What follows belongs to an exercise in optimizing a design on an open flow for small area, a short achievable clock period and few clock cycles; a production flow would make more cautious choices.
At most, simulation tests tie the RTL to the original design; equivalence was not proved.
The series may have gaps, and a smaller design here may also do less where the tests do not look.
Only the layout flow was run in runs 8 to 11; the RTL was not checked for function there.

==> design.v <==
module Controller 
(input [6:0] i_Opcode,
 input [2:0] i_Funct3,
 output reg [2:0] o_ctrl_Mem_Mode,
 output reg o_ctrl_MemRead,
 output reg o_ctrl_MemWrite,
 output reg o_ctrl_RegWrite,
 output reg o_ctrl_MemToReg,
 output reg [2:0] o_ctrl_ImmSel,
 output reg [7:0] o_ctrl_Br_Mask,
 output reg [1:0] o_ctrl_ALUop,
 output reg o_ctrl_LUI,
 output reg o_ctrl_AUIPC,
 output reg o_ctrl_Imme
 );
 always@(*) begin
	o_ctrl_Mem_Mode = i_Funct3;
	o_ctrl_MemRead = (i_Opcode == 7'b0000011)?1'b1:1'b0;
	o_ctrl_MemWrite = (i_Opcode == 7'b0100011)?1'b1:1'b0;
	o_ctrl_RegWrite = (i_Opcode == 7'b1100011 || i_Opcode == 7'b0100011)?1'b0:1'b1;
	o_ctrl_MemToReg = (i_Opcode == 7'b0000011)?1'b1:1'b0;
	o_ctrl_ImmSel = (i_Opcode == 7'b0000011 || i_Opcode == 7'b1100111 || i_Opcode == 7'b0010011)?3'b000:(i_Opcode == 7'b0100011)?3'b001:(i_Opcode == 7'b1100011)?3'b010:(i_Opcode == 7'b0010111 || i_Opcode == 7'b0110111)?3'b011:(i_Opcode == 7'b1101111)?3'b100:3'b000;
	o_ctrl_Br_Mask[7] = (i_Opcode == 7'b1101111)?1'b1:1'b0;
	o_ctrl_Br_Mask[6] = (i_Opcode == 7'b1100111)?1'b1:1'b0;
	o_ctrl_Br_Mask[5] = (i_Opcode == 7'b1100011 && i_Funct3 == 3'b111)?1'b1:1'b0;
	o_ctrl_Br_Mask[4] = (i_Opcode == 7'b1100011 && i_Funct3 == 3'b110)?1'b1:1'b0;
	o_ctrl_Br_Mask[3] = (i_Opcode == 7'b1100011 && i_Funct3 == 3'b101)?1'b1:1'b0;
	o_ctrl_Br_Mask[2] = (i_Opcode == 7'b1100011 && i_Funct3 == 3'b001)?1'b1:1'b0;
	o_ctrl_Br_Mask[1] = (i_Opcode == 7'b1100011 && i_Funct3 == 3'b100)?1'b1:1'b0;
	o_ctrl_Br_Mask[0] = (i_Opcode == 7'b1100011 && i_Funct3 == 3'b000)?1'b1:1'b0;
	o_ctrl_ALUop = (i_Opcode == 7'b0000011 || i_Opcode == 7'b0100011 || i_Opcode == 7'b1100011 || i_Opcode == 7'b0010111 || i_Opcode == 7'b1100111)?2'b00:(i_Opcode == 7'b0110011)?2'b01:(i_Opcode == 7'b0010011)?2'b10:2'b00;
	o_ctrl_LUI = (i_Opcode == 7'b0110111)?1'b1:1'b0;
	o_ctrl_AUIPC = (i_Opcode == 7'b0010111)?1'b1:1'b0;
	o_ctrl_Imme = (i_Opcode == 7'b0110011)?1'b0:1'b1;
 end
endmodule 
module ALU_Control
(input [1:0] i_ctrl_ALUop,
 input [2:0] i_Funct3,
 input [6:0] i_Funct7,
 output reg [3:0] o_ctrl_ALU_Sel,
 output reg o_ctrl_Unsigned,
 output reg o_ctrl_HSU,
 output reg o_ctrl_Start_Mul,
 output reg o_ctrl_Start_Div
 );	
 wire w_ADD, w_SUB, w_XOR, w_OR, w_AND, w_SLL, w_SRL, w_SRA, w_SLT, w_SLTU, w_MUL, w_MULH, w_MULHSU, w_MULHU, w_DIV, w_DIVU, w_REM, w_REMU;
 assign w_ADD = ((i_ctrl_ALUop == 2'b01 && i_Funct7 == 7'b0000000 && i_Funct3 == 3'b000) || (i_ctrl_ALUop == 2'b10 && i_Funct3 == 3'b000));
 assign w_SUB = (i_ctrl_ALUop == 2'b01 && i_Funct7 == 7'b0100000 && i_Funct3 == 3'b000);
 assign w_XOR = ((i_ctrl_ALUop == 2'b01 && i_Funct7 == 7'b0000000 && i_Funct3 == 3'b100) || (i_ctrl_ALUop == 2'b10 && i_Funct3 == 3'b100));
 assign w_OR = ((i_ctrl_ALUop == 2'b01 && i_Funct7 == 7'b0000000 && i_Funct3 == 3'b110) || (i_ctrl_ALUop == 2'b10 && i_Funct3 == 3'b110));
 assign w_AND = ((i_ctrl_ALUop == 2'b01 && i_Funct7 == 7'b0000000 && i_Funct3 == 3'b111) || (i_ctrl_ALUop == 2'b10 && i_Funct3 == 3'b111));
 assign w_SLL = ((i_ctrl_ALUop == 2'b01 && i_Funct7 == 7'b0000000 && i_Funct3 == 3'b001) || (i_ctrl_ALUop == 2'b10 && i_Funct7 == 7'b0000000 && i_Funct3 == 3'b001));
 assign w_SRL = ((i_ctrl_ALUop == 2'b01 && i_Funct7 == 7'b0000000 && i_Funct3 == 3'b101) || (i_ctrl_ALUop == 2'b10 && i_Funct7 == 7'b0000000 && i_Funct3 == 3'b101));
 assign w_SRA = ((i_ctrl_ALUop == 2'b01 && i_Funct7 == 7'b0100000 && i_Funct3 == 3'b101) || (i_ctrl_ALUop == 2'b10 && i_Funct7 == 7'b0100000 && i_Funct3 == 3'b101));
 assign w_SLT = ((i_ctrl_ALUop == 2'b01 && i_Funct7 == 7'b0000000 && i_Funct3 == 3'b010) || (i_ctrl_ALUop == 2'b10 && i_Funct3 == 3'b010));
 assign w_SLTU = ((i_ctrl_ALUop == 2'b01 && i_Funct7 == 7'b0000000 && i_Funct3 == 3'b011) || (i_ctrl_ALUop == 2'b10 && i_Funct3 == 3'b011));
 assign w_MUL = (i_ctrl_ALUop == 2'b01 && i_Funct7 == 7'b0000001 && i_Funct3 == 3'b000);
 assign w_MULH = (i_ctrl_ALUop == 2'b01 && i_Funct7 == 7'b0000001 && i_Funct3 == 3'b001);
 assign w_MULHSU = (i_ctrl_ALUop == 2'b01 && i_Funct7 == 7'b0000001 && i_Funct3 == 3'b010);
 assign w_MULHU = (i_ctrl_ALUop == 2'b01 && i_Funct7 == 7'b0000001 && i_Funct3 == 3'b011);
 assign w_DIV = (i_ctrl_ALUop == 2'b01 && i_Funct7 == 7'b0000001 && i_Funct3 == 3'b100);
 assign w_DIVU = (i_ctrl_ALUop == 2'b01 && i_Funct7 == 7'b0000001 && i_Funct3 == 3'b101);
 assign w_REM = (i_ctrl_ALUop == 2'b01 && i_Funct7 == 7'b0000001 && i_Funct3 == 3'b110);
 assign w_REMU = (i_ctrl_ALUop == 2'b01 && i_Funct7 == 7'b0000001 && i_Funct3 == 3'b111);
 always@(*) begin
	if(i_ctrl_ALUop == 2'b00 || w_ADD) begin
		o_ctrl_ALU_Sel = 4'b0000;
	end else if (w_SUB) begin
		o_ctrl_ALU_Sel = 4'b0001;		
	end else if (w_XOR) begin
		o_ctrl_ALU_Sel = 4'b0010;
	end else if (w_OR) begin
		o_ctrl_ALU_Sel = 4'b0011;
	end else if (w_AND) begin 
		o_ctrl_ALU_Sel = 4'b0100;
	end else if (w_SLL) begin
		o_ctrl_ALU_Sel = 4'b0101;
	end else if (w_SRL) begin
		o_ctrl_ALU_Sel = 4'b0110;
	end else if (w_SRA) begin
		o_ctrl_ALU_Sel = 4'b0111;
	end else if (w_SLT) begin
		o_ctrl_ALU_Sel = 4'b1000;
	end else if (w_SLTU) begin
		o_ctrl_ALU_Sel = 4'b1001;
	end else if (w_MUL) begin 
		o_ctrl_ALU_Sel = 4'b1010;
	end else if(w_MULH) begin
		o_ctrl_ALU_Sel = 4'b1011;
	end else if(w_MULHSU) begin
		o_ctrl_ALU_Sel = 4'b1011;
	end else if(w_MULHU) begin
		o_ctrl_ALU_Sel = 4'b1011;
	end else if(w_DIV) begin
		o_ctrl_ALU_Sel = 4'b1100;
	end else if(w_DIVU) begin
		o_ctrl_ALU_Sel = 4'b1100;
	end else if(w_REM) begin
		o_ctrl_ALU_Sel = 4'b1101;
	end else if(w_REMU) begin
		o_ctrl_ALU_Sel = 4'b1101;
	end else begin
		o_ctrl_ALU_Sel = 4'b0000;
	end
	o_ctrl_Unsigned = w_MULHU | w_DIVU | w_REMU;
	o_ctrl_HSU = w_MULHSU | w_MULHU;
	o_ctrl_Start_Mul = w_MUL | w_MULH | w_MULHSU | w_MULHU;
	o_ctrl_Start_Div = w_DIV | w_DIVU | w_REM | w_REMU;
 end
endmodule
module ImmGen 
#(parameter WIDTH = 32)
(input wire [2:0] i_ctrl_ImmSel,
 input wire i_Funct7,
 input wire [31:7] i_Imme,
 output reg [31:0] o_Imme
 );
always @(*) begin
	case(i_ctrl_ImmSel)
	  3'b000: o_Imme = (i_Funct7)?{{22{i_Imme[31]}}, i_Imme[29:20]}:{{21{i_Imme[31]}}, i_Imme[30:20]};
	  3'b001: o_Imme = {{21{i_Imme[31]}}, i_Imme[30:25], i_Imme[11:8], i_Imme[7]};
	  3'b010: o_Imme = {{20{i_Imme[31]}}, i_Imme[7], i_Imme[30:25], i_Imme[11:8], 1'b0};
	  3'b011: o_Imme = {i_Imme[31:12], 12'h0};
	  3'b100: o_Imme = {{12{i_Imme[31]}}, i_Imme[19:12], i_Imme[20], i_Imme[30:21], 1'b0};
	  default: o_Imme = 32'h0;
	 endcase
end
endmodule
module RegisterFile
#(parameter DATA_WIDTH = 32,
  parameter MEMORY_DEPTH = 32)
(input wire clk, n_rst,
 input wire [4:0] i_rs1,
 input wire [4:0] i_rs2,
 input wire [4:0] i_rd,
 input wire [DATA_WIDTH-1:0] i_WriteData,
 input wire i_ctrl_RegWrite,
 output reg [DATA_WIDTH-1:0] o_Read1,
 output reg [DATA_WIDTH-1:0] o_Read2
 );
reg [DATA_WIDTH-1:0] memory [1:MEMORY_DEPTH-1];
always@(*) begin
	o_Read1 = (i_rs1 == 5'h0) ? {DATA_WIDTH{1'b0}} : memory[i_rs1];
	o_Read2 = (i_rs2 == 5'h0) ? {DATA_WIDTH{1'b0}} : memory[i_rs2];
end
always@(posedge clk) begin
	if (n_rst) begin
		if(i_ctrl_RegWrite && i_rd != 5'h0) begin
			memory[i_rd] <= i_WriteData;
		end
	end
end
endmodule
module Decompression_Unit (input [15:0] i_low_inst,
									input [15:0] i_high_inst,
                           output reg [31:0] o_inst,
									output reg        o_ctrl_is_C_inst);
always @(*) begin
	if (i_low_inst[1:0] == 2'b00) begin 
		o_ctrl_is_C_inst = 1'b1;
		case (i_low_inst[15:13]) 
			3'b000: begin 
				if (i_low_inst[12:5] == 0) o_inst = 0;  
				else begin  
					o_inst[6:0] = 7'b0010011;  
					o_inst[11:7] = {2'b01,i_low_inst[4:2]};  
					o_inst[14:12] = 3'b000;  
					o_inst[19:15] = 5'b00010;  
					o_inst[31:20] = {2'b00, i_low_inst[10:7], i_low_inst[12:11], i_low_inst[5], i_low_inst[6], 2'b00};  
				end
			end
			3'b010: begin  
				o_inst[6:0] = 7'b0000011;  
				o_inst[11:7] = {2'b01,i_low_inst[4:2]};  
				o_inst[14:12] = 3'b010;  
				o_inst[19:15] = {2'b01,i_low_inst[9:7]};  
				o_inst[31:20] = {5'h0,i_low_inst[5], i_low_inst[12:10], i_low_inst[6], 2'b00};  
			end
			3'b110: begin  
				o_inst[6:0] = 7'b0100011;  
				o_inst[11:7] = {i_low_inst[11:10], i_low_inst[6], 2'b00};  
				o_inst[14:12] = 3'b010;  
				o_inst[19:15] = {2'b01,i_low_inst[9:7]};  
				o_inst[24:20] = {2'b01,i_low_inst[4:2]};  
				o_inst[31:25] = {5'h0,i_low_inst[5], i_low_inst[12]};  
			end
			default o_inst = 32'h0;
		endcase			
	end 
	else if (i_low_inst[1:0] == 2'b01) begin 
		o_ctrl_is_C_inst = 1'b1;
		case (i_low_inst[15:13]) 
			3'b000: begin  
				o_inst[6:0] = 7'b0010011;  
				o_inst[11:7] = i_low_inst[11:7];  
				o_inst[14:12] = 3'b000;  
				o_inst[19:15] = i_low_inst[11:7];  
				o_inst[31:20] = {{7{i_low_inst[12]}}, i_low_inst[6:2]};  
			end
			3'b001: begin  
				o_inst[6:0] = 7'b1101111;  
				o_inst[11:7] = 5'b00001;  
				o_inst[31:12] = {i_low_inst[12], i_low_inst[8], i_low_inst[10:9], i_low_inst[6], i_low_inst[7], i_low_inst[2], i_low_inst[11], i_low_inst[5:3], {9{i_low_inst[12]}}};
			end
			3'b010: begin  
				o_inst[6:0] = 7'b0010011;  
				o_inst[11:7] = i_low_inst[11:7];  
				o_inst[14:12] = 3'b000;  
				o_inst[19:15] = 5'h0;  
				o_inst[31:20] = {{7{i_low_inst[12]}}, i_low_inst[6:2]};  
			end
			3'b011: begin  
				if (i_low_inst[11:7] == 5'h2) begin  
					o_inst[6:0] = 7'b0010011;  
					o_inst[11:7] = i_low_inst[11:7];  
					o_inst[14:12] = 3'b000;  
					o_inst[19:15] = i_low_inst[11:7];  
					o_inst[31:20] = {{3{i_low_inst[12]}}, i_low_inst[4:3], i_low_inst[5], i_low_inst[2], i_low_inst[6], 4'h0};  
				end else begin  
					o_inst[6:0] = 7'b0110111;  
					o_inst[11:7] = i_low_inst[11:7];  
					o_inst[31:12] = {{15{i_low_inst[12]}}, i_low_inst[6:2]};  
				end
			end
			3'b100: begin  
				if (i_low_inst[11:10] == 2'b00) begin  
					o_inst[6:0] = 7'b0010011;  
					o_inst[11:7] = {2'b01,i_low_inst[9:7]};  
					o_inst[14:12] = 3'b101;  
					o_inst[19:15] = {2'b01,i_low_inst[9:7]};  
					o_inst[24:20] = i_low_inst[6:2];  
					o_inst[31:25] = 7'h0;  
				end else if (i_low_inst[11:10] == 2'b01) begin  
					o_inst[6:0] = 7'b0010011;  
					o_inst[11:7] = {2'b01,i_low_inst[9:7]};  
					o_inst[14:12] = 3'b101;  
					o_inst[19:15] = {2'b01,i_low_inst[9:7]};  
					o_inst[24:20] = {i_low_inst[6:2]};  
					o_inst[31:25] = 7'b0100000;  
				end else if (i_low_inst[11:10] == 2'b10) begin  
					o_inst[6:0] = 7'b0010011;  
					o_inst[11:7] = {2'b01,i_low_inst[9:7]};  
					o_inst[14:12] = 3'b111;  
					o_inst[19:15] = {2'b01,i_low_inst[9:7]};  
					o_inst[31:20] = {{7{i_low_inst[12]}}, i_low_inst[6:2]};  
				end else begin
					if (i_low_inst[12] == 1'b0) begin  
						if (i_low_inst[6:5] == 2'b00) begin  
							o_inst[6:0] = 7'b0110011;  
							o_inst[11:7] = {2'b01,i_low_inst[9:7]};  
							o_inst[14:12] = 3'b000;  
							o_inst[19:15] = {2'b01,i_low_inst[9:7]};  
							o_inst[24:20] = {2'b01,i_low_inst[4:2]};  
							o_inst[31:25] = 7'b0100000;  
						end else if (i_low_inst[6:5] == 2'b01) begin  
							o_inst[6:0] = 7'b0110011;  
							o_inst[11:7] = {2'b01,i_low_inst[9:7]};  
							o_inst[14:12] = 3'b100;  
							o_inst[19:15] = {2'b01,i_low_inst[9:7]};  
							o_inst[24:20] = {2'b01,i_low_inst[4:2]};  
							o_inst[31:25] = 7'b0000000;  
						end else if (i_low_inst[6:5] == 2'b10) begin  
							o_inst[6:0] = 7'b0110011;  
							o_inst[11:7] = {2'b01,i_low_inst[9:7]};  
							o_inst[14:12] = 3'b110;  
							o_inst[19:15] = {2'b01,i_low_inst[9:7]};  
							o_inst[24:20] = {2'b01,i_low_inst[4:2]};  
							o_inst[31:25] = 7'b0000000;  
						end else begin  
							o_inst[6:0] = 7'b0110011;  
							o_inst[11:7] = {2'b01,i_low_inst[9:7]};  
							o_inst[14:12] = 3'b111;  
							o_inst[19:15] = {2'b01,i_low_inst[9:7]};  
							o_inst[24:20] = {2'b01,i_low_inst[4:2]};  
							o_inst[31:25] = 7'b0000000;  
						end
					end else o_inst = 32'h0;
				end	
			end
			3'b101: begin  
				o_inst[6:0] = 7'b1101111;  
				o_inst[11:7] = 5'b00000;  
				o_inst[31:12] = {i_low_inst[12], i_low_inst[8], i_low_inst[10:9], i_low_inst[6], i_low_inst[7], i_low_inst[2], i_low_inst[11], i_low_inst[5:3], {9{i_low_inst[12]}}};
			end
			3'b110: begin  
				o_inst[6:0] = 7'b1100011;  
				o_inst[11:7] = {i_low_inst[11:10], i_low_inst[4:3], i_low_inst[12]};  
				o_inst[14:12] = 3'b000;  
				o_inst[19:15] = {2'b01,i_low_inst[9:7]};  
				o_inst[24:20] = 5'h0;  
				o_inst[31:25] = {{4{i_low_inst[12]}}, i_low_inst[6:5], i_low_inst[2]};  
			end
			3'b111: begin  
				o_inst[6:0] = 7'b1100011;  
				o_inst[11:7] = {i_low_inst[11:10], i_low_inst[4:3], i_low_inst[12]};  
				o_inst[14:12] = 3'b001;  
				o_inst[19:15] = {2'b01,i_low_inst[9:7]};  
				o_inst[24:20] = 5'h0;  
				o_inst[31:25] = {{4{i_low_inst[12]}}, i_low_inst[6:5], i_low_inst[2]};  
			end
			default o_inst = 32'h0;
		endcase
	end
	else if (i_low_inst[1:0] == 2'b10) begin  
		o_ctrl_is_C_inst = 1'b1;
		case (i_low_inst[15:13]) 
			3'b000: begin  
				o_inst[6:0] = 7'b0010011;  
				o_inst[11:7] = i_low_inst[11:7];  
				o_inst[14:12] = 3'b001;  
				o_inst[19:15] = i_low_inst[11:7];  
				o_inst[24:20] = {i_low_inst[6:2]};  
				o_inst[31:25] = 7'b0000000;  
			end
			3'b010: begin  
				o_inst[6:0] = 7'b0000011;  
				o_inst[11:7] = i_low_inst[11:7];  
				o_inst[14:12] = 3'b010;  
				o_inst[19:15] = 5'd2;  
				o_inst[31:20] = {4'b0, i_low_inst[3:2], i_low_inst[12], i_low_inst[6:4], 2'b00};  
			end
			3'b100: begin 
				if (i_low_inst[12] == 1'b0 && i_low_inst[6:2] == 5'd0) begin 
					o_inst[6:0] = 7'b1100111;  
					o_inst[11:7] = 5'd0;  
					o_inst[14:12] = 3'b000;  
					o_inst[19:15] = i_low_inst[11:7];  
					o_inst[31:20] = 12'h0;  
				end
				else if (i_low_inst[12] == 1'b0 && i_low_inst[6:2] != 5'd0) begin 
					o_inst[6:0] = 7'b0110011;  
					o_inst[11:7] = i_low_inst[11:7];  
					o_inst[14:12] = 3'b000;  
					o_inst[19:15] = 5'd0;  
					o_inst[24:20] = i_low_inst[6:2];  
					o_inst[31:25] = 7'b0000000;  
				end
				else if (i_low_inst[12] == 1'b1 && i_low_inst[6:2] == 5'd0) begin 
					o_inst[6:0] = 7'b1100111;  
					o_inst[11:7] = 5'd1;  
					o_inst[14:12] = 3'b000;  
					o_inst[19:15] = i_low_inst[11:7];  
					o_inst[31:20] = 12'h0;  
				end
				else begin  
					o_inst[6:0] = 7'b0110011;  
					o_inst[11:7] = i_low_inst[11:7];  
					o_inst[14:12] = 3'b000;  
					o_inst[19:15] = i_low_inst[11:7];  
					o_inst[24:20] = i_low_inst[6:2];  
					o_inst[31:25] = 7'b0000000;  
				end
			end
			3'b110: begin  
				o_inst[6:0] = 7'b0100011;  
				o_inst[11:7] = {i_low_inst[11:9], 2'b00};  
				o_inst[14:12] = 3'b010;  
				o_inst[19:15] = 5'd2;  
				o_inst[24:20] = i_low_inst[6:2];  
				o_inst[31:25] = {4'h0,i_low_inst[8:7], i_low_inst[12]};  
			end
			default o_inst = 32'h0;
		endcase
	end
	else begin
		o_ctrl_is_C_inst = 1'b0;
		o_inst = {i_high_inst,i_low_inst};
	end
end									
endmodule
module MulDiv
(input clk,
 input n_rst,
 input i_start_mul,
 input i_start_div,
 input [2:0] i_funct3,
 input [31:0] i_A,
 input [31:0] i_B,
 output [31:0] o_result,
 output o_busy
 );
 localparam S_IDLE = 3'd0, S_MUL = 3'd1, S_DCLZ = 3'd2, S_DSHIFT = 3'd3, S_DITER = 3'd4, S_FIN = 3'd5;
 reg [2:0] r_state;
 reg [4:0] r_cnt;
 reg [32:0] r_S;      
 reg [32:0] r_C;      
 reg r_cin;           
 reg [31:0] r_lo;     
 reg [31:0] r_D;      
 reg [31:0] r_X;      
 assign o_busy = (i_start_mul | i_start_div) & (r_state != S_FIN);
 wire [40:0] w_X = {9'd0, r_X};
 wire [40:0] pp0 = r_D[0] ? w_X       : 41'd0;
 wire [40:0] pp1 = r_D[1] ? w_X << 1  : 41'd0;
 wire [40:0] pp2 = r_D[2] ? w_X << 2  : 41'd0;
 wire [40:0] pp3 = r_D[3] ? w_X << 3  : 41'd0;
 wire [40:0] pp4 = r_D[4] ? w_X << 4  : 41'd0;
 wire [40:0] pp5 = r_D[5] ? w_X << 5  : 41'd0;
 wire [40:0] pp6 = r_D[6] ? w_X << 6  : 41'd0;
 wire [40:0] pp7 = r_D[7] ? w_X << 7  : 41'd0;
 wire [40:0] a0 = {8'd0, r_S};
 wire [40:0] a1 = {8'd0, r_C};
 wire [40:0] s1 = pp0 ^ pp1 ^ pp2;
 wire [40:0] c1 = ((pp0 & pp1) | (pp0 & pp2) | (pp1 & pp2)) << 1;
 wire [40:0] s2 = pp3 ^ pp4 ^ pp5;
 wire [40:0] c2 = ((pp3 & pp4) | (pp3 & pp5) | (pp4 & pp5)) << 1;
 wire [40:0] s3 = pp6 ^ pp7 ^ a0;
 wire [40:0] c3 = ((pp6 & pp7) | (pp6 & a0) | (pp7 & a0)) << 1;
 wire [40:0] s4 = s1 ^ c1 ^ s2;
 wire [40:0] c4 = ((s1 & c1) | (s1 & s2) | (c1 & s2)) << 1;
 wire [40:0] s5 = c2 ^ s3 ^ c3;
 wire [40:0] c5 = ((c2 & s3) | (c2 & c3) | (s3 & c3)) << 1;
 wire [40:0] s6 = s4 ^ c4 ^ s5;
 wire [40:0] c6 = ((s4 & c4) | (s4 & s5) | (c4 & s5)) << 1;
 wire [40:0] s7 = c5 ^ a1 ^ s6;
 wire [40:0] c7 = ((c5 & a1) | (c5 & s6) | (a1 & s6)) << 1;
 wire [40:0] s8 = s7 ^ c7 ^ c6;
 wire [40:0] c8 = ((s7 & c7) | (s7 & c6) | (c7 & c6)) << 1;
 wire [8:0] w_lowsum = {1'b0, s8[7:0]} + {1'b0, c8[7:0]} + {8'd0, r_cin};
 wire w_mul_neg = (i_funct3[1:0] != 2'b11) & r_X[31];
 wire [31:0] w_nb = w_mul_neg ? ~i_B : 32'd0;
 wire [31:0] w_ht = r_S[31:0] ^ r_C[31:0] ^ w_nb;
 wire [31:0] w_hc = {((r_S[30:0] & r_C[30:0]) | (r_S[30:0] & w_nb[30:0]) | (r_C[30:0] & w_nb[30:0])), r_cin};
 wire [31:0] w_mhi = w_ht + w_hc + {31'd0, w_mul_neg};
 wire w_div_signed = ~i_funct3[0];
 wire [31:0] w_absA = (w_div_signed & i_A[31]) ? -i_A : i_A;
 wire [31:0] w_absB = (w_div_signed & i_B[31]) ? -i_B : i_B;
 wire [5:0] w_zr, w_zd;
 LZC32 lzr (.i_x(r_S[31:0]), .o_z(w_zr));
 LZC32 lzd (.i_x(r_D), .o_z(w_zd));
 wire [5:0] w_shift = w_zd - w_zr;
 wire [32:0] w_diff = {1'b0, r_S[31:0]} - {1'b0, r_D};
 always @(posedge clk or negedge n_rst) begin
	if (!n_rst) begin
		r_state <= S_IDLE;
		r_cnt <= 5'd0;
	end else begin
		case (r_state)
			S_IDLE: begin
				r_cnt <= 5'd0;
				if (i_start_mul) r_state <= S_MUL;
				else if (i_start_div) r_state <= S_DCLZ;
			end
			S_MUL: begin
				r_cnt <= r_cnt + 5'd1;
				if (r_cnt[1:0] == 2'd3) r_state <= S_FIN;
			end
			S_DCLZ: begin
				r_cnt <= w_shift[4:0];
				if (w_zd[5] || w_zd < w_zr) r_state <= S_FIN;
				else r_state <= S_DSHIFT;
			end
			S_DSHIFT: r_state <= S_DITER;
			S_DITER: begin
				r_cnt <= r_cnt - 5'd1;
				if (r_cnt == 5'd0) r_state <= S_FIN;
			end
			default: r_state <= S_IDLE;
		endcase
	end
 end
 always @(posedge clk) begin
	case (r_state)
		S_IDLE: begin
			r_C <= 33'd0;
			r_cin <= 1'b0;
			if (i_start_mul) begin
				r_X <= i_A;
				r_D <= i_B;
				r_S <= 33'd0;
			end else begin
				r_S <= {1'b0, w_absA};
				r_D <= w_absB;
			end
		end
		S_MUL: begin
			r_S <= s8[40:8];
			r_C <= c8[40:8];
			r_cin <= w_lowsum[8];
			r_lo <= {w_lowsum[7:0], r_lo[31:8]};
			r_D <= r_D >> 8;
		end
		S_DCLZ: begin
			r_lo <= w_zd[5] ? 32'hFFFFFFFF : 32'd0;
		end
		S_DSHIFT: begin
			r_D <= r_D << r_cnt;
		end
		S_DITER: begin
			if (!w_diff[32]) r_S[31:0] <= w_diff[31:0];
			r_lo <= {r_lo[30:0], ~w_diff[32]};
			r_D <= r_D >> 1;
		end
		default: ;
	endcase
 end
 wire [31:0] w_dval = i_funct3[1] ? r_S[31:0] : r_lo;
 wire w_dneg = w_div_signed & (i_funct3[1] ? i_A[31] : (i_A[31] ^ i_B[31]));
 wire [31:0] w_dres = w_dneg ? -w_dval : w_dval;
 assign o_result = i_funct3[2] ? w_dres : ((i_funct3[1:0] == 2'b00) ? r_lo : w_mhi);
endmodule
module LZC32
(input [31:0] i_x,
 output [5:0] o_z
 );
 wire [15:0] v1;
 wire [15:0] z1;
 genvar g;
 generate
	for (g = 0; g < 16; g = g + 1) begin : l1
		assign v1[g] = i_x[2*g+1] | i_x[2*g];
		assign z1[g] = ~i_x[2*g+1];
	end
 endgenerate
 wire [7:0] v2;
 wire [15:0] z2;
 generate
	for (g = 0; g < 8; g = g + 1) begin : l2
		assign v2[g] = v1[2*g+1] | v1[2*g];
		assign z2[2*g+1:2*g] = v1[2*g+1] ? {1'b0, z1[2*g+1]} : {1'b1, z1[2*g]};
	end
 endgenerate
 wire [3:0] v3;
 wire [11:0] z3;
 generate
	for (g = 0; g < 4; g = g + 1) begin : l3
		assign v3[g] = v2[2*g+1] | v2[2*g];
		assign z3[3*g+2:3*g] = v2[2*g+1] ? {1'b0, z2[4*g+3:4*g+2]} : {1'b1, z2[4*g+1:4*g]};
	end
 endgenerate
 wire [1:0] v4;
 wire [7:0] z4;
 generate
	for (g = 0; g < 2; g = g + 1) begin : l4
		assign v4[g] = v3[2*g+1] | v3[2*g];
		assign z4[4*g+3:4*g] = v3[2*g+1] ? {1'b0, z3[6*g+5:6*g+3]} : {1'b1, z3[6*g+2:6*g]};
	end
 endgenerate
 wire [4:0] z5 = v4[1] ? {1'b0, z4[7:4]} : {1'b1, z4[3:0]};
 assign o_z = (v4[1] | v4[0]) ? {1'b0, z5} : 6'd32;
endmodule
module ALU
#(parameter DATA_WIDTH = 32)
(input [3:0] i_ctrl_ALU_Sel,
 input i_ctrl_Sub,
 input [DATA_WIDTH-1:0] i_A,
 input [DATA_WIDTH-1:0] i_B,
 input [DATA_WIDTH-1:0] i_MD_Result,
 output reg [DATA_WIDTH-1:0] o_ALU_Result,
 output [DATA_WIDTH-1:0] o_Sum,
 output o_EQ,
 output o_LT,
 output o_LTU
 );
 wire [DATA_WIDTH:0] w_sum = {1'b0, i_A} + {1'b0, i_B ^ {DATA_WIDTH{i_ctrl_Sub}}} + {{DATA_WIDTH{1'b0}}, i_ctrl_Sub};
 assign o_Sum = w_sum[DATA_WIDTH-1:0];
 assign o_LTU = ~w_sum[DATA_WIDTH];
 assign o_LT = (i_A[DATA_WIDTH-1] ^ i_B[DATA_WIDTH-1]) ? i_A[DATA_WIDTH-1] : w_sum[DATA_WIDTH-1];
 assign o_EQ = (i_A == i_B);
 wire w_left = (i_ctrl_ALU_Sel == 4'b0101);
 wire w_fill = (i_ctrl_ALU_Sel == 4'b0111) & i_A[DATA_WIDTH-1];
 reg [DATA_WIDTH-1:0] w_shin, w_shres;
 wire [DATA_WIDTH-1:0] w_shout;
 integer k;
 always @(*) begin
	for (k = 0; k < DATA_WIDTH; k = k + 1) w_shin[k] = w_left ? i_A[DATA_WIDTH-1-k] : i_A[k];
 end
 wire [2*DATA_WIDTH-1:0] w_shext = {{DATA_WIDTH{w_fill}}, w_shin} >> i_B[4:0];
 assign w_shout = (|i_B[DATA_WIDTH-1:5]) ? {DATA_WIDTH{w_fill}} : w_shext[DATA_WIDTH-1:0];
 always @(*) begin
	for (k = 0; k < DATA_WIDTH; k = k + 1) w_shres[k] = w_left ? w_shout[DATA_WIDTH-1-k] : w_shout[k];
 end
 always @(*) begin
	case (i_ctrl_ALU_Sel)
		4'b0000, 4'b0001: o_ALU_Result = o_Sum;
		4'b0010: o_ALU_Result = i_A ^ i_B;
		4'b0011: o_ALU_Result = i_A | i_B;
		4'b0100: o_ALU_Result = i_A & i_B;
		4'b0101, 4'b0110, 4'b0111: o_ALU_Result = w_shres;
		4'b1000: o_ALU_Result = {{(DATA_WIDTH-1){1'b0}}, o_LT};
		4'b1001: o_ALU_Result = {{(DATA_WIDTH-1){1'b0}}, o_LTU};
		4'b1010, 4'b1011, 4'b1100, 4'b1101: o_ALU_Result = i_MD_Result;
		default: o_ALU_Result = {DATA_WIDTH{1'b0}};
	endcase
 end
endmodule
module DataMem
#(parameter DATA_WIDTH = 32)
(input i_ctrl_MemRead,
 input [2:0] i_ctrl_Mem_Mode,
 input [1:0] i_Offset,
 input [DATA_WIDTH-1:0] i_dmem_rdata,
 output reg [DATA_WIDTH-1:0] o_MemOut
 );
wire [1:0] offset = i_Offset;
wire [1:0] w_ctrl_Mode = i_ctrl_Mem_Mode[1:0];
wire w_ctrl_UnsignLoad = i_ctrl_Mem_Mode[2];
wire [DATA_WIDTH-1:0] word = i_dmem_rdata;
always@(*) begin
	if(i_ctrl_MemRead) begin
		case(w_ctrl_Mode)
			2'b00:
				begin
					case(offset)
						2'b00: o_MemOut = (w_ctrl_UnsignLoad)?{24'b0, word[7:0]}:{{24{word[7]}}, word[7:0]};
						2'b01: o_MemOut = (w_ctrl_UnsignLoad)?{24'b0, word[15:8]}:{{24{word[15]}}, word[15:8]};
						2'b10: o_MemOut = (w_ctrl_UnsignLoad)?{24'b0, word[23:16]}:{{24{word[23]}}, word[23:16]};
						2'b11: o_MemOut = (w_ctrl_UnsignLoad)?{24'b0, word[31:24]}:{{24{word[31]}}, word[31:24]};
					endcase
				end
			2'b01:
				begin
					case(offset[1])
						1'b0: o_MemOut = (w_ctrl_UnsignLoad)?{16'b0, word[15:0]}:{{16{word[15]}}, word[15:0]};
						1'b1: o_MemOut = (w_ctrl_UnsignLoad)?{16'b0, word[31:16]}:{{16{word[31]}}, word[31:16]};
					endcase
				end
			2'b10: o_MemOut = word;
			default: o_MemOut = 32'b0;
		endcase
	end else begin
		o_MemOut = 32'b0;
	end
end
endmodule
module StoreFormat
#(parameter DATA_WIDTH = 32)
(input i_ctrl_MemWrite,
 input [2:0] i_ctrl_Mem_Mode,
 input [1:0] i_Offset,
 input [DATA_WIDTH-1:0] i_WriteData,
 output reg [DATA_WIDTH-1:0] o_wdata,
 output reg [3:0] o_wstrb
 );
always@(*) begin
	case(i_ctrl_Mem_Mode[1:0])
		2'b00: o_wdata = {4{i_WriteData[7:0]}};
		2'b01: o_wdata = {2{i_WriteData[15:0]}};
		default: o_wdata = i_WriteData;
	endcase
	o_wstrb = 4'b0000;
	if(i_ctrl_MemWrite) begin
		case(i_ctrl_Mem_Mode[1:0])
			2'b00:
				case(i_Offset)
					2'b00: o_wstrb = 4'b0001;
					2'b01: o_wstrb = 4'b0010;
					2'b10: o_wstrb = 4'b0100;
					2'b11: o_wstrb = 4'b1000;
				endcase
			2'b01: o_wstrb = i_Offset[1] ? 4'b1100 : 4'b0011;
			2'b10: o_wstrb = 4'b1111;
			default: o_wstrb = 4'b0000;
		endcase
	end
end
endmodule
module RV32ICM
#(parameter DATA_WIDTH = 32)
(input clk,
 input n_rst,
 output [DATA_WIDTH-1:0] o_imem_addr,
 input  [DATA_WIDTH-1:0] i_imem_rdata,
 output [DATA_WIDTH-1:0] o_dmem_addr,
 output [DATA_WIDTH-1:0] o_dmem_wdata,
 output [3:0] o_dmem_wstrb,
 input  [DATA_WIDTH-1:0] i_dmem_rdata
 );
 wire w_busy;
 wire w_ex_redirect;
 wire [31:0] w_ex_target;
 wire w_id_stall;
 wire [31:0] w_id_pcimm, w_id_pcnext;
 reg [31:0] r_PC;
 wire [31:0] w_IF_inst;
 wire w_IF_isC;
 Decompression_Unit Decomp (.i_low_inst(i_imem_rdata[15:0]),
                            .i_high_inst(i_imem_rdata[31:16]),
                            .o_inst(w_IF_inst),
                            .o_ctrl_is_C_inst(w_IF_isC));
 assign o_imem_addr = r_PC;
 wire [31:0] w_PC2 = r_PC + 32'd2;
 wire [31:0] w_PC4 = r_PC + 32'd4;
 wire [31:0] w_PC_seq = w_IF_isC ? w_PC2 : w_PC4;
 wire [31:0] w_raw = i_imem_rdata;
 wire w_q1 = (w_raw[1:0] == 2'b01);
 wire w_jal32 = (w_raw[6:0] == 7'b1101111);
 wire w_br32 = (w_raw[6:0] == 7'b1100011) & (w_raw[14:13] != 2'b01) & w_raw[31];
 wire w_cj = w_q1 & (w_raw[14:13] == 2'b01);
 wire w_cbr = w_q1 & (w_raw[15:14] == 2'b11) & w_raw[12];
 wire w_IF_pred = w_jal32 | w_br32 | w_cj | w_cbr;
 reg [31:0] w_pimm;
 always @(*) begin
	case ({w_q1, w_raw[2]})
		2'b00, 2'b01: w_pimm = w_raw[2] ? {{12{w_raw[31]}}, w_raw[19:12], w_raw[20], w_raw[30:21], 1'b0}
		                                : {{20{w_raw[31]}}, w_raw[7], w_raw[30:25], w_raw[11:8], 1'b0};
		default: w_pimm = w_raw[14] ? {{24{w_raw[12]}}, w_raw[6:5], w_raw[2], w_raw[11:10], w_raw[4:3], 1'b0}
		                            : {{21{w_raw[12]}}, w_raw[8], w_raw[10:9], w_raw[6], w_raw[7], w_raw[2], w_raw[11], w_raw[5:3], 1'b0};
	endcase
 end
 wire [31:0] w_PC_pred = r_PC + w_pimm;
 always @(posedge clk or negedge n_rst) begin
	if (!n_rst) r_PC <= 32'd0;
	else if (!w_busy) begin
		if (w_ex_redirect) r_PC <= w_ex_target;
		else if (w_id_stall) r_PC <= r_PC;
		else if (w_IF_pred) r_PC <= w_PC_pred;
		else r_PC <= w_PC_seq;
	end
 end
 reg r_IFID_valid;
 reg [31:0] r_IFID_inst, r_IFID_PC;
 reg r_IFID_isC, r_IFID_pred;
 always @(posedge clk or negedge n_rst) begin
	if (!n_rst) r_IFID_valid <= 1'b0;
	else if (!w_busy) begin
		if (w_ex_redirect) r_IFID_valid <= 1'b0;
		else if (!w_id_stall) r_IFID_valid <= 1'b1;
	end
 end
 always @(posedge clk) begin
	if (!w_busy && !w_id_stall) begin
		r_IFID_inst <= w_IF_inst;
		r_IFID_PC <= r_PC;
		r_IFID_isC <= w_IF_isC;
		r_IFID_pred <= w_IF_pred;
	end
 end
 wire [31:0] I = r_IFID_inst;
 wire [6:0] w_op = I[6:0];
 wire [2:0] w_f3 = I[14:12];
 wire [6:0] w_f7 = I[31:25];
 wire [4:0] w_rs1 = I[19:15];
 wire [4:0] w_rs2 = I[24:20];
 wire [4:0] w_rd = I[11:7];
 wire [2:0] w_Mem_Mode, w_ImmSel;
 wire w_MemRead, w_MemWrite, w_RegWrite, w_MemToReg, w_LUI, w_AUIPC, w_Imme;
 wire [7:0] w_Br_Mask;
 wire [1:0] w_ALUop;
 Controller Ctrler (.i_Opcode(w_op), .i_Funct3(w_f3),
                    .o_ctrl_Mem_Mode(w_Mem_Mode), .o_ctrl_MemRead(w_MemRead),
                    .o_ctrl_MemWrite(w_MemWrite), .o_ctrl_RegWrite(w_RegWrite),
                    .o_ctrl_MemToReg(w_MemToReg), .o_ctrl_ImmSel(w_ImmSel),
                    .o_ctrl_Br_Mask(w_Br_Mask), .o_ctrl_ALUop(w_ALUop),
                    .o_ctrl_LUI(w_LUI), .o_ctrl_AUIPC(w_AUIPC), .o_ctrl_Imme(w_Imme));
 wire [31:0] w_imm;
 ImmGen immgen1 (.i_Imme(I[31:7]), .i_ctrl_ImmSel(w_ImmSel), .i_Funct7(I[30]), .o_Imme(w_imm));
 wire [3:0] w_ALU_Sel;
 wire w_Unsigned, w_HSU, w_Start_Mul, w_Start_Div;
 ALU_Control ALUctrl1 (.i_ctrl_ALUop(w_ALUop), .i_Funct3(w_f3), .i_Funct7(w_f7),
                       .o_ctrl_ALU_Sel(w_ALU_Sel), .o_ctrl_Unsigned(w_Unsigned), .o_ctrl_HSU(w_HSU),
                       .o_ctrl_Start_Mul(w_Start_Mul), .o_ctrl_Start_Div(w_Start_Div));
 wire w_is_branch = |w_Br_Mask[5:0];
 wire w_is_jal = w_Br_Mask[7];
 wire w_is_jalr = w_Br_Mask[6];
 wire w_is_op = (w_op == 7'b0110011);
 wire w_use_rs1 = ~(w_LUI | w_AUIPC | w_is_jal);
 wire w_use_rs2 = w_is_op | w_MemWrite | (w_op == 7'b1100011);
 wire w_we = w_RegWrite & (w_rd != 5'd0);
 wire w_sub = (w_ALU_Sel == 4'b0001) | (w_ALU_Sel == 4'b1000) | (w_ALU_Sel == 4'b1001) | w_is_branch;
 wire w_use_alt = w_LUI | w_AUIPC | w_is_jal | w_is_jalr;
 assign w_id_pcimm = r_IFID_PC + w_imm;
 assign w_id_pcnext = r_IFID_PC + (r_IFID_isC ? 32'd2 : 32'd4);
 wire [31:0] w_alt = (w_LUI | w_MemWrite) ? w_imm : ((w_AUIPC | (w_is_branch & ~r_IFID_pred)) ? w_id_pcimm : w_id_pcnext);
 wire w_MEM_we;
 wire [4:0] w_MEM_rd;
 wire [31:0] w_MEM_data;
 wire [31:0] w_rf1, w_rf2;
 RegisterFile RegFile1 (.clk(clk), .n_rst(n_rst), .i_rs1(w_rs1), .i_rs2(w_rs2),
                        .i_rd(w_MEM_rd), .i_WriteData(w_MEM_data), .i_ctrl_RegWrite(w_MEM_we),
                        .o_Read1(w_rf1), .o_Read2(w_rf2));
 wire [31:0] w_r1 = (w_MEM_we && w_MEM_rd == w_rs1) ? w_MEM_data : w_rf1;
 wire [31:0] w_r2 = (w_MEM_we && w_MEM_rd == w_rs2) ? w_MEM_data : w_rf2;
 wire w_use_imm = ~(w_is_op | (w_op == 7'b1100011) | w_MemWrite);
 reg r_IDEX_valid;
 reg r_IDEX_we, r_IDEX_MemRead, r_IDEX_MemWrite, r_IDEX_Start_Mul, r_IDEX_Start_Div;
 reg r_IDEX_is_branch, r_IDEX_is_jalr, r_IDEX_pred, r_IDEX_use_alt, r_IDEX_sub;
 reg [2:0] r_IDEX_f3;
 reg [3:0] r_IDEX_ALU_Sel;
 reg [4:0] r_IDEX_rd;
 reg r_IDEX_fa_mem, r_IDEX_fb_mem;
 reg [31:0] r_IDEX_r1, r_IDEX_r2, r_IDEX_alt;   
 reg r_EXMEM_we, r_EXMEM_MemRead;
 reg [3:0] r_EXMEM_wstrb;
 reg [2:0] r_EXMEM_f3;
 reg [4:0] r_EXMEM_rd;
 reg [31:0] r_EXMEM_result, r_EXMEM_sdata;
 wire w_IDEX_we_v = r_IDEX_valid & r_IDEX_we;
 assign w_id_stall = r_IFID_valid & r_IDEX_valid & r_IDEX_MemRead & r_IDEX_we &
                     ((w_use_rs1 & (r_IDEX_rd == w_rs1)) | (w_use_rs2 & (r_IDEX_rd == w_rs2)));
 always @(posedge clk or negedge n_rst) begin
	if (!n_rst) r_IDEX_valid <= 1'b0;
	else if (!w_busy) r_IDEX_valid <= r_IFID_valid & ~w_ex_redirect & ~w_id_stall;
 end
 always @(posedge clk) begin
	if (!w_busy) begin
		r_IDEX_we <= w_we;
		r_IDEX_MemRead <= w_MemRead;
		r_IDEX_MemWrite <= w_MemWrite;
		r_IDEX_Start_Mul <= w_Start_Mul;
		r_IDEX_Start_Div <= w_Start_Div;
		r_IDEX_is_branch <= w_is_branch;
		r_IDEX_is_jalr <= w_is_jalr;
		r_IDEX_pred <= r_IFID_pred;
		r_IDEX_use_alt <= w_use_alt;
		r_IDEX_sub <= w_sub;
		r_IDEX_f3 <= w_f3;
		r_IDEX_ALU_Sel <= w_ALU_Sel;
		r_IDEX_rd <= w_rd;
		r_IDEX_fa_mem <= w_IDEX_we_v & (r_IDEX_rd == w_rs1);
		r_IDEX_fb_mem <= w_IDEX_we_v & (r_IDEX_rd == w_rs2) & ~w_use_imm;
		r_IDEX_r1 <= w_r1;
		r_IDEX_r2 <= w_use_imm ? w_imm : w_r2;
		r_IDEX_alt <= w_alt;
	end
 end
 wire [31:0] w_A = r_IDEX_fa_mem ? r_EXMEM_result : r_IDEX_r1;
 wire [31:0] w_B = r_IDEX_fb_mem ? r_EXMEM_result : r_IDEX_r2;
 wire [31:0] w_opB = r_IDEX_MemWrite ? r_IDEX_alt : w_B;
 wire [31:0] w_MD_Result;
 wire w_MD_Busy;
 MulDiv md1 (.clk(clk), .n_rst(n_rst),
             .i_start_mul(r_IDEX_valid & r_IDEX_Start_Mul),
             .i_start_div(r_IDEX_valid & r_IDEX_Start_Div),
             .i_funct3(r_IDEX_f3), .i_A(w_A), .i_B(w_B),
             .o_result(w_MD_Result), .o_busy(w_MD_Busy));
 assign w_busy = w_MD_Busy;
 wire [31:0] w_ALU_Result, w_Sum;
 wire w_EQ, w_LT, w_LTU;
 ALU alu1 (.i_ctrl_ALU_Sel(r_IDEX_ALU_Sel), .i_ctrl_Sub(r_IDEX_sub), .i_A(w_A), .i_B(w_opB),
           .i_MD_Result(w_MD_Result), .o_ALU_Result(w_ALU_Result), .o_Sum(w_Sum),
           .o_EQ(w_EQ), .o_LT(w_LT), .o_LTU(w_LTU));
 reg w_cond;
 always @(*) begin
	case (r_IDEX_f3)
		3'b000: w_cond = w_EQ;
		3'b001: w_cond = ~w_EQ;
		3'b100: w_cond = w_LT;
		3'b101: w_cond = ~w_LT;
		3'b110: w_cond = w_LTU;
		default: w_cond = ~w_LTU;
	endcase
 end
 assign w_ex_redirect = r_IDEX_valid & (r_IDEX_is_jalr | (r_IDEX_is_branch & (w_cond ^ r_IDEX_pred)));
 assign w_ex_target = r_IDEX_is_jalr ? w_Sum : r_IDEX_alt;
 wire [31:0] w_EX_result = r_IDEX_use_alt ? r_IDEX_alt : w_ALU_Result;
 wire [31:0] w_EX_wdata;
 wire [3:0] w_EX_wstrb;
 StoreFormat SF (.i_ctrl_MemWrite(r_IDEX_valid & r_IDEX_MemWrite), .i_ctrl_Mem_Mode(r_IDEX_f3),
                 .i_Offset(w_Sum[1:0]), .i_WriteData(w_B), .o_wdata(w_EX_wdata), .o_wstrb(w_EX_wstrb));
 always @(posedge clk or negedge n_rst) begin
	if (!n_rst) begin
		r_EXMEM_we <= 1'b0;
		r_EXMEM_MemRead <= 1'b0;
		r_EXMEM_wstrb <= 4'b0000;
	end else if (!w_busy) begin
		r_EXMEM_we <= w_IDEX_we_v;
		r_EXMEM_MemRead <= r_IDEX_valid & r_IDEX_MemRead;
		r_EXMEM_wstrb <= w_EX_wstrb;
	end
 end
 always @(posedge clk) begin
	if (!w_busy) begin
		r_EXMEM_f3 <= r_IDEX_f3;
		r_EXMEM_rd <= r_IDEX_rd;
		r_EXMEM_result <= w_EX_result;
		r_EXMEM_sdata <= w_EX_wdata;
	end
 end
 wire [31:0] w_MemOut;
 DataMem DMEM (.i_ctrl_MemRead(r_EXMEM_MemRead), .i_ctrl_Mem_Mode(r_EXMEM_f3),
               .i_Offset(r_EXMEM_result[1:0]), .i_dmem_rdata(i_dmem_rdata), .o_MemOut(w_MemOut));
 assign o_dmem_addr = r_EXMEM_result;
 assign o_dmem_wdata = r_EXMEM_sdata;
 assign o_dmem_wstrb = r_EXMEM_wstrb;
 assign w_MEM_we = r_EXMEM_we;
 assign w_MEM_rd = r_EXMEM_rd;
 assign w_MEM_data = r_EXMEM_MemRead ? w_MemOut : r_EXMEM_result;
endmodule
==> flow/run.sh <==
#!/bin/bash
# The standard layout (standard.sh: ORFS synthesis to finish), with
# timing repair asked to leave 7 ns of setup margin at the design's clock
# period, so that the repair sizes and buffers the critical paths further.
# The clock period, constraints and synthesis are unchanged.
export SETUP_SLACK_MARGIN=7
bash standard.sh > standard.log 2>&1
==> standard.sh <==
#!/bin/bash
# synth_recipe.tcl (not shown) runs the flow's synth.tcl, then flattens the netlist and writes it again
# the make line also repeats each setting of config.mk as NAME=value (left out here)
make -C /OpenROAD-flow-scripts/flow DESIGN_CONFIG=/design/flow/config.mk WORK_HOME=/design/flow/orfs CLKGATE_MAP_FILE= SYNTH_SCRIPT=/design/flow/synth_recipe.tcl "${@:-finish}"
==> config.mk <==
export PLATFORM = sky130hd
export DESIGN_NAME = RV32ICM
export DESIGN_NICKNAME = RV32ICM
export VERILOG_FILES = /design/flow/design.v
export SDC_FILE = /design/flow/constraint.sdc
export NUM_CORES = 4
export LEC_CHECK = 0
export CAP_MARGIN = 20
export CORE_MARGIN = 2
export CORE_UTILIZATION = 40
export PLACE_DENSITY = 0.6
export SLEW_MARGIN = 20
==> constraint.sdc <==
create_clock -name core_clock -period 12.0 [get_ports {clk}]
set_input_delay 2.4000 -clock core_clock [delete_from_list [all_inputs] [get_ports {clk}]]
set_output_delay 2.4000 -clock core_clock [all_outputs]
set_load 0.01 [all_outputs]
==> metrics.yaml, run 1 <==
outcome: "finished clean"
postLayoutCoreUtil_pct: 47.4
dpl_worst_slack_ps: 4580
die_area_um2: 247000
hold_buffers: 0
r2r-start: "r_EXMEM_result[11]"
maxUsedRoutingLayer: "met5"
setup_tns_ps: 0
vias: 75200
synth_warnings: 10
grt_use_total_pct: 31.8
syn-instance-count: 7943
hp-class: "flip-flop to flip-flop"
ios: 166
stdcell_area_um2: 114000
clock.fmax_mhz: 188
synth_async_sr_flop_share_pct: 3.28
hold_path_depth: 2
wl_met1_um: 152000
overflow: 0
firstDrtPassIters: 8
worstSetupPathType: "input port to flip-flop"
cts_max_path_buffers: 3
clock_sinks: 1465
synth_top_flop_cell: "edfxtp_1"
place_congestion: 1.05
grt_first_pass_wirelength_um: 557000
grt_use_met3_pct: 6.63
cts.reportedPaths.clkPinSlew_ps: 50
rsz0062_at_grt: "yes"
r2r-end: "r_EXMEM_result[28]"
worst-path-stages: 21
whs_ps: 475
reg_top3: "RegFile1.memory (992), md1.r_C (33)"
met3_length_um: 38400
drc: 0
grt.busiest_layer: "met2"
portBuffers: 165
grt_max_degree: 137
avgViaCountPerCell: 6.47
grt_pass1_vias: 72800
ys_seq_area_share_pct: 45.0
dr_wl_met2_um: 181000
path_buf_inv: 6
tritoncts: "built"
crit_chain: "buf_8, buf_12, buf_6, buf_12, nand2_8, buf_6, a21oi_4, ha_4, a211o_1, or3_1, o211ai_1, buf_4, o21ai_4, a211o_1, nand2_2, o211ai_1, a31o_2, a21oi_2, xor2_1, o21ai_1, a221o_1"
regMostFlops: "RegFile1.memory"
crit_family: "compound AO/OA/AOI/OAI gates"
antenna_found_initial: 34
initial_core_util_pct: 40.3
nets: 8887
drt-initial-drc-count: 9920
cts_root_buf: "clkbuf_16"
endpoint: "r_PC[30]"
cp-start-kind: "input port"
synth_area_um2: 97100
max_stage_delay_ps: 340
avgSynthCellArea_um2: 12.2
met1_usage_pct: 41.3
largest_reg_flops: 992
routedWlPerCell_um: 34.6
crit_slowest_cell: "a211o_1"
cts_buffers: 161
dp_cells: 11000
dp_hpwl_um: 275000
synth_edf_count: 1412
use_met2_pct: 48.9
maxCapViolations: 0
reg2reg_depth: 17
hold_end: "r_EXMEM_wstrb[2]"
layout-drive-gt1-share_pct: 22.5
endpoint_kind: "flip-flop"
coreArea_um2: 241000
holdCritStartpoint: "r_EXMEM_wstrb[2]"
setup_viol: 0
reg2reg_setup_slack_ps: 6760
slew_headroom_pct: 20.3
fin_crit_sh_pct: 44.4
dieHeight_um: 497
worstSetupStartpoint: "i_imem_rdata[0]"
crit_fanout: 5
skew_ps: 51.2
syn_nets: 8566
period_minus_slack_ps: 5330
routed_wl_um: 402000
clk_latency_ps: 860
place_area_um2: 103000
synth-seq-cells: 1465
tightest_slew_ps: 1190
drv_slew: 0
critPathRequiredTime_ps: 12710
fin_ws_ps: 6670
crit_arrival_ps: 6040
synth.distinct_cells: 101
row_count: 180
die_x_um: 497
finalHoldViolations: 0
htreeDepth: 4
ant_nets: 0
area_delta_synth_final_pct: 17.6
fin_cells: 11600
Testbench counts for the RTL of run 1, summed over its fixed seeds: cycles 34,891.
[run 1: timing repair]
action,in CTS,in global routing
resized for setup,448,248
setup endpoints to repair,254,297
gates cloned,19,9
pin swaps,70,130
setup buffers,144,95
[run 1: logic make-up after synthesis]
logic type	count (synthesis)	synth area share, %
compound gates	1742	11.6
xor+xnor	300	2.71
fa+ha+maj	557	9.36
buf+inv	977	3.91
flops	1465	45.0
mux	1053	18.6
other cells	1	0.00386
simple gates	1848	8.89
[run 1: cells in the mapped netlist, types with 16 or more instances]
master	count	area share, %
o21ai_0	356	1.8
ha_1	275	3.5
or3_1	31	0.20
a22oi_1	77	0.60
nand3_1	78	0.40
nand2_1	565	2.2
nor2b_1	38	0.24
mux2i_1	388	4.0
xor2_1	101	0.91
dfrtp_1	48	1.2
xnor2_1	198	1.8
a222oi_1	17	0.18
a211oi_1	118	0.91
fa_1	282	5.8
and3_1	30	0.19
nor3_1	100	0.52
mux4_2	588	14
mux2_2	70	0.81
o21bai_1	24	0.19
clkbuf_1	365	1.4
a21o_1	77	0.60
nand4_1	35	0.23
or2_2	27	0.17
o211ai_1	42	0.32
nor4_1	38	0.24
edfxtp_1	1412	44
o31ai_1	33	0.26
buf_1	84	0.32
inv_1	470	1.8
o22ai_1	81	0.52
nand2b_1	33	0.21
o221ai_1	48	0.43
a221oi_1	46	0.41
a31oi_1	47	0.30
o21a_1	37	0.29
a221o_1	57	0.59
nor2_1	584	2.3
nor3b_1	16	0.12
buf_2	33	0.17
and2_1	221	1.4
a21oi_1	521	2.7
[run 1: layout make-up]
class                   count  area [um^2]
diodes                     36         90.1
clock buffers             205         4250
clock inverters            87         1040
fillers                 21500       127000
inverters                 479         1880
multi-input cells        5508        52900
flip-flops and latches   1465        43700
well taps                3185         3990
repair buffers            645         6300
repair inverters            4         30.0
[run 1: cells in the final DEF (no fill, tap or decap), types with 147 or more instances in the layout]
master	instances
buf_4	386
xnor2_1	190
nand2_1	550
edfxtp_1	1412
a21oi_1	462
clkdlybuf4s50_1	147
and2_1	221
clkbuf_16	166
o21ai_0	309
fa_1	278
mux4_2	588
ha_1	240
nor2_1	514
mux2i_1	341
inv_1	455
Run 1, supply network:
Drawn at 1 px/um. Pins as bars on the die edge.
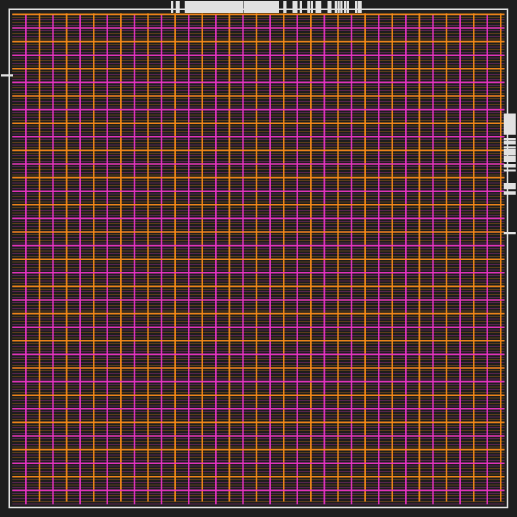
Key: magenta = VSS; orange = VDD
36 straps on met5. 36 straps on met4. 166 signal pins sit on the boundary. 181 met1 rails follow the rows. The core has 180 rows.

Run 1, cells colored by class:
Drawn at 1 px/um.
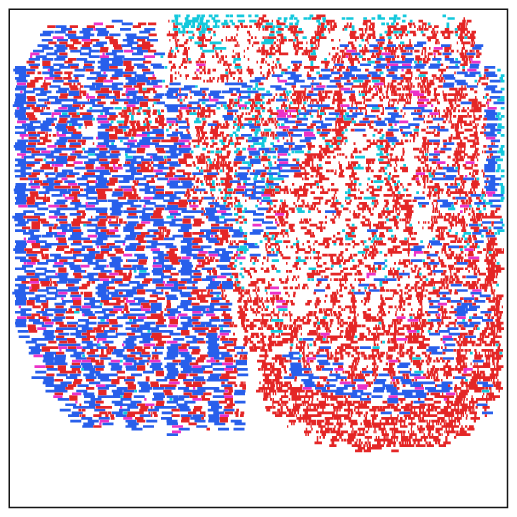
Key: blue = registers [cells 1465]; red = remaining logic cells [cells 5991]; magenta = clock drivers and dummy loads [cells 292]; cyan = remaining buffers and delay cells [cells 645]

Run 1, clock distribution:
Drawn at 1 px/um.
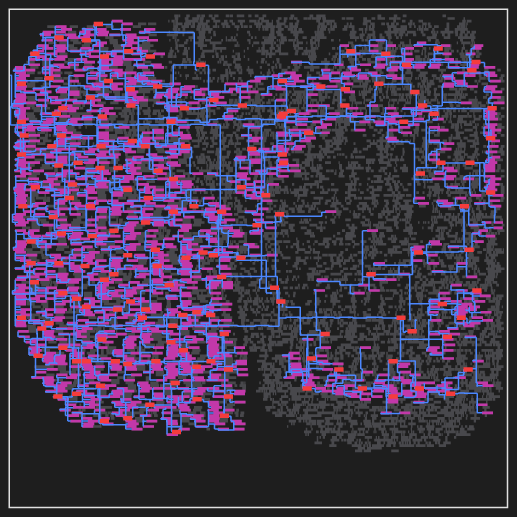
Key: blue = clock wires [length 19900 um]; magenta = flip-flops [count 1465]; red = clock-net drivers [count 161]
There are 162 routed clock nets. Position of the flops: spread over the die.

Run 1, metal layers overlaid:
Drawn at 1 px/um.
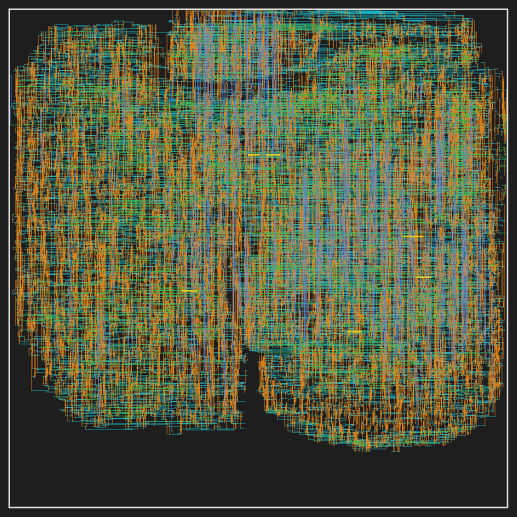
Key: orange = M2 [wire length 181 mm]; cyan = M1 [wire length 152 mm]; blue = M4 [wire length 30.6 mm]; green = M3 [wire length 38.4 mm]; yellow = M5 [wire length 82.8 um]

Run 1, placement view:
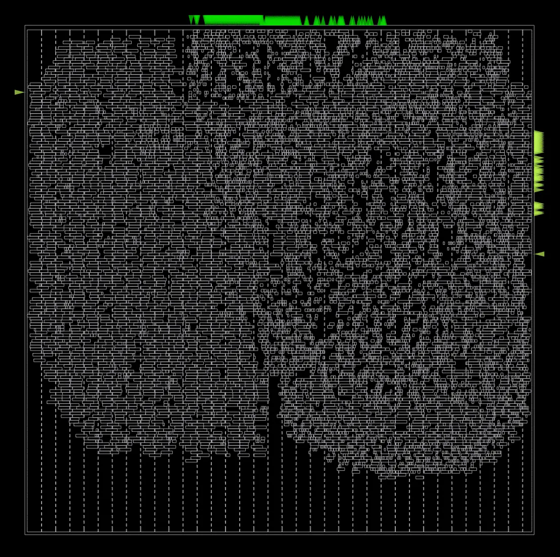

==> inputs of run 2 (changes only) <==
--- a/design.v
+++ b/design.v
@@ -422,7 +422,6 @@
  wire [31:0] w_nb = w_mul_neg ? ~i_B : 32'd0;
  wire [31:0] w_ht = r_S[31:0] ^ r_C[31:0] ^ w_nb;
  wire [31:0] w_hc = {((r_S[30:0] & r_C[30:0]) | (r_S[30:0] & w_nb[30:0]) | (r_C[30:0] & w_nb[30:0])), r_cin};
- wire [31:0] w_mhi = w_ht + w_hc + {31'd0, w_mul_neg};
  wire w_div_signed = ~i_funct3[0];
  wire [31:0] w_absA = (w_div_signed & i_A[31]) ? -i_A : i_A;
  wire [31:0] w_absB = (w_div_signed & i_B[31]) ? -i_B : i_B;
@@ -497,8 +496,10 @@
  end
  wire [31:0] w_dval = i_funct3[1] ? r_S[31:0] : r_lo;
  wire w_dneg = w_div_signed & (i_funct3[1] ? i_A[31] : (i_A[31] ^ i_B[31]));
- wire [31:0] w_dres = w_dneg ? -w_dval : w_dval;
- assign o_result = i_funct3[2] ? w_dres : ((i_funct3[1:0] == 2'b00) ? r_lo : w_mhi);
+ wire [31:0] w_fa = i_funct3[2] ? (w_dval ^ {32{w_dneg}}) : w_ht;
+ wire [31:0] w_fb = i_funct3[2] ? 32'd0 : w_hc;
+ wire [31:0] w_fsum = w_fa + w_fb + {31'd0, i_funct3[2] ? w_dneg : w_mul_neg};
+ assign o_result = (i_funct3 == 3'b000) ? r_lo : w_fsum;
 endmodule
 module LZC32
 (input [31:0] i_x,
@@ -680,9 +681,9 @@
                             .o_inst(w_IF_inst),
                             .o_ctrl_is_C_inst(w_IF_isC));
  assign o_imem_addr = r_PC;
- wire [31:0] w_PC2 = r_PC + 32'd2;
- wire [31:0] w_PC4 = r_PC + 32'd4;
- wire [31:0] w_PC_seq = w_IF_isC ? w_PC2 : w_PC4;
+ wire [29:0] w_PC_inc = r_PC[31:2] + 30'd1;
+ wire w_PC_carry = w_IF_isC ? r_PC[1] : 1'b1;
+ wire [31:0] w_PC_seq = {w_PC_carry ? w_PC_inc : r_PC[31:2], r_PC[1] ^ w_IF_isC, r_PC[0]};
  wire [31:0] w_raw = i_imem_rdata;
  wire w_q1 = (w_raw[1:0] == 2'b01);
  wire w_jal32 = (w_raw[6:0] == 7'b1101111);
--- a/config.mk
+++ b/config.mk
@@ -7,6 +7,6 @@
 export LEC_CHECK = 0
 export CAP_MARGIN = 20
 export CORE_MARGIN = 2
-export CORE_UTILIZATION = 40
-export PLACE_DENSITY = 0.6
+export CORE_UTILIZATION = 60
+export PLACE_DENSITY = 0.75
 export SLEW_MARGIN = 20
Run 2, placement view:
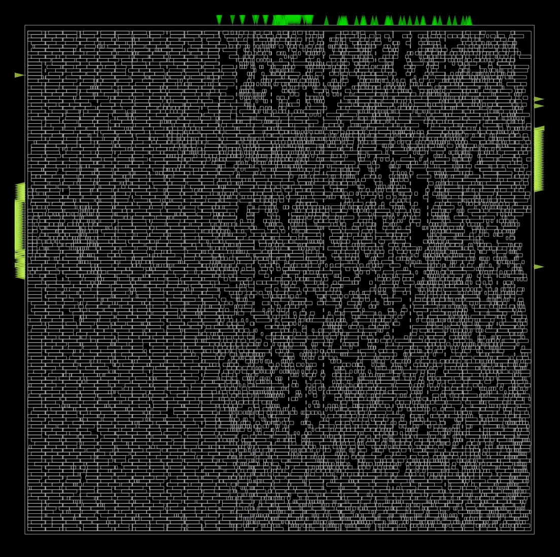
Site Rows: 146
Filler cells: 10900
Seq area share: 39.3%

Run 2, metal layers overlaid:
Drawn at 1.5 px/um.
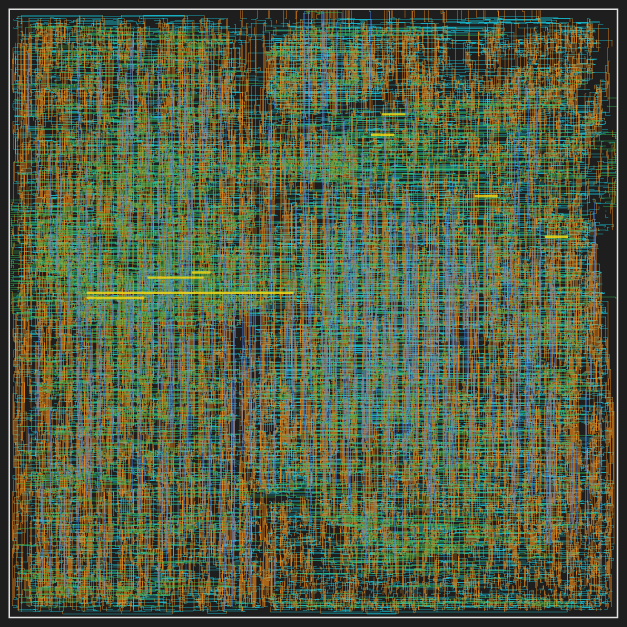
Key: green = M3 [wire length 57.7 mm]; yellow = M5 [wire length 275 um]; blue = M4 [wire length 34.3 mm]; orange = M2 [wire length 170 mm]; cyan = M1 [wire length 129 mm]

Run 2, cells colored by class:
Drawn at 1 px/um.
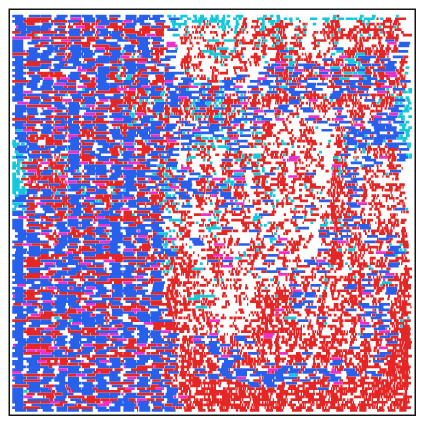
Key: cyan = remaining buffers and delay cells [cells 632]; magenta = clock drivers and dummy loads [cells 276]; red = remaining logic cells [cells 5869]; blue = registers [cells 1465]

==> metrics.yaml, run 2 <==
outcome: "finished clean"
tightest_slew_ps: 1280  # +94.4 ps
rsz0062_at_grt: "yes"
drv_slew: 0  # unchanged
synth_top_flop_cell: "edfxtp_1"
antenna_found_initial: 19  # -44%
syn-instance-count: 7827  # -1.5%
area_delta_synth_final_pct: 15.5
synth_area_leaders: "edfxtp_1 (44%), mux4_2 (14%), fa_1 (5.9%)"
crit_chain: "mux2i_4, clkinv_4, nor2_4, fa_1, mux2_4, fa_2, fa_2, a21oi_4, o21bai_4, a211oi_4, nor2_2, o31ai_1, a211oi_1, o21ai_0"
grt_pass1_vias: 74900  # +2.9%
die_x_um: 404  # -19%
max_stage_delay_ps: 1050  # +710 ps
worstSetupPathType: "flip-flop to flip-flop"
slew_headroom_pct: 13.7  # -6.5 points
synthMuxAreaShare_pct: 18.8  # +0.24 points
dp_cells: 9779  # -11%
place_congestion: 1.09  # +3.9%
setup_tns_ps: 0  # unchanged
cts.reportedPaths.clkPinSlew_ps: 70  # +20 ps
synth_async_sr_flop_share_pct: 3.28  # unchanged
synth-simple-area-share_pct: 8.57  # -0.32 points
dpl_worst_slack_ps: 4690  # +103 ps
cts_buffers: 154  # -4.3%
synth.most_common_cell: "edfxtp_1"
ios: 166  # unchanged
syn_nets: 8449  # -1.4%
routed_wl_um: 392000  # -2.5%
cp-start-kind: "flip-flop"
crit_slowest_cell: "o31ai_1"
synthAdderAreaFrac_pct: 9.44  # +0.083 points
htreeDepth: 4  # unchanged
fin_crit_sh_pct: 45.1  # +0.67 points
drc: 0  # unchanged
cts_root_buf: "clkbuf_16"
critPathRequiredTime_ps: 12640  # -70 ps
finalHoldViolations: 0  # unchanged
synth_area_um2: 96200  # -0.91%
drt-initial-drc-count: 12500  # +26%
fin_cells: 10300  # -11%
place_area_um2: 101000  # -2.2%
firstDrtPassIters: 12  # +4
dp_hpwl_um: 258000  # -5.9%
routedWlPerCell_um: 37.9  # +9.7%
avgViaCountPerCell: 7.49  # +16%
synth_commonest_cells: "edfxtp_1 (1412), mux4_2 (579), nand2_1 (557)"
die_area_um2: 164000  # -34%
fin_ws_ps: 6590  # -80.3 ps
layout_common_cells: "edfxtp_1 (1412), mux4_2 (579), nand2_1 (530), a21oi_1 (489), nor2_1 (487)"
wl_met1_um: 129000  # -15%
stdcell_area_um2: 111000  # -2.6%
dieHeight_um: 404  # -19%
synth_top_family_by_area: "multiplexers"
endpoint_kind: "flip-flop"
cts_max_path_buffers: 3  # unchanged
whs_ps: 487  # +12.2 ps
portBuffers: 165  # unchanged
synth_top_area_share_pct: 44.1  # +0.40 points
overflow: 0  # unchanged
ys_seq_area_share_pct: 45.4  # +0.41 points
synth_edf_count: 1412  # unchanged
tritoncts: "built"
largest_reg_flops: 992  # unchanged
clock.fmax_mhz: 185  # -1.5%
synth.distinct_cells: 90  # -11%
synth_compound_area_share_pct: 11.2  # -0.38 points
setup_viol: 0  # unchanged
synth-seq-cells: 1465  # unchanged
layout_commonest_cell: "edfxtp_1"
regMostFlops: "RegFile1.memory"
Testbench counts for the RTL of run 2, summed over its fixed seeds: cycles 34,891.
## run 2: changes by cell type after synthesis, sizes merged, moves of 16 or more
cell,delta
xnor2,+20
a21oi,+22
mux2,+34
a211oi,-20
a22oi,-22
nor2,-31
and3,+36
nand2b,+16
and2,-43
a221o,-22
inv,-29
clkbuf,+16
nor2b,+35
nor3,-20
## run 2: final timing paths
check / start / endpoint / slack (ps) / depth (start not counted)
worst max-delay path: r_EXMEM_result[0] / r_EXMEM_result[6] / 6590 / 14
worst min-delay path: r_IFID_inst[10] / r_IDEX_rd[3] / 490 / 0
worst max register to register: r_EXMEM_result[0] / r_EXMEM_result[6] / 6590 / 14
worst min register to register: r_IFID_inst[10] / r_IDEX_rd[3] / 490 / 0
max in group asynchronous: n_rst / md1.r_cnt[1] / 9560 / 3
min in group asynchronous: n_rst / r_PC[10] / 1610 / 2
## run 2: final cells by class
class                   count  area [um^2]
well taps                2072         2590
inverters                 453         1790
clock buffers             186         4000
diodes                     10         25.0
flip-flops and latches   1465        43700
clock inverters            90         1140
repair buffers            632         6200
repair inverters            5         28.8
multi-input cells        5411        51700
fillers                 10900        47500
## run 2: kinds of logic (layout without fill, tap and decap cells)
family | count (synthesis) | in the layout
DFF | 1465 | 1465
buffers and inverters | 955 | 1366
xor gates and xnor gates | 310 | 310
adders and majority gates | 557 | 557
other | 1 | 11
muxes | 1069 | 1069
AOI/OAI and AO/OA | 1690 | 1690
and+or+nand+nor | 1780 | 1784
## run 2: timing repair
action | in CTS | in global routing
cloned | 21 | 13
resized for setup | 328 | 322
setup buffers | 110 | 115
endpoints found under the setup margin | 152 | 380
pin swaps | 59 | 151
## run 2: critical path, delay by kind of cell, from the launching register on
kind	cells	cell delay, ps
AND/OR/NAND/NOR	2	220
adder cells (fa/ha/maj)	3	1180
flip-flops	1	690
buffers and inverters	1	180
multiplexers	2	680
AO/OA/AOI/OAI	6	2270
## run 2: per-layer routing
layer	up-vias	global-route usage, %
met4	16	31.7
met3	1835	16.2
li1	30400	-
met5	-	0.624
met2	6953	69.6
met1	38100	59.4
Run 2, clock distribution:
Drawn at 1.5 px/um.
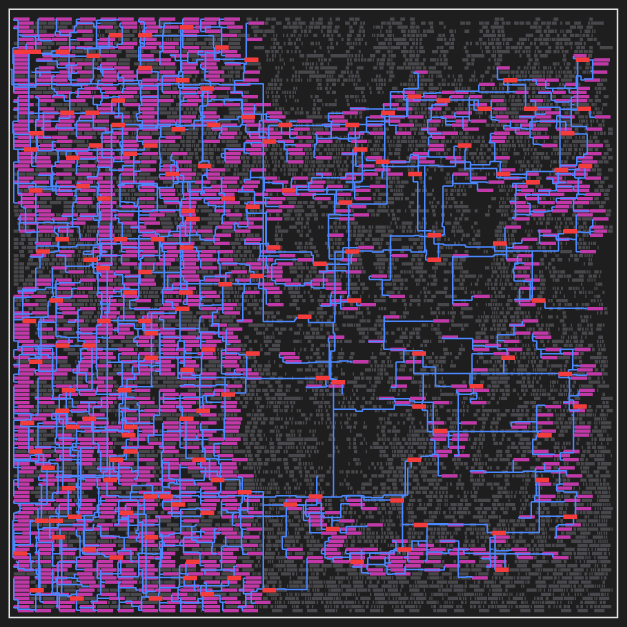

==> inputs of run 3 (changes only) <==
--- a/design.v
+++ b/design.v
@@ -139,17 +139,23 @@
  output reg [DATA_WIDTH-1:0] o_Read1,
  output reg [DATA_WIDTH-1:0] o_Read2
  );
-reg [DATA_WIDTH-1:0] memory [1:MEMORY_DEPTH-1];
-always@(*) begin
-	o_Read1 = (i_rs1 == 5'h0) ? {DATA_WIDTH{1'b0}} : memory[i_rs1];
-	o_Read2 = (i_rs2 == 5'h0) ? {DATA_WIDTH{1'b0}} : memory[i_rs2];
-end
-always@(posedge clk) begin
-	if (n_rst) begin
-		if(i_ctrl_RegWrite && i_rd != 5'h0) begin
-			memory[i_rd] <= i_WriteData;
+reg [DATA_WIDTH-1:0] r_x [1:MEMORY_DEPTH-1];
+genvar g;
+generate
+	for (g = 1; g < MEMORY_DEPTH; g = g + 1) begin : regs
+		always@(posedge clk) begin
+			if (n_rst && i_ctrl_RegWrite && i_rd == g) r_x[g] <= i_WriteData;
 		end
 	end
+endgenerate
+integer k;
+always@(*) begin
+	o_Read1 = {DATA_WIDTH{1'b0}};
+	o_Read2 = {DATA_WIDTH{1'b0}};
+	for (k = 1; k < MEMORY_DEPTH; k = k + 1) begin
+		o_Read1 = o_Read1 | ({DATA_WIDTH{i_rs1 == k}} & r_x[k]);
+		o_Read2 = o_Read2 | ({DATA_WIDTH{i_rs2 == k}} & r_x[k]);
+	end
 end
 endmodule
 module Decompression_Unit (input [15:0] i_low_inst,
@@ -498,7 +504,8 @@
  wire w_dneg = w_div_signed & (i_funct3[1] ? i_A[31] : (i_A[31] ^ i_B[31]));
  wire [31:0] w_fa = i_funct3[2] ? (w_dval ^ {32{w_dneg}}) : w_ht;
  wire [31:0] w_fb = i_funct3[2] ? 32'd0 : w_hc;
- wire [31:0] w_fsum = w_fa + w_fb + {31'd0, i_funct3[2] ? w_dneg : w_mul_neg};
+ wire [32:0] w_fsum1 = {w_fa, 1'b1} + {w_fb, i_funct3[2] ? w_dneg : w_mul_neg};
+ wire [31:0] w_fsum = w_fsum1[32:1];
  assign o_result = (i_funct3 == 3'b000) ? r_lo : w_fsum;
 endmodule
 module LZC32
@@ -554,10 +561,10 @@
  output o_LT,
  output o_LTU
  );
- wire [DATA_WIDTH:0] w_sum = {1'b0, i_A} + {1'b0, i_B ^ {DATA_WIDTH{i_ctrl_Sub}}} + {{DATA_WIDTH{1'b0}}, i_ctrl_Sub};
- assign o_Sum = w_sum[DATA_WIDTH-1:0];
- assign o_LTU = ~w_sum[DATA_WIDTH];
- assign o_LT = (i_A[DATA_WIDTH-1] ^ i_B[DATA_WIDTH-1]) ? i_A[DATA_WIDTH-1] : w_sum[DATA_WIDTH-1];
+ wire [DATA_WIDTH+1:0] w_sum = {1'b0, i_A, 1'b1} + {1'b0, i_B ^ {DATA_WIDTH{i_ctrl_Sub}}, i_ctrl_Sub};
+ assign o_Sum = w_sum[DATA_WIDTH:1];
+ assign o_LTU = ~w_sum[DATA_WIDTH+1];
+ assign o_LT = (i_A[DATA_WIDTH-1] ^ i_B[DATA_WIDTH-1]) ? i_A[DATA_WIDTH-1] : w_sum[DATA_WIDTH];
  assign o_EQ = (i_A == i_B);
  wire w_left = (i_ctrl_ALU_Sel == 4'b0101);
  wire w_fill = (i_ctrl_ALU_Sel == 4'b0111) & i_A[DATA_WIDTH-1];
--- a/config.mk
+++ b/config.mk
@@ -7,6 +7,8 @@
 export LEC_CHECK = 0
 export CAP_MARGIN = 20
 export CORE_MARGIN = 2
-export CORE_UTILIZATION = 60
-export PLACE_DENSITY = 0.75
+export CORE_UTILIZATION = 50
+export CTS_CLUSTER_DIAMETER = 70
+export CTS_CLUSTER_SIZE = 30
+export PLACE_DENSITY = 0.65
 export SLEW_MARGIN = 20
Run 3, clock distribution:
Drawn at 1.5 px/um.
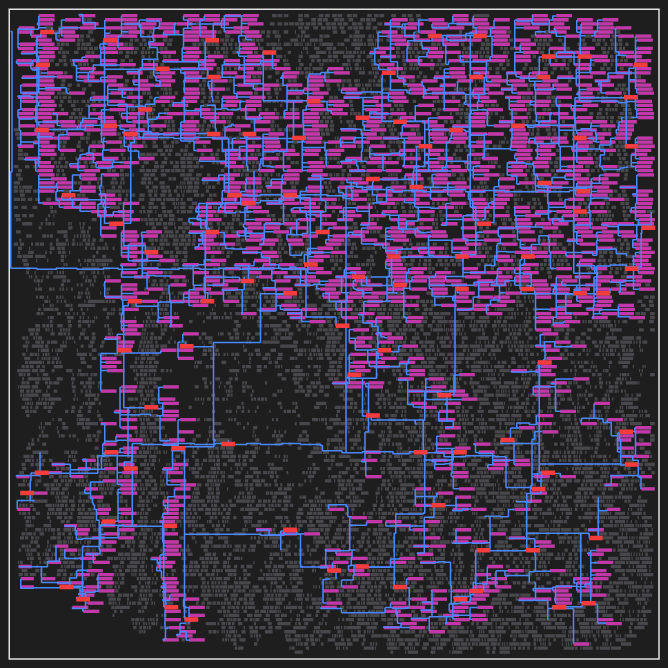
Key: red = clock-net drivers [count 101]; magenta = flip-flops [count 1460]; blue = clock wires [length 17300 um]
Position of the flops: spread over the die.

Run 3, placement view:
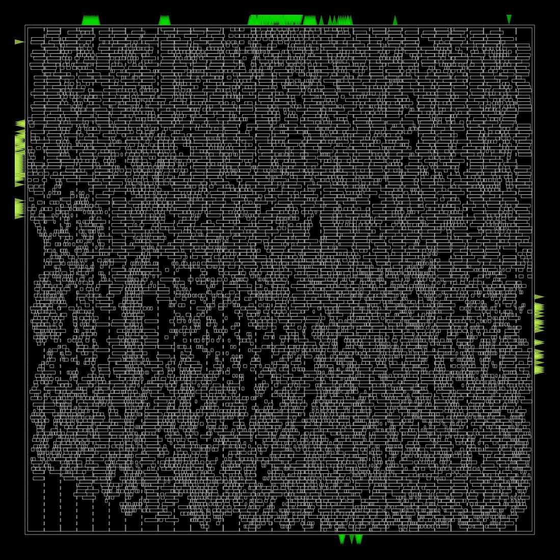
Layout Utilization: 58.5%
Site Rows: 157
Filler cells: 15100
Finished Layout Cells: 11200

==> metrics.yaml, run 3 <==
cts_buffers: 101  # -34%
reg2reg_setup_slack_ps: 6810  # +220 ps
ios: 166  # unchanged
place_area_um2: 97800  # -3.1%
synth_area_leaders: "edfxtp_1 (46%), fa_1 (6.1%), a22oi_1 (3.9%)"
max_stage_delay_ps: 1080  # +30 ps
endpoint_kind: "flip-flop"
ys_seq_area_share_pct: 47.6  # +2.2 points
synth_commonest_cells: "edfxtp_1 (1412), nor2_1 (603), nand2_1 (522)"
syn_nets: 8980  # +6.3%
syn-instance-count: 8358  # +6.8%
initial_core_util_pct: 50.2
grt_first_pass_wirelength_um: 638000
avgViaCountPerCell: 7.71  # +3.0%
area_delta_synth_final_pct: 16.6
crit_family: "simple AND/OR/NAND/NOR gates"
cp-start-kind: "flip-flop"
antenna_found_initial: 17  # -2
outcome: "finished clean"
dr_wl_met2_um: 185000
layout_commonest_cell: "edfxtp_1"
overflow: 0  # unchanged
drc: 0  # unchanged
portBuffers: 165  # unchanged
clk_latency_ps: 870
dieHeight_um: 432  # +6.8%
synth.most_common_cell: "edfxtp_1"
setup_viol: 0  # unchanged
crit_slowest_cell: "nor3_1"
dp_cells: 10700  # +9.1%
hold_end: "r_IFID_PC[9]"
maxCapViolations: 0
synth-seq-cells: 1460  # -0.34%
synth_top_area_share_pct: 46.3  # +2.2 points
wl_met1_um: 159000  # +23%
routedWlPerCell_um: 42.7  # +12%
cts_root_buf: "clkbuf_16"
grt_pass1_vias: 78700  # +5.0%
cts.reportedPaths.clkPinSlew_ps: 100  # +30 ps
synth_area_um2: 91700  # -4.7%
layout-drive-gt1-share_pct: 15.9
path_buf_inv: 1  # unchanged
dp_hpwl_um: 312000  # +21%
crit_fanout: 17
holdCritStartpoint: "r_PC[9]"
clock_sinks: 1460
reg2reg_depth: 10  # -4
slew_headroom_pct: 9.18  # -4.5 points
avgSynthCellArea_um2: 11.0
crit_arrival_ps: 5770
drt-initial-drc-count: 17400  # +39%
ant_nets: 0
grt_use_total_pct: 49.3
tightest_slew_ps: 1360  # +75.8 ps
fin_crit_sh_pct: 43.2  # -1.8 points
place_congestion: 1.10  # +0.37%
maxUsedRoutingLayer: "met5"
routed_wl_um: 476000  # +22%
crit_top_cell: "a21oi_1"
cts_max_path_buffers: 3  # unchanged
reg_top3: "RegFile1.r_x (992), md1.r_C (33)"
hold_buffers: 0
crit_chain: "nand2b_1, nor2_4, buf_4, a22o_1, a221oi_1, nand3_1, nor3_1, a21oi_1, nor2_1, a21oi_1"
skew_ps: 109
tritoncts: "built"
regMostFlops: "RegFile1.r_x"
period_minus_slack_ps: 5190
coreArea_um2: 183000
nets: 9294
layout_common_cells: "edfxtp_1 (1412), nand2_1 (509), buf_4 (499), nor2_1 (484), a22oi_1 (475)"
setup_tns_ps: 0  # unchanged
stdcell_area_um2: 107000  # -3.9%
die_x_um: 432  # +6.8%
worstSetupPathType: "flip-flop to flip-flop"
synth_top_area_cell: "edfxtp_1"
r2r-start: "r_IFID_inst[21]"
die_area_um2: 187000  # +14%
firstDrtPassIters: 15  # +3
hold_path_depth: 0  # unchanged
drv_slew: 0  # unchanged
clock.fmax_mhz: 193  # +4.3%
vias: 86100
finalHoldViolations: 0  # unchanged
rsz0062_at_grt: "yes"
synth_async_sr_flop_share_pct: 3.29  # +0.011 points
synth.distinct_cells: 96  # +6.7%
whs_ps: 473  # -14.3 ps
largest_reg_flops: 992  # unchanged
synth_top_flop_cell: "edfxtp_1"
synth_warnings: 11
r2r-end: "r_IDEX_r2[24]"
critPathRequiredTime_ps: 12580  # -60 ps
met3_length_um: 82000
hp-class: "flip-flop to flip-flop"
synth_edf_count: 1412  # unchanged
grt_max_degree: 70
htreeDepth: 3  # -1
Testbench counts for the RTL of run 3, summed over its fixed seeds: cycles 34,891.
Run 3, metal layers overlaid:
Drawn at 1.5 px/um.
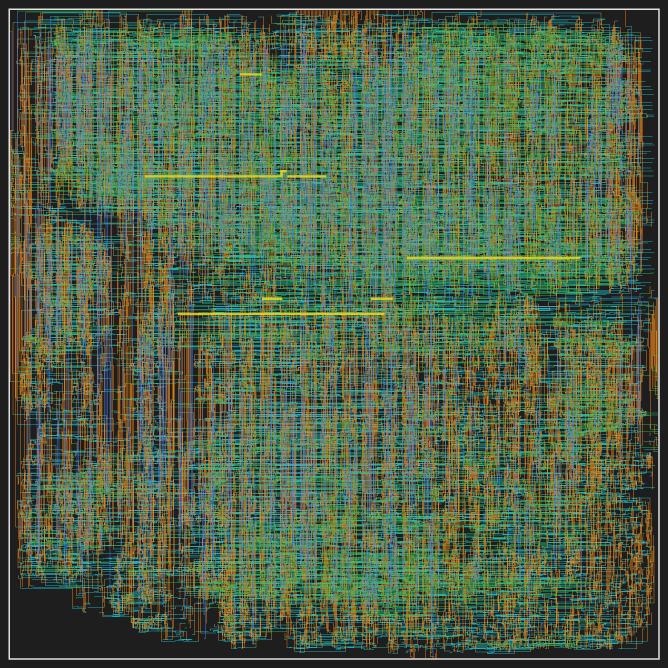
Key: cyan = M1 [wire length 159 mm]; orange = M2 [wire length 185 mm]; blue = M4 [wire length 50.2 mm]; yellow = M5 [wire length 409 um]; green = M3 [wire length 82.0 mm]

run 3: area by class of cell:
type | instances | area, um^2 | share of cell area, %
flip-flops and latches | 1460 | 43600 | 40.8
repair inverters | 1 | 7.51 | 0.00703
clock buffers | 102 | 2530 | 2.37
inverters | 456 | 1760 | 1.65
diodes | 20 | 50.0 | 0.0468
repair buffers | 752 | 7120 | 6.67
well taps | 2385 | 2980 | 2.79
multi-input cells | 5900 | 47400 | 44.3
clock inverters | 90 | 1410 | 1.32
run 3: routing by layer:
metal | global-route usage [%] | up-vias
li1 | - | 32900
met5 | 1.48 | -
met3 | 22.4 | 2524
met4 | 37.4 | 16
met1 | 61.3 | 41700
met2 | 66.3 | 9004
run 3: cell families after synthesis:
group / count (synthesis) / synth area share [%]
adders and majority gates: 556 / 9.88
and+or+nand+nor: 2109 / 11.1
muxes: 368 / 4.48
xor gates and xnor gates: 290 / 2.77
DFF: 1460 / 47.6
AOI/OAI and AO/OA: 2571 / 20.1
other: 1 / 0.00409
buffers and inverters: 1003 / 4.17
run 3: metrics by stage:
step                      setup slack (ps)  util, %
after global routing                  6820     58.5
after floorplan                       6320        -
after CTS                             6880     57.1
after detailed placement              5090     53.6
after global placement                4960     53.6
final                                 6810     58.5
run 3: how the worst max path moves through the flow:
| stage | start | end | slack [ps] | depth (start not counted) |
|---|---|---|---|---|
| final | r_IFID_inst[21] | r_IDEX_r2[24] | 6810 | 10 |
| after global routing | r_IDEX_fb_mem | r_EXMEM_result[30] | 6820 | 25 |
| after floorplan | md1.r_state[2] | r_PC[1] | 6320 | 9 |
| after detailed placement | i_imem_rdata[0] | r_PC[30] | 5090 | 18 |
| after CTS | r_IDEX_fb_mem | r_EXMEM_result[30] | 6880 | 21 |
| after global placement | i_imem_rdata[0] | r_PC[26] | 4960 | 17 |
run 3: what timing repair did:
item | 4_1_cts | 5_1_grt
gates cloned | 21 | 13
pin swaps | 52 | 150
buffers inserted | 95 | 155
gates resized for setup | 288 | 264
endpoints found under the setup margin | 139 | 112
Run 3, cells colored by class:
Drawn at 1 px/um.
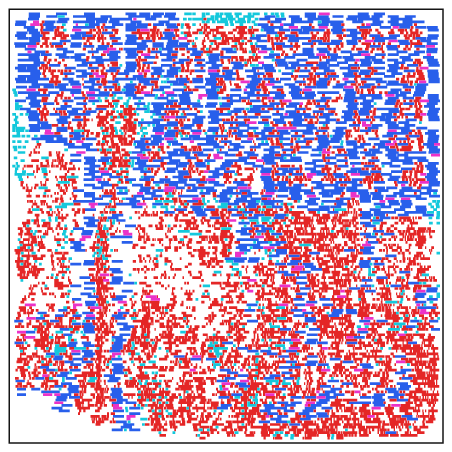

==> inputs of run 4 (changes only) <==
--- a/config.mk
+++ b/config.mk
@@ -8,7 +8,5 @@
 export CAP_MARGIN = 20
 export CORE_MARGIN = 2
 export CORE_UTILIZATION = 50
-export CTS_CLUSTER_DIAMETER = 70
-export CTS_CLUSTER_SIZE = 30
 export PLACE_DENSITY = 0.65
 export SLEW_MARGIN = 20
Run 4, cells colored by class:
Drawn at 1 px/um.
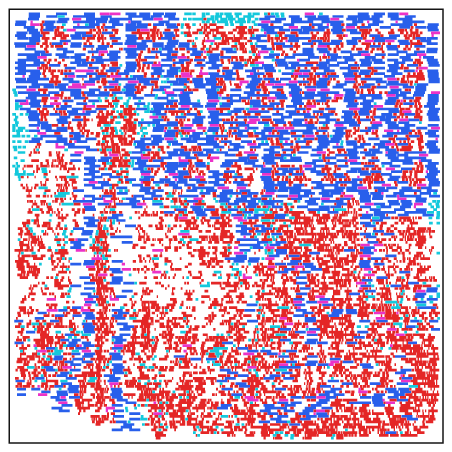
Key: red = remaining logic cells [cells 6359]; blue = registers [cells 1460]; cyan = remaining buffers and delay cells [cells 710]; magenta = clock drivers and dummy loads [cells 289]

Run 4, placement view:
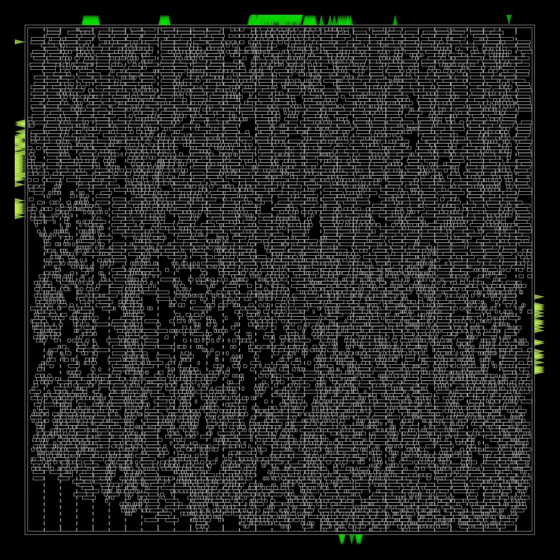
sequential cell count: 1460
core area: 183000 um^2
Seq area share: 40.6%
Layout Utilization: 58.8%
Filler cells: 15100

==> metrics.yaml, run 4 <==
outcome: "finished clean"
crit_slowest_cell: "o311ai_4"
max_stage_delay_ps: 450  # -630 ps
reg_top3: "RegFile1.r_x (992), md1.r_C (33)"
crit_top_cell: "buf_6"
die_area_um2: 187000  # unchanged
clock_sinks: 1460  # unchanged
cts_buffers: 158  # +56%
r2r-end: "r_PC[2]"
cts_max_path_buffers: 3  # unchanged
holdCritStartpoint: "r_PC[9]"
crit_family: "compound AO/OA/AOI/OAI gates"
multi_input_area_um2: 47100  # -0.64%
initial_core_util_pct: 50.2  # unchanged
cts.reportedPaths.clkPinSlew_ps: 60  # -40 ps
reg2reg_depth: 19  # +9
layout_common_cells: "edfxtp_1 (1412), nand2_1 (511), nor2_1 (494), a22oi_1 (475), buf_4 (468)"
avgSynthCellArea_um2: 11.0  # unchanged
drv_slew: 0  # unchanged
overflow: 0  # unchanged
hold_end: "r_IFID_PC[9]"
portBuffers: 165  # unchanged
hold_path_depth: 0  # unchanged
crit_chain: "buf_6, buf_12, buf_6, mux2_4, mux2i_4, xnor2_2, ha_4, a2111o_1, o21bai_4, a211oi_2, nand3_2, or3_4, and4_4, or3_4, o311ai_4, buf_6, buf_6, nor2_4, a221o_1"
grt_first_pass_wirelength_um: 641000  # +0.55%
fin_ws_ps: 6840  # +23.4 ps
synth_top_flop_cell: "edfxtp_1"
syn-instance-count: 8358  # unchanged
avgViaCountPerCell: 7.69  # -0.35%
place_congestion: 1.10  # unchanged
synth_top_area_cell: "edfxtp_1"
firstDrtPassIters: 13  # -2
worstSetupPathType: "flip-flop to flip-flop"
die_x_um: 432  # unchanged
dieHeight_um: 432  # unchanged
crit_arrival_ps: 5870  # +100 ps
tightest_slew_ps: 1320  # -36.6 ps
dp_hpwl_um: 312000  # unchanged
critPathRequiredTime_ps: 12710  # +130 ps
path_buf_inv: 5  # +4
clk_latency_ps: 880  # about the same
ios: 166  # unchanged
htreeDepth: 4  # +1
reg2reg_setup_slack_ps: 6840  # +20 ps
grt_max_degree: 70  # unchanged
drc: 0  # unchanged
synth_area_leaders: "edfxtp_1 (46%), fa_1 (6.1%), a22oi_1 (3.9%)"
skew_ps: 104  # -4.50 ps
synth_area_um2: 91700  # unchanged
synth-seq-cells: 1460  # unchanged
slew_headroom_pct: 11.6  # +2.4 points
synth_warnings: 11  # unchanged
cp-start-kind: "flip-flop"
finalHoldViolations: 0  # unchanged
hp-class: "flip-flop to flip-flop"
synth_async_sr_flop_share_pct: 3.29  # unchanged
regMostFlops: "RegFile1.r_x"
routed_wl_um: 478000  # +0.31%
syn_nets: 8980  # unchanged
row_count: 157  # unchanged
period_minus_slack_ps: 5160  # -23.4 ps
endpoint_kind: "flip-flop"
cts_resized: 259  # -10%
cts_root_buf: "clkbuf_16"
setup_viol: 0  # unchanged
seqCellArea_um2: 43600  # unchanged
crit_fanout: 8  # -9
antenna_found_initial: 28  # +11
rsz0062_at_grt: "yes"
ant_nets: 0  # unchanged
synth_edf_count: 1412  # unchanged
grt_use_total_pct: 49.6  # +0.25 points
hold_buffers: 0  # unchanged
postCtsSetupRepairBufs: 83  # -13%
nets: 9311  # +0.18%
layout_commonest_cell: "edfxtp_1"
drt-initial-drc-count: 17900  # +3.0%
fin_crit_sh_pct: 43.0  # -0.19 points
largest_reg_flops: 992  # unchanged
tritoncts: "built"
maxCapViolations: 0  # unchanged
Run 4, metal layers overlaid:
Drawn at 1.5 px/um.
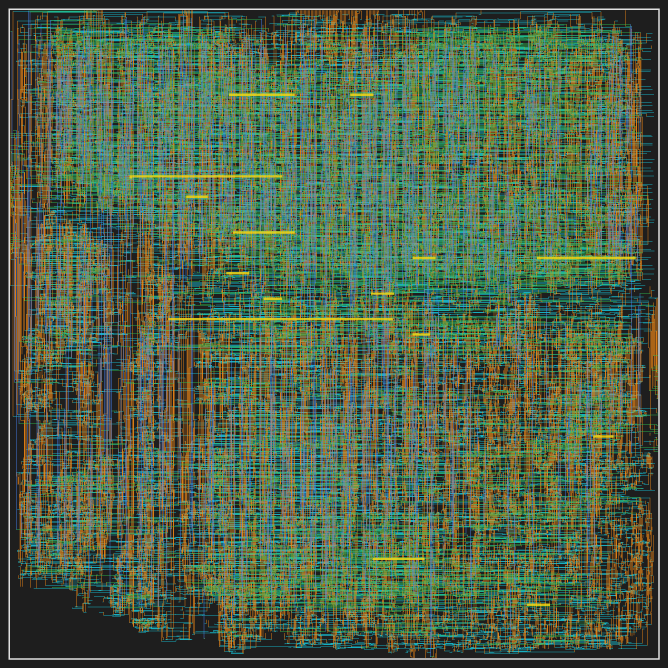
Key: blue = M4 [wire length 51.4 mm]; orange = M2 [wire length 184 mm]; yellow = M5 [wire length 544 um]; green = M3 [wire length 82.9 mm]; cyan = M1 [wire length 159 mm]

[run 4: routing by layer]
layer	part of all wire, %	wire length (um)	vias up	GRT usage [%]
met5	0.11	543	-	1.72
li1	-	-	32900	-
met2	38	184000	9088	66.5
met1	33	159000	41600	61.4
met4	11	51400	31	37.1
met3	17	82900	2612	23.2
[run 4: worst reg2reg max path, delay by kind of cell, from the launching register on]
kind                       cells  cell delay (ps)
AOI/OAI and AO/OA              5             1630
xor gates and xnor gates       1              180
adders and majority gates      1              240
buffers and inverters          5              750
DFF                            1              380
muxes                          2              590
and+or+nand+nor                5             1320
[run 4: worst max path at each step]
stage,start,to,slack (ps),depth (start not counted)
3_3_place_gp,i_imem_rdata[0],r_PC[26],4960,17
5_1_grt,r_IDEX_fb_mem,r_PC[2],6790,19
3_5_place_dp,i_imem_rdata[0],r_PC[30],5090,18
2_1_floorplan,md1.r_state[2],r_PC[1],6320,9
4_1_cts,r_IDEX_f3[1],r_EXMEM_result[30],6870,22
6_report,r_IDEX_fb_mem,r_PC[2],6840,19
[run 4: cells by family (layout without fill, tap and decap cells)]
| kind of cell | count (synthesis) | after routing | synth area share, % |
|---|---|---|---|
| buffers and inverters | 1003 | 1456 | 4.17 |
| adders and majority gates | 556 | 556 | 9.88 |
| AOI/OAI and AO/OA | 2571 | 2571 | 20.1 |
| muxes | 368 | 368 | 4.48 |
| other | 1 | 23 | 0.00409 |
| DFF | 1460 | 1460 | 47.6 |
| and+or+nand+nor | 2109 | 2116 | 11.1 |
| xor gates and xnor gates | 290 | 290 | 2.77 |
[run 4: cell type report]
type                    instances  area share, %
multi-input cells            5902           43.8
flip-flops and latches       1460           40.6
repair buffers                710           6.22
clock buffers                 192           3.88
well taps                    2385           2.78
inverters                     456           1.64
clock inverters                97          0.987
diodes                         22         0.0513
repair inverters                1        0.00699
[run 4: metrics by stage]
stage | instances | hold WS (ps) | area, um^2
finish | 11200 | 471 | 107000
global route | 11200 | 483 | 107000
CTS | 11100 | 479 | 105000
detailed placement | 10700 | 462 | 97800
global placement | 10700 | 454 | 97800
floorplan | 8358 | 424 | 92300
Run 4, clock distribution:
Drawn at 1.5 px/um.
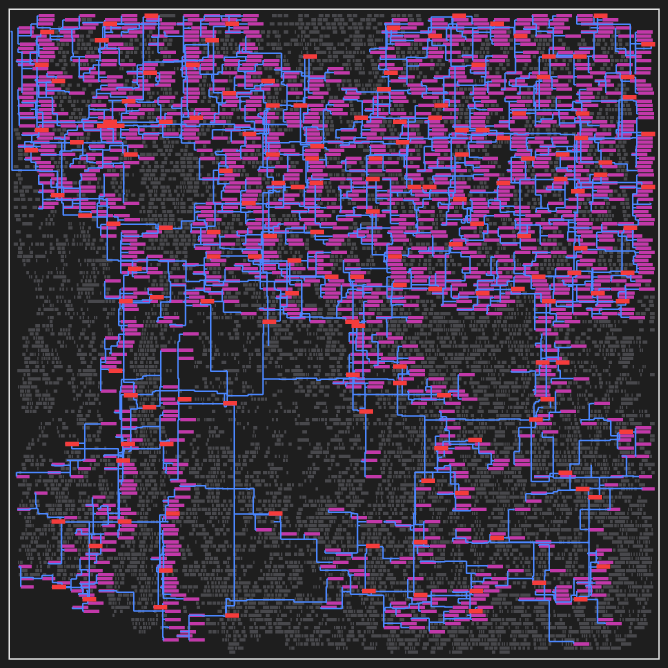

==> inputs of run 5 (changes only) <==
--- a/config.mk
+++ b/config.mk
@@ -7,6 +7,8 @@
 export LEC_CHECK = 0
 export CAP_MARGIN = 20
 export CORE_MARGIN = 2
-export CORE_UTILIZATION = 50
-export PLACE_DENSITY = 0.65
+export CORE_UTILIZATION = 55
+export CTS_CLUSTER_DIAMETER = 70
+export CTS_CLUSTER_SIZE = 30
+export PLACE_DENSITY = 0.7
 export SLEW_MARGIN = 20
Run 5, clock distribution:
Drawn at 1.5 px/um.
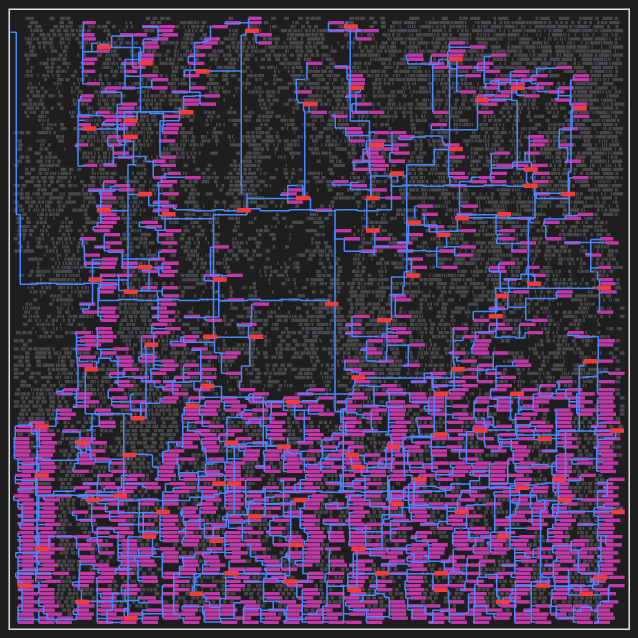
Key: magenta = flip-flops [count 1460]; blue = clock wires [length 16800 um]; red = clock-net drivers [count 103]
There are 104 routed clock nets. Position of the flops: spread over the die.

Run 5, metal layers overlaid:
Drawn at 1.5 px/um.
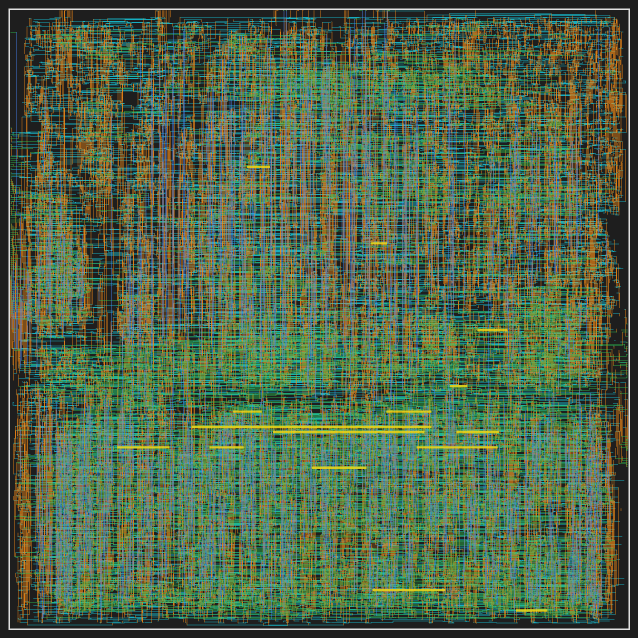
Key: yellow = M5 [wire length 590 um]; cyan = M1 [wire length 151 mm]; orange = M2 [wire length 172 mm]; blue = M4 [wire length 42.9 mm]; green = M3 [wire length 85.4 mm]

==> metrics.yaml, run 5 <==
outcome: "finished clean"
die_area_um2: 170000  # -9.0%
largest_reg_flops: 992  # unchanged
htreeDepth: 3  # -1
dieHeight_um: 412  # -4.6%
fin_ws_ps: 6780  # -52.1 ps
vias: 85800
hold_end: "r_EXMEM_wstrb[2]"
dpl_worst_slack_ps: 4990
avgViaCountPerCell: 7.89  # +2.6%
worst-path-stages: 11  # -8
period_minus_slack_ps: 5220  # +52.1 ps
max_stage_delay_ps: 620  # +170 ps
area_delta_synth_final_pct: 15.0
critPathRequiredTime_ps: 12560  # -150 ps
place_congestion: 1.10  # +0.20%
coreArea_um2: 165000  # -9.6%
holdCritStartpoint: "r_EXMEM_wstrb[2]"
fin_crit_sh_pct: 43.5  # +0.43 points
regMostFlops: "RegFile1.r_x"
r2r-start: "r_IDEX_fb_mem"
place_area_um2: 97400  # -0.43%
setup_viol: 0  # unchanged
tritoncts: "built"
stdcell_area_um2: 105000  # -1.8%
routed_wl_um: 453000  # -5.3%
hp-class: "flip-flop to flip-flop"
reg2reg_depth: 13  # -6
synth-seq-cells: 1460  # unchanged
cts.reportedPaths.clkPinSlew_ps: 90  # +30 ps
dp_cells: 10400  # -2.1%
worstSetupStartpoint: "i_dmem_rdata[31]"
hold_buffers: 0  # unchanged
ios: 166  # unchanged
cts_max_path_buffers: 3  # unchanged
whs_ps: 484  # +13.0 ps
endpoint: "r_IDEX_r2[31]"
crit_arrival_ps: 5780  # -90 ps
fin_cells: 10900  # -3.1%
r2r-end: "r_EXMEM_result[19]"
cp-start-kind: "input port"
clk_latency_ps: 840  # -40 ps
skew_ps: 89.0  # -15.2 ps
hold_path_depth: 2  # +2
portBuffers: 165  # unchanged
drv_slew: 0  # unchanged
synth_warnings: 11  # unchanged
layout_commonest_cell: "edfxtp_1"
synth_edf_count: 1412  # unchanged
routedWlPerCell_um: 41.6
path_buf_inv: 3  # -2
row_count: 149  # -5.1%
crit_slowest_cell: "a21oi_1"
nets: 9192  # -1.3%
avgSynthCellArea_um2: 11.0  # unchanged
antenna_found_initial: 24  # -14%
crit_family: "compound AO/OA/AOI/OAI gates"
drt-initial-drc-count: 19200  # +7.5%
grt_max_degree: 80  # +14%
grt_use_total_pct: 51.3  # +1.7 points
synth.most_common_cell: "edfxtp_1"
slew_headroom_pct: 16.6  # +5.0 points
grt_pass1_vias: 78300
synth_top_area_cell: "edfxtp_1"
maxCapViolations: 0  # unchanged
synth_area_um2: 91700  # unchanged
layout_common_cells: "edfxtp_1 (1412), nand2_1 (513), nor2_1 (490), a22oi_1 (476), inv_1 (437)"
synth_area_leaders: "edfxtp_1 (46%), fa_1 (6.1%), a22oi_1 (3.9%)"
layout-drive-gt1-share_pct: 14.6
firstDrtPassIters: 14  # +1
synth_top_flop_cell: "edfxtp_1"
synth_top_area_share_pct: 46.3
clock_sinks: 1460  # unchanged
dp_hpwl_um: 291000  # -6.8%
setup_tns_ps: 0
finalHoldViolations: 0  # unchanged
endpoint_kind: "flip-flop"
syn_nets: 8980  # unchanged
reg2reg_setup_slack_ps: 6790  # -50 ps
postLayoutCoreUtil_pct: 63.8  # +5.0 points
grt_first_pass_wirelength_um: 608000  # -5.2%
worstSetupPathType: "input port to flip-flop"
synth.distinct_cells: 96
synth_async_sr_flop_share_pct: 3.29  # unchanged
ant_nets: 0  # unchanged
tightest_slew_ps: 1240  # -85.0 ps
overflow: 0  # unchanged
cts_buffers: 103  # -35%
ys_seq_area_share_pct: 47.6
die_x_um: 412  # -4.6%
initial_core_util_pct: 55.5  # +5.3 points
synth_commonest_cells: "edfxtp_1 (1412), nor2_1 (603), nand2_1 (522)"
drc: 0  # unchanged
crit_fanout: 33  # +25
syn-instance-count: 8358  # unchanged
cts_root_buf: "clkbuf_16"
rsz0062_at_grt: "yes"
crit_chain: "clkdlybuf4s50_1, mux2_2, nor2_1, or3_1, a211oi_2, buf_4, a21oi_1, o22ai_2, buf_4, o22ai_2, o21ai_0"
clock.fmax_mhz: 192
reg_top3: "RegFile1.r_x (992), md1.r_C (33)"
Run 5, supply network:
Drawn at 1 px/um. Pins as bars on the die edge.
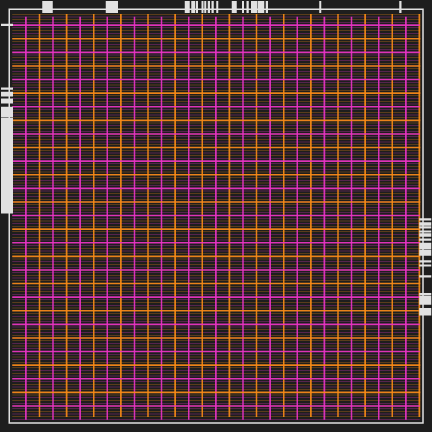
Key: orange = VDD; magenta = VSS
30 straps on met4. 150 met1 rails follow the rows. The core has 149 rows.

-- run 5: changes by cell type in the layout (fill, tap and decap cells not counted), moves of 9 or more --
cell       previous run  this run
buf_4               468       420
buf_6                25        15
clkbuf_1             29         2
clkbuf_16           170       117
clkinv_1             30         3
clkinv_2             24         5
clkinv_8              1        22
diode_2              22        31
inv_8                 2        18
mux2_2               57        48
mux2_4               22        31
o22ai_4               3        12
-- run 5: cell type report --
cell class | count | area (um^2)
Antenna cell | 31 | 77.6
Clock buffer | 107 | 2640
Clock inverter | 87 | 1190
Fill cell | 12900 | 59700
Inverter | 456 | 1750
Multi-Input combinational cell | 5904 | 47400
Sequential cell | 1460 | 43600
Tap cell | 2189 | 2740
Timing Repair Buffer | 644 | 6040
Timing Repair inverter | 1 | 5.00
-- run 5: cell families after synthesis --
| group | after synthesis | share of synthesized area (%) |
|---|---|---|
| buffers and inverters | 1003 | 4.17 |
| adder cells (fa/ha/maj) | 556 | 9.88 |
| flip-flops | 1460 | 47.6 |
| AND/OR/NAND/NOR | 2109 | 11.1 |
| multiplexers | 368 | 4.48 |
| AO/OA/AOI/OAI | 2571 | 20.1 |
| XOR/XNOR | 290 | 2.77 |
| other | 1 | 0.00409 |
-- run 5: metal layers --
| layer | wire length, um | GRT usage [%] | share of wire [%] | vias to the layer above |
|---|---|---|---|---|
| met5 | 589 | 1.41 | 0.13 | - |
| met4 | 42900 | 32.7 | 9.5 | 31 |
| met3 | 85400 | 25.5 | 19 | 2590 |
| met2 | 172000 | 68.2 | 38 | 9406 |
| met1 | 151000 | 65.6 | 33 | 41100 |
| li1 | - | - | - | 32700 |
-- run 5: repair_timing --
action | in CTS | in global routing
setup endpoints to repair | 160 | 101
hold endpoints to repair | 0 | 0
cloned | 16 | 17
gates resized for setup | 260 | 221
setup buffers | 51 | 125
pin swaps | 40 | 77
-- run 5: tightest hold or removal path, cell delays in order (launching register included) --
cell,delay (ps)
dfrtp_1,340
nand2_1,40
o21ai_0,60
Run 5, placement view:
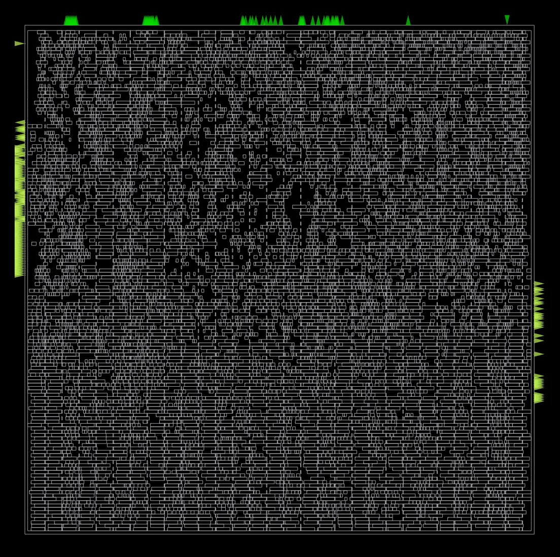

==> inputs of run 6 (changes only) <==
--- a/design.v
+++ b/design.v
@@ -383,6 +383,9 @@
  input [2:0] i_funct3,
  input [31:0] i_A,
  input [31:0] i_B,
+ input i_pre_load,         
+ input [31:0] i_pre_A,
+ input [31:0] i_pre_B,
  output [31:0] o_result,
  output o_busy
  );
@@ -395,6 +398,7 @@
  reg [31:0] r_lo;     
  reg [31:0] r_D;      
  reg [31:0] r_X;      
+ reg r_pre;           
  assign o_busy = (i_start_mul | i_start_div) & (r_state != S_FIN);
  wire [40:0] w_X = {9'd0, r_X};
  wire [40:0] pp0 = r_D[0] ? w_X       : 41'd0;
@@ -423,6 +427,7 @@
  wire [40:0] c7 = ((c5 & a1) | (c5 & s6) | (a1 & s6)) << 1;
  wire [40:0] s8 = s7 ^ c7 ^ c6;
  wire [40:0] c8 = ((s7 & c7) | (s7 & c6) | (c7 & c6)) << 1;
+ wire w_step = (r_state == S_MUL) | ((r_state == S_IDLE) & i_start_mul & r_pre);
  wire [8:0] w_lowsum = {1'b0, s8[7:0]} + {1'b0, c8[7:0]} + {8'd0, r_cin};
  wire w_mul_neg = (i_funct3[1:0] != 2'b11) & r_X[31];
  wire [31:0] w_nb = w_mul_neg ? ~i_B : 32'd0;
@@ -440,10 +445,12 @@
 	if (!n_rst) begin
 		r_state <= S_IDLE;
 		r_cnt <= 5'd0;
+		r_pre <= 1'b0;
 	end else begin
+		if (!o_busy) r_pre <= i_pre_load;
 		case (r_state)
 			S_IDLE: begin
-				r_cnt <= 5'd0;
+				r_cnt <= {4'd0, r_pre};
 				if (i_start_mul) r_state <= S_MUL;
 				else if (i_start_div) r_state <= S_DCLZ;
 			end
@@ -466,7 +473,19 @@
 	end
  end
  always @(posedge clk) begin
-	case (r_state)
+	if (!o_busy && i_pre_load) begin
+		r_X <= i_pre_A;
+		r_D <= i_pre_B;
+		r_S <= 33'd0;
+		r_C <= 33'd0;
+		r_cin <= 1'b0;
+	end else if (w_step) begin
+		r_S <= s8[40:8];
+		r_C <= c8[40:8];
+		r_cin <= w_lowsum[8];
+		r_lo <= {w_lowsum[7:0], r_lo[31:8]};
+		r_D <= r_D >> 8;
+	end else case (r_state)
 		S_IDLE: begin
 			r_C <= 33'd0;
 			r_cin <= 1'b0;
@@ -479,13 +498,6 @@
 				r_D <= w_absB;
 			end
 		end
-		S_MUL: begin
-			r_S <= s8[40:8];
-			r_C <= c8[40:8];
-			r_cin <= w_lowsum[8];
-			r_lo <= {w_lowsum[7:0], r_lo[31:8]};
-			r_D <= r_D >> 8;
-		end
 		S_DCLZ: begin
 			r_lo <= w_zd[5] ? 32'hFFFFFFFF : 32'd0;
 		end
@@ -795,6 +807,7 @@
  reg [4:0] r_EXMEM_rd;
  reg [31:0] r_EXMEM_result, r_EXMEM_sdata;
  wire w_IDEX_we_v = r_IDEX_valid & r_IDEX_we;
+ wire w_pre_load = w_Start_Mul & ~(w_IDEX_we_v & ((r_IDEX_rd == w_rs1) | (r_IDEX_rd == w_rs2)));
  assign w_id_stall = r_IFID_valid & r_IDEX_valid & r_IDEX_MemRead & r_IDEX_we &
                      ((w_use_rs1 & (r_IDEX_rd == w_rs1)) | (w_use_rs2 & (r_IDEX_rd == w_rs2)));
  always @(posedge clk or negedge n_rst) begin
@@ -832,6 +845,7 @@
              .i_start_mul(r_IDEX_valid & r_IDEX_Start_Mul),
              .i_start_div(r_IDEX_valid & r_IDEX_Start_Div),
              .i_funct3(r_IDEX_f3), .i_A(w_A), .i_B(w_B),
+             .i_pre_load(w_pre_load), .i_pre_A(w_r1), .i_pre_B(w_r2),
              .o_result(w_MD_Result), .o_busy(w_MD_Busy));
  assign w_busy = w_MD_Busy;
  wire [31:0] w_ALU_Result, w_Sum;
--- a/config.mk
+++ b/config.mk
@@ -7,8 +7,8 @@
 export LEC_CHECK = 0
 export CAP_MARGIN = 20
 export CORE_MARGIN = 2
-export CORE_UTILIZATION = 55
+export CORE_UTILIZATION = 45
 export CTS_CLUSTER_DIAMETER = 70
 export CTS_CLUSTER_SIZE = 30
-export PLACE_DENSITY = 0.7
+export PLACE_DENSITY = 0.6
 export SLEW_MARGIN = 20
Run 6, placement view:
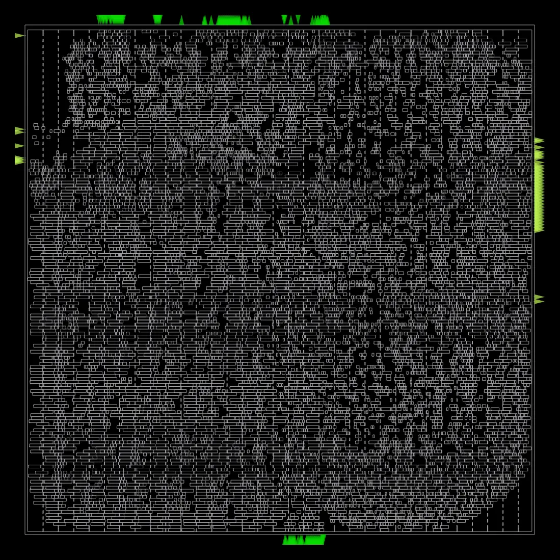
Seq area share: 39.6%
Site Rows: 166

Run 6, supply network:
Drawn at 1 px/um. Pins as bars on the die edge.
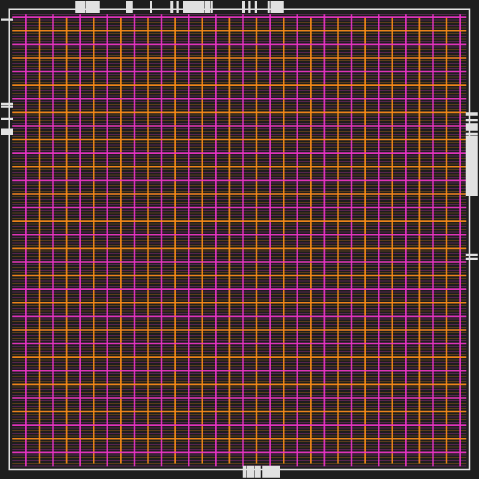
Key: magenta = VSS; orange = VDD
167 met1 rails follow the rows. 33 straps on met5. The core has 166 rows. 166 signal pins sit on the boundary.

Run 6, clock distribution:
Drawn at 1 px/um.
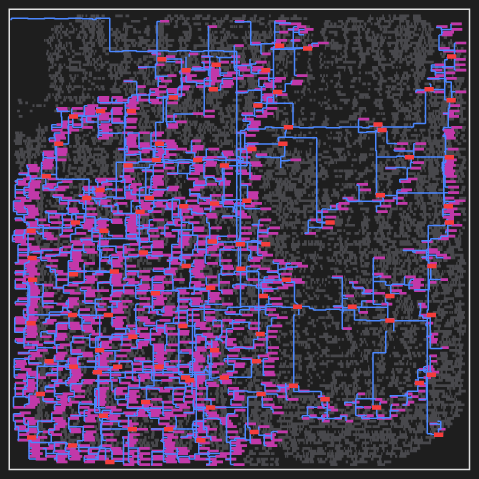
Key: blue = clock wires [length 17500 um]; red = clock-net drivers [count 99]; magenta = flip-flops [count 1461]
Position of the flops: spread over the die. There are 100 routed clock nets.

==> metrics.yaml, run 6 <==
ys_seq_area_share_pct: 46.2  # -1.4 points
multi_input_area_um2: 49800  # +5.0%
period_minus_slack_ps: 5360  # +141 ps
synth-seq-cells: 1461  # +0.068%
largest_reg_flops: 992  # unchanged
dieHeight_um: 459  # +11%
grt_use_total_pct: 46.1  # -5.2 points
seqCellArea_um2: 43000  # -1.5%
portBuffers: 165  # unchanged
worstSetupPathType: "input port to flip-flop"
layout-drive-gt1-share_pct: 16.1  # +1.4 points
grt_max_degree: 157  # +96%
htreeDepth: 3  # unchanged
layout_common_cells: "edfxtp_1 (1346), nand2_1 (572), nor2_1 (531), a22oi_1 (497), a21oi_1 (490)"
die_area_um2: 210000  # +24%
avgViaCountPerCell: 7.37  # -6.6%
routed_wl_um: 501000  # +11%
synth.most_common_cell: "edfxtp_1"
layout_commonest_cell: "edfxtp_1"
avgSynthCellArea_um2: 10.7  # -2.2%
slew_headroom_pct: 9.12  # -7.5 points
tightest_slew_ps: 1350  # +115 ps
crit_slowest_cell: "dlygate4sd2_1"
rsz0062_at_grt: "yes"
fin_cells: 11800  # +8.0%
skew_ps: 110  # +21.2 ps
postLayoutCoreUtil_pct: 53.0  # -11 points
initial_core_util_pct: 45.4  # -10 points
antenna_found_initial: 48  # +100%
crit_fanout: 10  # -70%
finalHoldViolations: 0  # unchanged
regMostFlops: "RegFile1.r_x"
drc: 0  # unchanged
ios: 166  # unchanged
clk_latency_ps: 870  # +30 ps
drv_slew: 0  # unchanged
crit_top_cell: "buf_4"
fin_crit_sh_pct: 44.6  # +1.2 points
ant_nets: 0  # unchanged
synth_warnings: 11  # unchanged
cts.reportedPaths.clkPinSlew_ps: 70  # -20 ps
cts_buffers: 99  # -3.9%
nets: 9571  # +4.1%
clock.fmax_mhz: 187  # -2.6%
cts_max_path_buffers: 3  # unchanged
dp_hpwl_um: 319000  # +9.6%
syn_nets: 9297  # +3.5%
synth_top_area_share_pct: 43.4  # -2.8 points
grt_first_pass_wirelength_um: 672000  # +11%
setup_tns_ps: 0  # unchanged
stdcell_area_um2: 109000  # +3.0%
die_x_um: 459  # +11%
crit_family: "compound AO/OA/AOI/OAI gates"
dpl_worst_slack_ps: 4210  # -777 ps
clock_sinks: 1461  # +0.068%
dp_cells: 11300  # +7.7%
synth_area_leaders: "edfxtp_1 (43%), fa_1 (6.0%), a22oi_1 (4.0%)"
drt-initial-drc-count: 15600  # -19%
coreArea_um2: 205000  # +24%
fin_ws_ps: 6640  # -141 ps
nFillCells: 18000  # +39%
synth_top_area_cell: "edfxtp_1"
area_delta_synth_final_pct: 16.7
cts_root_buf: "clkbuf_16"
crit_chain: "dlygate4sd2_1, mux2i_1, a21oi_1, ha_1, o21ai_0, nand2b_1, a311oi_2, nor3_2, buf_4, a2111oi_4, buf_4, o31ai_4, a31oi_4, o211ai_1, nand3_1, o22ai_1, a221oi_2"
endpoint_kind: "flip-flop"
tritoncts: "built"
cp-start-kind: "input port"
synth_top_flop_cell: "edfxtp_1"
firstDrtPassIters: 9  # -5
crit_arrival_ps: 6070  # +290 ps
reg_top3: "RegFile1.r_x (992), md1.r_C (33)"
routedWlPerCell_um: 42.6  # +2.4%
synth_async_sr_flop_share_pct: 3.35  # +0.066 points
syn-instance-count: 8675  # +3.8%
vias: 86600  # +0.88%
path_buf_inv: 3  # unchanged
setup_viol: 0  # unchanged
maxCapViolations: 0  # unchanged
overflow: 0  # unchanged
grt_pass1_vias: 81100  # +3.5%
hp-class: "flip-flop to flip-flop"
synth_commonest_cells: "edfxtp_1 (1346), nor2_1 (638), nand2_1 (586)"
synth_edf_count: 1346  # -4.7%
place_area_um2: 99200  # +1.8%
critPathRequiredTime_ps: 12710  # +150 ps
outcome: "finished clean"
synth.distinct_cells: 106  # +10%
max_stage_delay_ps: 550  # -70 ps
place_congestion: 1.06  # -3.8%
synth_area_um2: 93000  # +1.5%
Testbench counts for the RTL of run 6, summed over its fixed seeds: cycles 34,269.
==> run 6: worst paths after layout <==
kind | startpoint | endpoint | slack [ps] | cells past startpoint
hold / removal | r_EXMEM_wstrb[2] | r_EXMEM_wstrb[2] | 520 | 2
min in group asynchronous | n_rst | r_PC[22] | 1610 | 2
setup / recovery | i_imem_rdata[7] | r_PC[31] | 6640 | 17
setup reg to reg | r_IDEX_fb_mem | r_PC[29] | 6700 | 21
hold reg to reg | r_EXMEM_wstrb[2] | r_EXMEM_wstrb[2] | 520 | 2
max in group asynchronous | n_rst | md1.r_cnt[1] | 9300 | 3
==> run 6: final cells by class <==
class	instances	area share, %
Tap cell	2688	3.10
Multi-Input combinational cell	6193	45.8
Clock inverter	81	1.07
Sequential cell	1461	39.6
Inverter	469	1.70
Timing Repair Buffer	723	6.33
Antenna cell	27	0.0622
Clock buffer	106	2.33
Timing Repair inverter	2	0.0115
==> run 6: timing repair <==
item,4_1_cts,5_1_grt
gates resized for setup,352,270
cloned,26,10
hold buffers,0,0
endpoints found under the setup margin,254,126
pin swaps,67,119
buffers inserted,120,126
==> run 6: stage by stage <==
step	hold WS [ps]
final	518
after global routing	563
after CTS	534
after detailed placement	509
after global placement	493
after floorplan	424
==> run 6: tightest hold or removal path, stage by stage (launching register included) <==
cell and delay [ps]:
dfrtp_1 360, nand2_1 50, o21ai_0 70
==> run 6: cells by family after synthesis <==
family | after synthesis | share of synthesized area, %
AO/OA/AOI/OAI | 2675 | 20.2
AND/OR/NAND/NOR | 2201 | 11.3
flip-flops | 1461 | 46.2
buffers and inverters | 1034 | 4.32
adder cells (fa/ha/maj) | 556 | 9.74
multiplexers | 437 | 5.34
XOR/XNOR | 310 | 2.92
other | 1 | 0.00403
==> run 6: per-layer routing <==
| layer | wire length [um] | up-vias | track usage, % |
|---|---|---|---|
| met5 | 207 | - | 0.138 |
| met4 | 52900 | 26 | 37.6 |
| met3 | 71100 | 2445 | 15.8 |
| met2 | 205000 | 7957 | 66.2 |
| met1 | 171000 | 42300 | 56.0 |
| li1 | - | 33800 | - |
Run 6, metal layers overlaid:
Drawn at 1 px/um.
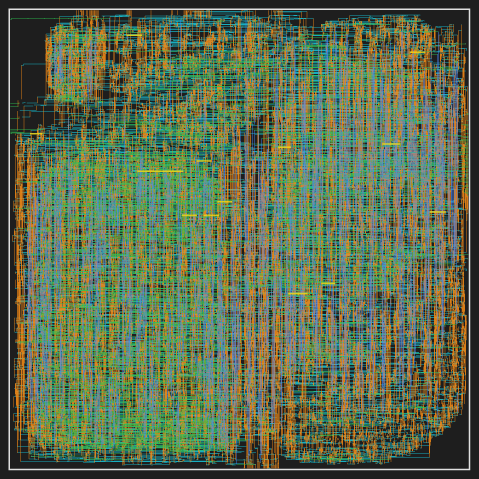

==> inputs of run 7 (changes only) <==
--- a/config.mk
+++ b/config.mk
@@ -7,8 +7,6 @@
 export LEC_CHECK = 0
 export CAP_MARGIN = 20
 export CORE_MARGIN = 2
-export CORE_UTILIZATION = 45
-export CTS_CLUSTER_DIAMETER = 70
-export CTS_CLUSTER_SIZE = 30
-export PLACE_DENSITY = 0.6
+export CORE_UTILIZATION = 50
+export PLACE_DENSITY = 0.65
 export SLEW_MARGIN = 20
Run 7, metal layers overlaid:
Drawn at 1 px/um.
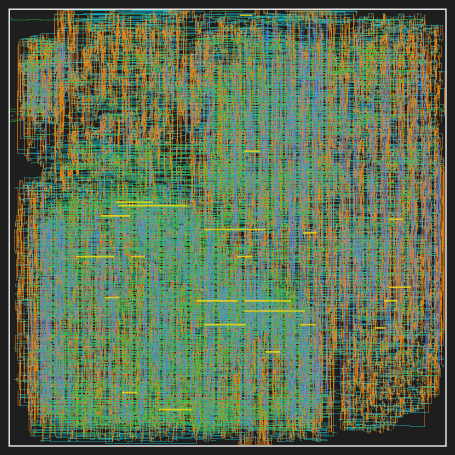
Key: green = M3 [wire length 83.2 mm]; blue = M4 [wire length 55.4 mm]; orange = M2 [wire length 196 mm]; yellow = M5 [wire length 615 um]; cyan = M1 [wire length 160 mm]

Run 7, clock distribution:
Drawn at 1 px/um.
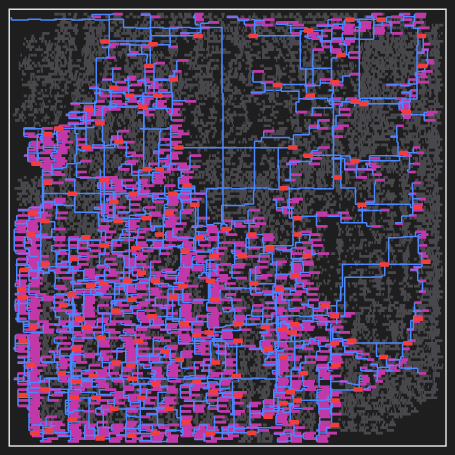
Key: magenta = flip-flops [count 1461]; blue = clock wires [length 19200 um]; red = clock-net drivers [count 158]
Position of the flops: spread over the die. There are 159 routed clock nets.

Run 7, supply network:
Drawn at 1 px/um. Pins as bars on the die edge.
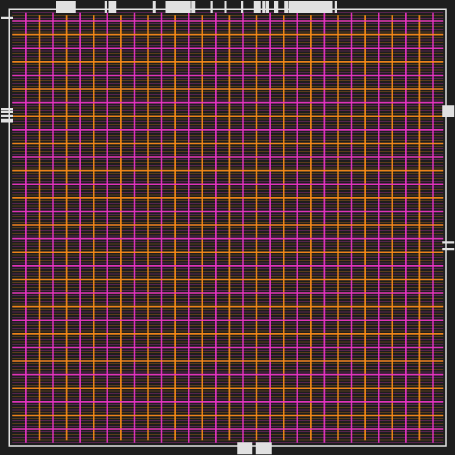
Key: magenta = VSS; orange = VDD
31 straps on met5. 166 signal pins sit on the boundary. 159 met1 rails follow the rows. The core has 158 rows. 31 straps on met4.

==> metrics.yaml, run 7 <==
avgSynthCellArea_um2: 10.7  # unchanged
syn-instance-count: 8675  # unchanged
die_x_um: 435  # -5.1%
synth_warnings: 11  # unchanged
clk_latency_ps: 900  # +30 ps
synth_area_um2: 93000  # unchanged
grt_max_degree: 175  # +11%
cp-start-kind: "flip-flop"
drc: 0  # unchanged
vias: 88900  # +2.7%
reg2reg_depth: 9  # -57%
grt_use_total_pct: 50.1  # +4.0 points
layout_commonest_cell: "edfxtp_1"
synth_area_leaders: "edfxtp_1 (43%), fa_1 (6.0%), a22oi_1 (4.0%)"
synth_top_area_share_pct: 43.4  # unchanged
worst-path-stages: 9  # -8
routed_wl_um: 495000  # -1.1%
reg_top3: "RegFile1.r_x (992), md1.r_C (33)"
critPathRequiredTime_ps: 12680  # -30 ps
place_congestion: 1.12  # +5.9%
hold_path_depth: 2  # unchanged
tightest_slew_ps: 1390  # +41.5 ps
place_area_um2: 98900  # -0.32%
area_delta_synth_final_pct: 18.5
ant_nets: 0  # unchanged
stdcell_area_um2: 110000  # +1.5%
endpoint_kind: "flip-flop"
dp_hpwl_um: 316000  # -0.68%
hp-class: "flip-flop to flip-flop"
syn_nets: 9297  # unchanged
nFillCells: 15400  # -14%
synth_edf_count: 1346  # unchanged
period_minus_slack_ps: 5370  # +17.2 ps
max_stage_delay_ps: 1120  # +570 ps
routedWlPerCell_um: 42.5  # -0.23%
regMostFlops: "RegFile1.r_x"
firstDrtPassIters: 12  # +3
slew_headroom_pct: 7.05  # -2.1 points
cts_root_buf: "clkbuf_16"
layout_common_cells: "edfxtp_1 (1346), nand2_1 (573), nor2_1 (530), a22oi_1 (498), a21oi_1 (482)"
cts_buffers: 158  # +60%
synth_async_sr_flop_share_pct: 3.35  # unchanged
grt_first_pass_wirelength_um: 663000  # -1.4%
synth_commonest_cells: "edfxtp_1 (1346), nor2_1 (638), nand2_1 (586)"
clock_sinks: 1461  # unchanged
finalHoldViolations: 0  # unchanged
drt-initial-drc-count: 17600  # +13%
crit_fanout: 22  # +12
portBuffers: 165  # unchanged
synth_top_flop_cell: "edfxtp_1"
initial_core_util_pct: 50.2  # +4.8 points
synth.distinct_cells: 106  # unchanged
clock.fmax_mhz: 186  # -0.32%
dpl_worst_slack_ps: 4090  # -122 ps
layout-drive-gt1-share_pct: 16.7  # +0.61 points
synth.most_common_cell: "edfxtp_1"
maxCapViolations: 0  # unchanged
dp_cells: 11000  # -1.9%
fin_ws_ps: 6630  # -17.2 ps
cts.reportedPaths.clkPinSlew_ps: 60  # about the same
crit_family: "simple AND/OR/NAND/NOR gates"
coreArea_um2: 185000  # -9.6%
crit_arrival_ps: 6060  # about the same
whs_ps: 490  # -27.3 ps
fin_crit_sh_pct: 44.8  # +0.14 points
synth-seq-cells: 1461  # unchanged
outcome: "finished clean"
htreeDepth: 4  # +1
largest_reg_flops: 992  # unchanged
cts_max_path_buffers: 3  # unchanged
setup_tns_ps: 0  # unchanged
overflow: 0  # unchanged
fin_cells: 11600  # -0.89%
ys_seq_area_share_pct: 46.2  # unchanged
synth_top_area_cell: "edfxtp_1"
dieHeight_um: 435  # -5.1%
path_buf_inv: 1  # -2
postLayoutCoreUtil_pct: 59.5  # +6.5 points
grt_pass1_vias: 82500  # +1.8%
crit_slowest_cell: "a21oi_1"
nets: 9626  # +0.57%
ios: 166  # unchanged
antenna_found_initial: 43  # -10%
row_count: 158  # -4.8%
tritoncts: "built"
skew_ps: 90.6  # -19.7 ps
setup_viol: 0  # unchanged
avgViaCountPerCell: 7.63  # +3.6%
crit_top_cell: "a21oi_1"
die_area_um2: 190000  # -9.9%
drv_slew: 0  # unchanged
crit_chain: "nand2b_1, nor2_4, buf_4, a222oi_1, nand4_1, nor3_1, a21oi_1, nor2_1, a21oi_1"
worstSetupPathType: "flip-flop to flip-flop"
hold_buffers: 0  # unchanged
rsz0062_at_grt: "yes"
run 7: timing repair:
item	CTS	global route
pin swaps	53	129
setup buffers	97	147
setup endpoints to repair	142	112
gates cloned	21	17
gates resized for setup	322	307
run 7: final cells by class:
class / instances / area [um^2] / area share [%]
timing repair buffer: 720 / 6890 / 6.25
clock buffer: 182 / 4100 / 3.72
timing repair inverter: 1 / 5.00 / 0.00454
multi-input combinational: 6193 / 49800 / 45.2
antenna: 32 / 80.1 / 0.0727
tap: 2480 / 3100 / 2.82
inverter: 469 / 1820 / 1.65
sequential: 1461 / 43000 / 39.0
clock inverter: 107 / 1400 / 1.27
run 7: worst min-delay path, delay by kind of cell, from the launching register on:
kind	cells	cell delay [ps]
flops	1	350
simple gates	1	50
compound gates	1	60
run 7: cells by family after synthesis:
| logic type | after synthesis | share of synthesized area, % |
|---|---|---|
| AO/OA/AOI/OAI | 2675 | 20.2 |
| flip-flops | 1461 | 46.2 |
| adder cells (fa/ha/maj) | 556 | 9.74 |
| XOR/XNOR | 310 | 2.92 |
| multiplexers | 437 | 5.34 |
| buffers and inverters | 1034 | 4.32 |
| AND/OR/NAND/NOR | 2201 | 11.3 |
| other | 1 | 0.00403 |
run 7: path summary, 6_finish.rpt:
kind / startpoint / endpoint / slack, ps
hold reg to reg: r_EXMEM_wstrb[0] / r_EXMEM_wstrb[0] / 490
setup reg to reg: r_IFID_inst[20] / md1.r_D[0] / 6630
setup / recovery: r_IFID_inst[20] / md1.r_D[0] / 6630
max in group asynchronous: n_rst / r_EXMEM_MemRead / 9390
hold / removal: r_EXMEM_wstrb[0] / r_EXMEM_wstrb[0] / 490
min in group asynchronous: n_rst / r_PC[7] / 1610
run 7: per-layer routing:
| metal | routed length (um) | global-route usage [%] | vias up |
|---|---|---|---|
| met5 | 614 | 0.277 | - |
| met4 | 55400 | 40.6 | 47 |
| met3 | 83200 | 23.3 | 3041 |
| met2 | 196000 | 69.4 | 9150 |
| met1 | 160000 | 59.2 | 42700 |
| li1 | - | - | 34000 |
Run 7, placement view:
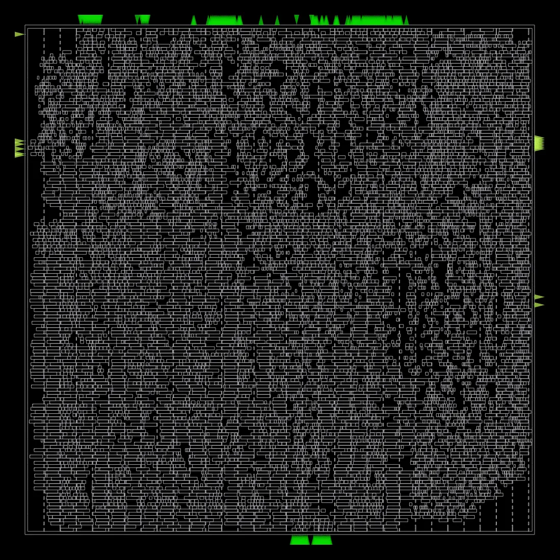

==> run 8: a larger rewrite; changed files in full <==
removed: flow/run.sh
removed: standard.sh
==> design.v <==
module Controller 
(input [6:0] i_Opcode,
 input [2:0] i_Funct3,
 output reg [2:0] o_ctrl_Mem_Mode,
 output reg o_ctrl_MemRead,
 output reg o_ctrl_MemWrite,
 output reg o_ctrl_RegWrite,
 output reg o_ctrl_MemToReg,
 output reg [2:0] o_ctrl_ImmSel,
 output reg [7:0] o_ctrl_Br_Mask,
 output reg [1:0] o_ctrl_ALUop,
 output reg o_ctrl_LUI,
 output reg o_ctrl_AUIPC,
 output reg o_ctrl_Imme
 );
 always@(*) begin
	o_ctrl_Mem_Mode = i_Funct3;
	o_ctrl_MemRead = (i_Opcode == 7'b0000011)?1'b1:1'b0;
	o_ctrl_MemWrite = (i_Opcode == 7'b0100011)?1'b1:1'b0;
	o_ctrl_RegWrite = (i_Opcode == 7'b1100011 || i_Opcode == 7'b0100011)?1'b0:1'b1;
	o_ctrl_MemToReg = (i_Opcode == 7'b0000011)?1'b1:1'b0;
	o_ctrl_ImmSel = (i_Opcode == 7'b0000011 || i_Opcode == 7'b1100111 || i_Opcode == 7'b0010011)?3'b000:(i_Opcode == 7'b0100011)?3'b001:(i_Opcode == 7'b1100011)?3'b010:(i_Opcode == 7'b0010111 || i_Opcode == 7'b0110111)?3'b011:(i_Opcode == 7'b1101111)?3'b100:3'b000;
	o_ctrl_Br_Mask[7] = (i_Opcode == 7'b1101111)?1'b1:1'b0;
	o_ctrl_Br_Mask[6] = (i_Opcode == 7'b1100111)?1'b1:1'b0;
	o_ctrl_Br_Mask[5] = (i_Opcode == 7'b1100011 && i_Funct3 == 3'b111)?1'b1:1'b0;
	o_ctrl_Br_Mask[4] = (i_Opcode == 7'b1100011 && i_Funct3 == 3'b110)?1'b1:1'b0;
	o_ctrl_Br_Mask[3] = (i_Opcode == 7'b1100011 && i_Funct3 == 3'b101)?1'b1:1'b0;
	o_ctrl_Br_Mask[2] = (i_Opcode == 7'b1100011 && i_Funct3 == 3'b001)?1'b1:1'b0;
	o_ctrl_Br_Mask[1] = (i_Opcode == 7'b1100011 && i_Funct3 == 3'b100)?1'b1:1'b0;
	o_ctrl_Br_Mask[0] = (i_Opcode == 7'b1100011 && i_Funct3 == 3'b000)?1'b1:1'b0;
	o_ctrl_ALUop = (i_Opcode == 7'b0000011 || i_Opcode == 7'b0100011 || i_Opcode == 7'b1100011 || i_Opcode == 7'b0010111 || i_Opcode == 7'b1100111)?2'b00:(i_Opcode == 7'b0110011)?2'b01:(i_Opcode == 7'b0010011)?2'b10:2'b00;
	o_ctrl_LUI = (i_Opcode == 7'b0110111)?1'b1:1'b0;
	o_ctrl_AUIPC = (i_Opcode == 7'b0010111)?1'b1:1'b0;
	o_ctrl_Imme = (i_Opcode == 7'b0110011)?1'b0:1'b1;
 end
endmodule 
module ALU_Control
(input [1:0] i_ctrl_ALUop,
 input [2:0] i_Funct3,
 input [6:0] i_Funct7,
 output reg [3:0] o_ctrl_ALU_Sel,
 output reg o_ctrl_Unsigned,
 output reg o_ctrl_HSU,
 output reg o_ctrl_Start_Mul,
 output reg o_ctrl_Start_Div
 );	
 wire w_ADD, w_SUB, w_XOR, w_OR, w_AND, w_SLL, w_SRL, w_SRA, w_SLT, w_SLTU, w_MUL, w_MULH, w_MULHSU, w_MULHU, w_DIV, w_DIVU, w_REM, w_REMU;
 assign w_ADD = ((i_ctrl_ALUop == 2'b01 && i_Funct7 == 7'b0000000 && i_Funct3 == 3'b000) || (i_ctrl_ALUop == 2'b10 && i_Funct3 == 3'b000));
 assign w_SUB = (i_ctrl_ALUop == 2'b01 && i_Funct7 == 7'b0100000 && i_Funct3 == 3'b000);
 assign w_XOR = ((i_ctrl_ALUop == 2'b01 && i_Funct7 == 7'b0000000 && i_Funct3 == 3'b100) || (i_ctrl_ALUop == 2'b10 && i_Funct3 == 3'b100));
 assign w_OR = ((i_ctrl_ALUop == 2'b01 && i_Funct7 == 7'b0000000 && i_Funct3 == 3'b110) || (i_ctrl_ALUop == 2'b10 && i_Funct3 == 3'b110));
 assign w_AND = ((i_ctrl_ALUop == 2'b01 && i_Funct7 == 7'b0000000 && i_Funct3 == 3'b111) || (i_ctrl_ALUop == 2'b10 && i_Funct3 == 3'b111));
 assign w_SLL = ((i_ctrl_ALUop == 2'b01 && i_Funct7 == 7'b0000000 && i_Funct3 == 3'b001) || (i_ctrl_ALUop == 2'b10 && i_Funct7 == 7'b0000000 && i_Funct3 == 3'b001));
 assign w_SRL = ((i_ctrl_ALUop == 2'b01 && i_Funct7 == 7'b0000000 && i_Funct3 == 3'b101) || (i_ctrl_ALUop == 2'b10 && i_Funct7 == 7'b0000000 && i_Funct3 == 3'b101));
 assign w_SRA = ((i_ctrl_ALUop == 2'b01 && i_Funct7 == 7'b0100000 && i_Funct3 == 3'b101) || (i_ctrl_ALUop == 2'b10 && i_Funct7 == 7'b0100000 && i_Funct3 == 3'b101));
 assign w_SLT = ((i_ctrl_ALUop == 2'b01 && i_Funct7 == 7'b0000000 && i_Funct3 == 3'b010) || (i_ctrl_ALUop == 2'b10 && i_Funct3 == 3'b010));
 assign w_SLTU = ((i_ctrl_ALUop == 2'b01 && i_Funct7 == 7'b0000000 && i_Funct3 == 3'b011) || (i_ctrl_ALUop == 2'b10 && i_Funct3 == 3'b011));
 assign w_MUL = (i_ctrl_ALUop == 2'b01 && i_Funct7 == 7'b0000001 && i_Funct3 == 3'b000);
 assign w_MULH = (i_ctrl_ALUop == 2'b01 && i_Funct7 == 7'b0000001 && i_Funct3 == 3'b001);
 assign w_MULHSU = (i_ctrl_ALUop == 2'b01 && i_Funct7 == 7'b0000001 && i_Funct3 == 3'b010);
 assign w_MULHU = (i_ctrl_ALUop == 2'b01 && i_Funct7 == 7'b0000001 && i_Funct3 == 3'b011);
 assign w_DIV = (i_ctrl_ALUop == 2'b01 && i_Funct7 == 7'b0000001 && i_Funct3 == 3'b100);
 assign w_DIVU = (i_ctrl_ALUop == 2'b01 && i_Funct7 == 7'b0000001 && i_Funct3 == 3'b101);
 assign w_REM = (i_ctrl_ALUop == 2'b01 && i_Funct7 == 7'b0000001 && i_Funct3 == 3'b110);
 assign w_REMU = (i_ctrl_ALUop == 2'b01 && i_Funct7 == 7'b0000001 && i_Funct3 == 3'b111);
 always@(*) begin
	if(i_ctrl_ALUop == 2'b00 || w_ADD) begin
		o_ctrl_ALU_Sel = 4'b0000;
	end else if (w_SUB) begin
		o_ctrl_ALU_Sel = 4'b0001;		
	end else if (w_XOR) begin
		o_ctrl_ALU_Sel = 4'b0010;
	end else if (w_OR) begin
		o_ctrl_ALU_Sel = 4'b0011;
	end else if (w_AND) begin 
		o_ctrl_ALU_Sel = 4'b0100;
	end else if (w_SLL) begin
		o_ctrl_ALU_Sel = 4'b0101;
	end else if (w_SRL) begin
		o_ctrl_ALU_Sel = 4'b0110;
	end else if (w_SRA) begin
		o_ctrl_ALU_Sel = 4'b0111;
	end else if (w_SLT) begin
		o_ctrl_ALU_Sel = 4'b1000;
	end else if (w_SLTU) begin
		o_ctrl_ALU_Sel = 4'b1001;
	end else if (w_MUL) begin 
		o_ctrl_ALU_Sel = 4'b1010;
	end else if(w_MULH) begin
		o_ctrl_ALU_Sel = 4'b1011;
	end else if(w_MULHSU) begin
		o_ctrl_ALU_Sel = 4'b1011;
	end else if(w_MULHU) begin
		o_ctrl_ALU_Sel = 4'b1011;
	end else if(w_DIV) begin
		o_ctrl_ALU_Sel = 4'b1100;
	end else if(w_DIVU) begin
		o_ctrl_ALU_Sel = 4'b1100;
	end else if(w_REM) begin
		o_ctrl_ALU_Sel = 4'b1101;
	end else if(w_REMU) begin
		o_ctrl_ALU_Sel = 4'b1101;
	end else begin
		o_ctrl_ALU_Sel = 4'b0000;
	end
	o_ctrl_Unsigned = w_MULHU | w_DIVU | w_REMU;
	o_ctrl_HSU = w_MULHSU | w_MULHU;
	o_ctrl_Start_Mul = w_MUL | w_MULH | w_MULHSU | w_MULHU;
	o_ctrl_Start_Div = w_DIV | w_DIVU | w_REM | w_REMU;
 end
endmodule
module ImmGen 
#(parameter WIDTH = 32)
(input wire [2:0] i_ctrl_ImmSel,
 input wire i_Funct7,
 input wire [31:7] i_Imme,
 output reg [31:0] o_Imme
 );
always @(*) begin
	case(i_ctrl_ImmSel)
	  3'b000: o_Imme = (i_Funct7)?{{22{i_Imme[31]}}, i_Imme[29:20]}:{{21{i_Imme[31]}}, i_Imme[30:20]};
	  3'b001: o_Imme = {{21{i_Imme[31]}}, i_Imme[30:25], i_Imme[11:8], i_Imme[7]};
	  3'b010: o_Imme = {{20{i_Imme[31]}}, i_Imme[7], i_Imme[30:25], i_Imme[11:8], 1'b0};
	  3'b011: o_Imme = {i_Imme[31:12], 12'h0};
	  3'b100: o_Imme = {{12{i_Imme[31]}}, i_Imme[19:12], i_Imme[20], i_Imme[30:21], 1'b0};
	  default: o_Imme = 32'h0;
	 endcase
end
endmodule
module RegisterFile
#(parameter DATA_WIDTH = 32,
  parameter MEMORY_DEPTH = 32)
(input wire clk, n_rst,
 input wire [4:0] i_rs1,
 input wire [4:0] i_rs2,
 input wire [4:0] i_rd,
 input wire [DATA_WIDTH-1:0] i_WriteData,
 input wire i_ctrl_RegWrite,
 output reg [DATA_WIDTH-1:0] o_Read1,
 output reg [DATA_WIDTH-1:0] o_Read2
 );
reg [DATA_WIDTH-1:0] memory [1:MEMORY_DEPTH-1];
always@(*) begin
	o_Read1 = (i_rs1 == 5'h0) ? {DATA_WIDTH{1'b0}} : memory[i_rs1];
	o_Read2 = (i_rs2 == 5'h0) ? {DATA_WIDTH{1'b0}} : memory[i_rs2];
end
always@(posedge clk) begin
	if (n_rst) begin
		if(i_ctrl_RegWrite && i_rd != 5'h0) begin
			memory[i_rd] <= i_WriteData;
		end
	end
end
endmodule
module Decompression_Unit (input [15:0] i_low_inst,
									input [15:0] i_high_inst,
                           output reg [31:0] o_inst,
									output reg        o_ctrl_is_C_inst);
always @(*) begin
	if (i_low_inst[1:0] == 2'b00) begin 
		o_ctrl_is_C_inst = 1'b1;
		case (i_low_inst[15:13]) 
			3'b000: begin 
				if (i_low_inst[12:5] == 0) o_inst = 0;  
				else begin  
					o_inst[6:0] = 7'b0010011;  
					o_inst[11:7] = {2'b01,i_low_inst[4:2]};  
					o_inst[14:12] = 3'b000;  
					o_inst[19:15] = 5'b00010;  
					o_inst[31:20] = {2'b00, i_low_inst[10:7], i_low_inst[12:11], i_low_inst[5], i_low_inst[6], 2'b00};  
				end
			end
			3'b010: begin  
				o_inst[6:0] = 7'b0000011;  
				o_inst[11:7] = {2'b01,i_low_inst[4:2]};  
				o_inst[14:12] = 3'b010;  
				o_inst[19:15] = {2'b01,i_low_inst[9:7]};  
				o_inst[31:20] = {5'h0,i_low_inst[5], i_low_inst[12:10], i_low_inst[6], 2'b00};  
			end
			3'b110: begin  
				o_inst[6:0] = 7'b0100011;  
				o_inst[11:7] = {i_low_inst[11:10], i_low_inst[6], 2'b00};  
				o_inst[14:12] = 3'b010;  
				o_inst[19:15] = {2'b01,i_low_inst[9:7]};  
				o_inst[24:20] = {2'b01,i_low_inst[4:2]};  
				o_inst[31:25] = {5'h0,i_low_inst[5], i_low_inst[12]};  
			end
			default o_inst = 32'h0;
		endcase			
	end 
	else if (i_low_inst[1:0] == 2'b01) begin 
		o_ctrl_is_C_inst = 1'b1;
		case (i_low_inst[15:13]) 
			3'b000: begin  
				o_inst[6:0] = 7'b0010011;  
				o_inst[11:7] = i_low_inst[11:7];  
				o_inst[14:12] = 3'b000;  
				o_inst[19:15] = i_low_inst[11:7];  
				o_inst[31:20] = {{7{i_low_inst[12]}}, i_low_inst[6:2]};  
			end
			3'b001: begin  
				o_inst[6:0] = 7'b1101111;  
				o_inst[11:7] = 5'b00001;  
				o_inst[31:12] = {i_low_inst[12], i_low_inst[8], i_low_inst[10:9], i_low_inst[6], i_low_inst[7], i_low_inst[2], i_low_inst[11], i_low_inst[5:3], {9{i_low_inst[12]}}};
			end
			3'b010: begin  
				o_inst[6:0] = 7'b0010011;  
				o_inst[11:7] = i_low_inst[11:7];  
				o_inst[14:12] = 3'b000;  
				o_inst[19:15] = 5'h0;  
				o_inst[31:20] = {{7{i_low_inst[12]}}, i_low_inst[6:2]};  
			end
			3'b011: begin  
				if (i_low_inst[11:7] == 5'h2) begin  
					o_inst[6:0] = 7'b0010011;  
					o_inst[11:7] = i_low_inst[11:7];  
					o_inst[14:12] = 3'b000;  
					o_inst[19:15] = i_low_inst[11:7];  
					o_inst[31:20] = {{3{i_low_inst[12]}}, i_low_inst[4:3], i_low_inst[5], i_low_inst[2], i_low_inst[6], 4'h0};  
				end else begin  
					o_inst[6:0] = 7'b0110111;  
					o_inst[11:7] = i_low_inst[11:7];  
					o_inst[31:12] = {{15{i_low_inst[12]}}, i_low_inst[6:2]};  
				end
			end
			3'b100: begin  
				if (i_low_inst[11:10] == 2'b00) begin  
					o_inst[6:0] = 7'b0010011;  
					o_inst[11:7] = {2'b01,i_low_inst[9:7]};  
					o_inst[14:12] = 3'b101;  
					o_inst[19:15] = {2'b01,i_low_inst[9:7]};  
					o_inst[24:20] = i_low_inst[6:2];  
					o_inst[31:25] = 7'h0;  
				end else if (i_low_inst[11:10] == 2'b01) begin  
					o_inst[6:0] = 7'b0010011;  
					o_inst[11:7] = {2'b01,i_low_inst[9:7]};  
					o_inst[14:12] = 3'b101;  
					o_inst[19:15] = {2'b01,i_low_inst[9:7]};  
					o_inst[24:20] = {i_low_inst[6:2]};  
					o_inst[31:25] = 7'b0100000;  
				end else if (i_low_inst[11:10] == 2'b10) begin  
					o_inst[6:0] = 7'b0010011;  
					o_inst[11:7] = {2'b01,i_low_inst[9:7]};  
					o_inst[14:12] = 3'b111;  
					o_inst[19:15] = {2'b01,i_low_inst[9:7]};  
					o_inst[31:20] = {{7{i_low_inst[12]}}, i_low_inst[6:2]};  
				end else begin
					if (i_low_inst[12] == 1'b0) begin  
						if (i_low_inst[6:5] == 2'b00) begin  
							o_inst[6:0] = 7'b0110011;  
							o_inst[11:7] = {2'b01,i_low_inst[9:7]};  
							o_inst[14:12] = 3'b000;  
							o_inst[19:15] = {2'b01,i_low_inst[9:7]};  
							o_inst[24:20] = {2'b01,i_low_inst[4:2]};  
							o_inst[31:25] = 7'b0100000;  
						end else if (i_low_inst[6:5] == 2'b01) begin  
							o_inst[6:0] = 7'b0110011;  
							o_inst[11:7] = {2'b01,i_low_inst[9:7]};  
							o_inst[14:12] = 3'b100;  
							o_inst[19:15] = {2'b01,i_low_inst[9:7]};  
							o_inst[24:20] = {2'b01,i_low_inst[4:2]};  
							o_inst[31:25] = 7'b0000000;  
						end else if (i_low_inst[6:5] == 2'b10) begin  
							o_inst[6:0] = 7'b0110011;  
							o_inst[11:7] = {2'b01,i_low_inst[9:7]};  
							o_inst[14:12] = 3'b110;  
							o_inst[19:15] = {2'b01,i_low_inst[9:7]};  
							o_inst[24:20] = {2'b01,i_low_inst[4:2]};  
							o_inst[31:25] = 7'b0000000;  
						end else begin  
							o_inst[6:0] = 7'b0110011;  
							o_inst[11:7] = {2'b01,i_low_inst[9:7]};  
							o_inst[14:12] = 3'b111;  
							o_inst[19:15] = {2'b01,i_low_inst[9:7]};  
							o_inst[24:20] = {2'b01,i_low_inst[4:2]};  
							o_inst[31:25] = 7'b0000000;  
						end
					end else o_inst = 32'h0;
				end	
			end
			3'b101: begin  
				o_inst[6:0] = 7'b1101111;  
				o_inst[11:7] = 5'b00000;  
				o_inst[31:12] = {i_low_inst[12], i_low_inst[8], i_low_inst[10:9], i_low_inst[6], i_low_inst[7], i_low_inst[2], i_low_inst[11], i_low_inst[5:3], {9{i_low_inst[12]}}};
			end
			3'b110: begin  
				o_inst[6:0] = 7'b1100011;  
				o_inst[11:7] = {i_low_inst[11:10], i_low_inst[4:3], i_low_inst[12]};  
				o_inst[14:12] = 3'b000;  
				o_inst[19:15] = {2'b01,i_low_inst[9:7]};  
				o_inst[24:20] = 5'h0;  
				o_inst[31:25] = {{4{i_low_inst[12]}}, i_low_inst[6:5], i_low_inst[2]};  
			end
			3'b111: begin  
				o_inst[6:0] = 7'b1100011;  
				o_inst[11:7] = {i_low_inst[11:10], i_low_inst[4:3], i_low_inst[12]};  
				o_inst[14:12] = 3'b001;  
				o_inst[19:15] = {2'b01,i_low_inst[9:7]};  
				o_inst[24:20] = 5'h0;  
				o_inst[31:25] = {{4{i_low_inst[12]}}, i_low_inst[6:5], i_low_inst[2]};  
			end
			default o_inst = 32'h0;
		endcase
	end
	else if (i_low_inst[1:0] == 2'b10) begin  
		o_ctrl_is_C_inst = 1'b1;
		case (i_low_inst[15:13]) 
			3'b000: begin  
				o_inst[6:0] = 7'b0010011;  
				o_inst[11:7] = i_low_inst[11:7];  
				o_inst[14:12] = 3'b001;  
				o_inst[19:15] = i_low_inst[11:7];  
				o_inst[24:20] = {i_low_inst[6:2]};  
				o_inst[31:25] = 7'b0000000;  
			end
			3'b010: begin  
				o_inst[6:0] = 7'b0000011;  
				o_inst[11:7] = i_low_inst[11:7];  
				o_inst[14:12] = 3'b010;  
				o_inst[19:15] = 5'd2;  
				o_inst[31:20] = {4'b0, i_low_inst[3:2], i_low_inst[12], i_low_inst[6:4], 2'b00};  
			end
			3'b100: begin 
				if (i_low_inst[12] == 1'b0 && i_low_inst[6:2] == 5'd0) begin 
					o_inst[6:0] = 7'b1100111;  
					o_inst[11:7] = 5'd0;  
					o_inst[14:12] = 3'b000;  
					o_inst[19:15] = i_low_inst[11:7];  
					o_inst[31:20] = 12'h0;  
				end
				else if (i_low_inst[12] == 1'b0 && i_low_inst[6:2] != 5'd0) begin 
					o_inst[6:0] = 7'b0110011;  
					o_inst[11:7] = i_low_inst[11:7];  
					o_inst[14:12] = 3'b000;  
					o_inst[19:15] = 5'd0;  
					o_inst[24:20] = i_low_inst[6:2];  
					o_inst[31:25] = 7'b0000000;  
				end
				else if (i_low_inst[12] == 1'b1 && i_low_inst[6:2] == 5'd0) begin 
					o_inst[6:0] = 7'b1100111;  
					o_inst[11:7] = 5'd1;  
					o_inst[14:12] = 3'b000;  
					o_inst[19:15] = i_low_inst[11:7];  
					o_inst[31:20] = 12'h0;  
				end
				else begin  
					o_inst[6:0] = 7'b0110011;  
					o_inst[11:7] = i_low_inst[11:7];  
					o_inst[14:12] = 3'b000;  
					o_inst[19:15] = i_low_inst[11:7];  
					o_inst[24:20] = i_low_inst[6:2];  
					o_inst[31:25] = 7'b0000000;  
				end
			end
			3'b110: begin  
				o_inst[6:0] = 7'b0100011;  
				o_inst[11:7] = {i_low_inst[11:9], 2'b00};  
				o_inst[14:12] = 3'b010;  
				o_inst[19:15] = 5'd2;  
				o_inst[24:20] = i_low_inst[6:2];  
				o_inst[31:25] = {4'h0,i_low_inst[8:7], i_low_inst[12]};  
			end
			default o_inst = 32'h0;
		endcase
	end
	else begin
		o_ctrl_is_C_inst = 1'b0;
		o_inst = {i_high_inst,i_low_inst};
	end
end									
endmodule
module MulDiv
(input clk,
 input n_rst,
 input i_start_mul,
 input i_start_div,
 input [2:0] i_funct3,
 input [31:0] i_A,
 input [31:0] i_B,
 output [31:0] o_result,
 output o_busy
 );
 localparam S_IDLE = 3'd0, S_MUL = 3'd1, S_DNORM = 3'd2, S_DITER = 3'd3, S_FIN = 3'd4;
 reg [2:0] r_state;
 reg [4:0] r_cnt;
 reg [33:0] r_acc;    
 reg [31:0] r_lo;     
 reg [31:0] r_D;      
 assign o_busy = (i_start_mul | i_start_div) & (r_state != S_FIN);
 wire w_mul_signed = (i_funct3[1:0] != 2'b11);
 wire [32:0] w_A33 = {w_mul_signed & i_A[31], i_A};
 wire w_first = (r_state == S_IDLE);
 wire [1:0] w_bsel = w_first ? 2'd0 : r_cnt[1:0];
 reg [7:0] w_byte;
 always @(*) begin
	case (w_bsel)
		2'd0: w_byte = i_B[7:0];
		2'd1: w_byte = i_B[15:8];
		2'd2: w_byte = i_B[23:16];
		default: w_byte = i_B[31:24];
	endcase
 end
 wire [41:0] w_Aext = {{9{w_A33[32]}}, w_A33};
 wire [41:0] w_accin = w_first ? 42'd0 : {{8{r_acc[33]}}, r_acc};
 wire [41:0] pp0 = w_byte[0] ? w_Aext       : 42'd0;
 wire [41:0] pp1 = w_byte[1] ? w_Aext << 1  : 42'd0;
 wire [41:0] pp2 = w_byte[2] ? w_Aext << 2  : 42'd0;
 wire [41:0] pp3 = w_byte[3] ? w_Aext << 3  : 42'd0;
 wire [41:0] pp4 = w_byte[4] ? w_Aext << 4  : 42'd0;
 wire [41:0] pp5 = w_byte[5] ? w_Aext << 5  : 42'd0;
 wire [41:0] pp6 = w_byte[6] ? w_Aext << 6  : 42'd0;
 wire [41:0] pp7 = w_byte[7] ? w_Aext << 7  : 42'd0;
 wire [41:0] s1 = w_accin ^ pp0 ^ pp1;
 wire [41:0] c1 = ((w_accin & pp0) | (w_accin & pp1) | (pp0 & pp1)) << 1;
 wire [41:0] s2 = pp2 ^ pp3 ^ pp4;
 wire [41:0] c2 = ((pp2 & pp3) | (pp2 & pp4) | (pp3 & pp4)) << 1;
 wire [41:0] s3 = pp5 ^ pp6 ^ pp7;
 wire [41:0] c3 = ((pp5 & pp6) | (pp5 & pp7) | (pp6 & pp7)) << 1;
 wire [41:0] s4 = s1 ^ c1 ^ s2;
 wire [41:0] c4 = ((s1 & c1) | (s1 & s2) | (c1 & s2)) << 1;
 wire [41:0] s5 = c2 ^ s3 ^ c3;
 wire [41:0] c5 = ((c2 & s3) | (c2 & c3) | (s3 & c3)) << 1;
 wire [41:0] s6 = s4 ^ c4 ^ s5;
 wire [41:0] c6 = ((s4 & c4) | (s4 & s5) | (c4 & s5)) << 1;
 wire [41:0] s7 = s6 ^ c6 ^ c5;
 wire [41:0] c7 = ((s6 & c6) | (s6 & c5) | (c6 & c5)) << 1;
 wire [41:0] w_msum = s7 + c7;
 wire w_div_signed = ~i_funct3[0];
 wire [31:0] w_absA = (w_div_signed & i_A[31]) ? -i_A : i_A;
 wire [31:0] w_absB = (w_div_signed & i_B[31]) ? -i_B : i_B;
 reg [5:0] w_zr, w_zd;
 integer k;
 always @(*) begin
	w_zr = 6'd32;
	for (k = 0; k < 32; k = k + 1) if (r_acc[k]) w_zr = 6'd31 - k;
	w_zd = 6'd32;
	for (k = 0; k < 32; k = k + 1) if (r_D[k]) w_zd = 6'd31 - k;
 end
 wire [5:0] w_shift = w_zd - w_zr;
 wire [32:0] w_diff = {1'b0, r_acc[31:0]} - {1'b0, r_D};
 always @(posedge clk or negedge n_rst) begin
	if (!n_rst) begin
		r_state <= S_IDLE;
		r_cnt <= 5'd0;
	end else begin
		case (r_state)
			S_IDLE: begin
				if (i_start_mul) begin
					r_state <= S_MUL;
					r_cnt <= 5'd1;
				end else if (i_start_div) begin
					r_state <= S_DNORM;
				end
			end
			S_MUL: begin
				r_cnt <= r_cnt + 5'd1;
				if (r_cnt[1:0] == 2'd3) r_state <= S_FIN;
			end
			S_DNORM: begin
				r_cnt <= w_shift[4:0];
				if (r_D == 32'd0 || w_zd < w_zr) r_state <= S_FIN;
				else r_state <= S_DITER;
			end
			S_DITER: begin
				r_cnt <= r_cnt - 5'd1;
				if (r_cnt == 5'd0) r_state <= S_FIN;
			end
			default: r_state <= S_IDLE;
		endcase
	end
 end
 always @(posedge clk) begin
	case (r_state)
		S_IDLE: begin
			if (i_start_mul) begin
				r_acc <= w_msum[41:8];
				r_lo <= {w_msum[7:0], r_lo[31:8]};
			end else begin
				r_acc <= {2'b00, w_absA};
				r_D <= w_absB;
			end
		end
		S_MUL: begin
			r_acc <= w_msum[41:8];
			r_lo <= {w_msum[7:0], r_lo[31:8]};
		end
		S_DNORM: begin
			r_D <= r_D << w_shift[4:0];
			r_lo <= (r_D == 32'd0) ? 32'hFFFFFFFF : 32'd0;
		end
		S_DITER: begin
			if (!w_diff[32]) r_acc[31:0] <= w_diff[31:0];
			r_lo <= {r_lo[30:0], ~w_diff[32]};
			r_D <= r_D >> 1;
		end
		default: ;
	endcase
 end
 wire [31:0] w_dval = i_funct3[1] ? r_acc[31:0] : r_lo;
 wire w_dneg = w_div_signed & (i_funct3[1] ? i_A[31] : (i_A[31] ^ i_B[31]));
 wire [31:0] w_dres = w_dneg ? -w_dval : w_dval;
 assign o_result = i_funct3[2] ? w_dres : ((i_funct3[1:0] == 2'b00) ? r_lo : r_acc[31:0]);
endmodule
module ALU
#(parameter DATA_WIDTH = 32)
(input [3:0] i_ctrl_ALU_Sel,
 input i_ctrl_Sub,
 input [DATA_WIDTH-1:0] i_A,
 input [DATA_WIDTH-1:0] i_B,
 input [DATA_WIDTH-1:0] i_MD_Result,
 output reg [DATA_WIDTH-1:0] o_ALU_Result,
 output [DATA_WIDTH-1:0] o_Sum,
 output o_EQ,
 output o_LT,
 output o_LTU
 );
 wire [DATA_WIDTH:0] w_sum = {1'b0, i_A} + {1'b0, i_B ^ {DATA_WIDTH{i_ctrl_Sub}}} + {{DATA_WIDTH{1'b0}}, i_ctrl_Sub};
 assign o_Sum = w_sum[DATA_WIDTH-1:0];
 assign o_LTU = ~w_sum[DATA_WIDTH];
 assign o_LT = (i_A[DATA_WIDTH-1] ^ i_B[DATA_WIDTH-1]) ? i_A[DATA_WIDTH-1] : w_sum[DATA_WIDTH-1];
 assign o_EQ = (i_A == i_B);
 wire w_left = (i_ctrl_ALU_Sel == 4'b0101);
 wire w_fill = (i_ctrl_ALU_Sel == 4'b0111) & i_A[DATA_WIDTH-1];
 reg [DATA_WIDTH-1:0] w_shin, w_shres;
 wire [DATA_WIDTH-1:0] w_shout;
 integer k;
 always @(*) begin
	for (k = 0; k < DATA_WIDTH; k = k + 1) w_shin[k] = w_left ? i_A[DATA_WIDTH-1-k] : i_A[k];
 end
 wire [2*DATA_WIDTH-1:0] w_shext = {{DATA_WIDTH{w_fill}}, w_shin} >> i_B[4:0];
 assign w_shout = (|i_B[DATA_WIDTH-1:5]) ? {DATA_WIDTH{w_fill}} : w_shext[DATA_WIDTH-1:0];
 always @(*) begin
	for (k = 0; k < DATA_WIDTH; k = k + 1) w_shres[k] = w_left ? w_shout[DATA_WIDTH-1-k] : w_shout[k];
 end
 always @(*) begin
	case (i_ctrl_ALU_Sel)
		4'b0000, 4'b0001: o_ALU_Result = o_Sum;
		4'b0010: o_ALU_Result = i_A ^ i_B;
		4'b0011: o_ALU_Result = i_A | i_B;
		4'b0100: o_ALU_Result = i_A & i_B;
		4'b0101, 4'b0110, 4'b0111: o_ALU_Result = w_shres;
		4'b1000: o_ALU_Result = {{(DATA_WIDTH-1){1'b0}}, o_LT};
		4'b1001: o_ALU_Result = {{(DATA_WIDTH-1){1'b0}}, o_LTU};
		4'b1010, 4'b1011, 4'b1100, 4'b1101: o_ALU_Result = i_MD_Result;
		default: o_ALU_Result = {DATA_WIDTH{1'b0}};
	endcase
 end
endmodule
module DataMem
#(parameter DATA_WIDTH = 32)
(input clk,
 input n_rst,
 input i_ctrl_MemRead,
 input i_ctrl_MemWrite,
 input [2:0] i_ctrl_Mem_Mode,
 input [DATA_WIDTH-1:0] i_Addr,
 input [DATA_WIDTH-1:0] i_WriteData,
 output reg [DATA_WIDTH-1:0] o_MemOut,
 output [DATA_WIDTH-1:0] o_dmem_addr,
 output reg [DATA_WIDTH-1:0] o_dmem_wdata,
 output reg [3:0] o_dmem_wstrb,
 input [DATA_WIDTH-1:0] i_dmem_rdata
 );
wire [1:0] offset;
wire [DATA_WIDTH-1:0] word;
wire [1:0] w_ctrl_Mode;
wire w_ctrl_UnsignLoad;
assign offset = i_Addr[1:0];
assign w_ctrl_Mode = i_ctrl_Mem_Mode[1:0];
assign w_ctrl_UnsignLoad = i_ctrl_Mem_Mode[2];
assign o_dmem_addr = i_Addr;
assign word = i_dmem_rdata;
always@(*) begin
	if(i_ctrl_MemRead) begin
		case(w_ctrl_Mode)
			2'b00: 
				begin
					case(offset)
						2'b00: o_MemOut = (w_ctrl_UnsignLoad)?{24'b0, word[7:0]}:{{24{word[7]}}, word[7:0]};
						2'b01: o_MemOut = (w_ctrl_UnsignLoad)?{24'b0, word[15:8]}:{{24{word[15]}}, word[15:8]};
						2'b10: o_MemOut = (w_ctrl_UnsignLoad)?{24'b0, word[23:16]}:{{24{word[23]}}, word[23:16]};
						2'b11: o_MemOut = (w_ctrl_UnsignLoad)?{24'b0, word[31:24]}:{{24{word[31]}}, word[31:24]};
					endcase
				end
			2'b01: 
				begin
					case(offset[1])
						1'b0: o_MemOut = (w_ctrl_UnsignLoad)?{16'b0, word[15:0]}:{{16{word[15]}}, word[15:0]};
						1'b1: o_MemOut = (w_ctrl_UnsignLoad)?{16'b0, word[31:16]}:{{16{word[31]}}, word[31:16]};
					endcase
				end
			2'b10: o_MemOut = word;
			default: o_MemOut = 32'b0;
		endcase
	end else begin
		o_MemOut = 32'b0;
	end
end
always@(*) begin
	o_dmem_wstrb = 4'b0000;
	o_dmem_wdata = 32'b0;
	if(i_ctrl_MemWrite) begin
		case(w_ctrl_Mode)
			2'b00: 
				begin
					o_dmem_wdata = {4{i_WriteData[7:0]}};
					case(offset)
						2'b00: o_dmem_wstrb = 4'b0001;
						2'b01: o_dmem_wstrb = 4'b0010;
						2'b10: o_dmem_wstrb = 4'b0100;
						2'b11: o_dmem_wstrb = 4'b1000;
					endcase
				end
			2'b01: 
				begin
					o_dmem_wdata = {2{i_WriteData[15:0]}};
					case(offset[1])
						1'b0: o_dmem_wstrb = 4'b0011;
						1'b1: o_dmem_wstrb = 4'b1100;
					endcase
				end
			2'b10:
				begin
					o_dmem_wdata = i_WriteData;
					o_dmem_wstrb = 4'b1111;
				end
			default: o_dmem_wstrb = 4'b0000;
		endcase
	end
end
endmodule
module RV32ICM
#(parameter DATA_WIDTH = 32)
(input clk,
 input n_rst,
 output [DATA_WIDTH-1:0] o_imem_addr,
 input  [DATA_WIDTH-1:0] i_imem_rdata,
 output [DATA_WIDTH-1:0] o_dmem_addr,
 output [DATA_WIDTH-1:0] o_dmem_wdata,
 output [3:0] o_dmem_wstrb,
 input  [DATA_WIDTH-1:0] i_dmem_rdata
 );
 wire w_busy;
 wire w_ex_redirect;
 wire [31:0] w_ex_target;
 wire w_id_stall;
 wire w_id_predict;
 wire [31:0] w_id_pcimm, w_id_pcnext;
 reg [31:0] r_PC;
 wire [31:0] w_IF_inst;
 wire w_IF_isC;
 Decompression_Unit Decomp (.i_low_inst(i_imem_rdata[15:0]),
                            .i_high_inst(i_imem_rdata[31:16]),
                            .o_inst(w_IF_inst),
                            .o_ctrl_is_C_inst(w_IF_isC));
 assign o_imem_addr = r_PC;
 wire [31:0] w_PC2 = r_PC + 32'd2;
 wire [31:0] w_PC4 = r_PC + 32'd4;
 wire [31:0] w_PC_seq = w_IF_isC ? w_PC2 : w_PC4;
 always @(posedge clk or negedge n_rst) begin
	if (!n_rst) r_PC <= 32'd0;
	else if (!w_busy) begin
		if (w_ex_redirect) r_PC <= w_ex_target;
		else if (w_id_stall) r_PC <= r_PC;
		else if (w_id_predict) r_PC <= w_id_pcimm;
		else r_PC <= w_PC_seq;
	end
 end
 reg r_IFID_valid;
 reg [31:0] r_IFID_inst, r_IFID_PC;
 reg r_IFID_isC;
 always @(posedge clk or negedge n_rst) begin
	if (!n_rst) r_IFID_valid <= 1'b0;
	else if (!w_busy) begin
		if (w_ex_redirect || (!w_id_stall && w_id_predict)) r_IFID_valid <= 1'b0;
		else if (!w_id_stall) r_IFID_valid <= 1'b1;
	end
 end
 always @(posedge clk) begin
	if (!w_busy && !w_id_stall) begin
		r_IFID_inst <= w_IF_inst;
		r_IFID_PC <= r_PC;
		r_IFID_isC <= w_IF_isC;
	end
 end
 wire [31:0] I = r_IFID_inst;
 wire [6:0] w_op = I[6:0];
 wire [2:0] w_f3 = I[14:12];
 wire [6:0] w_f7 = I[31:25];
 wire [4:0] w_rs1 = I[19:15];
 wire [4:0] w_rs2 = I[24:20];
 wire [4:0] w_rd = I[11:7];
 wire [2:0] w_Mem_Mode, w_ImmSel;
 wire w_MemRead, w_MemWrite, w_RegWrite, w_MemToReg, w_LUI, w_AUIPC, w_Imme;
 wire [7:0] w_Br_Mask;
 wire [1:0] w_ALUop;
 Controller Ctrler (.i_Opcode(w_op), .i_Funct3(w_f3),
                    .o_ctrl_Mem_Mode(w_Mem_Mode), .o_ctrl_MemRead(w_MemRead),
                    .o_ctrl_MemWrite(w_MemWrite), .o_ctrl_RegWrite(w_RegWrite),
                    .o_ctrl_MemToReg(w_MemToReg), .o_ctrl_ImmSel(w_ImmSel),
                    .o_ctrl_Br_Mask(w_Br_Mask), .o_ctrl_ALUop(w_ALUop),
                    .o_ctrl_LUI(w_LUI), .o_ctrl_AUIPC(w_AUIPC), .o_ctrl_Imme(w_Imme));
 wire [31:0] w_imm;
 ImmGen immgen1 (.i_Imme(I[31:7]), .i_ctrl_ImmSel(w_ImmSel), .i_Funct7(I[30]), .o_Imme(w_imm));
 wire [3:0] w_ALU_Sel;
 wire w_Unsigned, w_HSU, w_Start_Mul, w_Start_Div;
 ALU_Control ALUctrl1 (.i_ctrl_ALUop(w_ALUop), .i_Funct3(w_f3), .i_Funct7(w_f7),
                       .o_ctrl_ALU_Sel(w_ALU_Sel), .o_ctrl_Unsigned(w_Unsigned), .o_ctrl_HSU(w_HSU),
                       .o_ctrl_Start_Mul(w_Start_Mul), .o_ctrl_Start_Div(w_Start_Div));
 wire w_is_branch = |w_Br_Mask[5:0];
 wire w_is_jal = w_Br_Mask[7];
 wire w_is_jalr = w_Br_Mask[6];
 wire w_is_op = (w_op == 7'b0110011);
 wire w_use_rs1 = ~(w_LUI | w_AUIPC | w_is_jal);
 wire w_use_rs2 = w_is_op | w_MemWrite | (w_op == 7'b1100011);
 wire w_we = w_RegWrite & (w_rd != 5'd0);
 wire w_sub = (w_ALU_Sel == 4'b0001) | (w_ALU_Sel == 4'b1000) | (w_ALU_Sel == 4'b1001) | w_is_branch;
 wire w_use_alt = w_LUI | w_AUIPC | w_is_jal | w_is_jalr;
 assign w_id_pcimm = r_IFID_PC + w_imm;
 assign w_id_pcnext = r_IFID_PC + (r_IFID_isC ? 32'd2 : 32'd4);
 assign w_id_predict = r_IFID_valid & (w_is_jal | (w_is_branch & I[31]));
 wire [31:0] w_alt = w_LUI ? w_imm : ((w_AUIPC | (w_is_branch & ~I[31])) ? w_id_pcimm : w_id_pcnext);
 reg r_MEMWB_we;
 reg [4:0] r_MEMWB_rd;
 reg [31:0] r_MEMWB_data;
 wire [31:0] w_rf1, w_rf2;
 RegisterFile RegFile1 (.clk(clk), .n_rst(n_rst), .i_rs1(w_rs1), .i_rs2(w_rs2),
                        .i_rd(r_MEMWB_rd), .i_WriteData(r_MEMWB_data), .i_ctrl_RegWrite(r_MEMWB_we),
                        .o_Read1(w_rf1), .o_Read2(w_rf2));
 wire [31:0] w_r1 = (r_MEMWB_we && r_MEMWB_rd == w_rs1) ? r_MEMWB_data : w_rf1;
 wire [31:0] w_r2 = (r_MEMWB_we && r_MEMWB_rd == w_rs2) ? r_MEMWB_data : w_rf2;
 reg r_IDEX_valid;
 reg r_IDEX_we, r_IDEX_MemRead, r_IDEX_MemWrite, r_IDEX_Start_Mul, r_IDEX_Start_Div;
 reg r_IDEX_is_branch, r_IDEX_is_jalr, r_IDEX_pred, r_IDEX_use_alt, r_IDEX_use_imm, r_IDEX_sub;
 reg [2:0] r_IDEX_f3;
 reg [3:0] r_IDEX_ALU_Sel;
 reg [4:0] r_IDEX_rd;
 reg r_IDEX_fa_mem, r_IDEX_fa_wb, r_IDEX_fb_mem, r_IDEX_fb_wb;
 reg [31:0] r_IDEX_r1, r_IDEX_r2, r_IDEX_imm, r_IDEX_alt;
 reg r_EXMEM_we, r_EXMEM_MemRead, r_EXMEM_MemWrite;
 reg [2:0] r_EXMEM_f3;
 reg [4:0] r_EXMEM_rd;
 reg [31:0] r_EXMEM_result, r_EXMEM_sdata;
 wire w_IDEX_we_v = r_IDEX_valid & r_IDEX_we;
 assign w_id_stall = r_IFID_valid & r_IDEX_valid & r_IDEX_MemRead & r_IDEX_we &
                     ((w_use_rs1 & (r_IDEX_rd == w_rs1)) | (w_use_rs2 & (r_IDEX_rd == w_rs2)));
 always @(posedge clk or negedge n_rst) begin
	if (!n_rst) r_IDEX_valid <= 1'b0;
	else if (!w_busy) r_IDEX_valid <= r_IFID_valid & ~w_ex_redirect & ~w_id_stall;
 end
 always @(posedge clk) begin
	if (!w_busy) begin
		r_IDEX_we <= w_we;
		r_IDEX_MemRead <= w_MemRead;
		r_IDEX_MemWrite <= w_MemWrite;
		r_IDEX_Start_Mul <= w_Start_Mul;
		r_IDEX_Start_Div <= w_Start_Div;
		r_IDEX_is_branch <= w_is_branch;
		r_IDEX_is_jalr <= w_is_jalr;
		r_IDEX_pred <= I[31];
		r_IDEX_use_alt <= w_use_alt;
		r_IDEX_use_imm <= ~(w_is_op | (w_op == 7'b1100011));
		r_IDEX_sub <= w_sub;
		r_IDEX_f3 <= w_f3;
		r_IDEX_ALU_Sel <= w_ALU_Sel;
		r_IDEX_rd <= w_rd;
		r_IDEX_fa_mem <= w_IDEX_we_v & (r_IDEX_rd == w_rs1);
		r_IDEX_fa_wb <= r_EXMEM_we & (r_EXMEM_rd == w_rs1);
		r_IDEX_fb_mem <= w_IDEX_we_v & (r_IDEX_rd == w_rs2);
		r_IDEX_fb_wb <= r_EXMEM_we & (r_EXMEM_rd == w_rs2);
		r_IDEX_r1 <= w_r1;
		r_IDEX_r2 <= w_r2;
		r_IDEX_imm <= w_imm;
		r_IDEX_alt <= w_alt;
	end
 end
 wire [31:0] w_A = r_IDEX_fa_mem ? r_EXMEM_result : (r_IDEX_fa_wb ? r_MEMWB_data : r_IDEX_r1);
 wire [31:0] w_B = r_IDEX_fb_mem ? r_EXMEM_result : (r_IDEX_fb_wb ? r_MEMWB_data : r_IDEX_r2);
 wire [31:0] w_opB = r_IDEX_use_imm ? r_IDEX_imm : w_B;
 wire [31:0] w_MD_Result;
 wire w_MD_Busy;
 MulDiv md1 (.clk(clk), .n_rst(n_rst),
             .i_start_mul(r_IDEX_valid & r_IDEX_Start_Mul),
             .i_start_div(r_IDEX_valid & r_IDEX_Start_Div),
             .i_funct3(r_IDEX_f3), .i_A(w_A), .i_B(w_B),
             .o_result(w_MD_Result), .o_busy(w_MD_Busy));
 assign w_busy = w_MD_Busy;
 wire [31:0] w_ALU_Result, w_Sum;
 wire w_EQ, w_LT, w_LTU;
 ALU alu1 (.i_ctrl_ALU_Sel(r_IDEX_ALU_Sel), .i_ctrl_Sub(r_IDEX_sub), .i_A(w_A), .i_B(w_opB),
           .i_MD_Result(w_MD_Result), .o_ALU_Result(w_ALU_Result), .o_Sum(w_Sum),
           .o_EQ(w_EQ), .o_LT(w_LT), .o_LTU(w_LTU));
 reg w_cond;
 always @(*) begin
	case (r_IDEX_f3)
		3'b000: w_cond = w_EQ;
		3'b001: w_cond = ~w_EQ;
		3'b100: w_cond = w_LT;
		3'b101: w_cond = ~w_LT;
		3'b110: w_cond = w_LTU;
		default: w_cond = ~w_LTU;
	endcase
 end
 assign w_ex_redirect = r_IDEX_valid & (r_IDEX_is_jalr | (r_IDEX_is_branch & (w_cond ^ r_IDEX_pred)));
 assign w_ex_target = r_IDEX_is_jalr ? w_Sum : r_IDEX_alt;
 wire [31:0] w_EX_result = r_IDEX_use_alt ? r_IDEX_alt : w_ALU_Result;
 always @(posedge clk or negedge n_rst) begin
	if (!n_rst) begin
		r_EXMEM_we <= 1'b0;
		r_EXMEM_MemRead <= 1'b0;
		r_EXMEM_MemWrite <= 1'b0;
	end else if (!w_busy) begin
		r_EXMEM_we <= w_IDEX_we_v;
		r_EXMEM_MemRead <= r_IDEX_valid & r_IDEX_MemRead;
		r_EXMEM_MemWrite <= r_IDEX_valid & r_IDEX_MemWrite;
	end
 end
 always @(posedge clk) begin
	if (!w_busy) begin
		r_EXMEM_f3 <= r_IDEX_f3;
		r_EXMEM_rd <= r_IDEX_rd;
		r_EXMEM_result <= w_EX_result;
		r_EXMEM_sdata <= w_B;
	end
 end
 wire [31:0] w_MemOut;
 DataMem DMEM (.clk(clk), .n_rst(n_rst),
               .i_ctrl_MemRead(r_EXMEM_MemRead), .i_ctrl_MemWrite(r_EXMEM_MemWrite),
               .i_ctrl_Mem_Mode(r_EXMEM_f3), .i_Addr(r_EXMEM_result), .i_WriteData(r_EXMEM_sdata),
               .o_MemOut(w_MemOut), .o_dmem_addr(o_dmem_addr), .o_dmem_wdata(o_dmem_wdata),
               .o_dmem_wstrb(o_dmem_wstrb), .i_dmem_rdata(i_dmem_rdata));
 always @(posedge clk or negedge n_rst) begin
	if (!n_rst) r_MEMWB_we <= 1'b0;
	else if (!w_busy) r_MEMWB_we <= r_EXMEM_we;
 end
 always @(posedge clk) begin
	if (!w_busy) begin
		r_MEMWB_rd <= r_EXMEM_rd;
		r_MEMWB_data <= r_EXMEM_MemRead ? w_MemOut : r_EXMEM_result;
	end
 end
endmodule
==> run.sh <==
#!/bin/bash
# synth_recipe.tcl (not shown) runs the flow's synth.tcl, then flattens the netlist and writes it again
# the make line also repeats each setting of config.mk as NAME=value (left out here)
make -C /OpenROAD-flow-scripts/flow DESIGN_CONFIG=/design/flow/config.mk WORK_HOME=/design/flow/orfs CLKGATE_MAP_FILE= SYNTH_SCRIPT=/design/flow/synth_recipe.tcl finish
==> config.mk <==
export PLATFORM = sky130hd
export DESIGN_NAME = RV32ICM
export DESIGN_NICKNAME = RV32ICM
export VERILOG_FILES = /design/flow/design.v
export SDC_FILE = /design/flow/constraint.sdc
export NUM_CORES = 4
export LEC_CHECK = 0
export CAP_MARGIN = 20
export CORE_MARGIN = 2
export CORE_UTILIZATION = 40
export PLACE_DENSITY = 0.6
export SLEW_MARGIN = 20
Run 8, placement view:
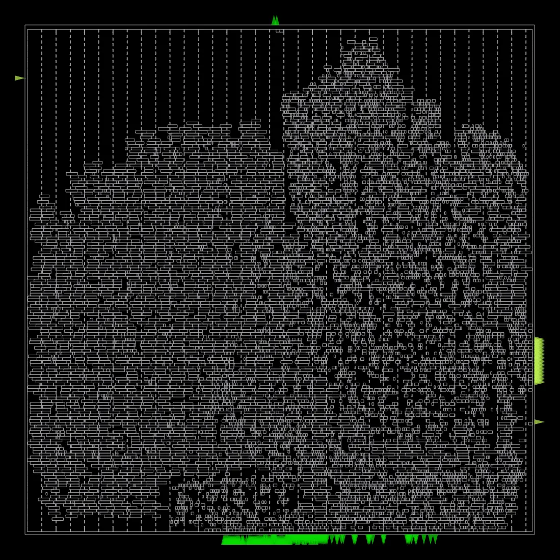
Finished Layout Cells: 11300
core area: 238000 um^2
Filler cells: 21700

Run 8, supply network:
Drawn at 1 px/um. Pins as bars on the die edge.
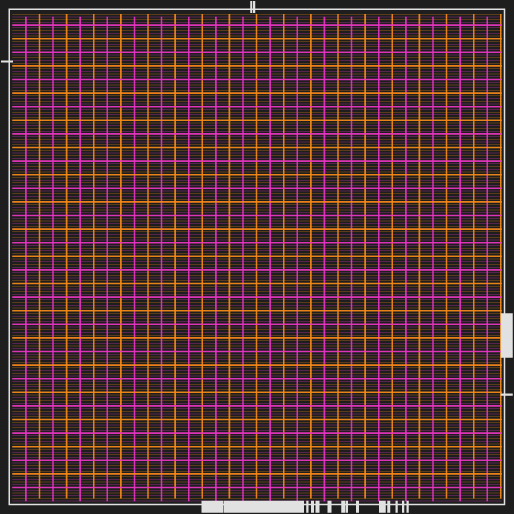
Key: orange = VDD; magenta = VSS
166 signal pins sit on the boundary. The core has 179 rows. 35 straps on met5. 36 straps on met4. 180 met1 rails follow the rows.

==> metrics.yaml, run 8 <==
slew_headroom_pct: 18.8  # +12 points
whs_ps: 515  # +25.0 ps
vias: 72200  # -19%
setup_viol: 0  # unchanged
layout_common_cells: "edfxtp_1 (1419), nor2_1 (650), nand2_1 (624), mux4_2 (584), a21oi_1 (546)"
fin_crit_sh_pct: 71.9  # +27 points
fin_ws_ps: 3370  # -3250 ps
regMostFlops: "RegFile1.memory"
dp_hpwl_um: 259000  # -18%
maxCapViolations: 0  # unchanged
holdCritStartpoint: "r_IDEX_MemWrite"
clock_sinks: 1470  # +0.62%
setup_tns_ps: 0  # unchanged
syn_nets: 8513  # -8.4%
synth_top_area_share_pct: 44.4  # +0.95 points
hp-class: "flip-flop to flip-flop"
place_congestion: 1.03  # -7.8%
cts_buffers: 159  # +0.63%
portBuffers: 165  # unchanged
cp-start-kind: "flip-flop"
synth_edf_count: 1419  # +5.4%
reg_top3: "RegFile1.memory (992), md1.r_acc (34)"
synth.distinct_cells: 104  # -1.9%
cts_resized: 0  # -100%
synth_area_leaders: "edfxtp_1 (44%), mux4_2 (14%), fa_1 (5.2%)"
tritoncts: "built"
max_stage_delay_ps: 840  # -280 ps
die_x_um: 494  # +13%
ios: 166  # unchanged
r2r-start: "r_IDEX_fb_wb"
r2r-end: "md1.r_acc[24]"
synth_compound_area_share_pct: 11.6  # -8.6 points
tightest_slew_ps: 1210  # -183 ps
drt-initial-drc-count: 9590  # -46%
synth_warnings: 9  # -2
hold_end: "r_EXMEM_MemWrite"
finalHoldViolations: 0  # unchanged
hold_path_depth: 2  # unchanged
postCtsSetupRepairBufs: 0  # -100%
synth_xor_area_share_pct: 3.03  # +0.11 points
synth_commonest_cells: "edfxtp_1 (1419), nor2_1 (683), nand2_1 (625)"
clk_latency_ps: 860  # -40 ps
crit_fanout: 33  # +50%
synth_async_sr_flop_share_pct: 3.13  # -0.22 points
worstSetupPathType: "flip-flop to flip-flop"
crit_top_cell: "fa_1"
grt_pass1_vias: 70500  # -15%
area_delta_synth_final_pct: 11.7
synth_top_area_cell: "edfxtp_1"
synth_top_flop_cell: "edfxtp_1"
routed_wl_um: 373000  # -25%
critPathRequiredTime_ps: 12650  # -30 ps
largest_reg_flops: 992  # unchanged
synth.most_common_cell: "edfxtp_1"
drc: 0  # unchanged
routedWlPerCell_um: 33.0  # -22%
reg2reg_depth: 24  # +15
avgViaCountPerCell: 6.39  # -16%
skew_ps: 73.4  # -17.1 ps
dieHeight_um: 494  # +13%
ant_nets: 0  # unchanged
wl_met1_um: 147000  # -8.2%
ys_seq_area_share_pct: 45.7  # -0.48 points
synth_area_um2: 96000  # +3.2%
layout_commonest_cell: "edfxtp_1"
antenna_found_initial: 14  # -67%
clock.fmax_mhz: 116  # -38%
hold_buffers: 0  # unchanged
synth-simple-area-share_pct: 8.84  # -2.5 points
synthMuxAreaShare_pct: 18.8  # +13 points
firstDrtPassIters: 8  # -4
dr_wl_met2_um: 169000  # -14%
synth-seq-cells: 1470  # +0.62%
avgSynthCellArea_um2: 12.0  # +12%
drv_slew: 0  # unchanged
grt_first_pass_wirelength_um: 526000  # -21%
row_count: 179  # +13%
reg2reg_setup_slack_ps: 3370  # -3250 ps
crit_chain: "buf_4, mux2i_1, o21ai_1, nor2b_1, a211oi_1, a221oi_4, buf_4, and2_1, fa_1, fa_1, fa_1, ha_1, ha_1, fa_1, a21o_1, a21oi_1, o21bai_1, a2111o_1, a2111o_1, a41o_1, a21boi_0, o21bai_1, xnor2_1, a222oi_1"
dpl_worst_slack_ps: 3540  # -544 ps
cts_root_buf: "clkbuf_16"
overflow: 0  # unchanged
multi_input_area_um2: 48700  # -2.2%
maxUsedRoutingLayer: "met5"
synthAdderAreaFrac_pct: 8.05  # -1.7 points
crit_slowest_cell: "o21ai_1"
cts.reportedPaths.clkPinSlew_ps: 60  # about the same
synth_top_family_by_area: "multiplexers"
grt_use_total_pct: 30.1  # -20 points
htreeDepth: 4  # unchanged
syn-instance-count: 7978  # -8.0%
nets: 8535  # -11%
initial_core_util_pct: 40.3  # -10 points
met3_length_um: 35400  # -57%
period_minus_slack_ps: 8630  # +3250 ps
rsz0062_at_grt: "no"
crit_arrival_ps: 9270  # +3210 ps
outcome: "finished clean"
seqCellArea_um2: 43900  # +2.1%
layout-drive-gt1-share_pct: 15.1  # -1.5 points
cts_max_path_buffers: 3  # unchanged
die_area_um2: 244000  # +29%
endpoint_kind: "flip-flop"
grt_max_degree: 135  # -23%
Run 8, clock distribution:
Drawn at 1 px/um.
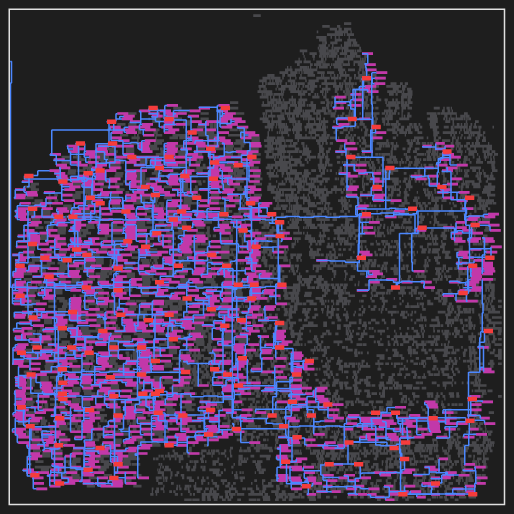
Key: blue = clock wires [length 19500 um]; red = clock-net drivers [count 159]; magenta = flip-flops [count 1470]
There are 160 routed clock nets.

-- run 8: cell count changes in the layout (fill, tap and decap cells not counted), sizes merged, moves of 129 or more --
cell	delta
a221oi	-226
a22o	-248
a22oi	-480
buf	-297
mux2i	+139
mux4	+556
nand4	-129
-- run 8: area by class of cell --
type	instances	share of cell area, %
multi-input combinational	5508	45.5
sequential	1470	40.9
clock buffer	198	3.93
tap	3167	3.70
timing repair buffer	405	3.43
inverter	456	1.60
clock inverter	92	0.935
antenna	9	0.0210
-- run 8: through the flow --
step	std cells	utilization (%)	instance area, um^2
6_report	11300	45.0	107000
4_1_cts	11300	44.9	107000
3_5_place_dp	11000	42.7	102000
2_1_floorplan	7978	-	96000
3_3_place_gp	11000	42.7	102000
5_1_grt	11300	45.0	107000
-- run 8: logic make-up (layout without fill, tap and decap cells) --
group | after synthesis | in the layout
AOI/OAI and AO/OA | 1743 | 1743
xor gates and xnor gates | 332 | 332
adders and majority gates | 469 | 469
buffers and inverters | 1000 | 1151
DFF | 1470 | 1470
muxes | 1064 | 1064
other | 0 | 9
and+or+nand+nor | 1900 | 1900
-- run 8: worst max-delay path by stage --
stage,start,slack (ps),endpoint
after detailed placement,r_IDEX_fb_wb,3540,md1.r_acc[24]
final,r_IDEX_fb_wb,3370,md1.r_acc[24]
after global placement,r_IDEX_fb_wb,3560,md1.r_acc[26]
after CTS,r_IDEX_fb_wb,3500,md1.r_acc[24]
after global routing,r_IDEX_fb_wb,3030,md1.r_acc[24]
after floorplan,r_IDEX_valid,3260,r_PC[0]
-- run 8: worst max-delay path, delay by kind of cell, from the launching register on --
kind	cells	cell delay, ps
mux	1	140
flops	1	750
simple gates	2	460
compound gates	12	3660
buf+inv	2	840
fa+ha+maj	6	2440
xor+xnor	1	150
-- run 8: routing by layer --
layer	GRT usage, %	up-vias
met5	0	-
met4	14.8	6
met3	5.58	815
met2	46.6	4084
met1	40.7	37000
li1	-	30300
Run 8, cells colored by class:
Drawn at 1 px/um.
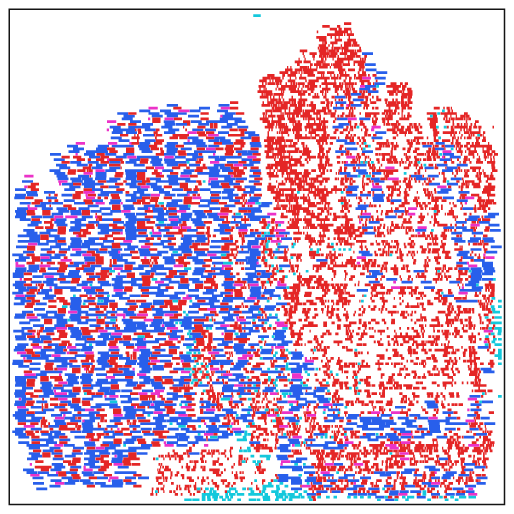

==> inputs of run 9 (changes only) <==
--- a/design.v
+++ b/design.v
@@ -386,22 +386,12 @@
  reg [33:0] r_acc;    
  reg [31:0] r_lo;     
  reg [31:0] r_D;      
+ reg [32:0] r_X;      
  assign o_busy = (i_start_mul | i_start_div) & (r_state != S_FIN);
  wire w_mul_signed = (i_funct3[1:0] != 2'b11);
- wire [32:0] w_A33 = {w_mul_signed & i_A[31], i_A};
- wire w_first = (r_state == S_IDLE);
- wire [1:0] w_bsel = w_first ? 2'd0 : r_cnt[1:0];
- reg [7:0] w_byte;
- always @(*) begin
-	case (w_bsel)
-		2'd0: w_byte = i_B[7:0];
-		2'd1: w_byte = i_B[15:8];
-		2'd2: w_byte = i_B[23:16];
-		default: w_byte = i_B[31:24];
-	endcase
- end
- wire [41:0] w_Aext = {{9{w_A33[32]}}, w_A33};
- wire [41:0] w_accin = w_first ? 42'd0 : {{8{r_acc[33]}}, r_acc};
+ wire [7:0] w_byte = r_D[7:0];
+ wire [41:0] w_Aext = {{9{r_X[32]}}, r_X};
+ wire [41:0] w_accin = {{8{r_acc[33]}}, r_acc};
  wire [41:0] pp0 = w_byte[0] ? w_Aext       : 42'd0;
  wire [41:0] pp1 = w_byte[1] ? w_Aext << 1  : 42'd0;
  wire [41:0] pp2 = w_byte[2] ? w_Aext << 2  : 42'd0;
@@ -447,7 +437,7 @@
 			S_IDLE: begin
 				if (i_start_mul) begin
 					r_state <= S_MUL;
-					r_cnt <= 5'd1;
+					r_cnt <= 5'd0;
 				end else if (i_start_div) begin
 					r_state <= S_DNORM;
 				end
@@ -473,8 +463,9 @@
 	case (r_state)
 		S_IDLE: begin
 			if (i_start_mul) begin
-				r_acc <= w_msum[41:8];
-				r_lo <= {w_msum[7:0], r_lo[31:8]};
+				r_X <= {w_mul_signed & i_A[31], i_A};
+				r_D <= i_B;
+				r_acc <= 34'd0;
 			end else begin
 				r_acc <= {2'b00, w_absA};
 				r_D <= w_absB;
@@ -483,6 +474,7 @@
 		S_MUL: begin
 			r_acc <= w_msum[41:8];
 			r_lo <= {w_msum[7:0], r_lo[31:8]};
+			r_D <= r_D >> 8;
 		end
 		S_DNORM: begin
 			r_D <= r_D << w_shift[4:0];
--- a/config.mk
+++ b/config.mk
@@ -9,4 +9,5 @@
 export CORE_MARGIN = 2
 export CORE_UTILIZATION = 40
 export PLACE_DENSITY = 0.6
+export SETUP_SLACK_MARGIN = 5
 export SLEW_MARGIN = 20
Run 9, cells colored by class:
Drawn at 1 px/um.
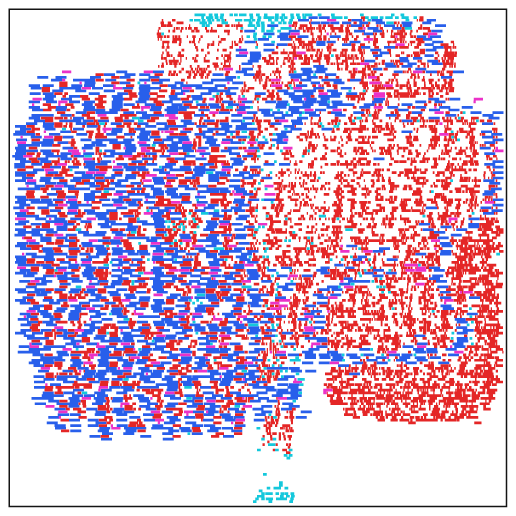
Key: cyan = remaining buffers and delay cells [cells 407]; blue = registers [cells 1503]; red = remaining logic cells [cells 6058]; magenta = clock drivers and dummy loads [cells 297]

Run 9, clock distribution:
Drawn at 1 px/um.
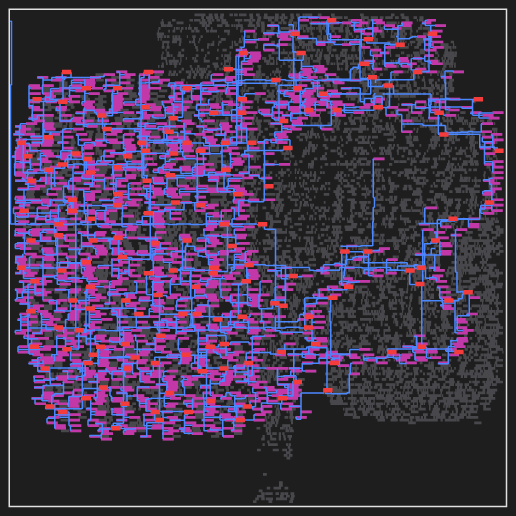
Key: blue = clock wires [length 20.1 mm]; red = clock-net drivers [count 162]; magenta = flip-flops [count 1503]
There are 163 routed clock nets.

==> metrics.yaml, run 9 <==
maxCapViolations: 0  # unchanged
overflow: 0  # unchanged
crit_top_cell: "fa_1"
area_delta_synth_final_pct: 11.7  # about the same
critPathRequiredTime_ps: 12640  # about the same
synth_commonest_cells: "edfxtp_1 (1452), nand2_1 (693), a21oi_1 (617)"
ant_nets: 0  # unchanged
cp-start-kind: "flip-flop"
grt_first_pass_wirelength_um: 521000  # -1.1%
drc: 0  # unchanged
finalHoldViolations: 0  # unchanged
clock.fmax_mhz: 147  # +27%
die_area_um2: 246000  # +0.79%
crit_chain: "buf_4, nand2_1, fa_1, fa_1, fa_1, fa_1, inv_1, ha_1, a21o_1, a2111oi_0, o21bai_1, nand3_1, nand2_1, o21ai_0, o21ai_0, a41o_1, or4b_2, a21o_1, o211ai_1"
syn_nets: 8645  # +1.6%
routedWlPerCell_um: 32.2  # -2.4%
grt_pass1_vias: 70900  # +0.61%
rsz0062_at_grt: "no"
synth_area_leaders: "edfxtp_1 (45%), mux4_2 (12%), fa_1 (5.1%)"
synth-seq-cells: 1503  # +2.2%
tritoncts: "built"
ios: 166  # unchanged
cts_root_buf: "clkbuf_16"
cts.reportedPaths.clkPinSlew_ps: 60  # about the same
dp_hpwl_um: 251000  # -2.9%
fin_ws_ps: 5210  # +1840 ps
cts_buffers: 162  # +1.9%
synth.distinct_cells: 90  # -13%
synth.most_common_cell: "edfxtp_1"
antenna_found_initial: 18  # +4
crit_fanout: 40  # +21%
outcome: "finished clean"
synth_top_flop_cell: "edfxtp_1"
fin_crit_sh_pct: 56.6  # -15 points
synth_top_area_share_pct: 45.1  # +0.67 points
synth_area_um2: 96700  # +0.80%
routed_wl_um: 368000  # -1.1%
slew_headroom_pct: 15.8  # -3.0 points
place_congestion: 1.06  # +2.4%
clock_sinks: 1503  # +2.2%
dpl_worst_slack_ps: 5220  # +1670 ps
die_x_um: 496  # +0.39%
setup_viol: 0  # unchanged
skew_ps: 80.1  # +6.68 ps
max_stage_delay_ps: 610  # -230 ps
avgViaCountPerCell: 6.38  # -0.14%
vias: 73100  # +1.2%
layout_commonest_cell: "edfxtp_1"
largest_reg_flops: 992  # unchanged
coreArea_um2: 241000  # +0.94%
row_count: 180  # +0.56%
synth_warnings: 9  # unchanged
firstDrtPassIters: 10  # +2
nets: 8667  # +1.5%
synth_async_sr_flop_share_pct: 3.06  # -0.069 points
reg2reg_setup_slack_ps: 5210  # +1840 ps
postLayoutCoreUtil_pct: 44.9  # -0.053 points
place_area_um2: 102000  # +0.68%
dieHeight_um: 496  # +0.39%
avgSynthCellArea_um2: 11.9  # -0.84%
synth_edf_count: 1452  # +2.3%
layout_common_cells: "edfxtp_1 (1452), nand2_1 (690), a21oi_1 (613), mux4_2 (509), o21ai_0 (454)"
regMostFlops: "RegFile1.memory"
tightest_slew_ps: 1260  # +52.5 ps
crit_slowest_cell: "or4b_2"
htreeDepth: 4  # unchanged
layout-drive-gt1-share_pct: 14.4  # -0.71 points
syn-instance-count: 8110  # +1.7%
whs_ps: 509  # -6.55 ps
drv_slew: 0  # unchanged
dp_cells: 11100  # +1.3%
worstSetupPathType: "flip-flop to flip-flop"
cts_max_path_buffers: 3  # unchanged
stdcell_area_um2: 108000  # +0.82%
endpoint_kind: "flip-flop"
setup_tns_ps: 0  # unchanged
portBuffers: 165  # unchanged
grt_max_degree: 154  # +14%
clk_latency_ps: 870  # about the same
hp-class: "flip-flop to flip-flop"
initial_core_util_pct: 40.2  # -0.055 points
crit_arrival_ps: 7430  # -1840 ps
grt_use_total_pct: 29.4  # -0.71 points
period_minus_slack_ps: 6790  # -1840 ps
synth_top_area_cell: "edfxtp_1"
drt-initial-drc-count: 9381  # -2.2%
ys_seq_area_share_pct: 46.4  # +0.66 points
fin_cells: 11500  # +1.3%
reg_top3: "RegFile1.memory (992), md1.r_acc (34), md1.r_X (33)"
Run 9, metal layers overlaid:
Drawn at 1 px/um.
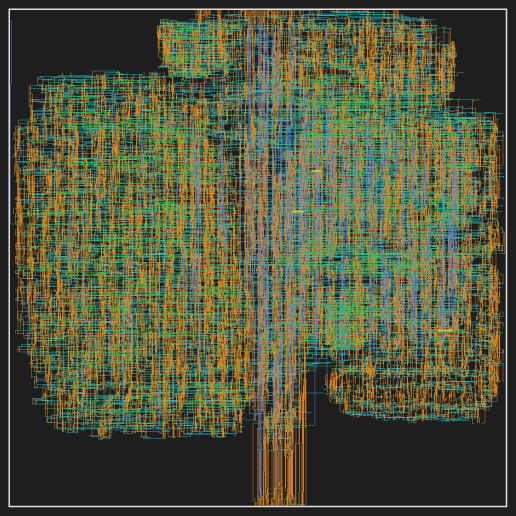
Key: orange = M2 [wire length 170 mm]; cyan = M1 [wire length 138 mm]; green = M3 [wire length 33.2 mm]; blue = M4 [wire length 26.9 mm]; yellow = M5 [wire length 32.2 um]

[run 9: cell count changes in the layout (fill, tap and decap cells not counted), moves of 29 or more]
cell	previous run	this run
edfxtp_1	1419	1452
nor2_1	650	427
a21o_1	70	99
mux4_2	584	509
o21ai_0	375	454
nand2_1	624	690
o211ai_1	27	79
a21oi_1	546	613
mux2_2	60	95
and2_1	78	214
o221ai_1	31	63
[run 9: cell families (layout without fill, tap and decap cells)]
kind of cell / after synthesis / in the layout / share of synthesized area, %
xor+xnor: 299 / 299 / 2.71
simple gates: 1869 / 1869 / 8.96
fa+ha+maj: 469 / 469 / 7.98
buf+inv: 992 / 1147 / 3.95
mux: 1006 / 1006 / 17.1
other cells: 0 / 3 / 0
flops: 1503 / 1503 / 46.4
compound gates: 1972 / 1972 / 12.9
[run 9: critical path, delay by kind of cell (launching register included)]
family          cells  cell delay, ps
compound gates      8            2290
fa+ha+maj           5            2350
buf+inv             2             530
flops               1             320
simple gates        4            1050
[run 9: layer usage]
metal | vias to the layer above | share of wire (%) | track usage [%]
li1 | 30900 | - | -
met1 | 37100 | 37 | 37.4
met2 | 4042 | 46 | 46.5
met3 | 989 | 9.0 | 5.62
met4 | 6 | 7.3 | 17.9
met5 | - | 0.0087 | 0
[run 9: cell type report]
type	instances	area, um^2
inverters	443	1670
flip-flops and latches	1503	44900
clock inverters	92	987
fillers	21800	132000
multi-input cells	5615	48500
diodes	3	7.51
well taps	3185	3990
repair buffers	407	3760
clock buffers	205	4300
[run 9: final timing paths]
check | start | to | depth (start not counted)
hold / removal | r_IFID_inst[9] | r_IDEX_rd[2] | 0
setup reg to reg | md1.r_D[3] | md1.r_acc[31] | 19
setup / recovery | md1.r_D[3] | md1.r_acc[31] | 19
min in group asynchronous | n_rst | r_MEMWB_we | 1
max in group asynchronous | n_rst | md1.r_state[0] | 2
hold reg to reg | r_IFID_inst[9] | r_IDEX_rd[2] | 0
[run 9: timing repair]
item / CTS / global route
resized for setup: 0 / 2
buffers inserted: 0 / 1
endpoints found under the hold margin: 0 / 0
hold buffers: 0 / 0
setup endpoints to repair: 0 / 23
Run 9, placement view:
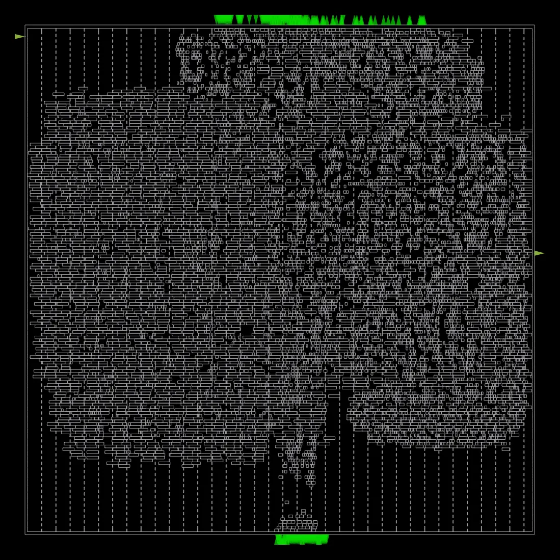

==> inputs of run 10 (changes only) <==
--- a/design.v
+++ b/design.v
@@ -636,7 +636,6 @@
  wire w_ex_redirect;
  wire [31:0] w_ex_target;
  wire w_id_stall;
- wire w_id_predict;
  wire [31:0] w_id_pcimm, w_id_pcnext;
  reg [31:0] r_PC;
  wire [31:0] w_IF_inst;
@@ -649,22 +648,39 @@
  wire [31:0] w_PC2 = r_PC + 32'd2;
  wire [31:0] w_PC4 = r_PC + 32'd4;
  wire [31:0] w_PC_seq = w_IF_isC ? w_PC2 : w_PC4;
+ wire [31:0] w_raw = i_imem_rdata;
+ wire w_q1 = (w_raw[1:0] == 2'b01);
+ wire w_jal32 = (w_raw[6:0] == 7'b1101111);
+ wire w_br32 = (w_raw[6:0] == 7'b1100011) & (w_raw[14:13] != 2'b01) & w_raw[31];
+ wire w_cj = w_q1 & (w_raw[14:13] == 2'b01);
+ wire w_cbr = w_q1 & (w_raw[15:14] == 2'b11) & w_raw[12];
+ wire w_IF_pred = w_jal32 | w_br32 | w_cj | w_cbr;
+ reg [31:0] w_pimm;
+ always @(*) begin
+	case ({w_q1, w_raw[2]})
+		2'b00, 2'b01: w_pimm = w_raw[2] ? {{12{w_raw[31]}}, w_raw[19:12], w_raw[20], w_raw[30:21], 1'b0}
+		                                : {{20{w_raw[31]}}, w_raw[7], w_raw[30:25], w_raw[11:8], 1'b0};
+		default: w_pimm = w_raw[14] ? {{24{w_raw[12]}}, w_raw[6:5], w_raw[2], w_raw[11:10], w_raw[4:3], 1'b0}
+		                            : {{21{w_raw[12]}}, w_raw[8], w_raw[10:9], w_raw[6], w_raw[7], w_raw[2], w_raw[11], w_raw[5:3], 1'b0};
+	endcase
+ end
+ wire [31:0] w_PC_pred = r_PC + w_pimm;
  always @(posedge clk or negedge n_rst) begin
 	if (!n_rst) r_PC <= 32'd0;
 	else if (!w_busy) begin
 		if (w_ex_redirect) r_PC <= w_ex_target;
 		else if (w_id_stall) r_PC <= r_PC;
-		else if (w_id_predict) r_PC <= w_id_pcimm;
+		else if (w_IF_pred) r_PC <= w_PC_pred;
 		else r_PC <= w_PC_seq;
 	end
  end
  reg r_IFID_valid;
  reg [31:0] r_IFID_inst, r_IFID_PC;
- reg r_IFID_isC;
+ reg r_IFID_isC, r_IFID_pred;
  always @(posedge clk or negedge n_rst) begin
 	if (!n_rst) r_IFID_valid <= 1'b0;
 	else if (!w_busy) begin
-		if (w_ex_redirect || (!w_id_stall && w_id_predict)) r_IFID_valid <= 1'b0;
+		if (w_ex_redirect) r_IFID_valid <= 1'b0;
 		else if (!w_id_stall) r_IFID_valid <= 1'b1;
 	end
  end
@@ -673,6 +689,7 @@
 		r_IFID_inst <= w_IF_inst;
 		r_IFID_PC <= r_PC;
 		r_IFID_isC <= w_IF_isC;
+		r_IFID_pred <= w_IF_pred;
 	end
  end
  wire [31:0] I = r_IFID_inst;
@@ -710,8 +727,7 @@
  wire w_use_alt = w_LUI | w_AUIPC | w_is_jal | w_is_jalr;
  assign w_id_pcimm = r_IFID_PC + w_imm;
  assign w_id_pcnext = r_IFID_PC + (r_IFID_isC ? 32'd2 : 32'd4);
- assign w_id_predict = r_IFID_valid & (w_is_jal | (w_is_branch & I[31]));
- wire [31:0] w_alt = w_LUI ? w_imm : ((w_AUIPC | (w_is_branch & ~I[31])) ? w_id_pcimm : w_id_pcnext);
+ wire [31:0] w_alt = w_LUI ? w_imm : ((w_AUIPC | (w_is_branch & ~r_IFID_pred)) ? w_id_pcimm : w_id_pcnext);
  reg r_MEMWB_we;
  reg [4:0] r_MEMWB_rd;
  reg [31:0] r_MEMWB_data;
@@ -749,7 +765,7 @@
 		r_IDEX_Start_Div <= w_Start_Div;
 		r_IDEX_is_branch <= w_is_branch;
 		r_IDEX_is_jalr <= w_is_jalr;
-		r_IDEX_pred <= I[31];
+		r_IDEX_pred <= r_IFID_pred;
 		r_IDEX_use_alt <= w_use_alt;
 		r_IDEX_use_imm <= ~(w_is_op | (w_op == 7'b1100011));
 		r_IDEX_sub <= w_sub;
==> flow/run.sh (new file) <==
#!/bin/bash
# The standard layout (standard.sh: ORFS synthesis to finish), with
# timing repair asked to leave 7 ns of setup margin at the design's clock
# period, so that the repair sizes and buffers the critical paths further.
# The clock period, constraints and synthesis are unchanged.
export SETUP_SLACK_MARGIN=7
bash standard.sh > standard.log 2>&1
==> standard.sh (new file) <==
#!/bin/bash
# synth_recipe.tcl (not shown) runs the flow's synth.tcl, then flattens the netlist and writes it again
# the make line also repeats each setting of config.mk as NAME=value (left out here)
make -C /OpenROAD-flow-scripts/flow DESIGN_CONFIG=/design/flow/config.mk WORK_HOME=/design/flow/orfs CLKGATE_MAP_FILE= SYNTH_SCRIPT=/design/flow/synth_recipe.tcl "${@:-finish}"
--- a/config.mk
+++ b/config.mk
@@ -9,5 +9,4 @@
 export CORE_MARGIN = 2
 export CORE_UTILIZATION = 40
 export PLACE_DENSITY = 0.6
-export SETUP_SLACK_MARGIN = 5
 export SLEW_MARGIN = 20
removed: run.sh
Run 10, placement view:
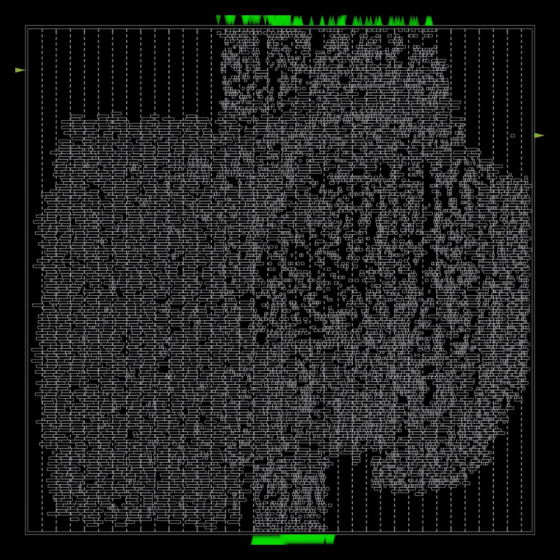
Seq area share: 38.2%
Site Rows: 181
Tapcells: 3202
sequential cell count: 1504

Run 10, metal layers overlaid:
Drawn at 1 px/um.
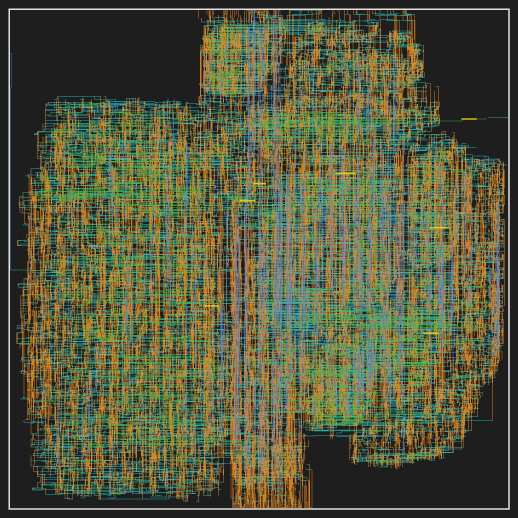
Key: green = M3 [wire length 35.7 mm]; cyan = M1 [wire length 145 mm]; yellow = M5 [wire length 102 um]; orange = M2 [wire length 182 mm]; blue = M4 [wire length 26.1 mm]

Run 10, supply network:
Drawn at 1 px/um. Pins as bars on the die edge.
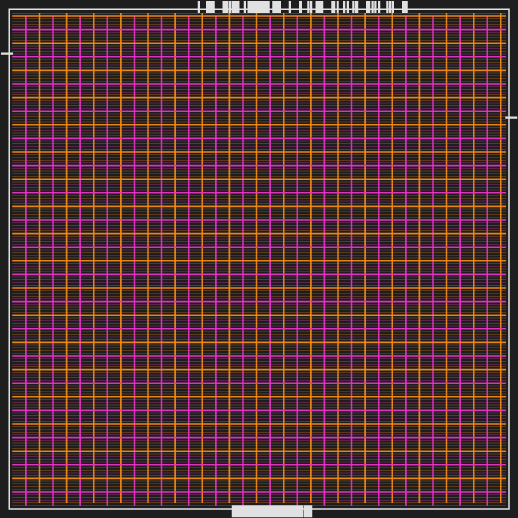
Key: orange = VDD; magenta = VSS
The core has 181 rows. 182 met1 rails follow the rows. 36 straps on met5. 36 straps on met4.

==> metrics.yaml, run 10 <==
synth_edf_count: 1453  # +0.069%
antenna_found_initial: 20  # +2
syn_nets: 8648  # +0.035%
crit_fanout: 5  # -88%
die_x_um: 498  # +0.51%
clock.fmax_mhz: 178  # +21%
drc: 0  # unchanged
r2r-start: "md1.r_D[3]"
reg2reg_depth: 30  # +11
grt_max_degree: 137  # -11%
slew_headroom_pct: 21.9  # +6.1 points
critPathRequiredTime_ps: 12520  # -120 ps
largest_reg_flops: 992  # unchanged
clock_sinks: 1504  # +0.067%
grt_first_pass_wirelength_um: 545000  # +4.7%
hold_buffers: 0  # unchanged
syn-instance-count: 8085  # -0.31%
cp-start-kind: "flip-flop"
cts_max_path_buffers: 3  # unchanged
regMostFlops: "RegFile1.memory"
tightest_slew_ps: 1170  # -91.3 ps
r2r-end: "md1.r_D[16]"
synth_area_leaders: "edfxtp_1 (45%), mux4_2 (13%), fa_1 (5.1%)"
crit_top_cell: "buf_6"
avgSynthCellArea_um2: 12.1  # +1.3%
endpoint_kind: "flip-flop"
synth_area_um2: 97700  # +1.0%
setup_viol: 0  # unchanged
synth_top_flop_cell: "edfxtp_1"
endpoint: "md1.r_D[16]"
htreeDepth: 4  # unchanged
coreArea_um2: 243000  # +1.0%
rsz0062_at_grt: "yes"
hold_path_depth: 0  # unchanged
synth_commonest_cells: "edfxtp_1 (1453), nand2_1 (622), mux4_2 (559)"
hp-class: "flip-flop to flip-flop"
nets: 9124  # +5.3%
fin_crit_sh_pct: 46.7  # -9.8 points
cts_root_buf: "clkbuf_16"
grt_use_total_pct: 30.3  # +0.98 points
period_minus_slack_ps: 5610  # -1180 ps
firstDrtPassIters: 7  # -3
holdCritStartpoint: "r_IFID_inst[9]"
drv_slew: 0  # unchanged
worstSetupStartpoint: "md1.r_D[3]"
routedWlPerCell_um: 32.6  # +1.4%
overflow: 0  # unchanged
synth_top_area_share_pct: 44.6  # -0.43 points
skew_ps: 63.4  # -16.8 ps
drt-initial-drc-count: 9603  # +2.4%
layout_commonest_cell: "edfxtp_1"
dp_hpwl_um: 247000  # -1.7%
crit_arrival_ps: 6130  # -1300 ps
crit_slowest_cell: "fa_2"
outcome: "finished clean"
synth_async_sr_flop_share_pct: 3.06  # about the same
ios: 166  # unchanged
synth.distinct_cells: 99  # +10%
portBuffers: 165  # unchanged
synth.most_common_cell: "edfxtp_1"
setup_tns_ps: 0  # unchanged
hold_end: "r_IDEX_rd[2]"
reg2reg_setup_slack_ps: 6390  # +1180 ps
grt_pass1_vias: 74300  # +4.8%
initial_core_util_pct: 40.2  # about the same
die_area_um2: 248000  # +1.0%
avgViaCountPerCell: 6.37  # -0.17%
maxCapViolations: 0  # unchanged
ant_nets: 0  # unchanged
tritoncts: "built"
cts.reportedPaths.clkPinSlew_ps: 70  # about the same
ys_seq_area_share_pct: 45.9  # -0.44 points
reg_top3: "RegFile1.memory (992), md1.r_acc (34), md1.r_X (33)"
synth_top_area_cell: "edfxtp_1"
area_delta_synth_final_pct: 20.2
synth-seq-cells: 1504  # +0.067%
vias: 75800  # +3.8%
cts_buffers: 164  # +1.2%
clk_latency_ps: 860  # about the same
finalHoldViolations: 0  # unchanged
worstSetupPathType: "flip-flop to flip-flop"
layout-drive-gt1-share_pct: 24.4  # +10 points
layout_common_cells: "edfxtp_1 (1453), nand2_1 (602), mux4_2 (559), a21oi_1 (481), buf_4 (456)"
routed_wl_um: 388000  # +5.4%
synth_warnings: 9  # unchanged
place_congestion: 0.996  # -5.8%
dieHeight_um: 498  # +0.51%
max_stage_delay_ps: 600  # about the same
-- run 10: changes by cell type after synthesis, moves of 43 or more --
cell,before,now
o211ai_1,79,32
nand2_1,693,622
mux4_2,509,559
nor2_1,462,505
a21oi_1,617,551
nor2b_1,52,98
-- run 10: cells by family after synthesis --
kind of cell | synth area share [%]
DFF | 45.9
other | 0.00384
AOI/OAI and AO/OA | 12.0
buffers and inverters | 3.80
and+or+nand+nor | 9.22
muxes | 18.1
xor gates and xnor gates | 2.63
adders and majority gates | 8.26
-- run 10: area by class of cell --
| cell class | instances | area (um^2) |
|---|---|---|
| clock buffer | 199 | 4330 |
| inverter | 450 | 1770 |
| multi-input combinational | 5609 | 52700 |
| antenna | 7 | 17.5 |
| sequential | 1504 | 44900 |
| tap | 3202 | 4010 |
| timing repair inverter | 1 | 5.00 |
| timing repair buffer | 831 | 8660 |
| fill | 21100 | 126000 |
| clock inverter | 103 | 1000 |
-- run 10: per-stage QoR --
step	cell area (um^2)	setup slack [ps]	hold WS (ps)	utilization, %	std cells
after global placement	104000	3540	485	42.8	11200
final	117000	6390	504	48.3	11900
after floorplan	98500	5990	424	-	8085
after global routing	117000	6230	530	48.3	11900
after CTS	116000	6380	498	47.5	11800
after detailed placement	104000	3620	485	42.8	11200
-- run 10: worst max-delay path: cells and delay by family, from the launching register on --
family,cells,cell delay (ps)
AOI/OAI and AO/OA,16,2270
buffers and inverters,10,1050
adders and majority gates,2,830
muxes,2,760
DFF,1,390
-- run 10: per-layer routing --
metal  share of wire, %  up-vias  wire length, um  track usage [%]
met2                 47     4265           182000             48.6
met1                 37    38800           145000             38.7
met5              0.026        -              102                0
li1                   -    31800                -                -
met3                9.2      995            35700             5.54
met4                6.7       14            26100             17.3
-- run 10: repair_timing --
item | in CTS | in global routing
setup buffers | 309 | 82
cloned | 42 | 6
gates resized for setup | 629 | 238
endpoints found under the setup margin | 213 | 176
pin swaps | 172 | 131
Run 10, cells colored by class:
Drawn at 1 px/um.
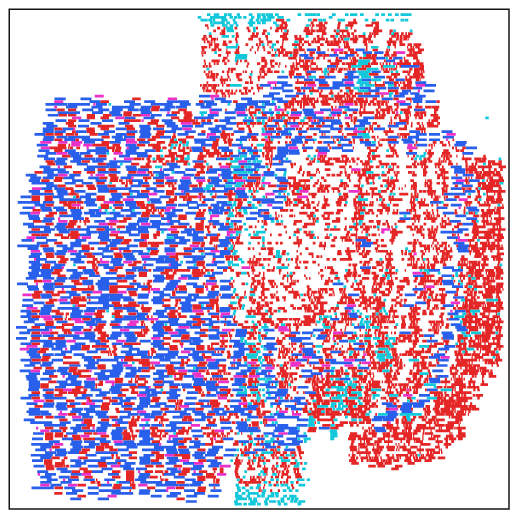

--- run 11: outline of the changes from run 10 ---
design.v: 850 -> 1527 lines; modules unchanged: 6
  Br_Comp: new, 21 lines
  Forwarding_Unit: new, 27 lines
  Hazard_Detection: new, 67 lines
  Multiplier: new, 60 lines
  Divider: new, 82 lines
  ALU: edited, 45 -> 62 lines
  IF: new, 43 lines
  ID: new, 203 lines
  EX: new, 136 lines
  MEM: new, 50 lines
  WB: new, 17 lines
  RV32ICM: edited, 227 -> 305 lines
  removed: MulDiv
==> module ID as of run 11 <==
module ID
#(parameter DATA_WIDTH = 32)
(input clk, n_rst,
 input [DATA_WIDTH-1:0] i_Inst,
 input [DATA_WIDTH-1:0] i_PC,
 input [DATA_WIDTH-1:0] i_WB_WriteData,
 input [DATA_WIDTH-1:0] i_MEM_WriteData,
 input i_ctrl_MEM_MemRead,
 input i_ctrl_MEM_RegWrite,
 input [4:0] i_MEM_Rd,
 input i_ctrl_WB_RegWrite,
 input [4:0] i_WB_Rd,
 input i_ctrl_EX_MemRead,
 input i_ctrl_EX_RegWrite,  
 input [4:0] i_EX_Rd,
 input i_ctrl_EX_Br_taken,
 input i_ctrl_is_C_inst,
 input i_ctrl_EX_Busy,
 output reg o_ctrl_PC_Write,
 output reg o_ctrl_IFID_Write,
 output reg o_ctrl_IDEX_Write,
 output reg o_ctrl_EXMEM_Write,
 output reg o_ctrl_MEMWB_Write,
 output reg o_ctrl_MemRead,
 output reg o_ctrl_MemWrite,
 output reg o_ctrl_RegWrite,
 output reg o_ctrl_MemToReg,
 output reg o_ctrl_LUI,
 output reg o_ctrl_AUIPC,
 output reg o_ctrl_Imme,
 output reg o_ctrl_LT,
 output reg o_ctrl_LTU,
 output reg o_ctrl_EQ,
 output reg o_ctrl_kill,
 output reg o_ctrl_Jump,
 output reg o_ctrl_is_C_inst,
 output reg [5:0] o_ctrl_Br_Mask,
 output reg [1:0] o_ctrl_ALUop,
 output reg [2:0] o_ctrl_Mem_Mode,
 output reg [4:0] o_Rs1,
 output reg [4:0] o_Rs2,
 output reg [4:0] o_Rd,
 output reg [2:0] o_Funct3,
 output reg [6:0] o_Funct7,
 output reg [DATA_WIDTH-1:0] o_PC_Jump,
 output reg [DATA_WIDTH-1:0] o_PC,
 output reg [DATA_WIDTH-1:0] o_Imme,
 output reg [DATA_WIDTH-1:0] o_Read1,
 output reg [DATA_WIDTH-1:0] o_Read2
 );
 wire [4:0] w_Rs1, w_Rs2, w_Rd;
 wire [31:7] w_Imme;
 wire [6:0] w_Opcode, w_Funct7;
 wire [2:0] w_Funct3;
 wire w_ctrl_PC_Sel, w_ctrl_MemRead, w_ctrl_MemWrite, w_ctrl_RegWrite, w_ctrl_MemToReg, w_ctrl_LUI, w_ctrl_AUIPC, w_ctrl_Imme;
 wire [1:0] w_ctrl_ALUop, w_ctrl_ForwardA, w_ctrl_ForwardB;
 wire [7:0] w_ctrl_Br_Mask;
 wire [2:0] w_ctrl_Mem_Mode, w_ctrl_ImmSel;
 wire w_ctrl_PC_Write, w_ctrl_IFID_Write, w_ctrl_flush, w_ctrl_LT, w_ctrl_LTU, w_ctrl_EQ, w_ctrl_kill, w_ctrl_Jump, w_ctrl_Branch;
 wire w_ctrl_IDEX_Write, w_ctrl_EXMEM_Write, w_ctrl_MEMWB_Write;
 wire [DATA_WIDTH-1:0] w_ImmeExtend, w_Read1, w_Read2, w_PC_Branch, w_Mux_JALR, w_PC_Jump;
 reg [DATA_WIDTH-1:0] r_ForwardA, r_ForwardB;
 assign w_Rs1 = i_Inst[19:15];
 assign w_Rs2 = i_Inst[24:20];
 assign w_Rd = i_Inst[11:7];
 assign w_Imme = i_Inst[31:7];
 assign w_Opcode = i_Inst[6:0];
 assign w_Funct7 = i_Inst[31:25];
 assign w_Funct3 = i_Inst[14:12];
 assign w_ctrl_Jump = (|w_ctrl_Br_Mask[7:6]) & ~i_ctrl_EX_Br_taken;
 assign w_ctrl_Branch = |w_ctrl_Br_Mask[5:0];
 assign w_Mux_JALR = (w_ctrl_Br_Mask[6])?r_ForwardA:i_PC;
 assign w_PC_Jump = w_ImmeExtend + w_Mux_JALR;
 always@(*) begin
	case(w_ctrl_ForwardA)
		2'b00: r_ForwardA = w_Read1;
		2'b10: r_ForwardA = i_MEM_WriteData;
		2'b11: r_ForwardA = i_WB_WriteData;
		default: r_ForwardA = w_Read1;
	endcase
	case(w_ctrl_ForwardB)
		2'b00: r_ForwardB = w_Read2;
		2'b10: r_ForwardB = i_MEM_WriteData;
		2'b11: r_ForwardB = i_WB_WriteData;
		default: r_ForwardB = w_Read2;
	endcase
 end
 Controller Ctrler (.i_Opcode(w_Opcode),
						  .i_Funct3(w_Funct3),
						  .o_ctrl_Mem_Mode(w_ctrl_Mem_Mode),
						  .o_ctrl_MemRead(w_ctrl_MemRead),
						  .o_ctrl_MemWrite(w_ctrl_MemWrite),
						  .o_ctrl_RegWrite(w_ctrl_RegWrite),
						  .o_ctrl_MemToReg(w_ctrl_MemToReg),
						  .o_ctrl_ImmSel(w_ctrl_ImmSel),
						  .o_ctrl_Br_Mask(w_ctrl_Br_Mask),
						  .o_ctrl_ALUop(w_ctrl_ALUop),
						  .o_ctrl_LUI(w_ctrl_LUI),
						  .o_ctrl_AUIPC(w_ctrl_AUIPC),
						  .o_ctrl_Imme(w_ctrl_Imme)
						  );
 ImmGen immgen1(.i_Imme(w_Imme),
					 .i_ctrl_ImmSel(w_ctrl_ImmSel),
					 .i_Funct7(w_Funct7[5]),
					 .o_Imme(w_ImmeExtend)
					 );
 RegisterFile RegFile1(.clk(clk),
							  .n_rst(n_rst),
							  .i_rs1(w_Rs1),
							  .i_rs2(w_Rs2),
							  .i_rd(i_WB_Rd),
							  .i_WriteData(i_WB_WriteData),
							  .i_ctrl_RegWrite(i_ctrl_WB_RegWrite),
							  .o_Read1(w_Read1),
							  .o_Read2(w_Read2)
							  );
 Hazard_Detection HazardDetection1 (.i_rs1(w_Rs1),
												.i_rs2(w_Rs2),
												.i_ctrl_EX_MemRead(i_ctrl_EX_MemRead),
												.i_ctrl_MEM_MemRead(i_ctrl_MEM_MemRead),
												.i_EX_rd(i_EX_Rd),
												.i_MEM_rd(i_MEM_Rd),
												.i_ctrl_EX_Br_taken(i_ctrl_EX_Br_taken),
												.i_ctrl_Jump(w_ctrl_Jump),
												.i_ctrl_Branch(w_ctrl_Branch),
												.i_ctrl_JALR(w_ctrl_Br_Mask[6]),
												.i_ctrl_EX_RegWrite(i_ctrl_EX_RegWrite),
												.i_ctrl_EX_Busy(i_ctrl_EX_Busy),
												.o_ctrl_PC_Write(w_ctrl_PC_Write),
												.o_ctrl_IFID_Write(w_ctrl_IFID_Write),
												.o_ctrl_flush(w_ctrl_flush),
												.o_ctrl_kill(w_ctrl_kill),
												.o_ctrl_IDEX_Write(w_ctrl_IDEX_Write),
												.o_ctrl_EXMEM_Write(w_ctrl_EXMEM_Write),
												.o_ctrl_MEMWB_Write(w_ctrl_MEMWB_Write)
												);
 Forwarding_Unit FU1 (.i_Rs1(w_Rs1),
							 .i_Rs2(w_Rs2),
							 .i_MEM_Rd(i_MEM_Rd),
							 .i_ctrl_MEM_RegWrite(i_ctrl_MEM_RegWrite),
							 .i_WB_Rd(i_WB_Rd),
							 .i_ctrl_WB_RegWrite(i_ctrl_WB_RegWrite),
							 .o_ctrl_ForwardA(w_ctrl_ForwardA),
							 .o_ctrl_ForwardB(w_ctrl_ForwardB)
							 );
 Br_Comp BrComp1 (.i_Read1(r_ForwardA),
						.i_Read2(r_ForwardB),
						.o_ctrl_LT(w_ctrl_LT),
						.o_ctrl_LTU(w_ctrl_LTU),
						.o_ctrl_EQ(w_ctrl_EQ)
						);
 always@(*) begin
	if(w_ctrl_flush) begin
		o_ctrl_Br_Mask = {6'b0};
		o_ctrl_ALUop = 2'b00;
		o_ctrl_LUI = 1'b0;
		o_ctrl_AUIPC = 1'b0;
		o_ctrl_Mem_Mode = 3'b000;
		o_ctrl_MemRead = 1'b0;
		o_ctrl_MemWrite = 1'b0;
		o_ctrl_MemToReg = 1'b0;
		o_ctrl_RegWrite = w_ctrl_Jump;
		o_ctrl_Imme = 1'b0;
		o_ctrl_LT = 1'b0;
		o_ctrl_LTU = 1'b0;
		o_ctrl_EQ = 1'b0;
		o_Funct3 = 3'b000;
		o_Funct7 = 7'b0000000;
	end else begin
		o_ctrl_Br_Mask = w_ctrl_Br_Mask[5:0];
		o_ctrl_ALUop = w_ctrl_ALUop;
		o_ctrl_LUI = w_ctrl_LUI;
		o_ctrl_AUIPC = w_ctrl_AUIPC;
		o_ctrl_Mem_Mode = w_ctrl_Mem_Mode;
		o_ctrl_MemRead = w_ctrl_MemRead;
		o_ctrl_MemWrite = w_ctrl_MemWrite;
		o_ctrl_MemToReg = w_ctrl_MemToReg;
		o_ctrl_RegWrite = w_ctrl_RegWrite;
		o_ctrl_Imme = w_ctrl_Imme;
		o_ctrl_LT = w_ctrl_LT;
		o_ctrl_LTU = w_ctrl_LTU;
		o_ctrl_EQ = w_ctrl_EQ;
		o_Funct3 = w_Funct3;
		o_Funct7 = w_Funct7;
	end
	o_Read1 = r_ForwardA;
	o_Read2 = r_ForwardB;
	o_Rs1 = w_Rs1;
	o_Rs2 = w_Rs2;
	o_Rd = w_Rd;
	o_Imme = w_ImmeExtend;
	o_PC = i_PC;
	o_ctrl_PC_Write = w_ctrl_PC_Write;
	o_ctrl_IFID_Write = w_ctrl_IFID_Write;
	o_ctrl_IDEX_Write = w_ctrl_IDEX_Write;
	o_ctrl_EXMEM_Write = w_ctrl_EXMEM_Write;
	o_ctrl_MEMWB_Write = w_ctrl_MEMWB_Write;
	o_PC_Jump = w_PC_Jump;
	o_ctrl_kill = w_ctrl_kill;
	o_ctrl_Jump = w_ctrl_Jump;
	o_ctrl_is_C_inst = i_ctrl_is_C_inst;
 end
endmodule
==> module WB as of run 11 <==
module WB
#(parameter DATA_WIDTH = 32)
(input [DATA_WIDTH-1:0] i_ALU_Data,
 input [DATA_WIDTH-1:0] i_Mem_Data,
 input i_ctrl_MemToReg,
 input i_ctrl_RegWrite,
 input [4:0] i_Rd,
 output reg [DATA_WIDTH-1:0] o_WriteData,
 output reg o_ctrl_RegWrite,
 output reg [4:0] o_Rd
 );
 always@(*) begin
	o_WriteData = (i_ctrl_MemToReg)?i_Mem_Data:i_ALU_Data;
	o_Rd = i_Rd;
	o_ctrl_RegWrite = i_ctrl_RegWrite;
 end
endmodule 
==> module Forwarding_Unit as of run 11 <==
module Forwarding_Unit
(input [4:0] i_Rs1,
 input [4:0] i_Rs2,
 input [4:0] i_MEM_Rd,
 input       i_ctrl_MEM_RegWrite,
 input [4:0] i_WB_Rd,
 input       i_ctrl_WB_RegWrite,
 output reg [1:0] o_ctrl_ForwardA,
 output reg [1:0] o_ctrl_ForwardB
 );
 always@(*) begin
	if (i_ctrl_MEM_RegWrite && (i_MEM_Rd != 0) && (i_MEM_Rd == i_Rs1)) begin
		o_ctrl_ForwardA = 2'b10;
	end else if (i_ctrl_WB_RegWrite && (i_WB_Rd != 0) && (i_WB_Rd == i_Rs1)) begin
		o_ctrl_ForwardA = 2'b11;
	end else begin
		o_ctrl_ForwardA = 2'b00;
	end
	if (i_ctrl_MEM_RegWrite && (i_MEM_Rd != 0) && (i_MEM_Rd == i_Rs2)) begin
		o_ctrl_ForwardB = 2'b10;
	end else if (i_ctrl_WB_RegWrite && (i_WB_Rd != 0) && (i_WB_Rd == i_Rs2)) begin
		o_ctrl_ForwardB = 2'b11;
	end else begin
		o_ctrl_ForwardB = 2'b00;
	end
 end
endmodule 
==> run.sh (new file) <==
#!/bin/bash
# synth_recipe.tcl (not shown) runs the flow's synth.tcl, then flattens the netlist and writes it again
# the make line also repeats each setting of config.mk as NAME=value (left out here)
make -C /OpenROAD-flow-scripts/flow DESIGN_CONFIG=/design/flow/config.mk WORK_HOME=/design/flow/orfs CLKGATE_MAP_FILE= SYNTH_SCRIPT=/design/flow/synth_recipe.tcl finish
removed: flow/run.sh
removed: standard.sh
Run 11, cells colored by class:
Drawn at 1 px/um.
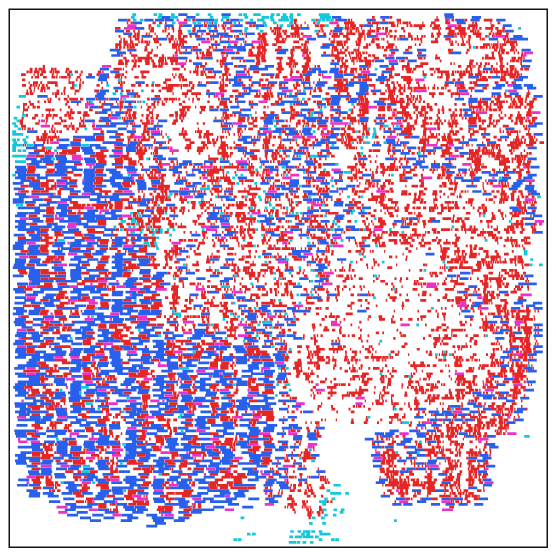
Key: magenta = clock drivers and dummy loads [cells 387]; red = remaining logic cells [cells 8368]; blue = registers [cells 1808]; cyan = remaining buffers and delay cells [cells 494]

Run 11, placement view:
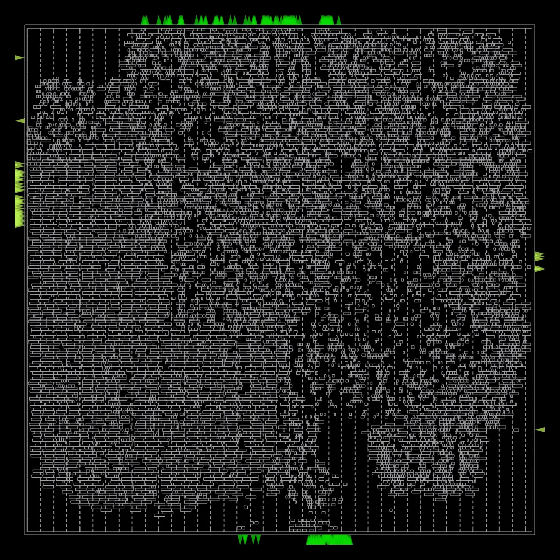
core area: 282000 um^2
Filler cells: 26500

==> metrics.yaml, run 11 <==
maxCapViolations: 0  # unchanged
synth_compound_area_share_pct: 17.4  # +5.4 points
crit_fanout: 55  # +50
hp-class: "flip-flop to flip-flop"
overflow: 0  # unchanged
synth_top_area_share_pct: 26.3  # -18 points
outcome: "finished clean"
ios: 166  # unchanged
grt_first_pass_wirelength_um: 718000  # +32%
tightest_slew_ps: 1200  # +26.8 ps
setup_tns_ps: 0  # unchanged
cts.reportedPaths.clkPinSlew_ps: 60  # about the same
routedWlPerCell_um: 34.6  # +6.2%
crit_family: "compound AO/OA/AOI/OAI gates"
dieHeight_um: 536  # +7.7%
firstDrtPassIters: 6  # -1
synth_commonest_cells: "nand2_1 (1436), edfxtp_1 (992), dfrtp_1 (816)"
synth-simple-area-share_pct: 12.2  # +3.0 points
syn_nets: 11400  # +32%
crit_slowest_cell: "buf_4"
slew_headroom_pct: 19.2  # -2.6 points
grt_use_total_pct: 34.9  # +4.6 points
drv_slew: 0  # unchanged
drc: 0  # unchanged
dpl_worst_slack_ps: 4320  # +697 ps
cts_resized: 0  # -100%
fin_cells: 14800  # +25%
synth_area_um2: 113000  # +16%
finalHoldViolations: 0  # unchanged
tritoncts: "built"
cts_root_buf: "clkbuf_16"
synth.distinct_cells: 129  # +30%
synth_async_sr_flop_share_pct: 45.1  # +42 points
cp-start-kind: "flip-flop"
postCtsSetupRepairBufs: 0  # -100%
whs_ps: 404  # -99.6 ps
initial_core_util_pct: 40.2  # about the same
clock_sinks: 1808  # +20%
area_delta_synth_final_pct: 11.6
grt_max_degree: 151  # +10%
place_congestion: 1.04  # +4.4%
holdCritStartpoint: "EX1.alu1.mul1.r_Multiplier[24]"
clk_latency_ps: 930  # +70 ps
portBuffers: 165  # unchanged
worstSetupPathType: "flip-flop to flip-flop"
endpoint_kind: "flip-flop"
worstSetupStartpoint: "r_IFID_Inst[16]"
max_stage_delay_ps: 770  # +170 ps
period_minus_slack_ps: 7780  # +2170 ps
synth_xor_area_share_pct: 3.03  # +0.39 points
row_count: 195  # +7.7%
htreeDepth: 4  # unchanged
largest_reg_flops: 992  # unchanged
path_buf_inv: 2  # -8
ant_nets: 0  # unchanged
synth_warnings: 18  # +9
synth_area_leaders: "edfxtp_1 (26%), dfrtp_1 (18%), mux4_2 (9.8%)"
critPathRequiredTime_ps: 12850  # +330 ps
die_x_um: 536  # +7.7%
fin_crit_sh_pct: 64.8  # +18 points
Run 11, supply network:
Drawn at 1 px/um. Pins as bars on the die edge.
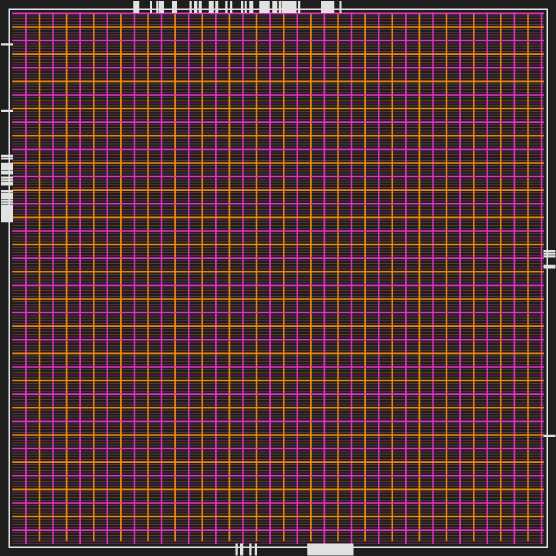
Key: magenta = VSS; orange = VDD
39 straps on met5. 166 signal pins sit on the boundary. 196 met1 rails follow the rows. The core has 195 rows. 39 straps on met4.

-- run 11: cell count changes in the layout (fill, tap and decap cells not counted), sizes merged, moves of 238 or more --
cell,previous run,this run
edfxtp,1453,992
dfrtp,46,816
buf,652,328
o21ai,433,846
nand2,624,1441
nor2,507,781
fa,247,9
-- run 11: logic make-up after synthesis --
kind of cell,count (synthesis)
simple gates,3116
compound gates,3026
flops,1808
buf+inv,1212
mux,985
fa+ha+maj,405
xor+xnor,392
-- run 11: path summary, 6_finish.rpt --
path                                                   to  slack [ps]  cells after the start
setup / recovery                             IF1.o_PC[30]        4220                     22
hold / removal             EX1.alu1.mul1.r_Multiplier[23]         400                      2
setup reg to reg                             IF1.o_PC[30]        4220                     22
hold reg to reg            EX1.alu1.mul1.r_Multiplier[23]         400                      2
max in group asynchronous    EX1.alu1.div1.r_Quotient[24]        7960                      4
min in group asynchronous               r_MEMWB_MemOut[7]        1370                      1
-- run 11: layout make-up --
type	count	area, um^2	area share [%]
multi-input combinational	7924	58800	46.4
timing repair buffer	494	4340	3.43
inverter	444	1670	1.32
sequential	1808	50300	39.7
tap	3743	4680	3.70
clock inverter	117	1080	0.850
clock buffer	270	5740	4.53
antenna	23	57.6	0.0455
-- run 11: metal layers --
metal | GRT usage, % | wire length [um] | vias to the layer above | share of wire [%]
met2 | 54.2 | 230000 | 5346 | 45
met4 | 26.2 | 46800 | 20 | 9.1
met1 | 43.5 | 193000 | 47900 | 38
li1 | - | - | 40800 | -
met3 | 6.49 | 43500 | 1402 | 8.5
met5 | 0 | 140 | - | 0.027
-- run 11: metrics by stage --
step	utilization [%]	area, um^2
4_1_cts	44.8	126000
5_1_grt	44.9	127000
3_5_place_dp	42.4	120000
6_report	44.9	127000
3_3_place_gp	42.4	120000
2_1_floorplan	-	113000

==> gallery <==
Supply network.
Drawn at 1 px/um. Pins as bars on the die edge.
panel A
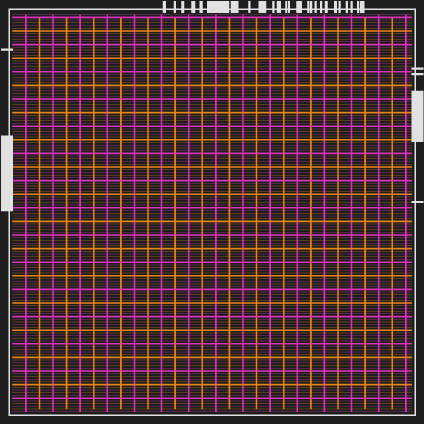
panel B
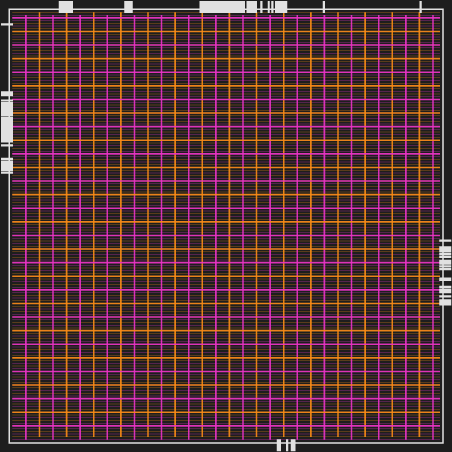
panel C
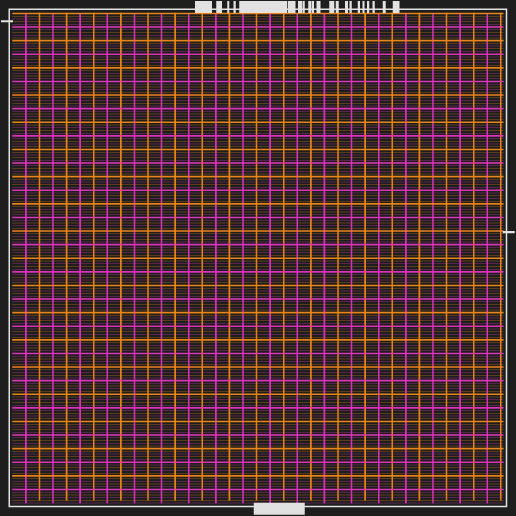
Of these, largest die: panel C
Panel A comes from run 2.
Panel B comes from run 3.
Panel C comes from run 9.


==> gallery <==
Cells colored by class.
Drawn at 1 px/um.
Plate I
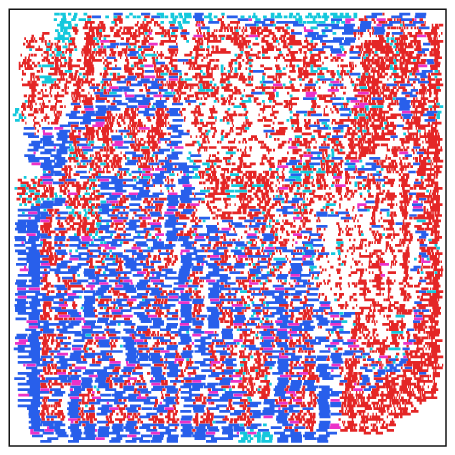
Plate II
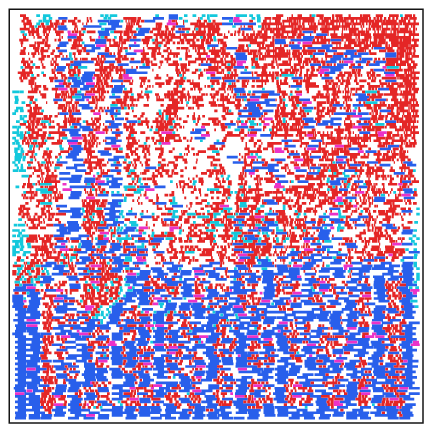
Plate III
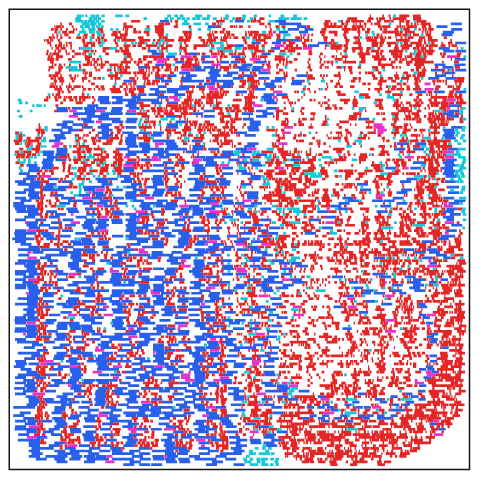
Plate III comes from run 6.
Plate II comes from run 5.
Plate I comes from run 7.

Key to Plate I:
Key: blue = registers [cells 1461]; red = remaining logic cells [cells 6663]; cyan = remaining buffers and delay cells [cells 720]; magenta = clock drivers and dummy loads [cells 289]

==> re-timing with driven ports <==
The flow's constraints put no driver on any port. The routed layouts listed below were extracted and timed again, unchanged, in two steps.
Step 1: set_driving_cell puts a clkbuf_16 on clk and a buf_2 on each other input, an assumption about the parent block.
Step 2 adds t to the input delays and takes it off the output delays; t is the mean of the earliest and latest rising clock arrival at the registers after step 1. Input paths then give back, and output paths get back, about the clock's delay inside the block.
Three values: ideal, step 1, step 2; two values: the first two.
run	t (ns)	setup WS [ns]	worst hold slack (ns)	latest minus earliest clock arrival (ns)	worst data-port slew with drivers (ns)
run 1	0.930	6.671 / 6.708 / 5.778	0.475 / 0.475 / 0.475	0.051 / 0.052	0.16
run 2	0.910	6.591 / 6.591 / 6.012	0.487 / 0.487 / 0.487	0.088 / 0.089	0.06
run 3	0.911	6.812 / 6.812 / 6.193	0.473 / 0.473 / 0.473	0.112 / 0.112	0.12
run 4	0.923	6.835 / 6.835 / 6.084	0.471 / 0.471 / 0.471	0.105 / 0.106	0.13
run 5	0.893	6.783 / 6.787 / 5.913	0.484 / 0.484 / 0.484	0.094 / 0.093	0.10
run 6	0.911	6.643 / 6.702 / 5.809	0.518 / 0.518 / 0.518	0.112 / 0.111	0.16
run 7	0.951	6.626 / 6.626 / 5.721	0.490 / 0.490 / 0.490	0.091 / 0.091	0.39
run 8	0.911	3.375 / 3.375 / 3.375	0.515 / 0.515 / 0.515	0.074 / 0.074	0.08
run 9	0.921	5.212 / 5.212 / 5.212	0.509 / 0.509 / 0.509	0.081 / 0.080	0.17
run 10	0.916	6.392 / 6.392 / 5.773	0.504 / 0.504 / 0.504	0.065 / 0.065	0.15
run 11	0.988	4.219 / 4.219 / 4.219	0.404 / 0.404 / 0.404	0.103 / 0.102	0.11
After both steps every run listed still meets setup and hold. The setup slack of run 7, which loses most, moves by 0.000 ns with the drivers and by -0.905 ns with both steps.
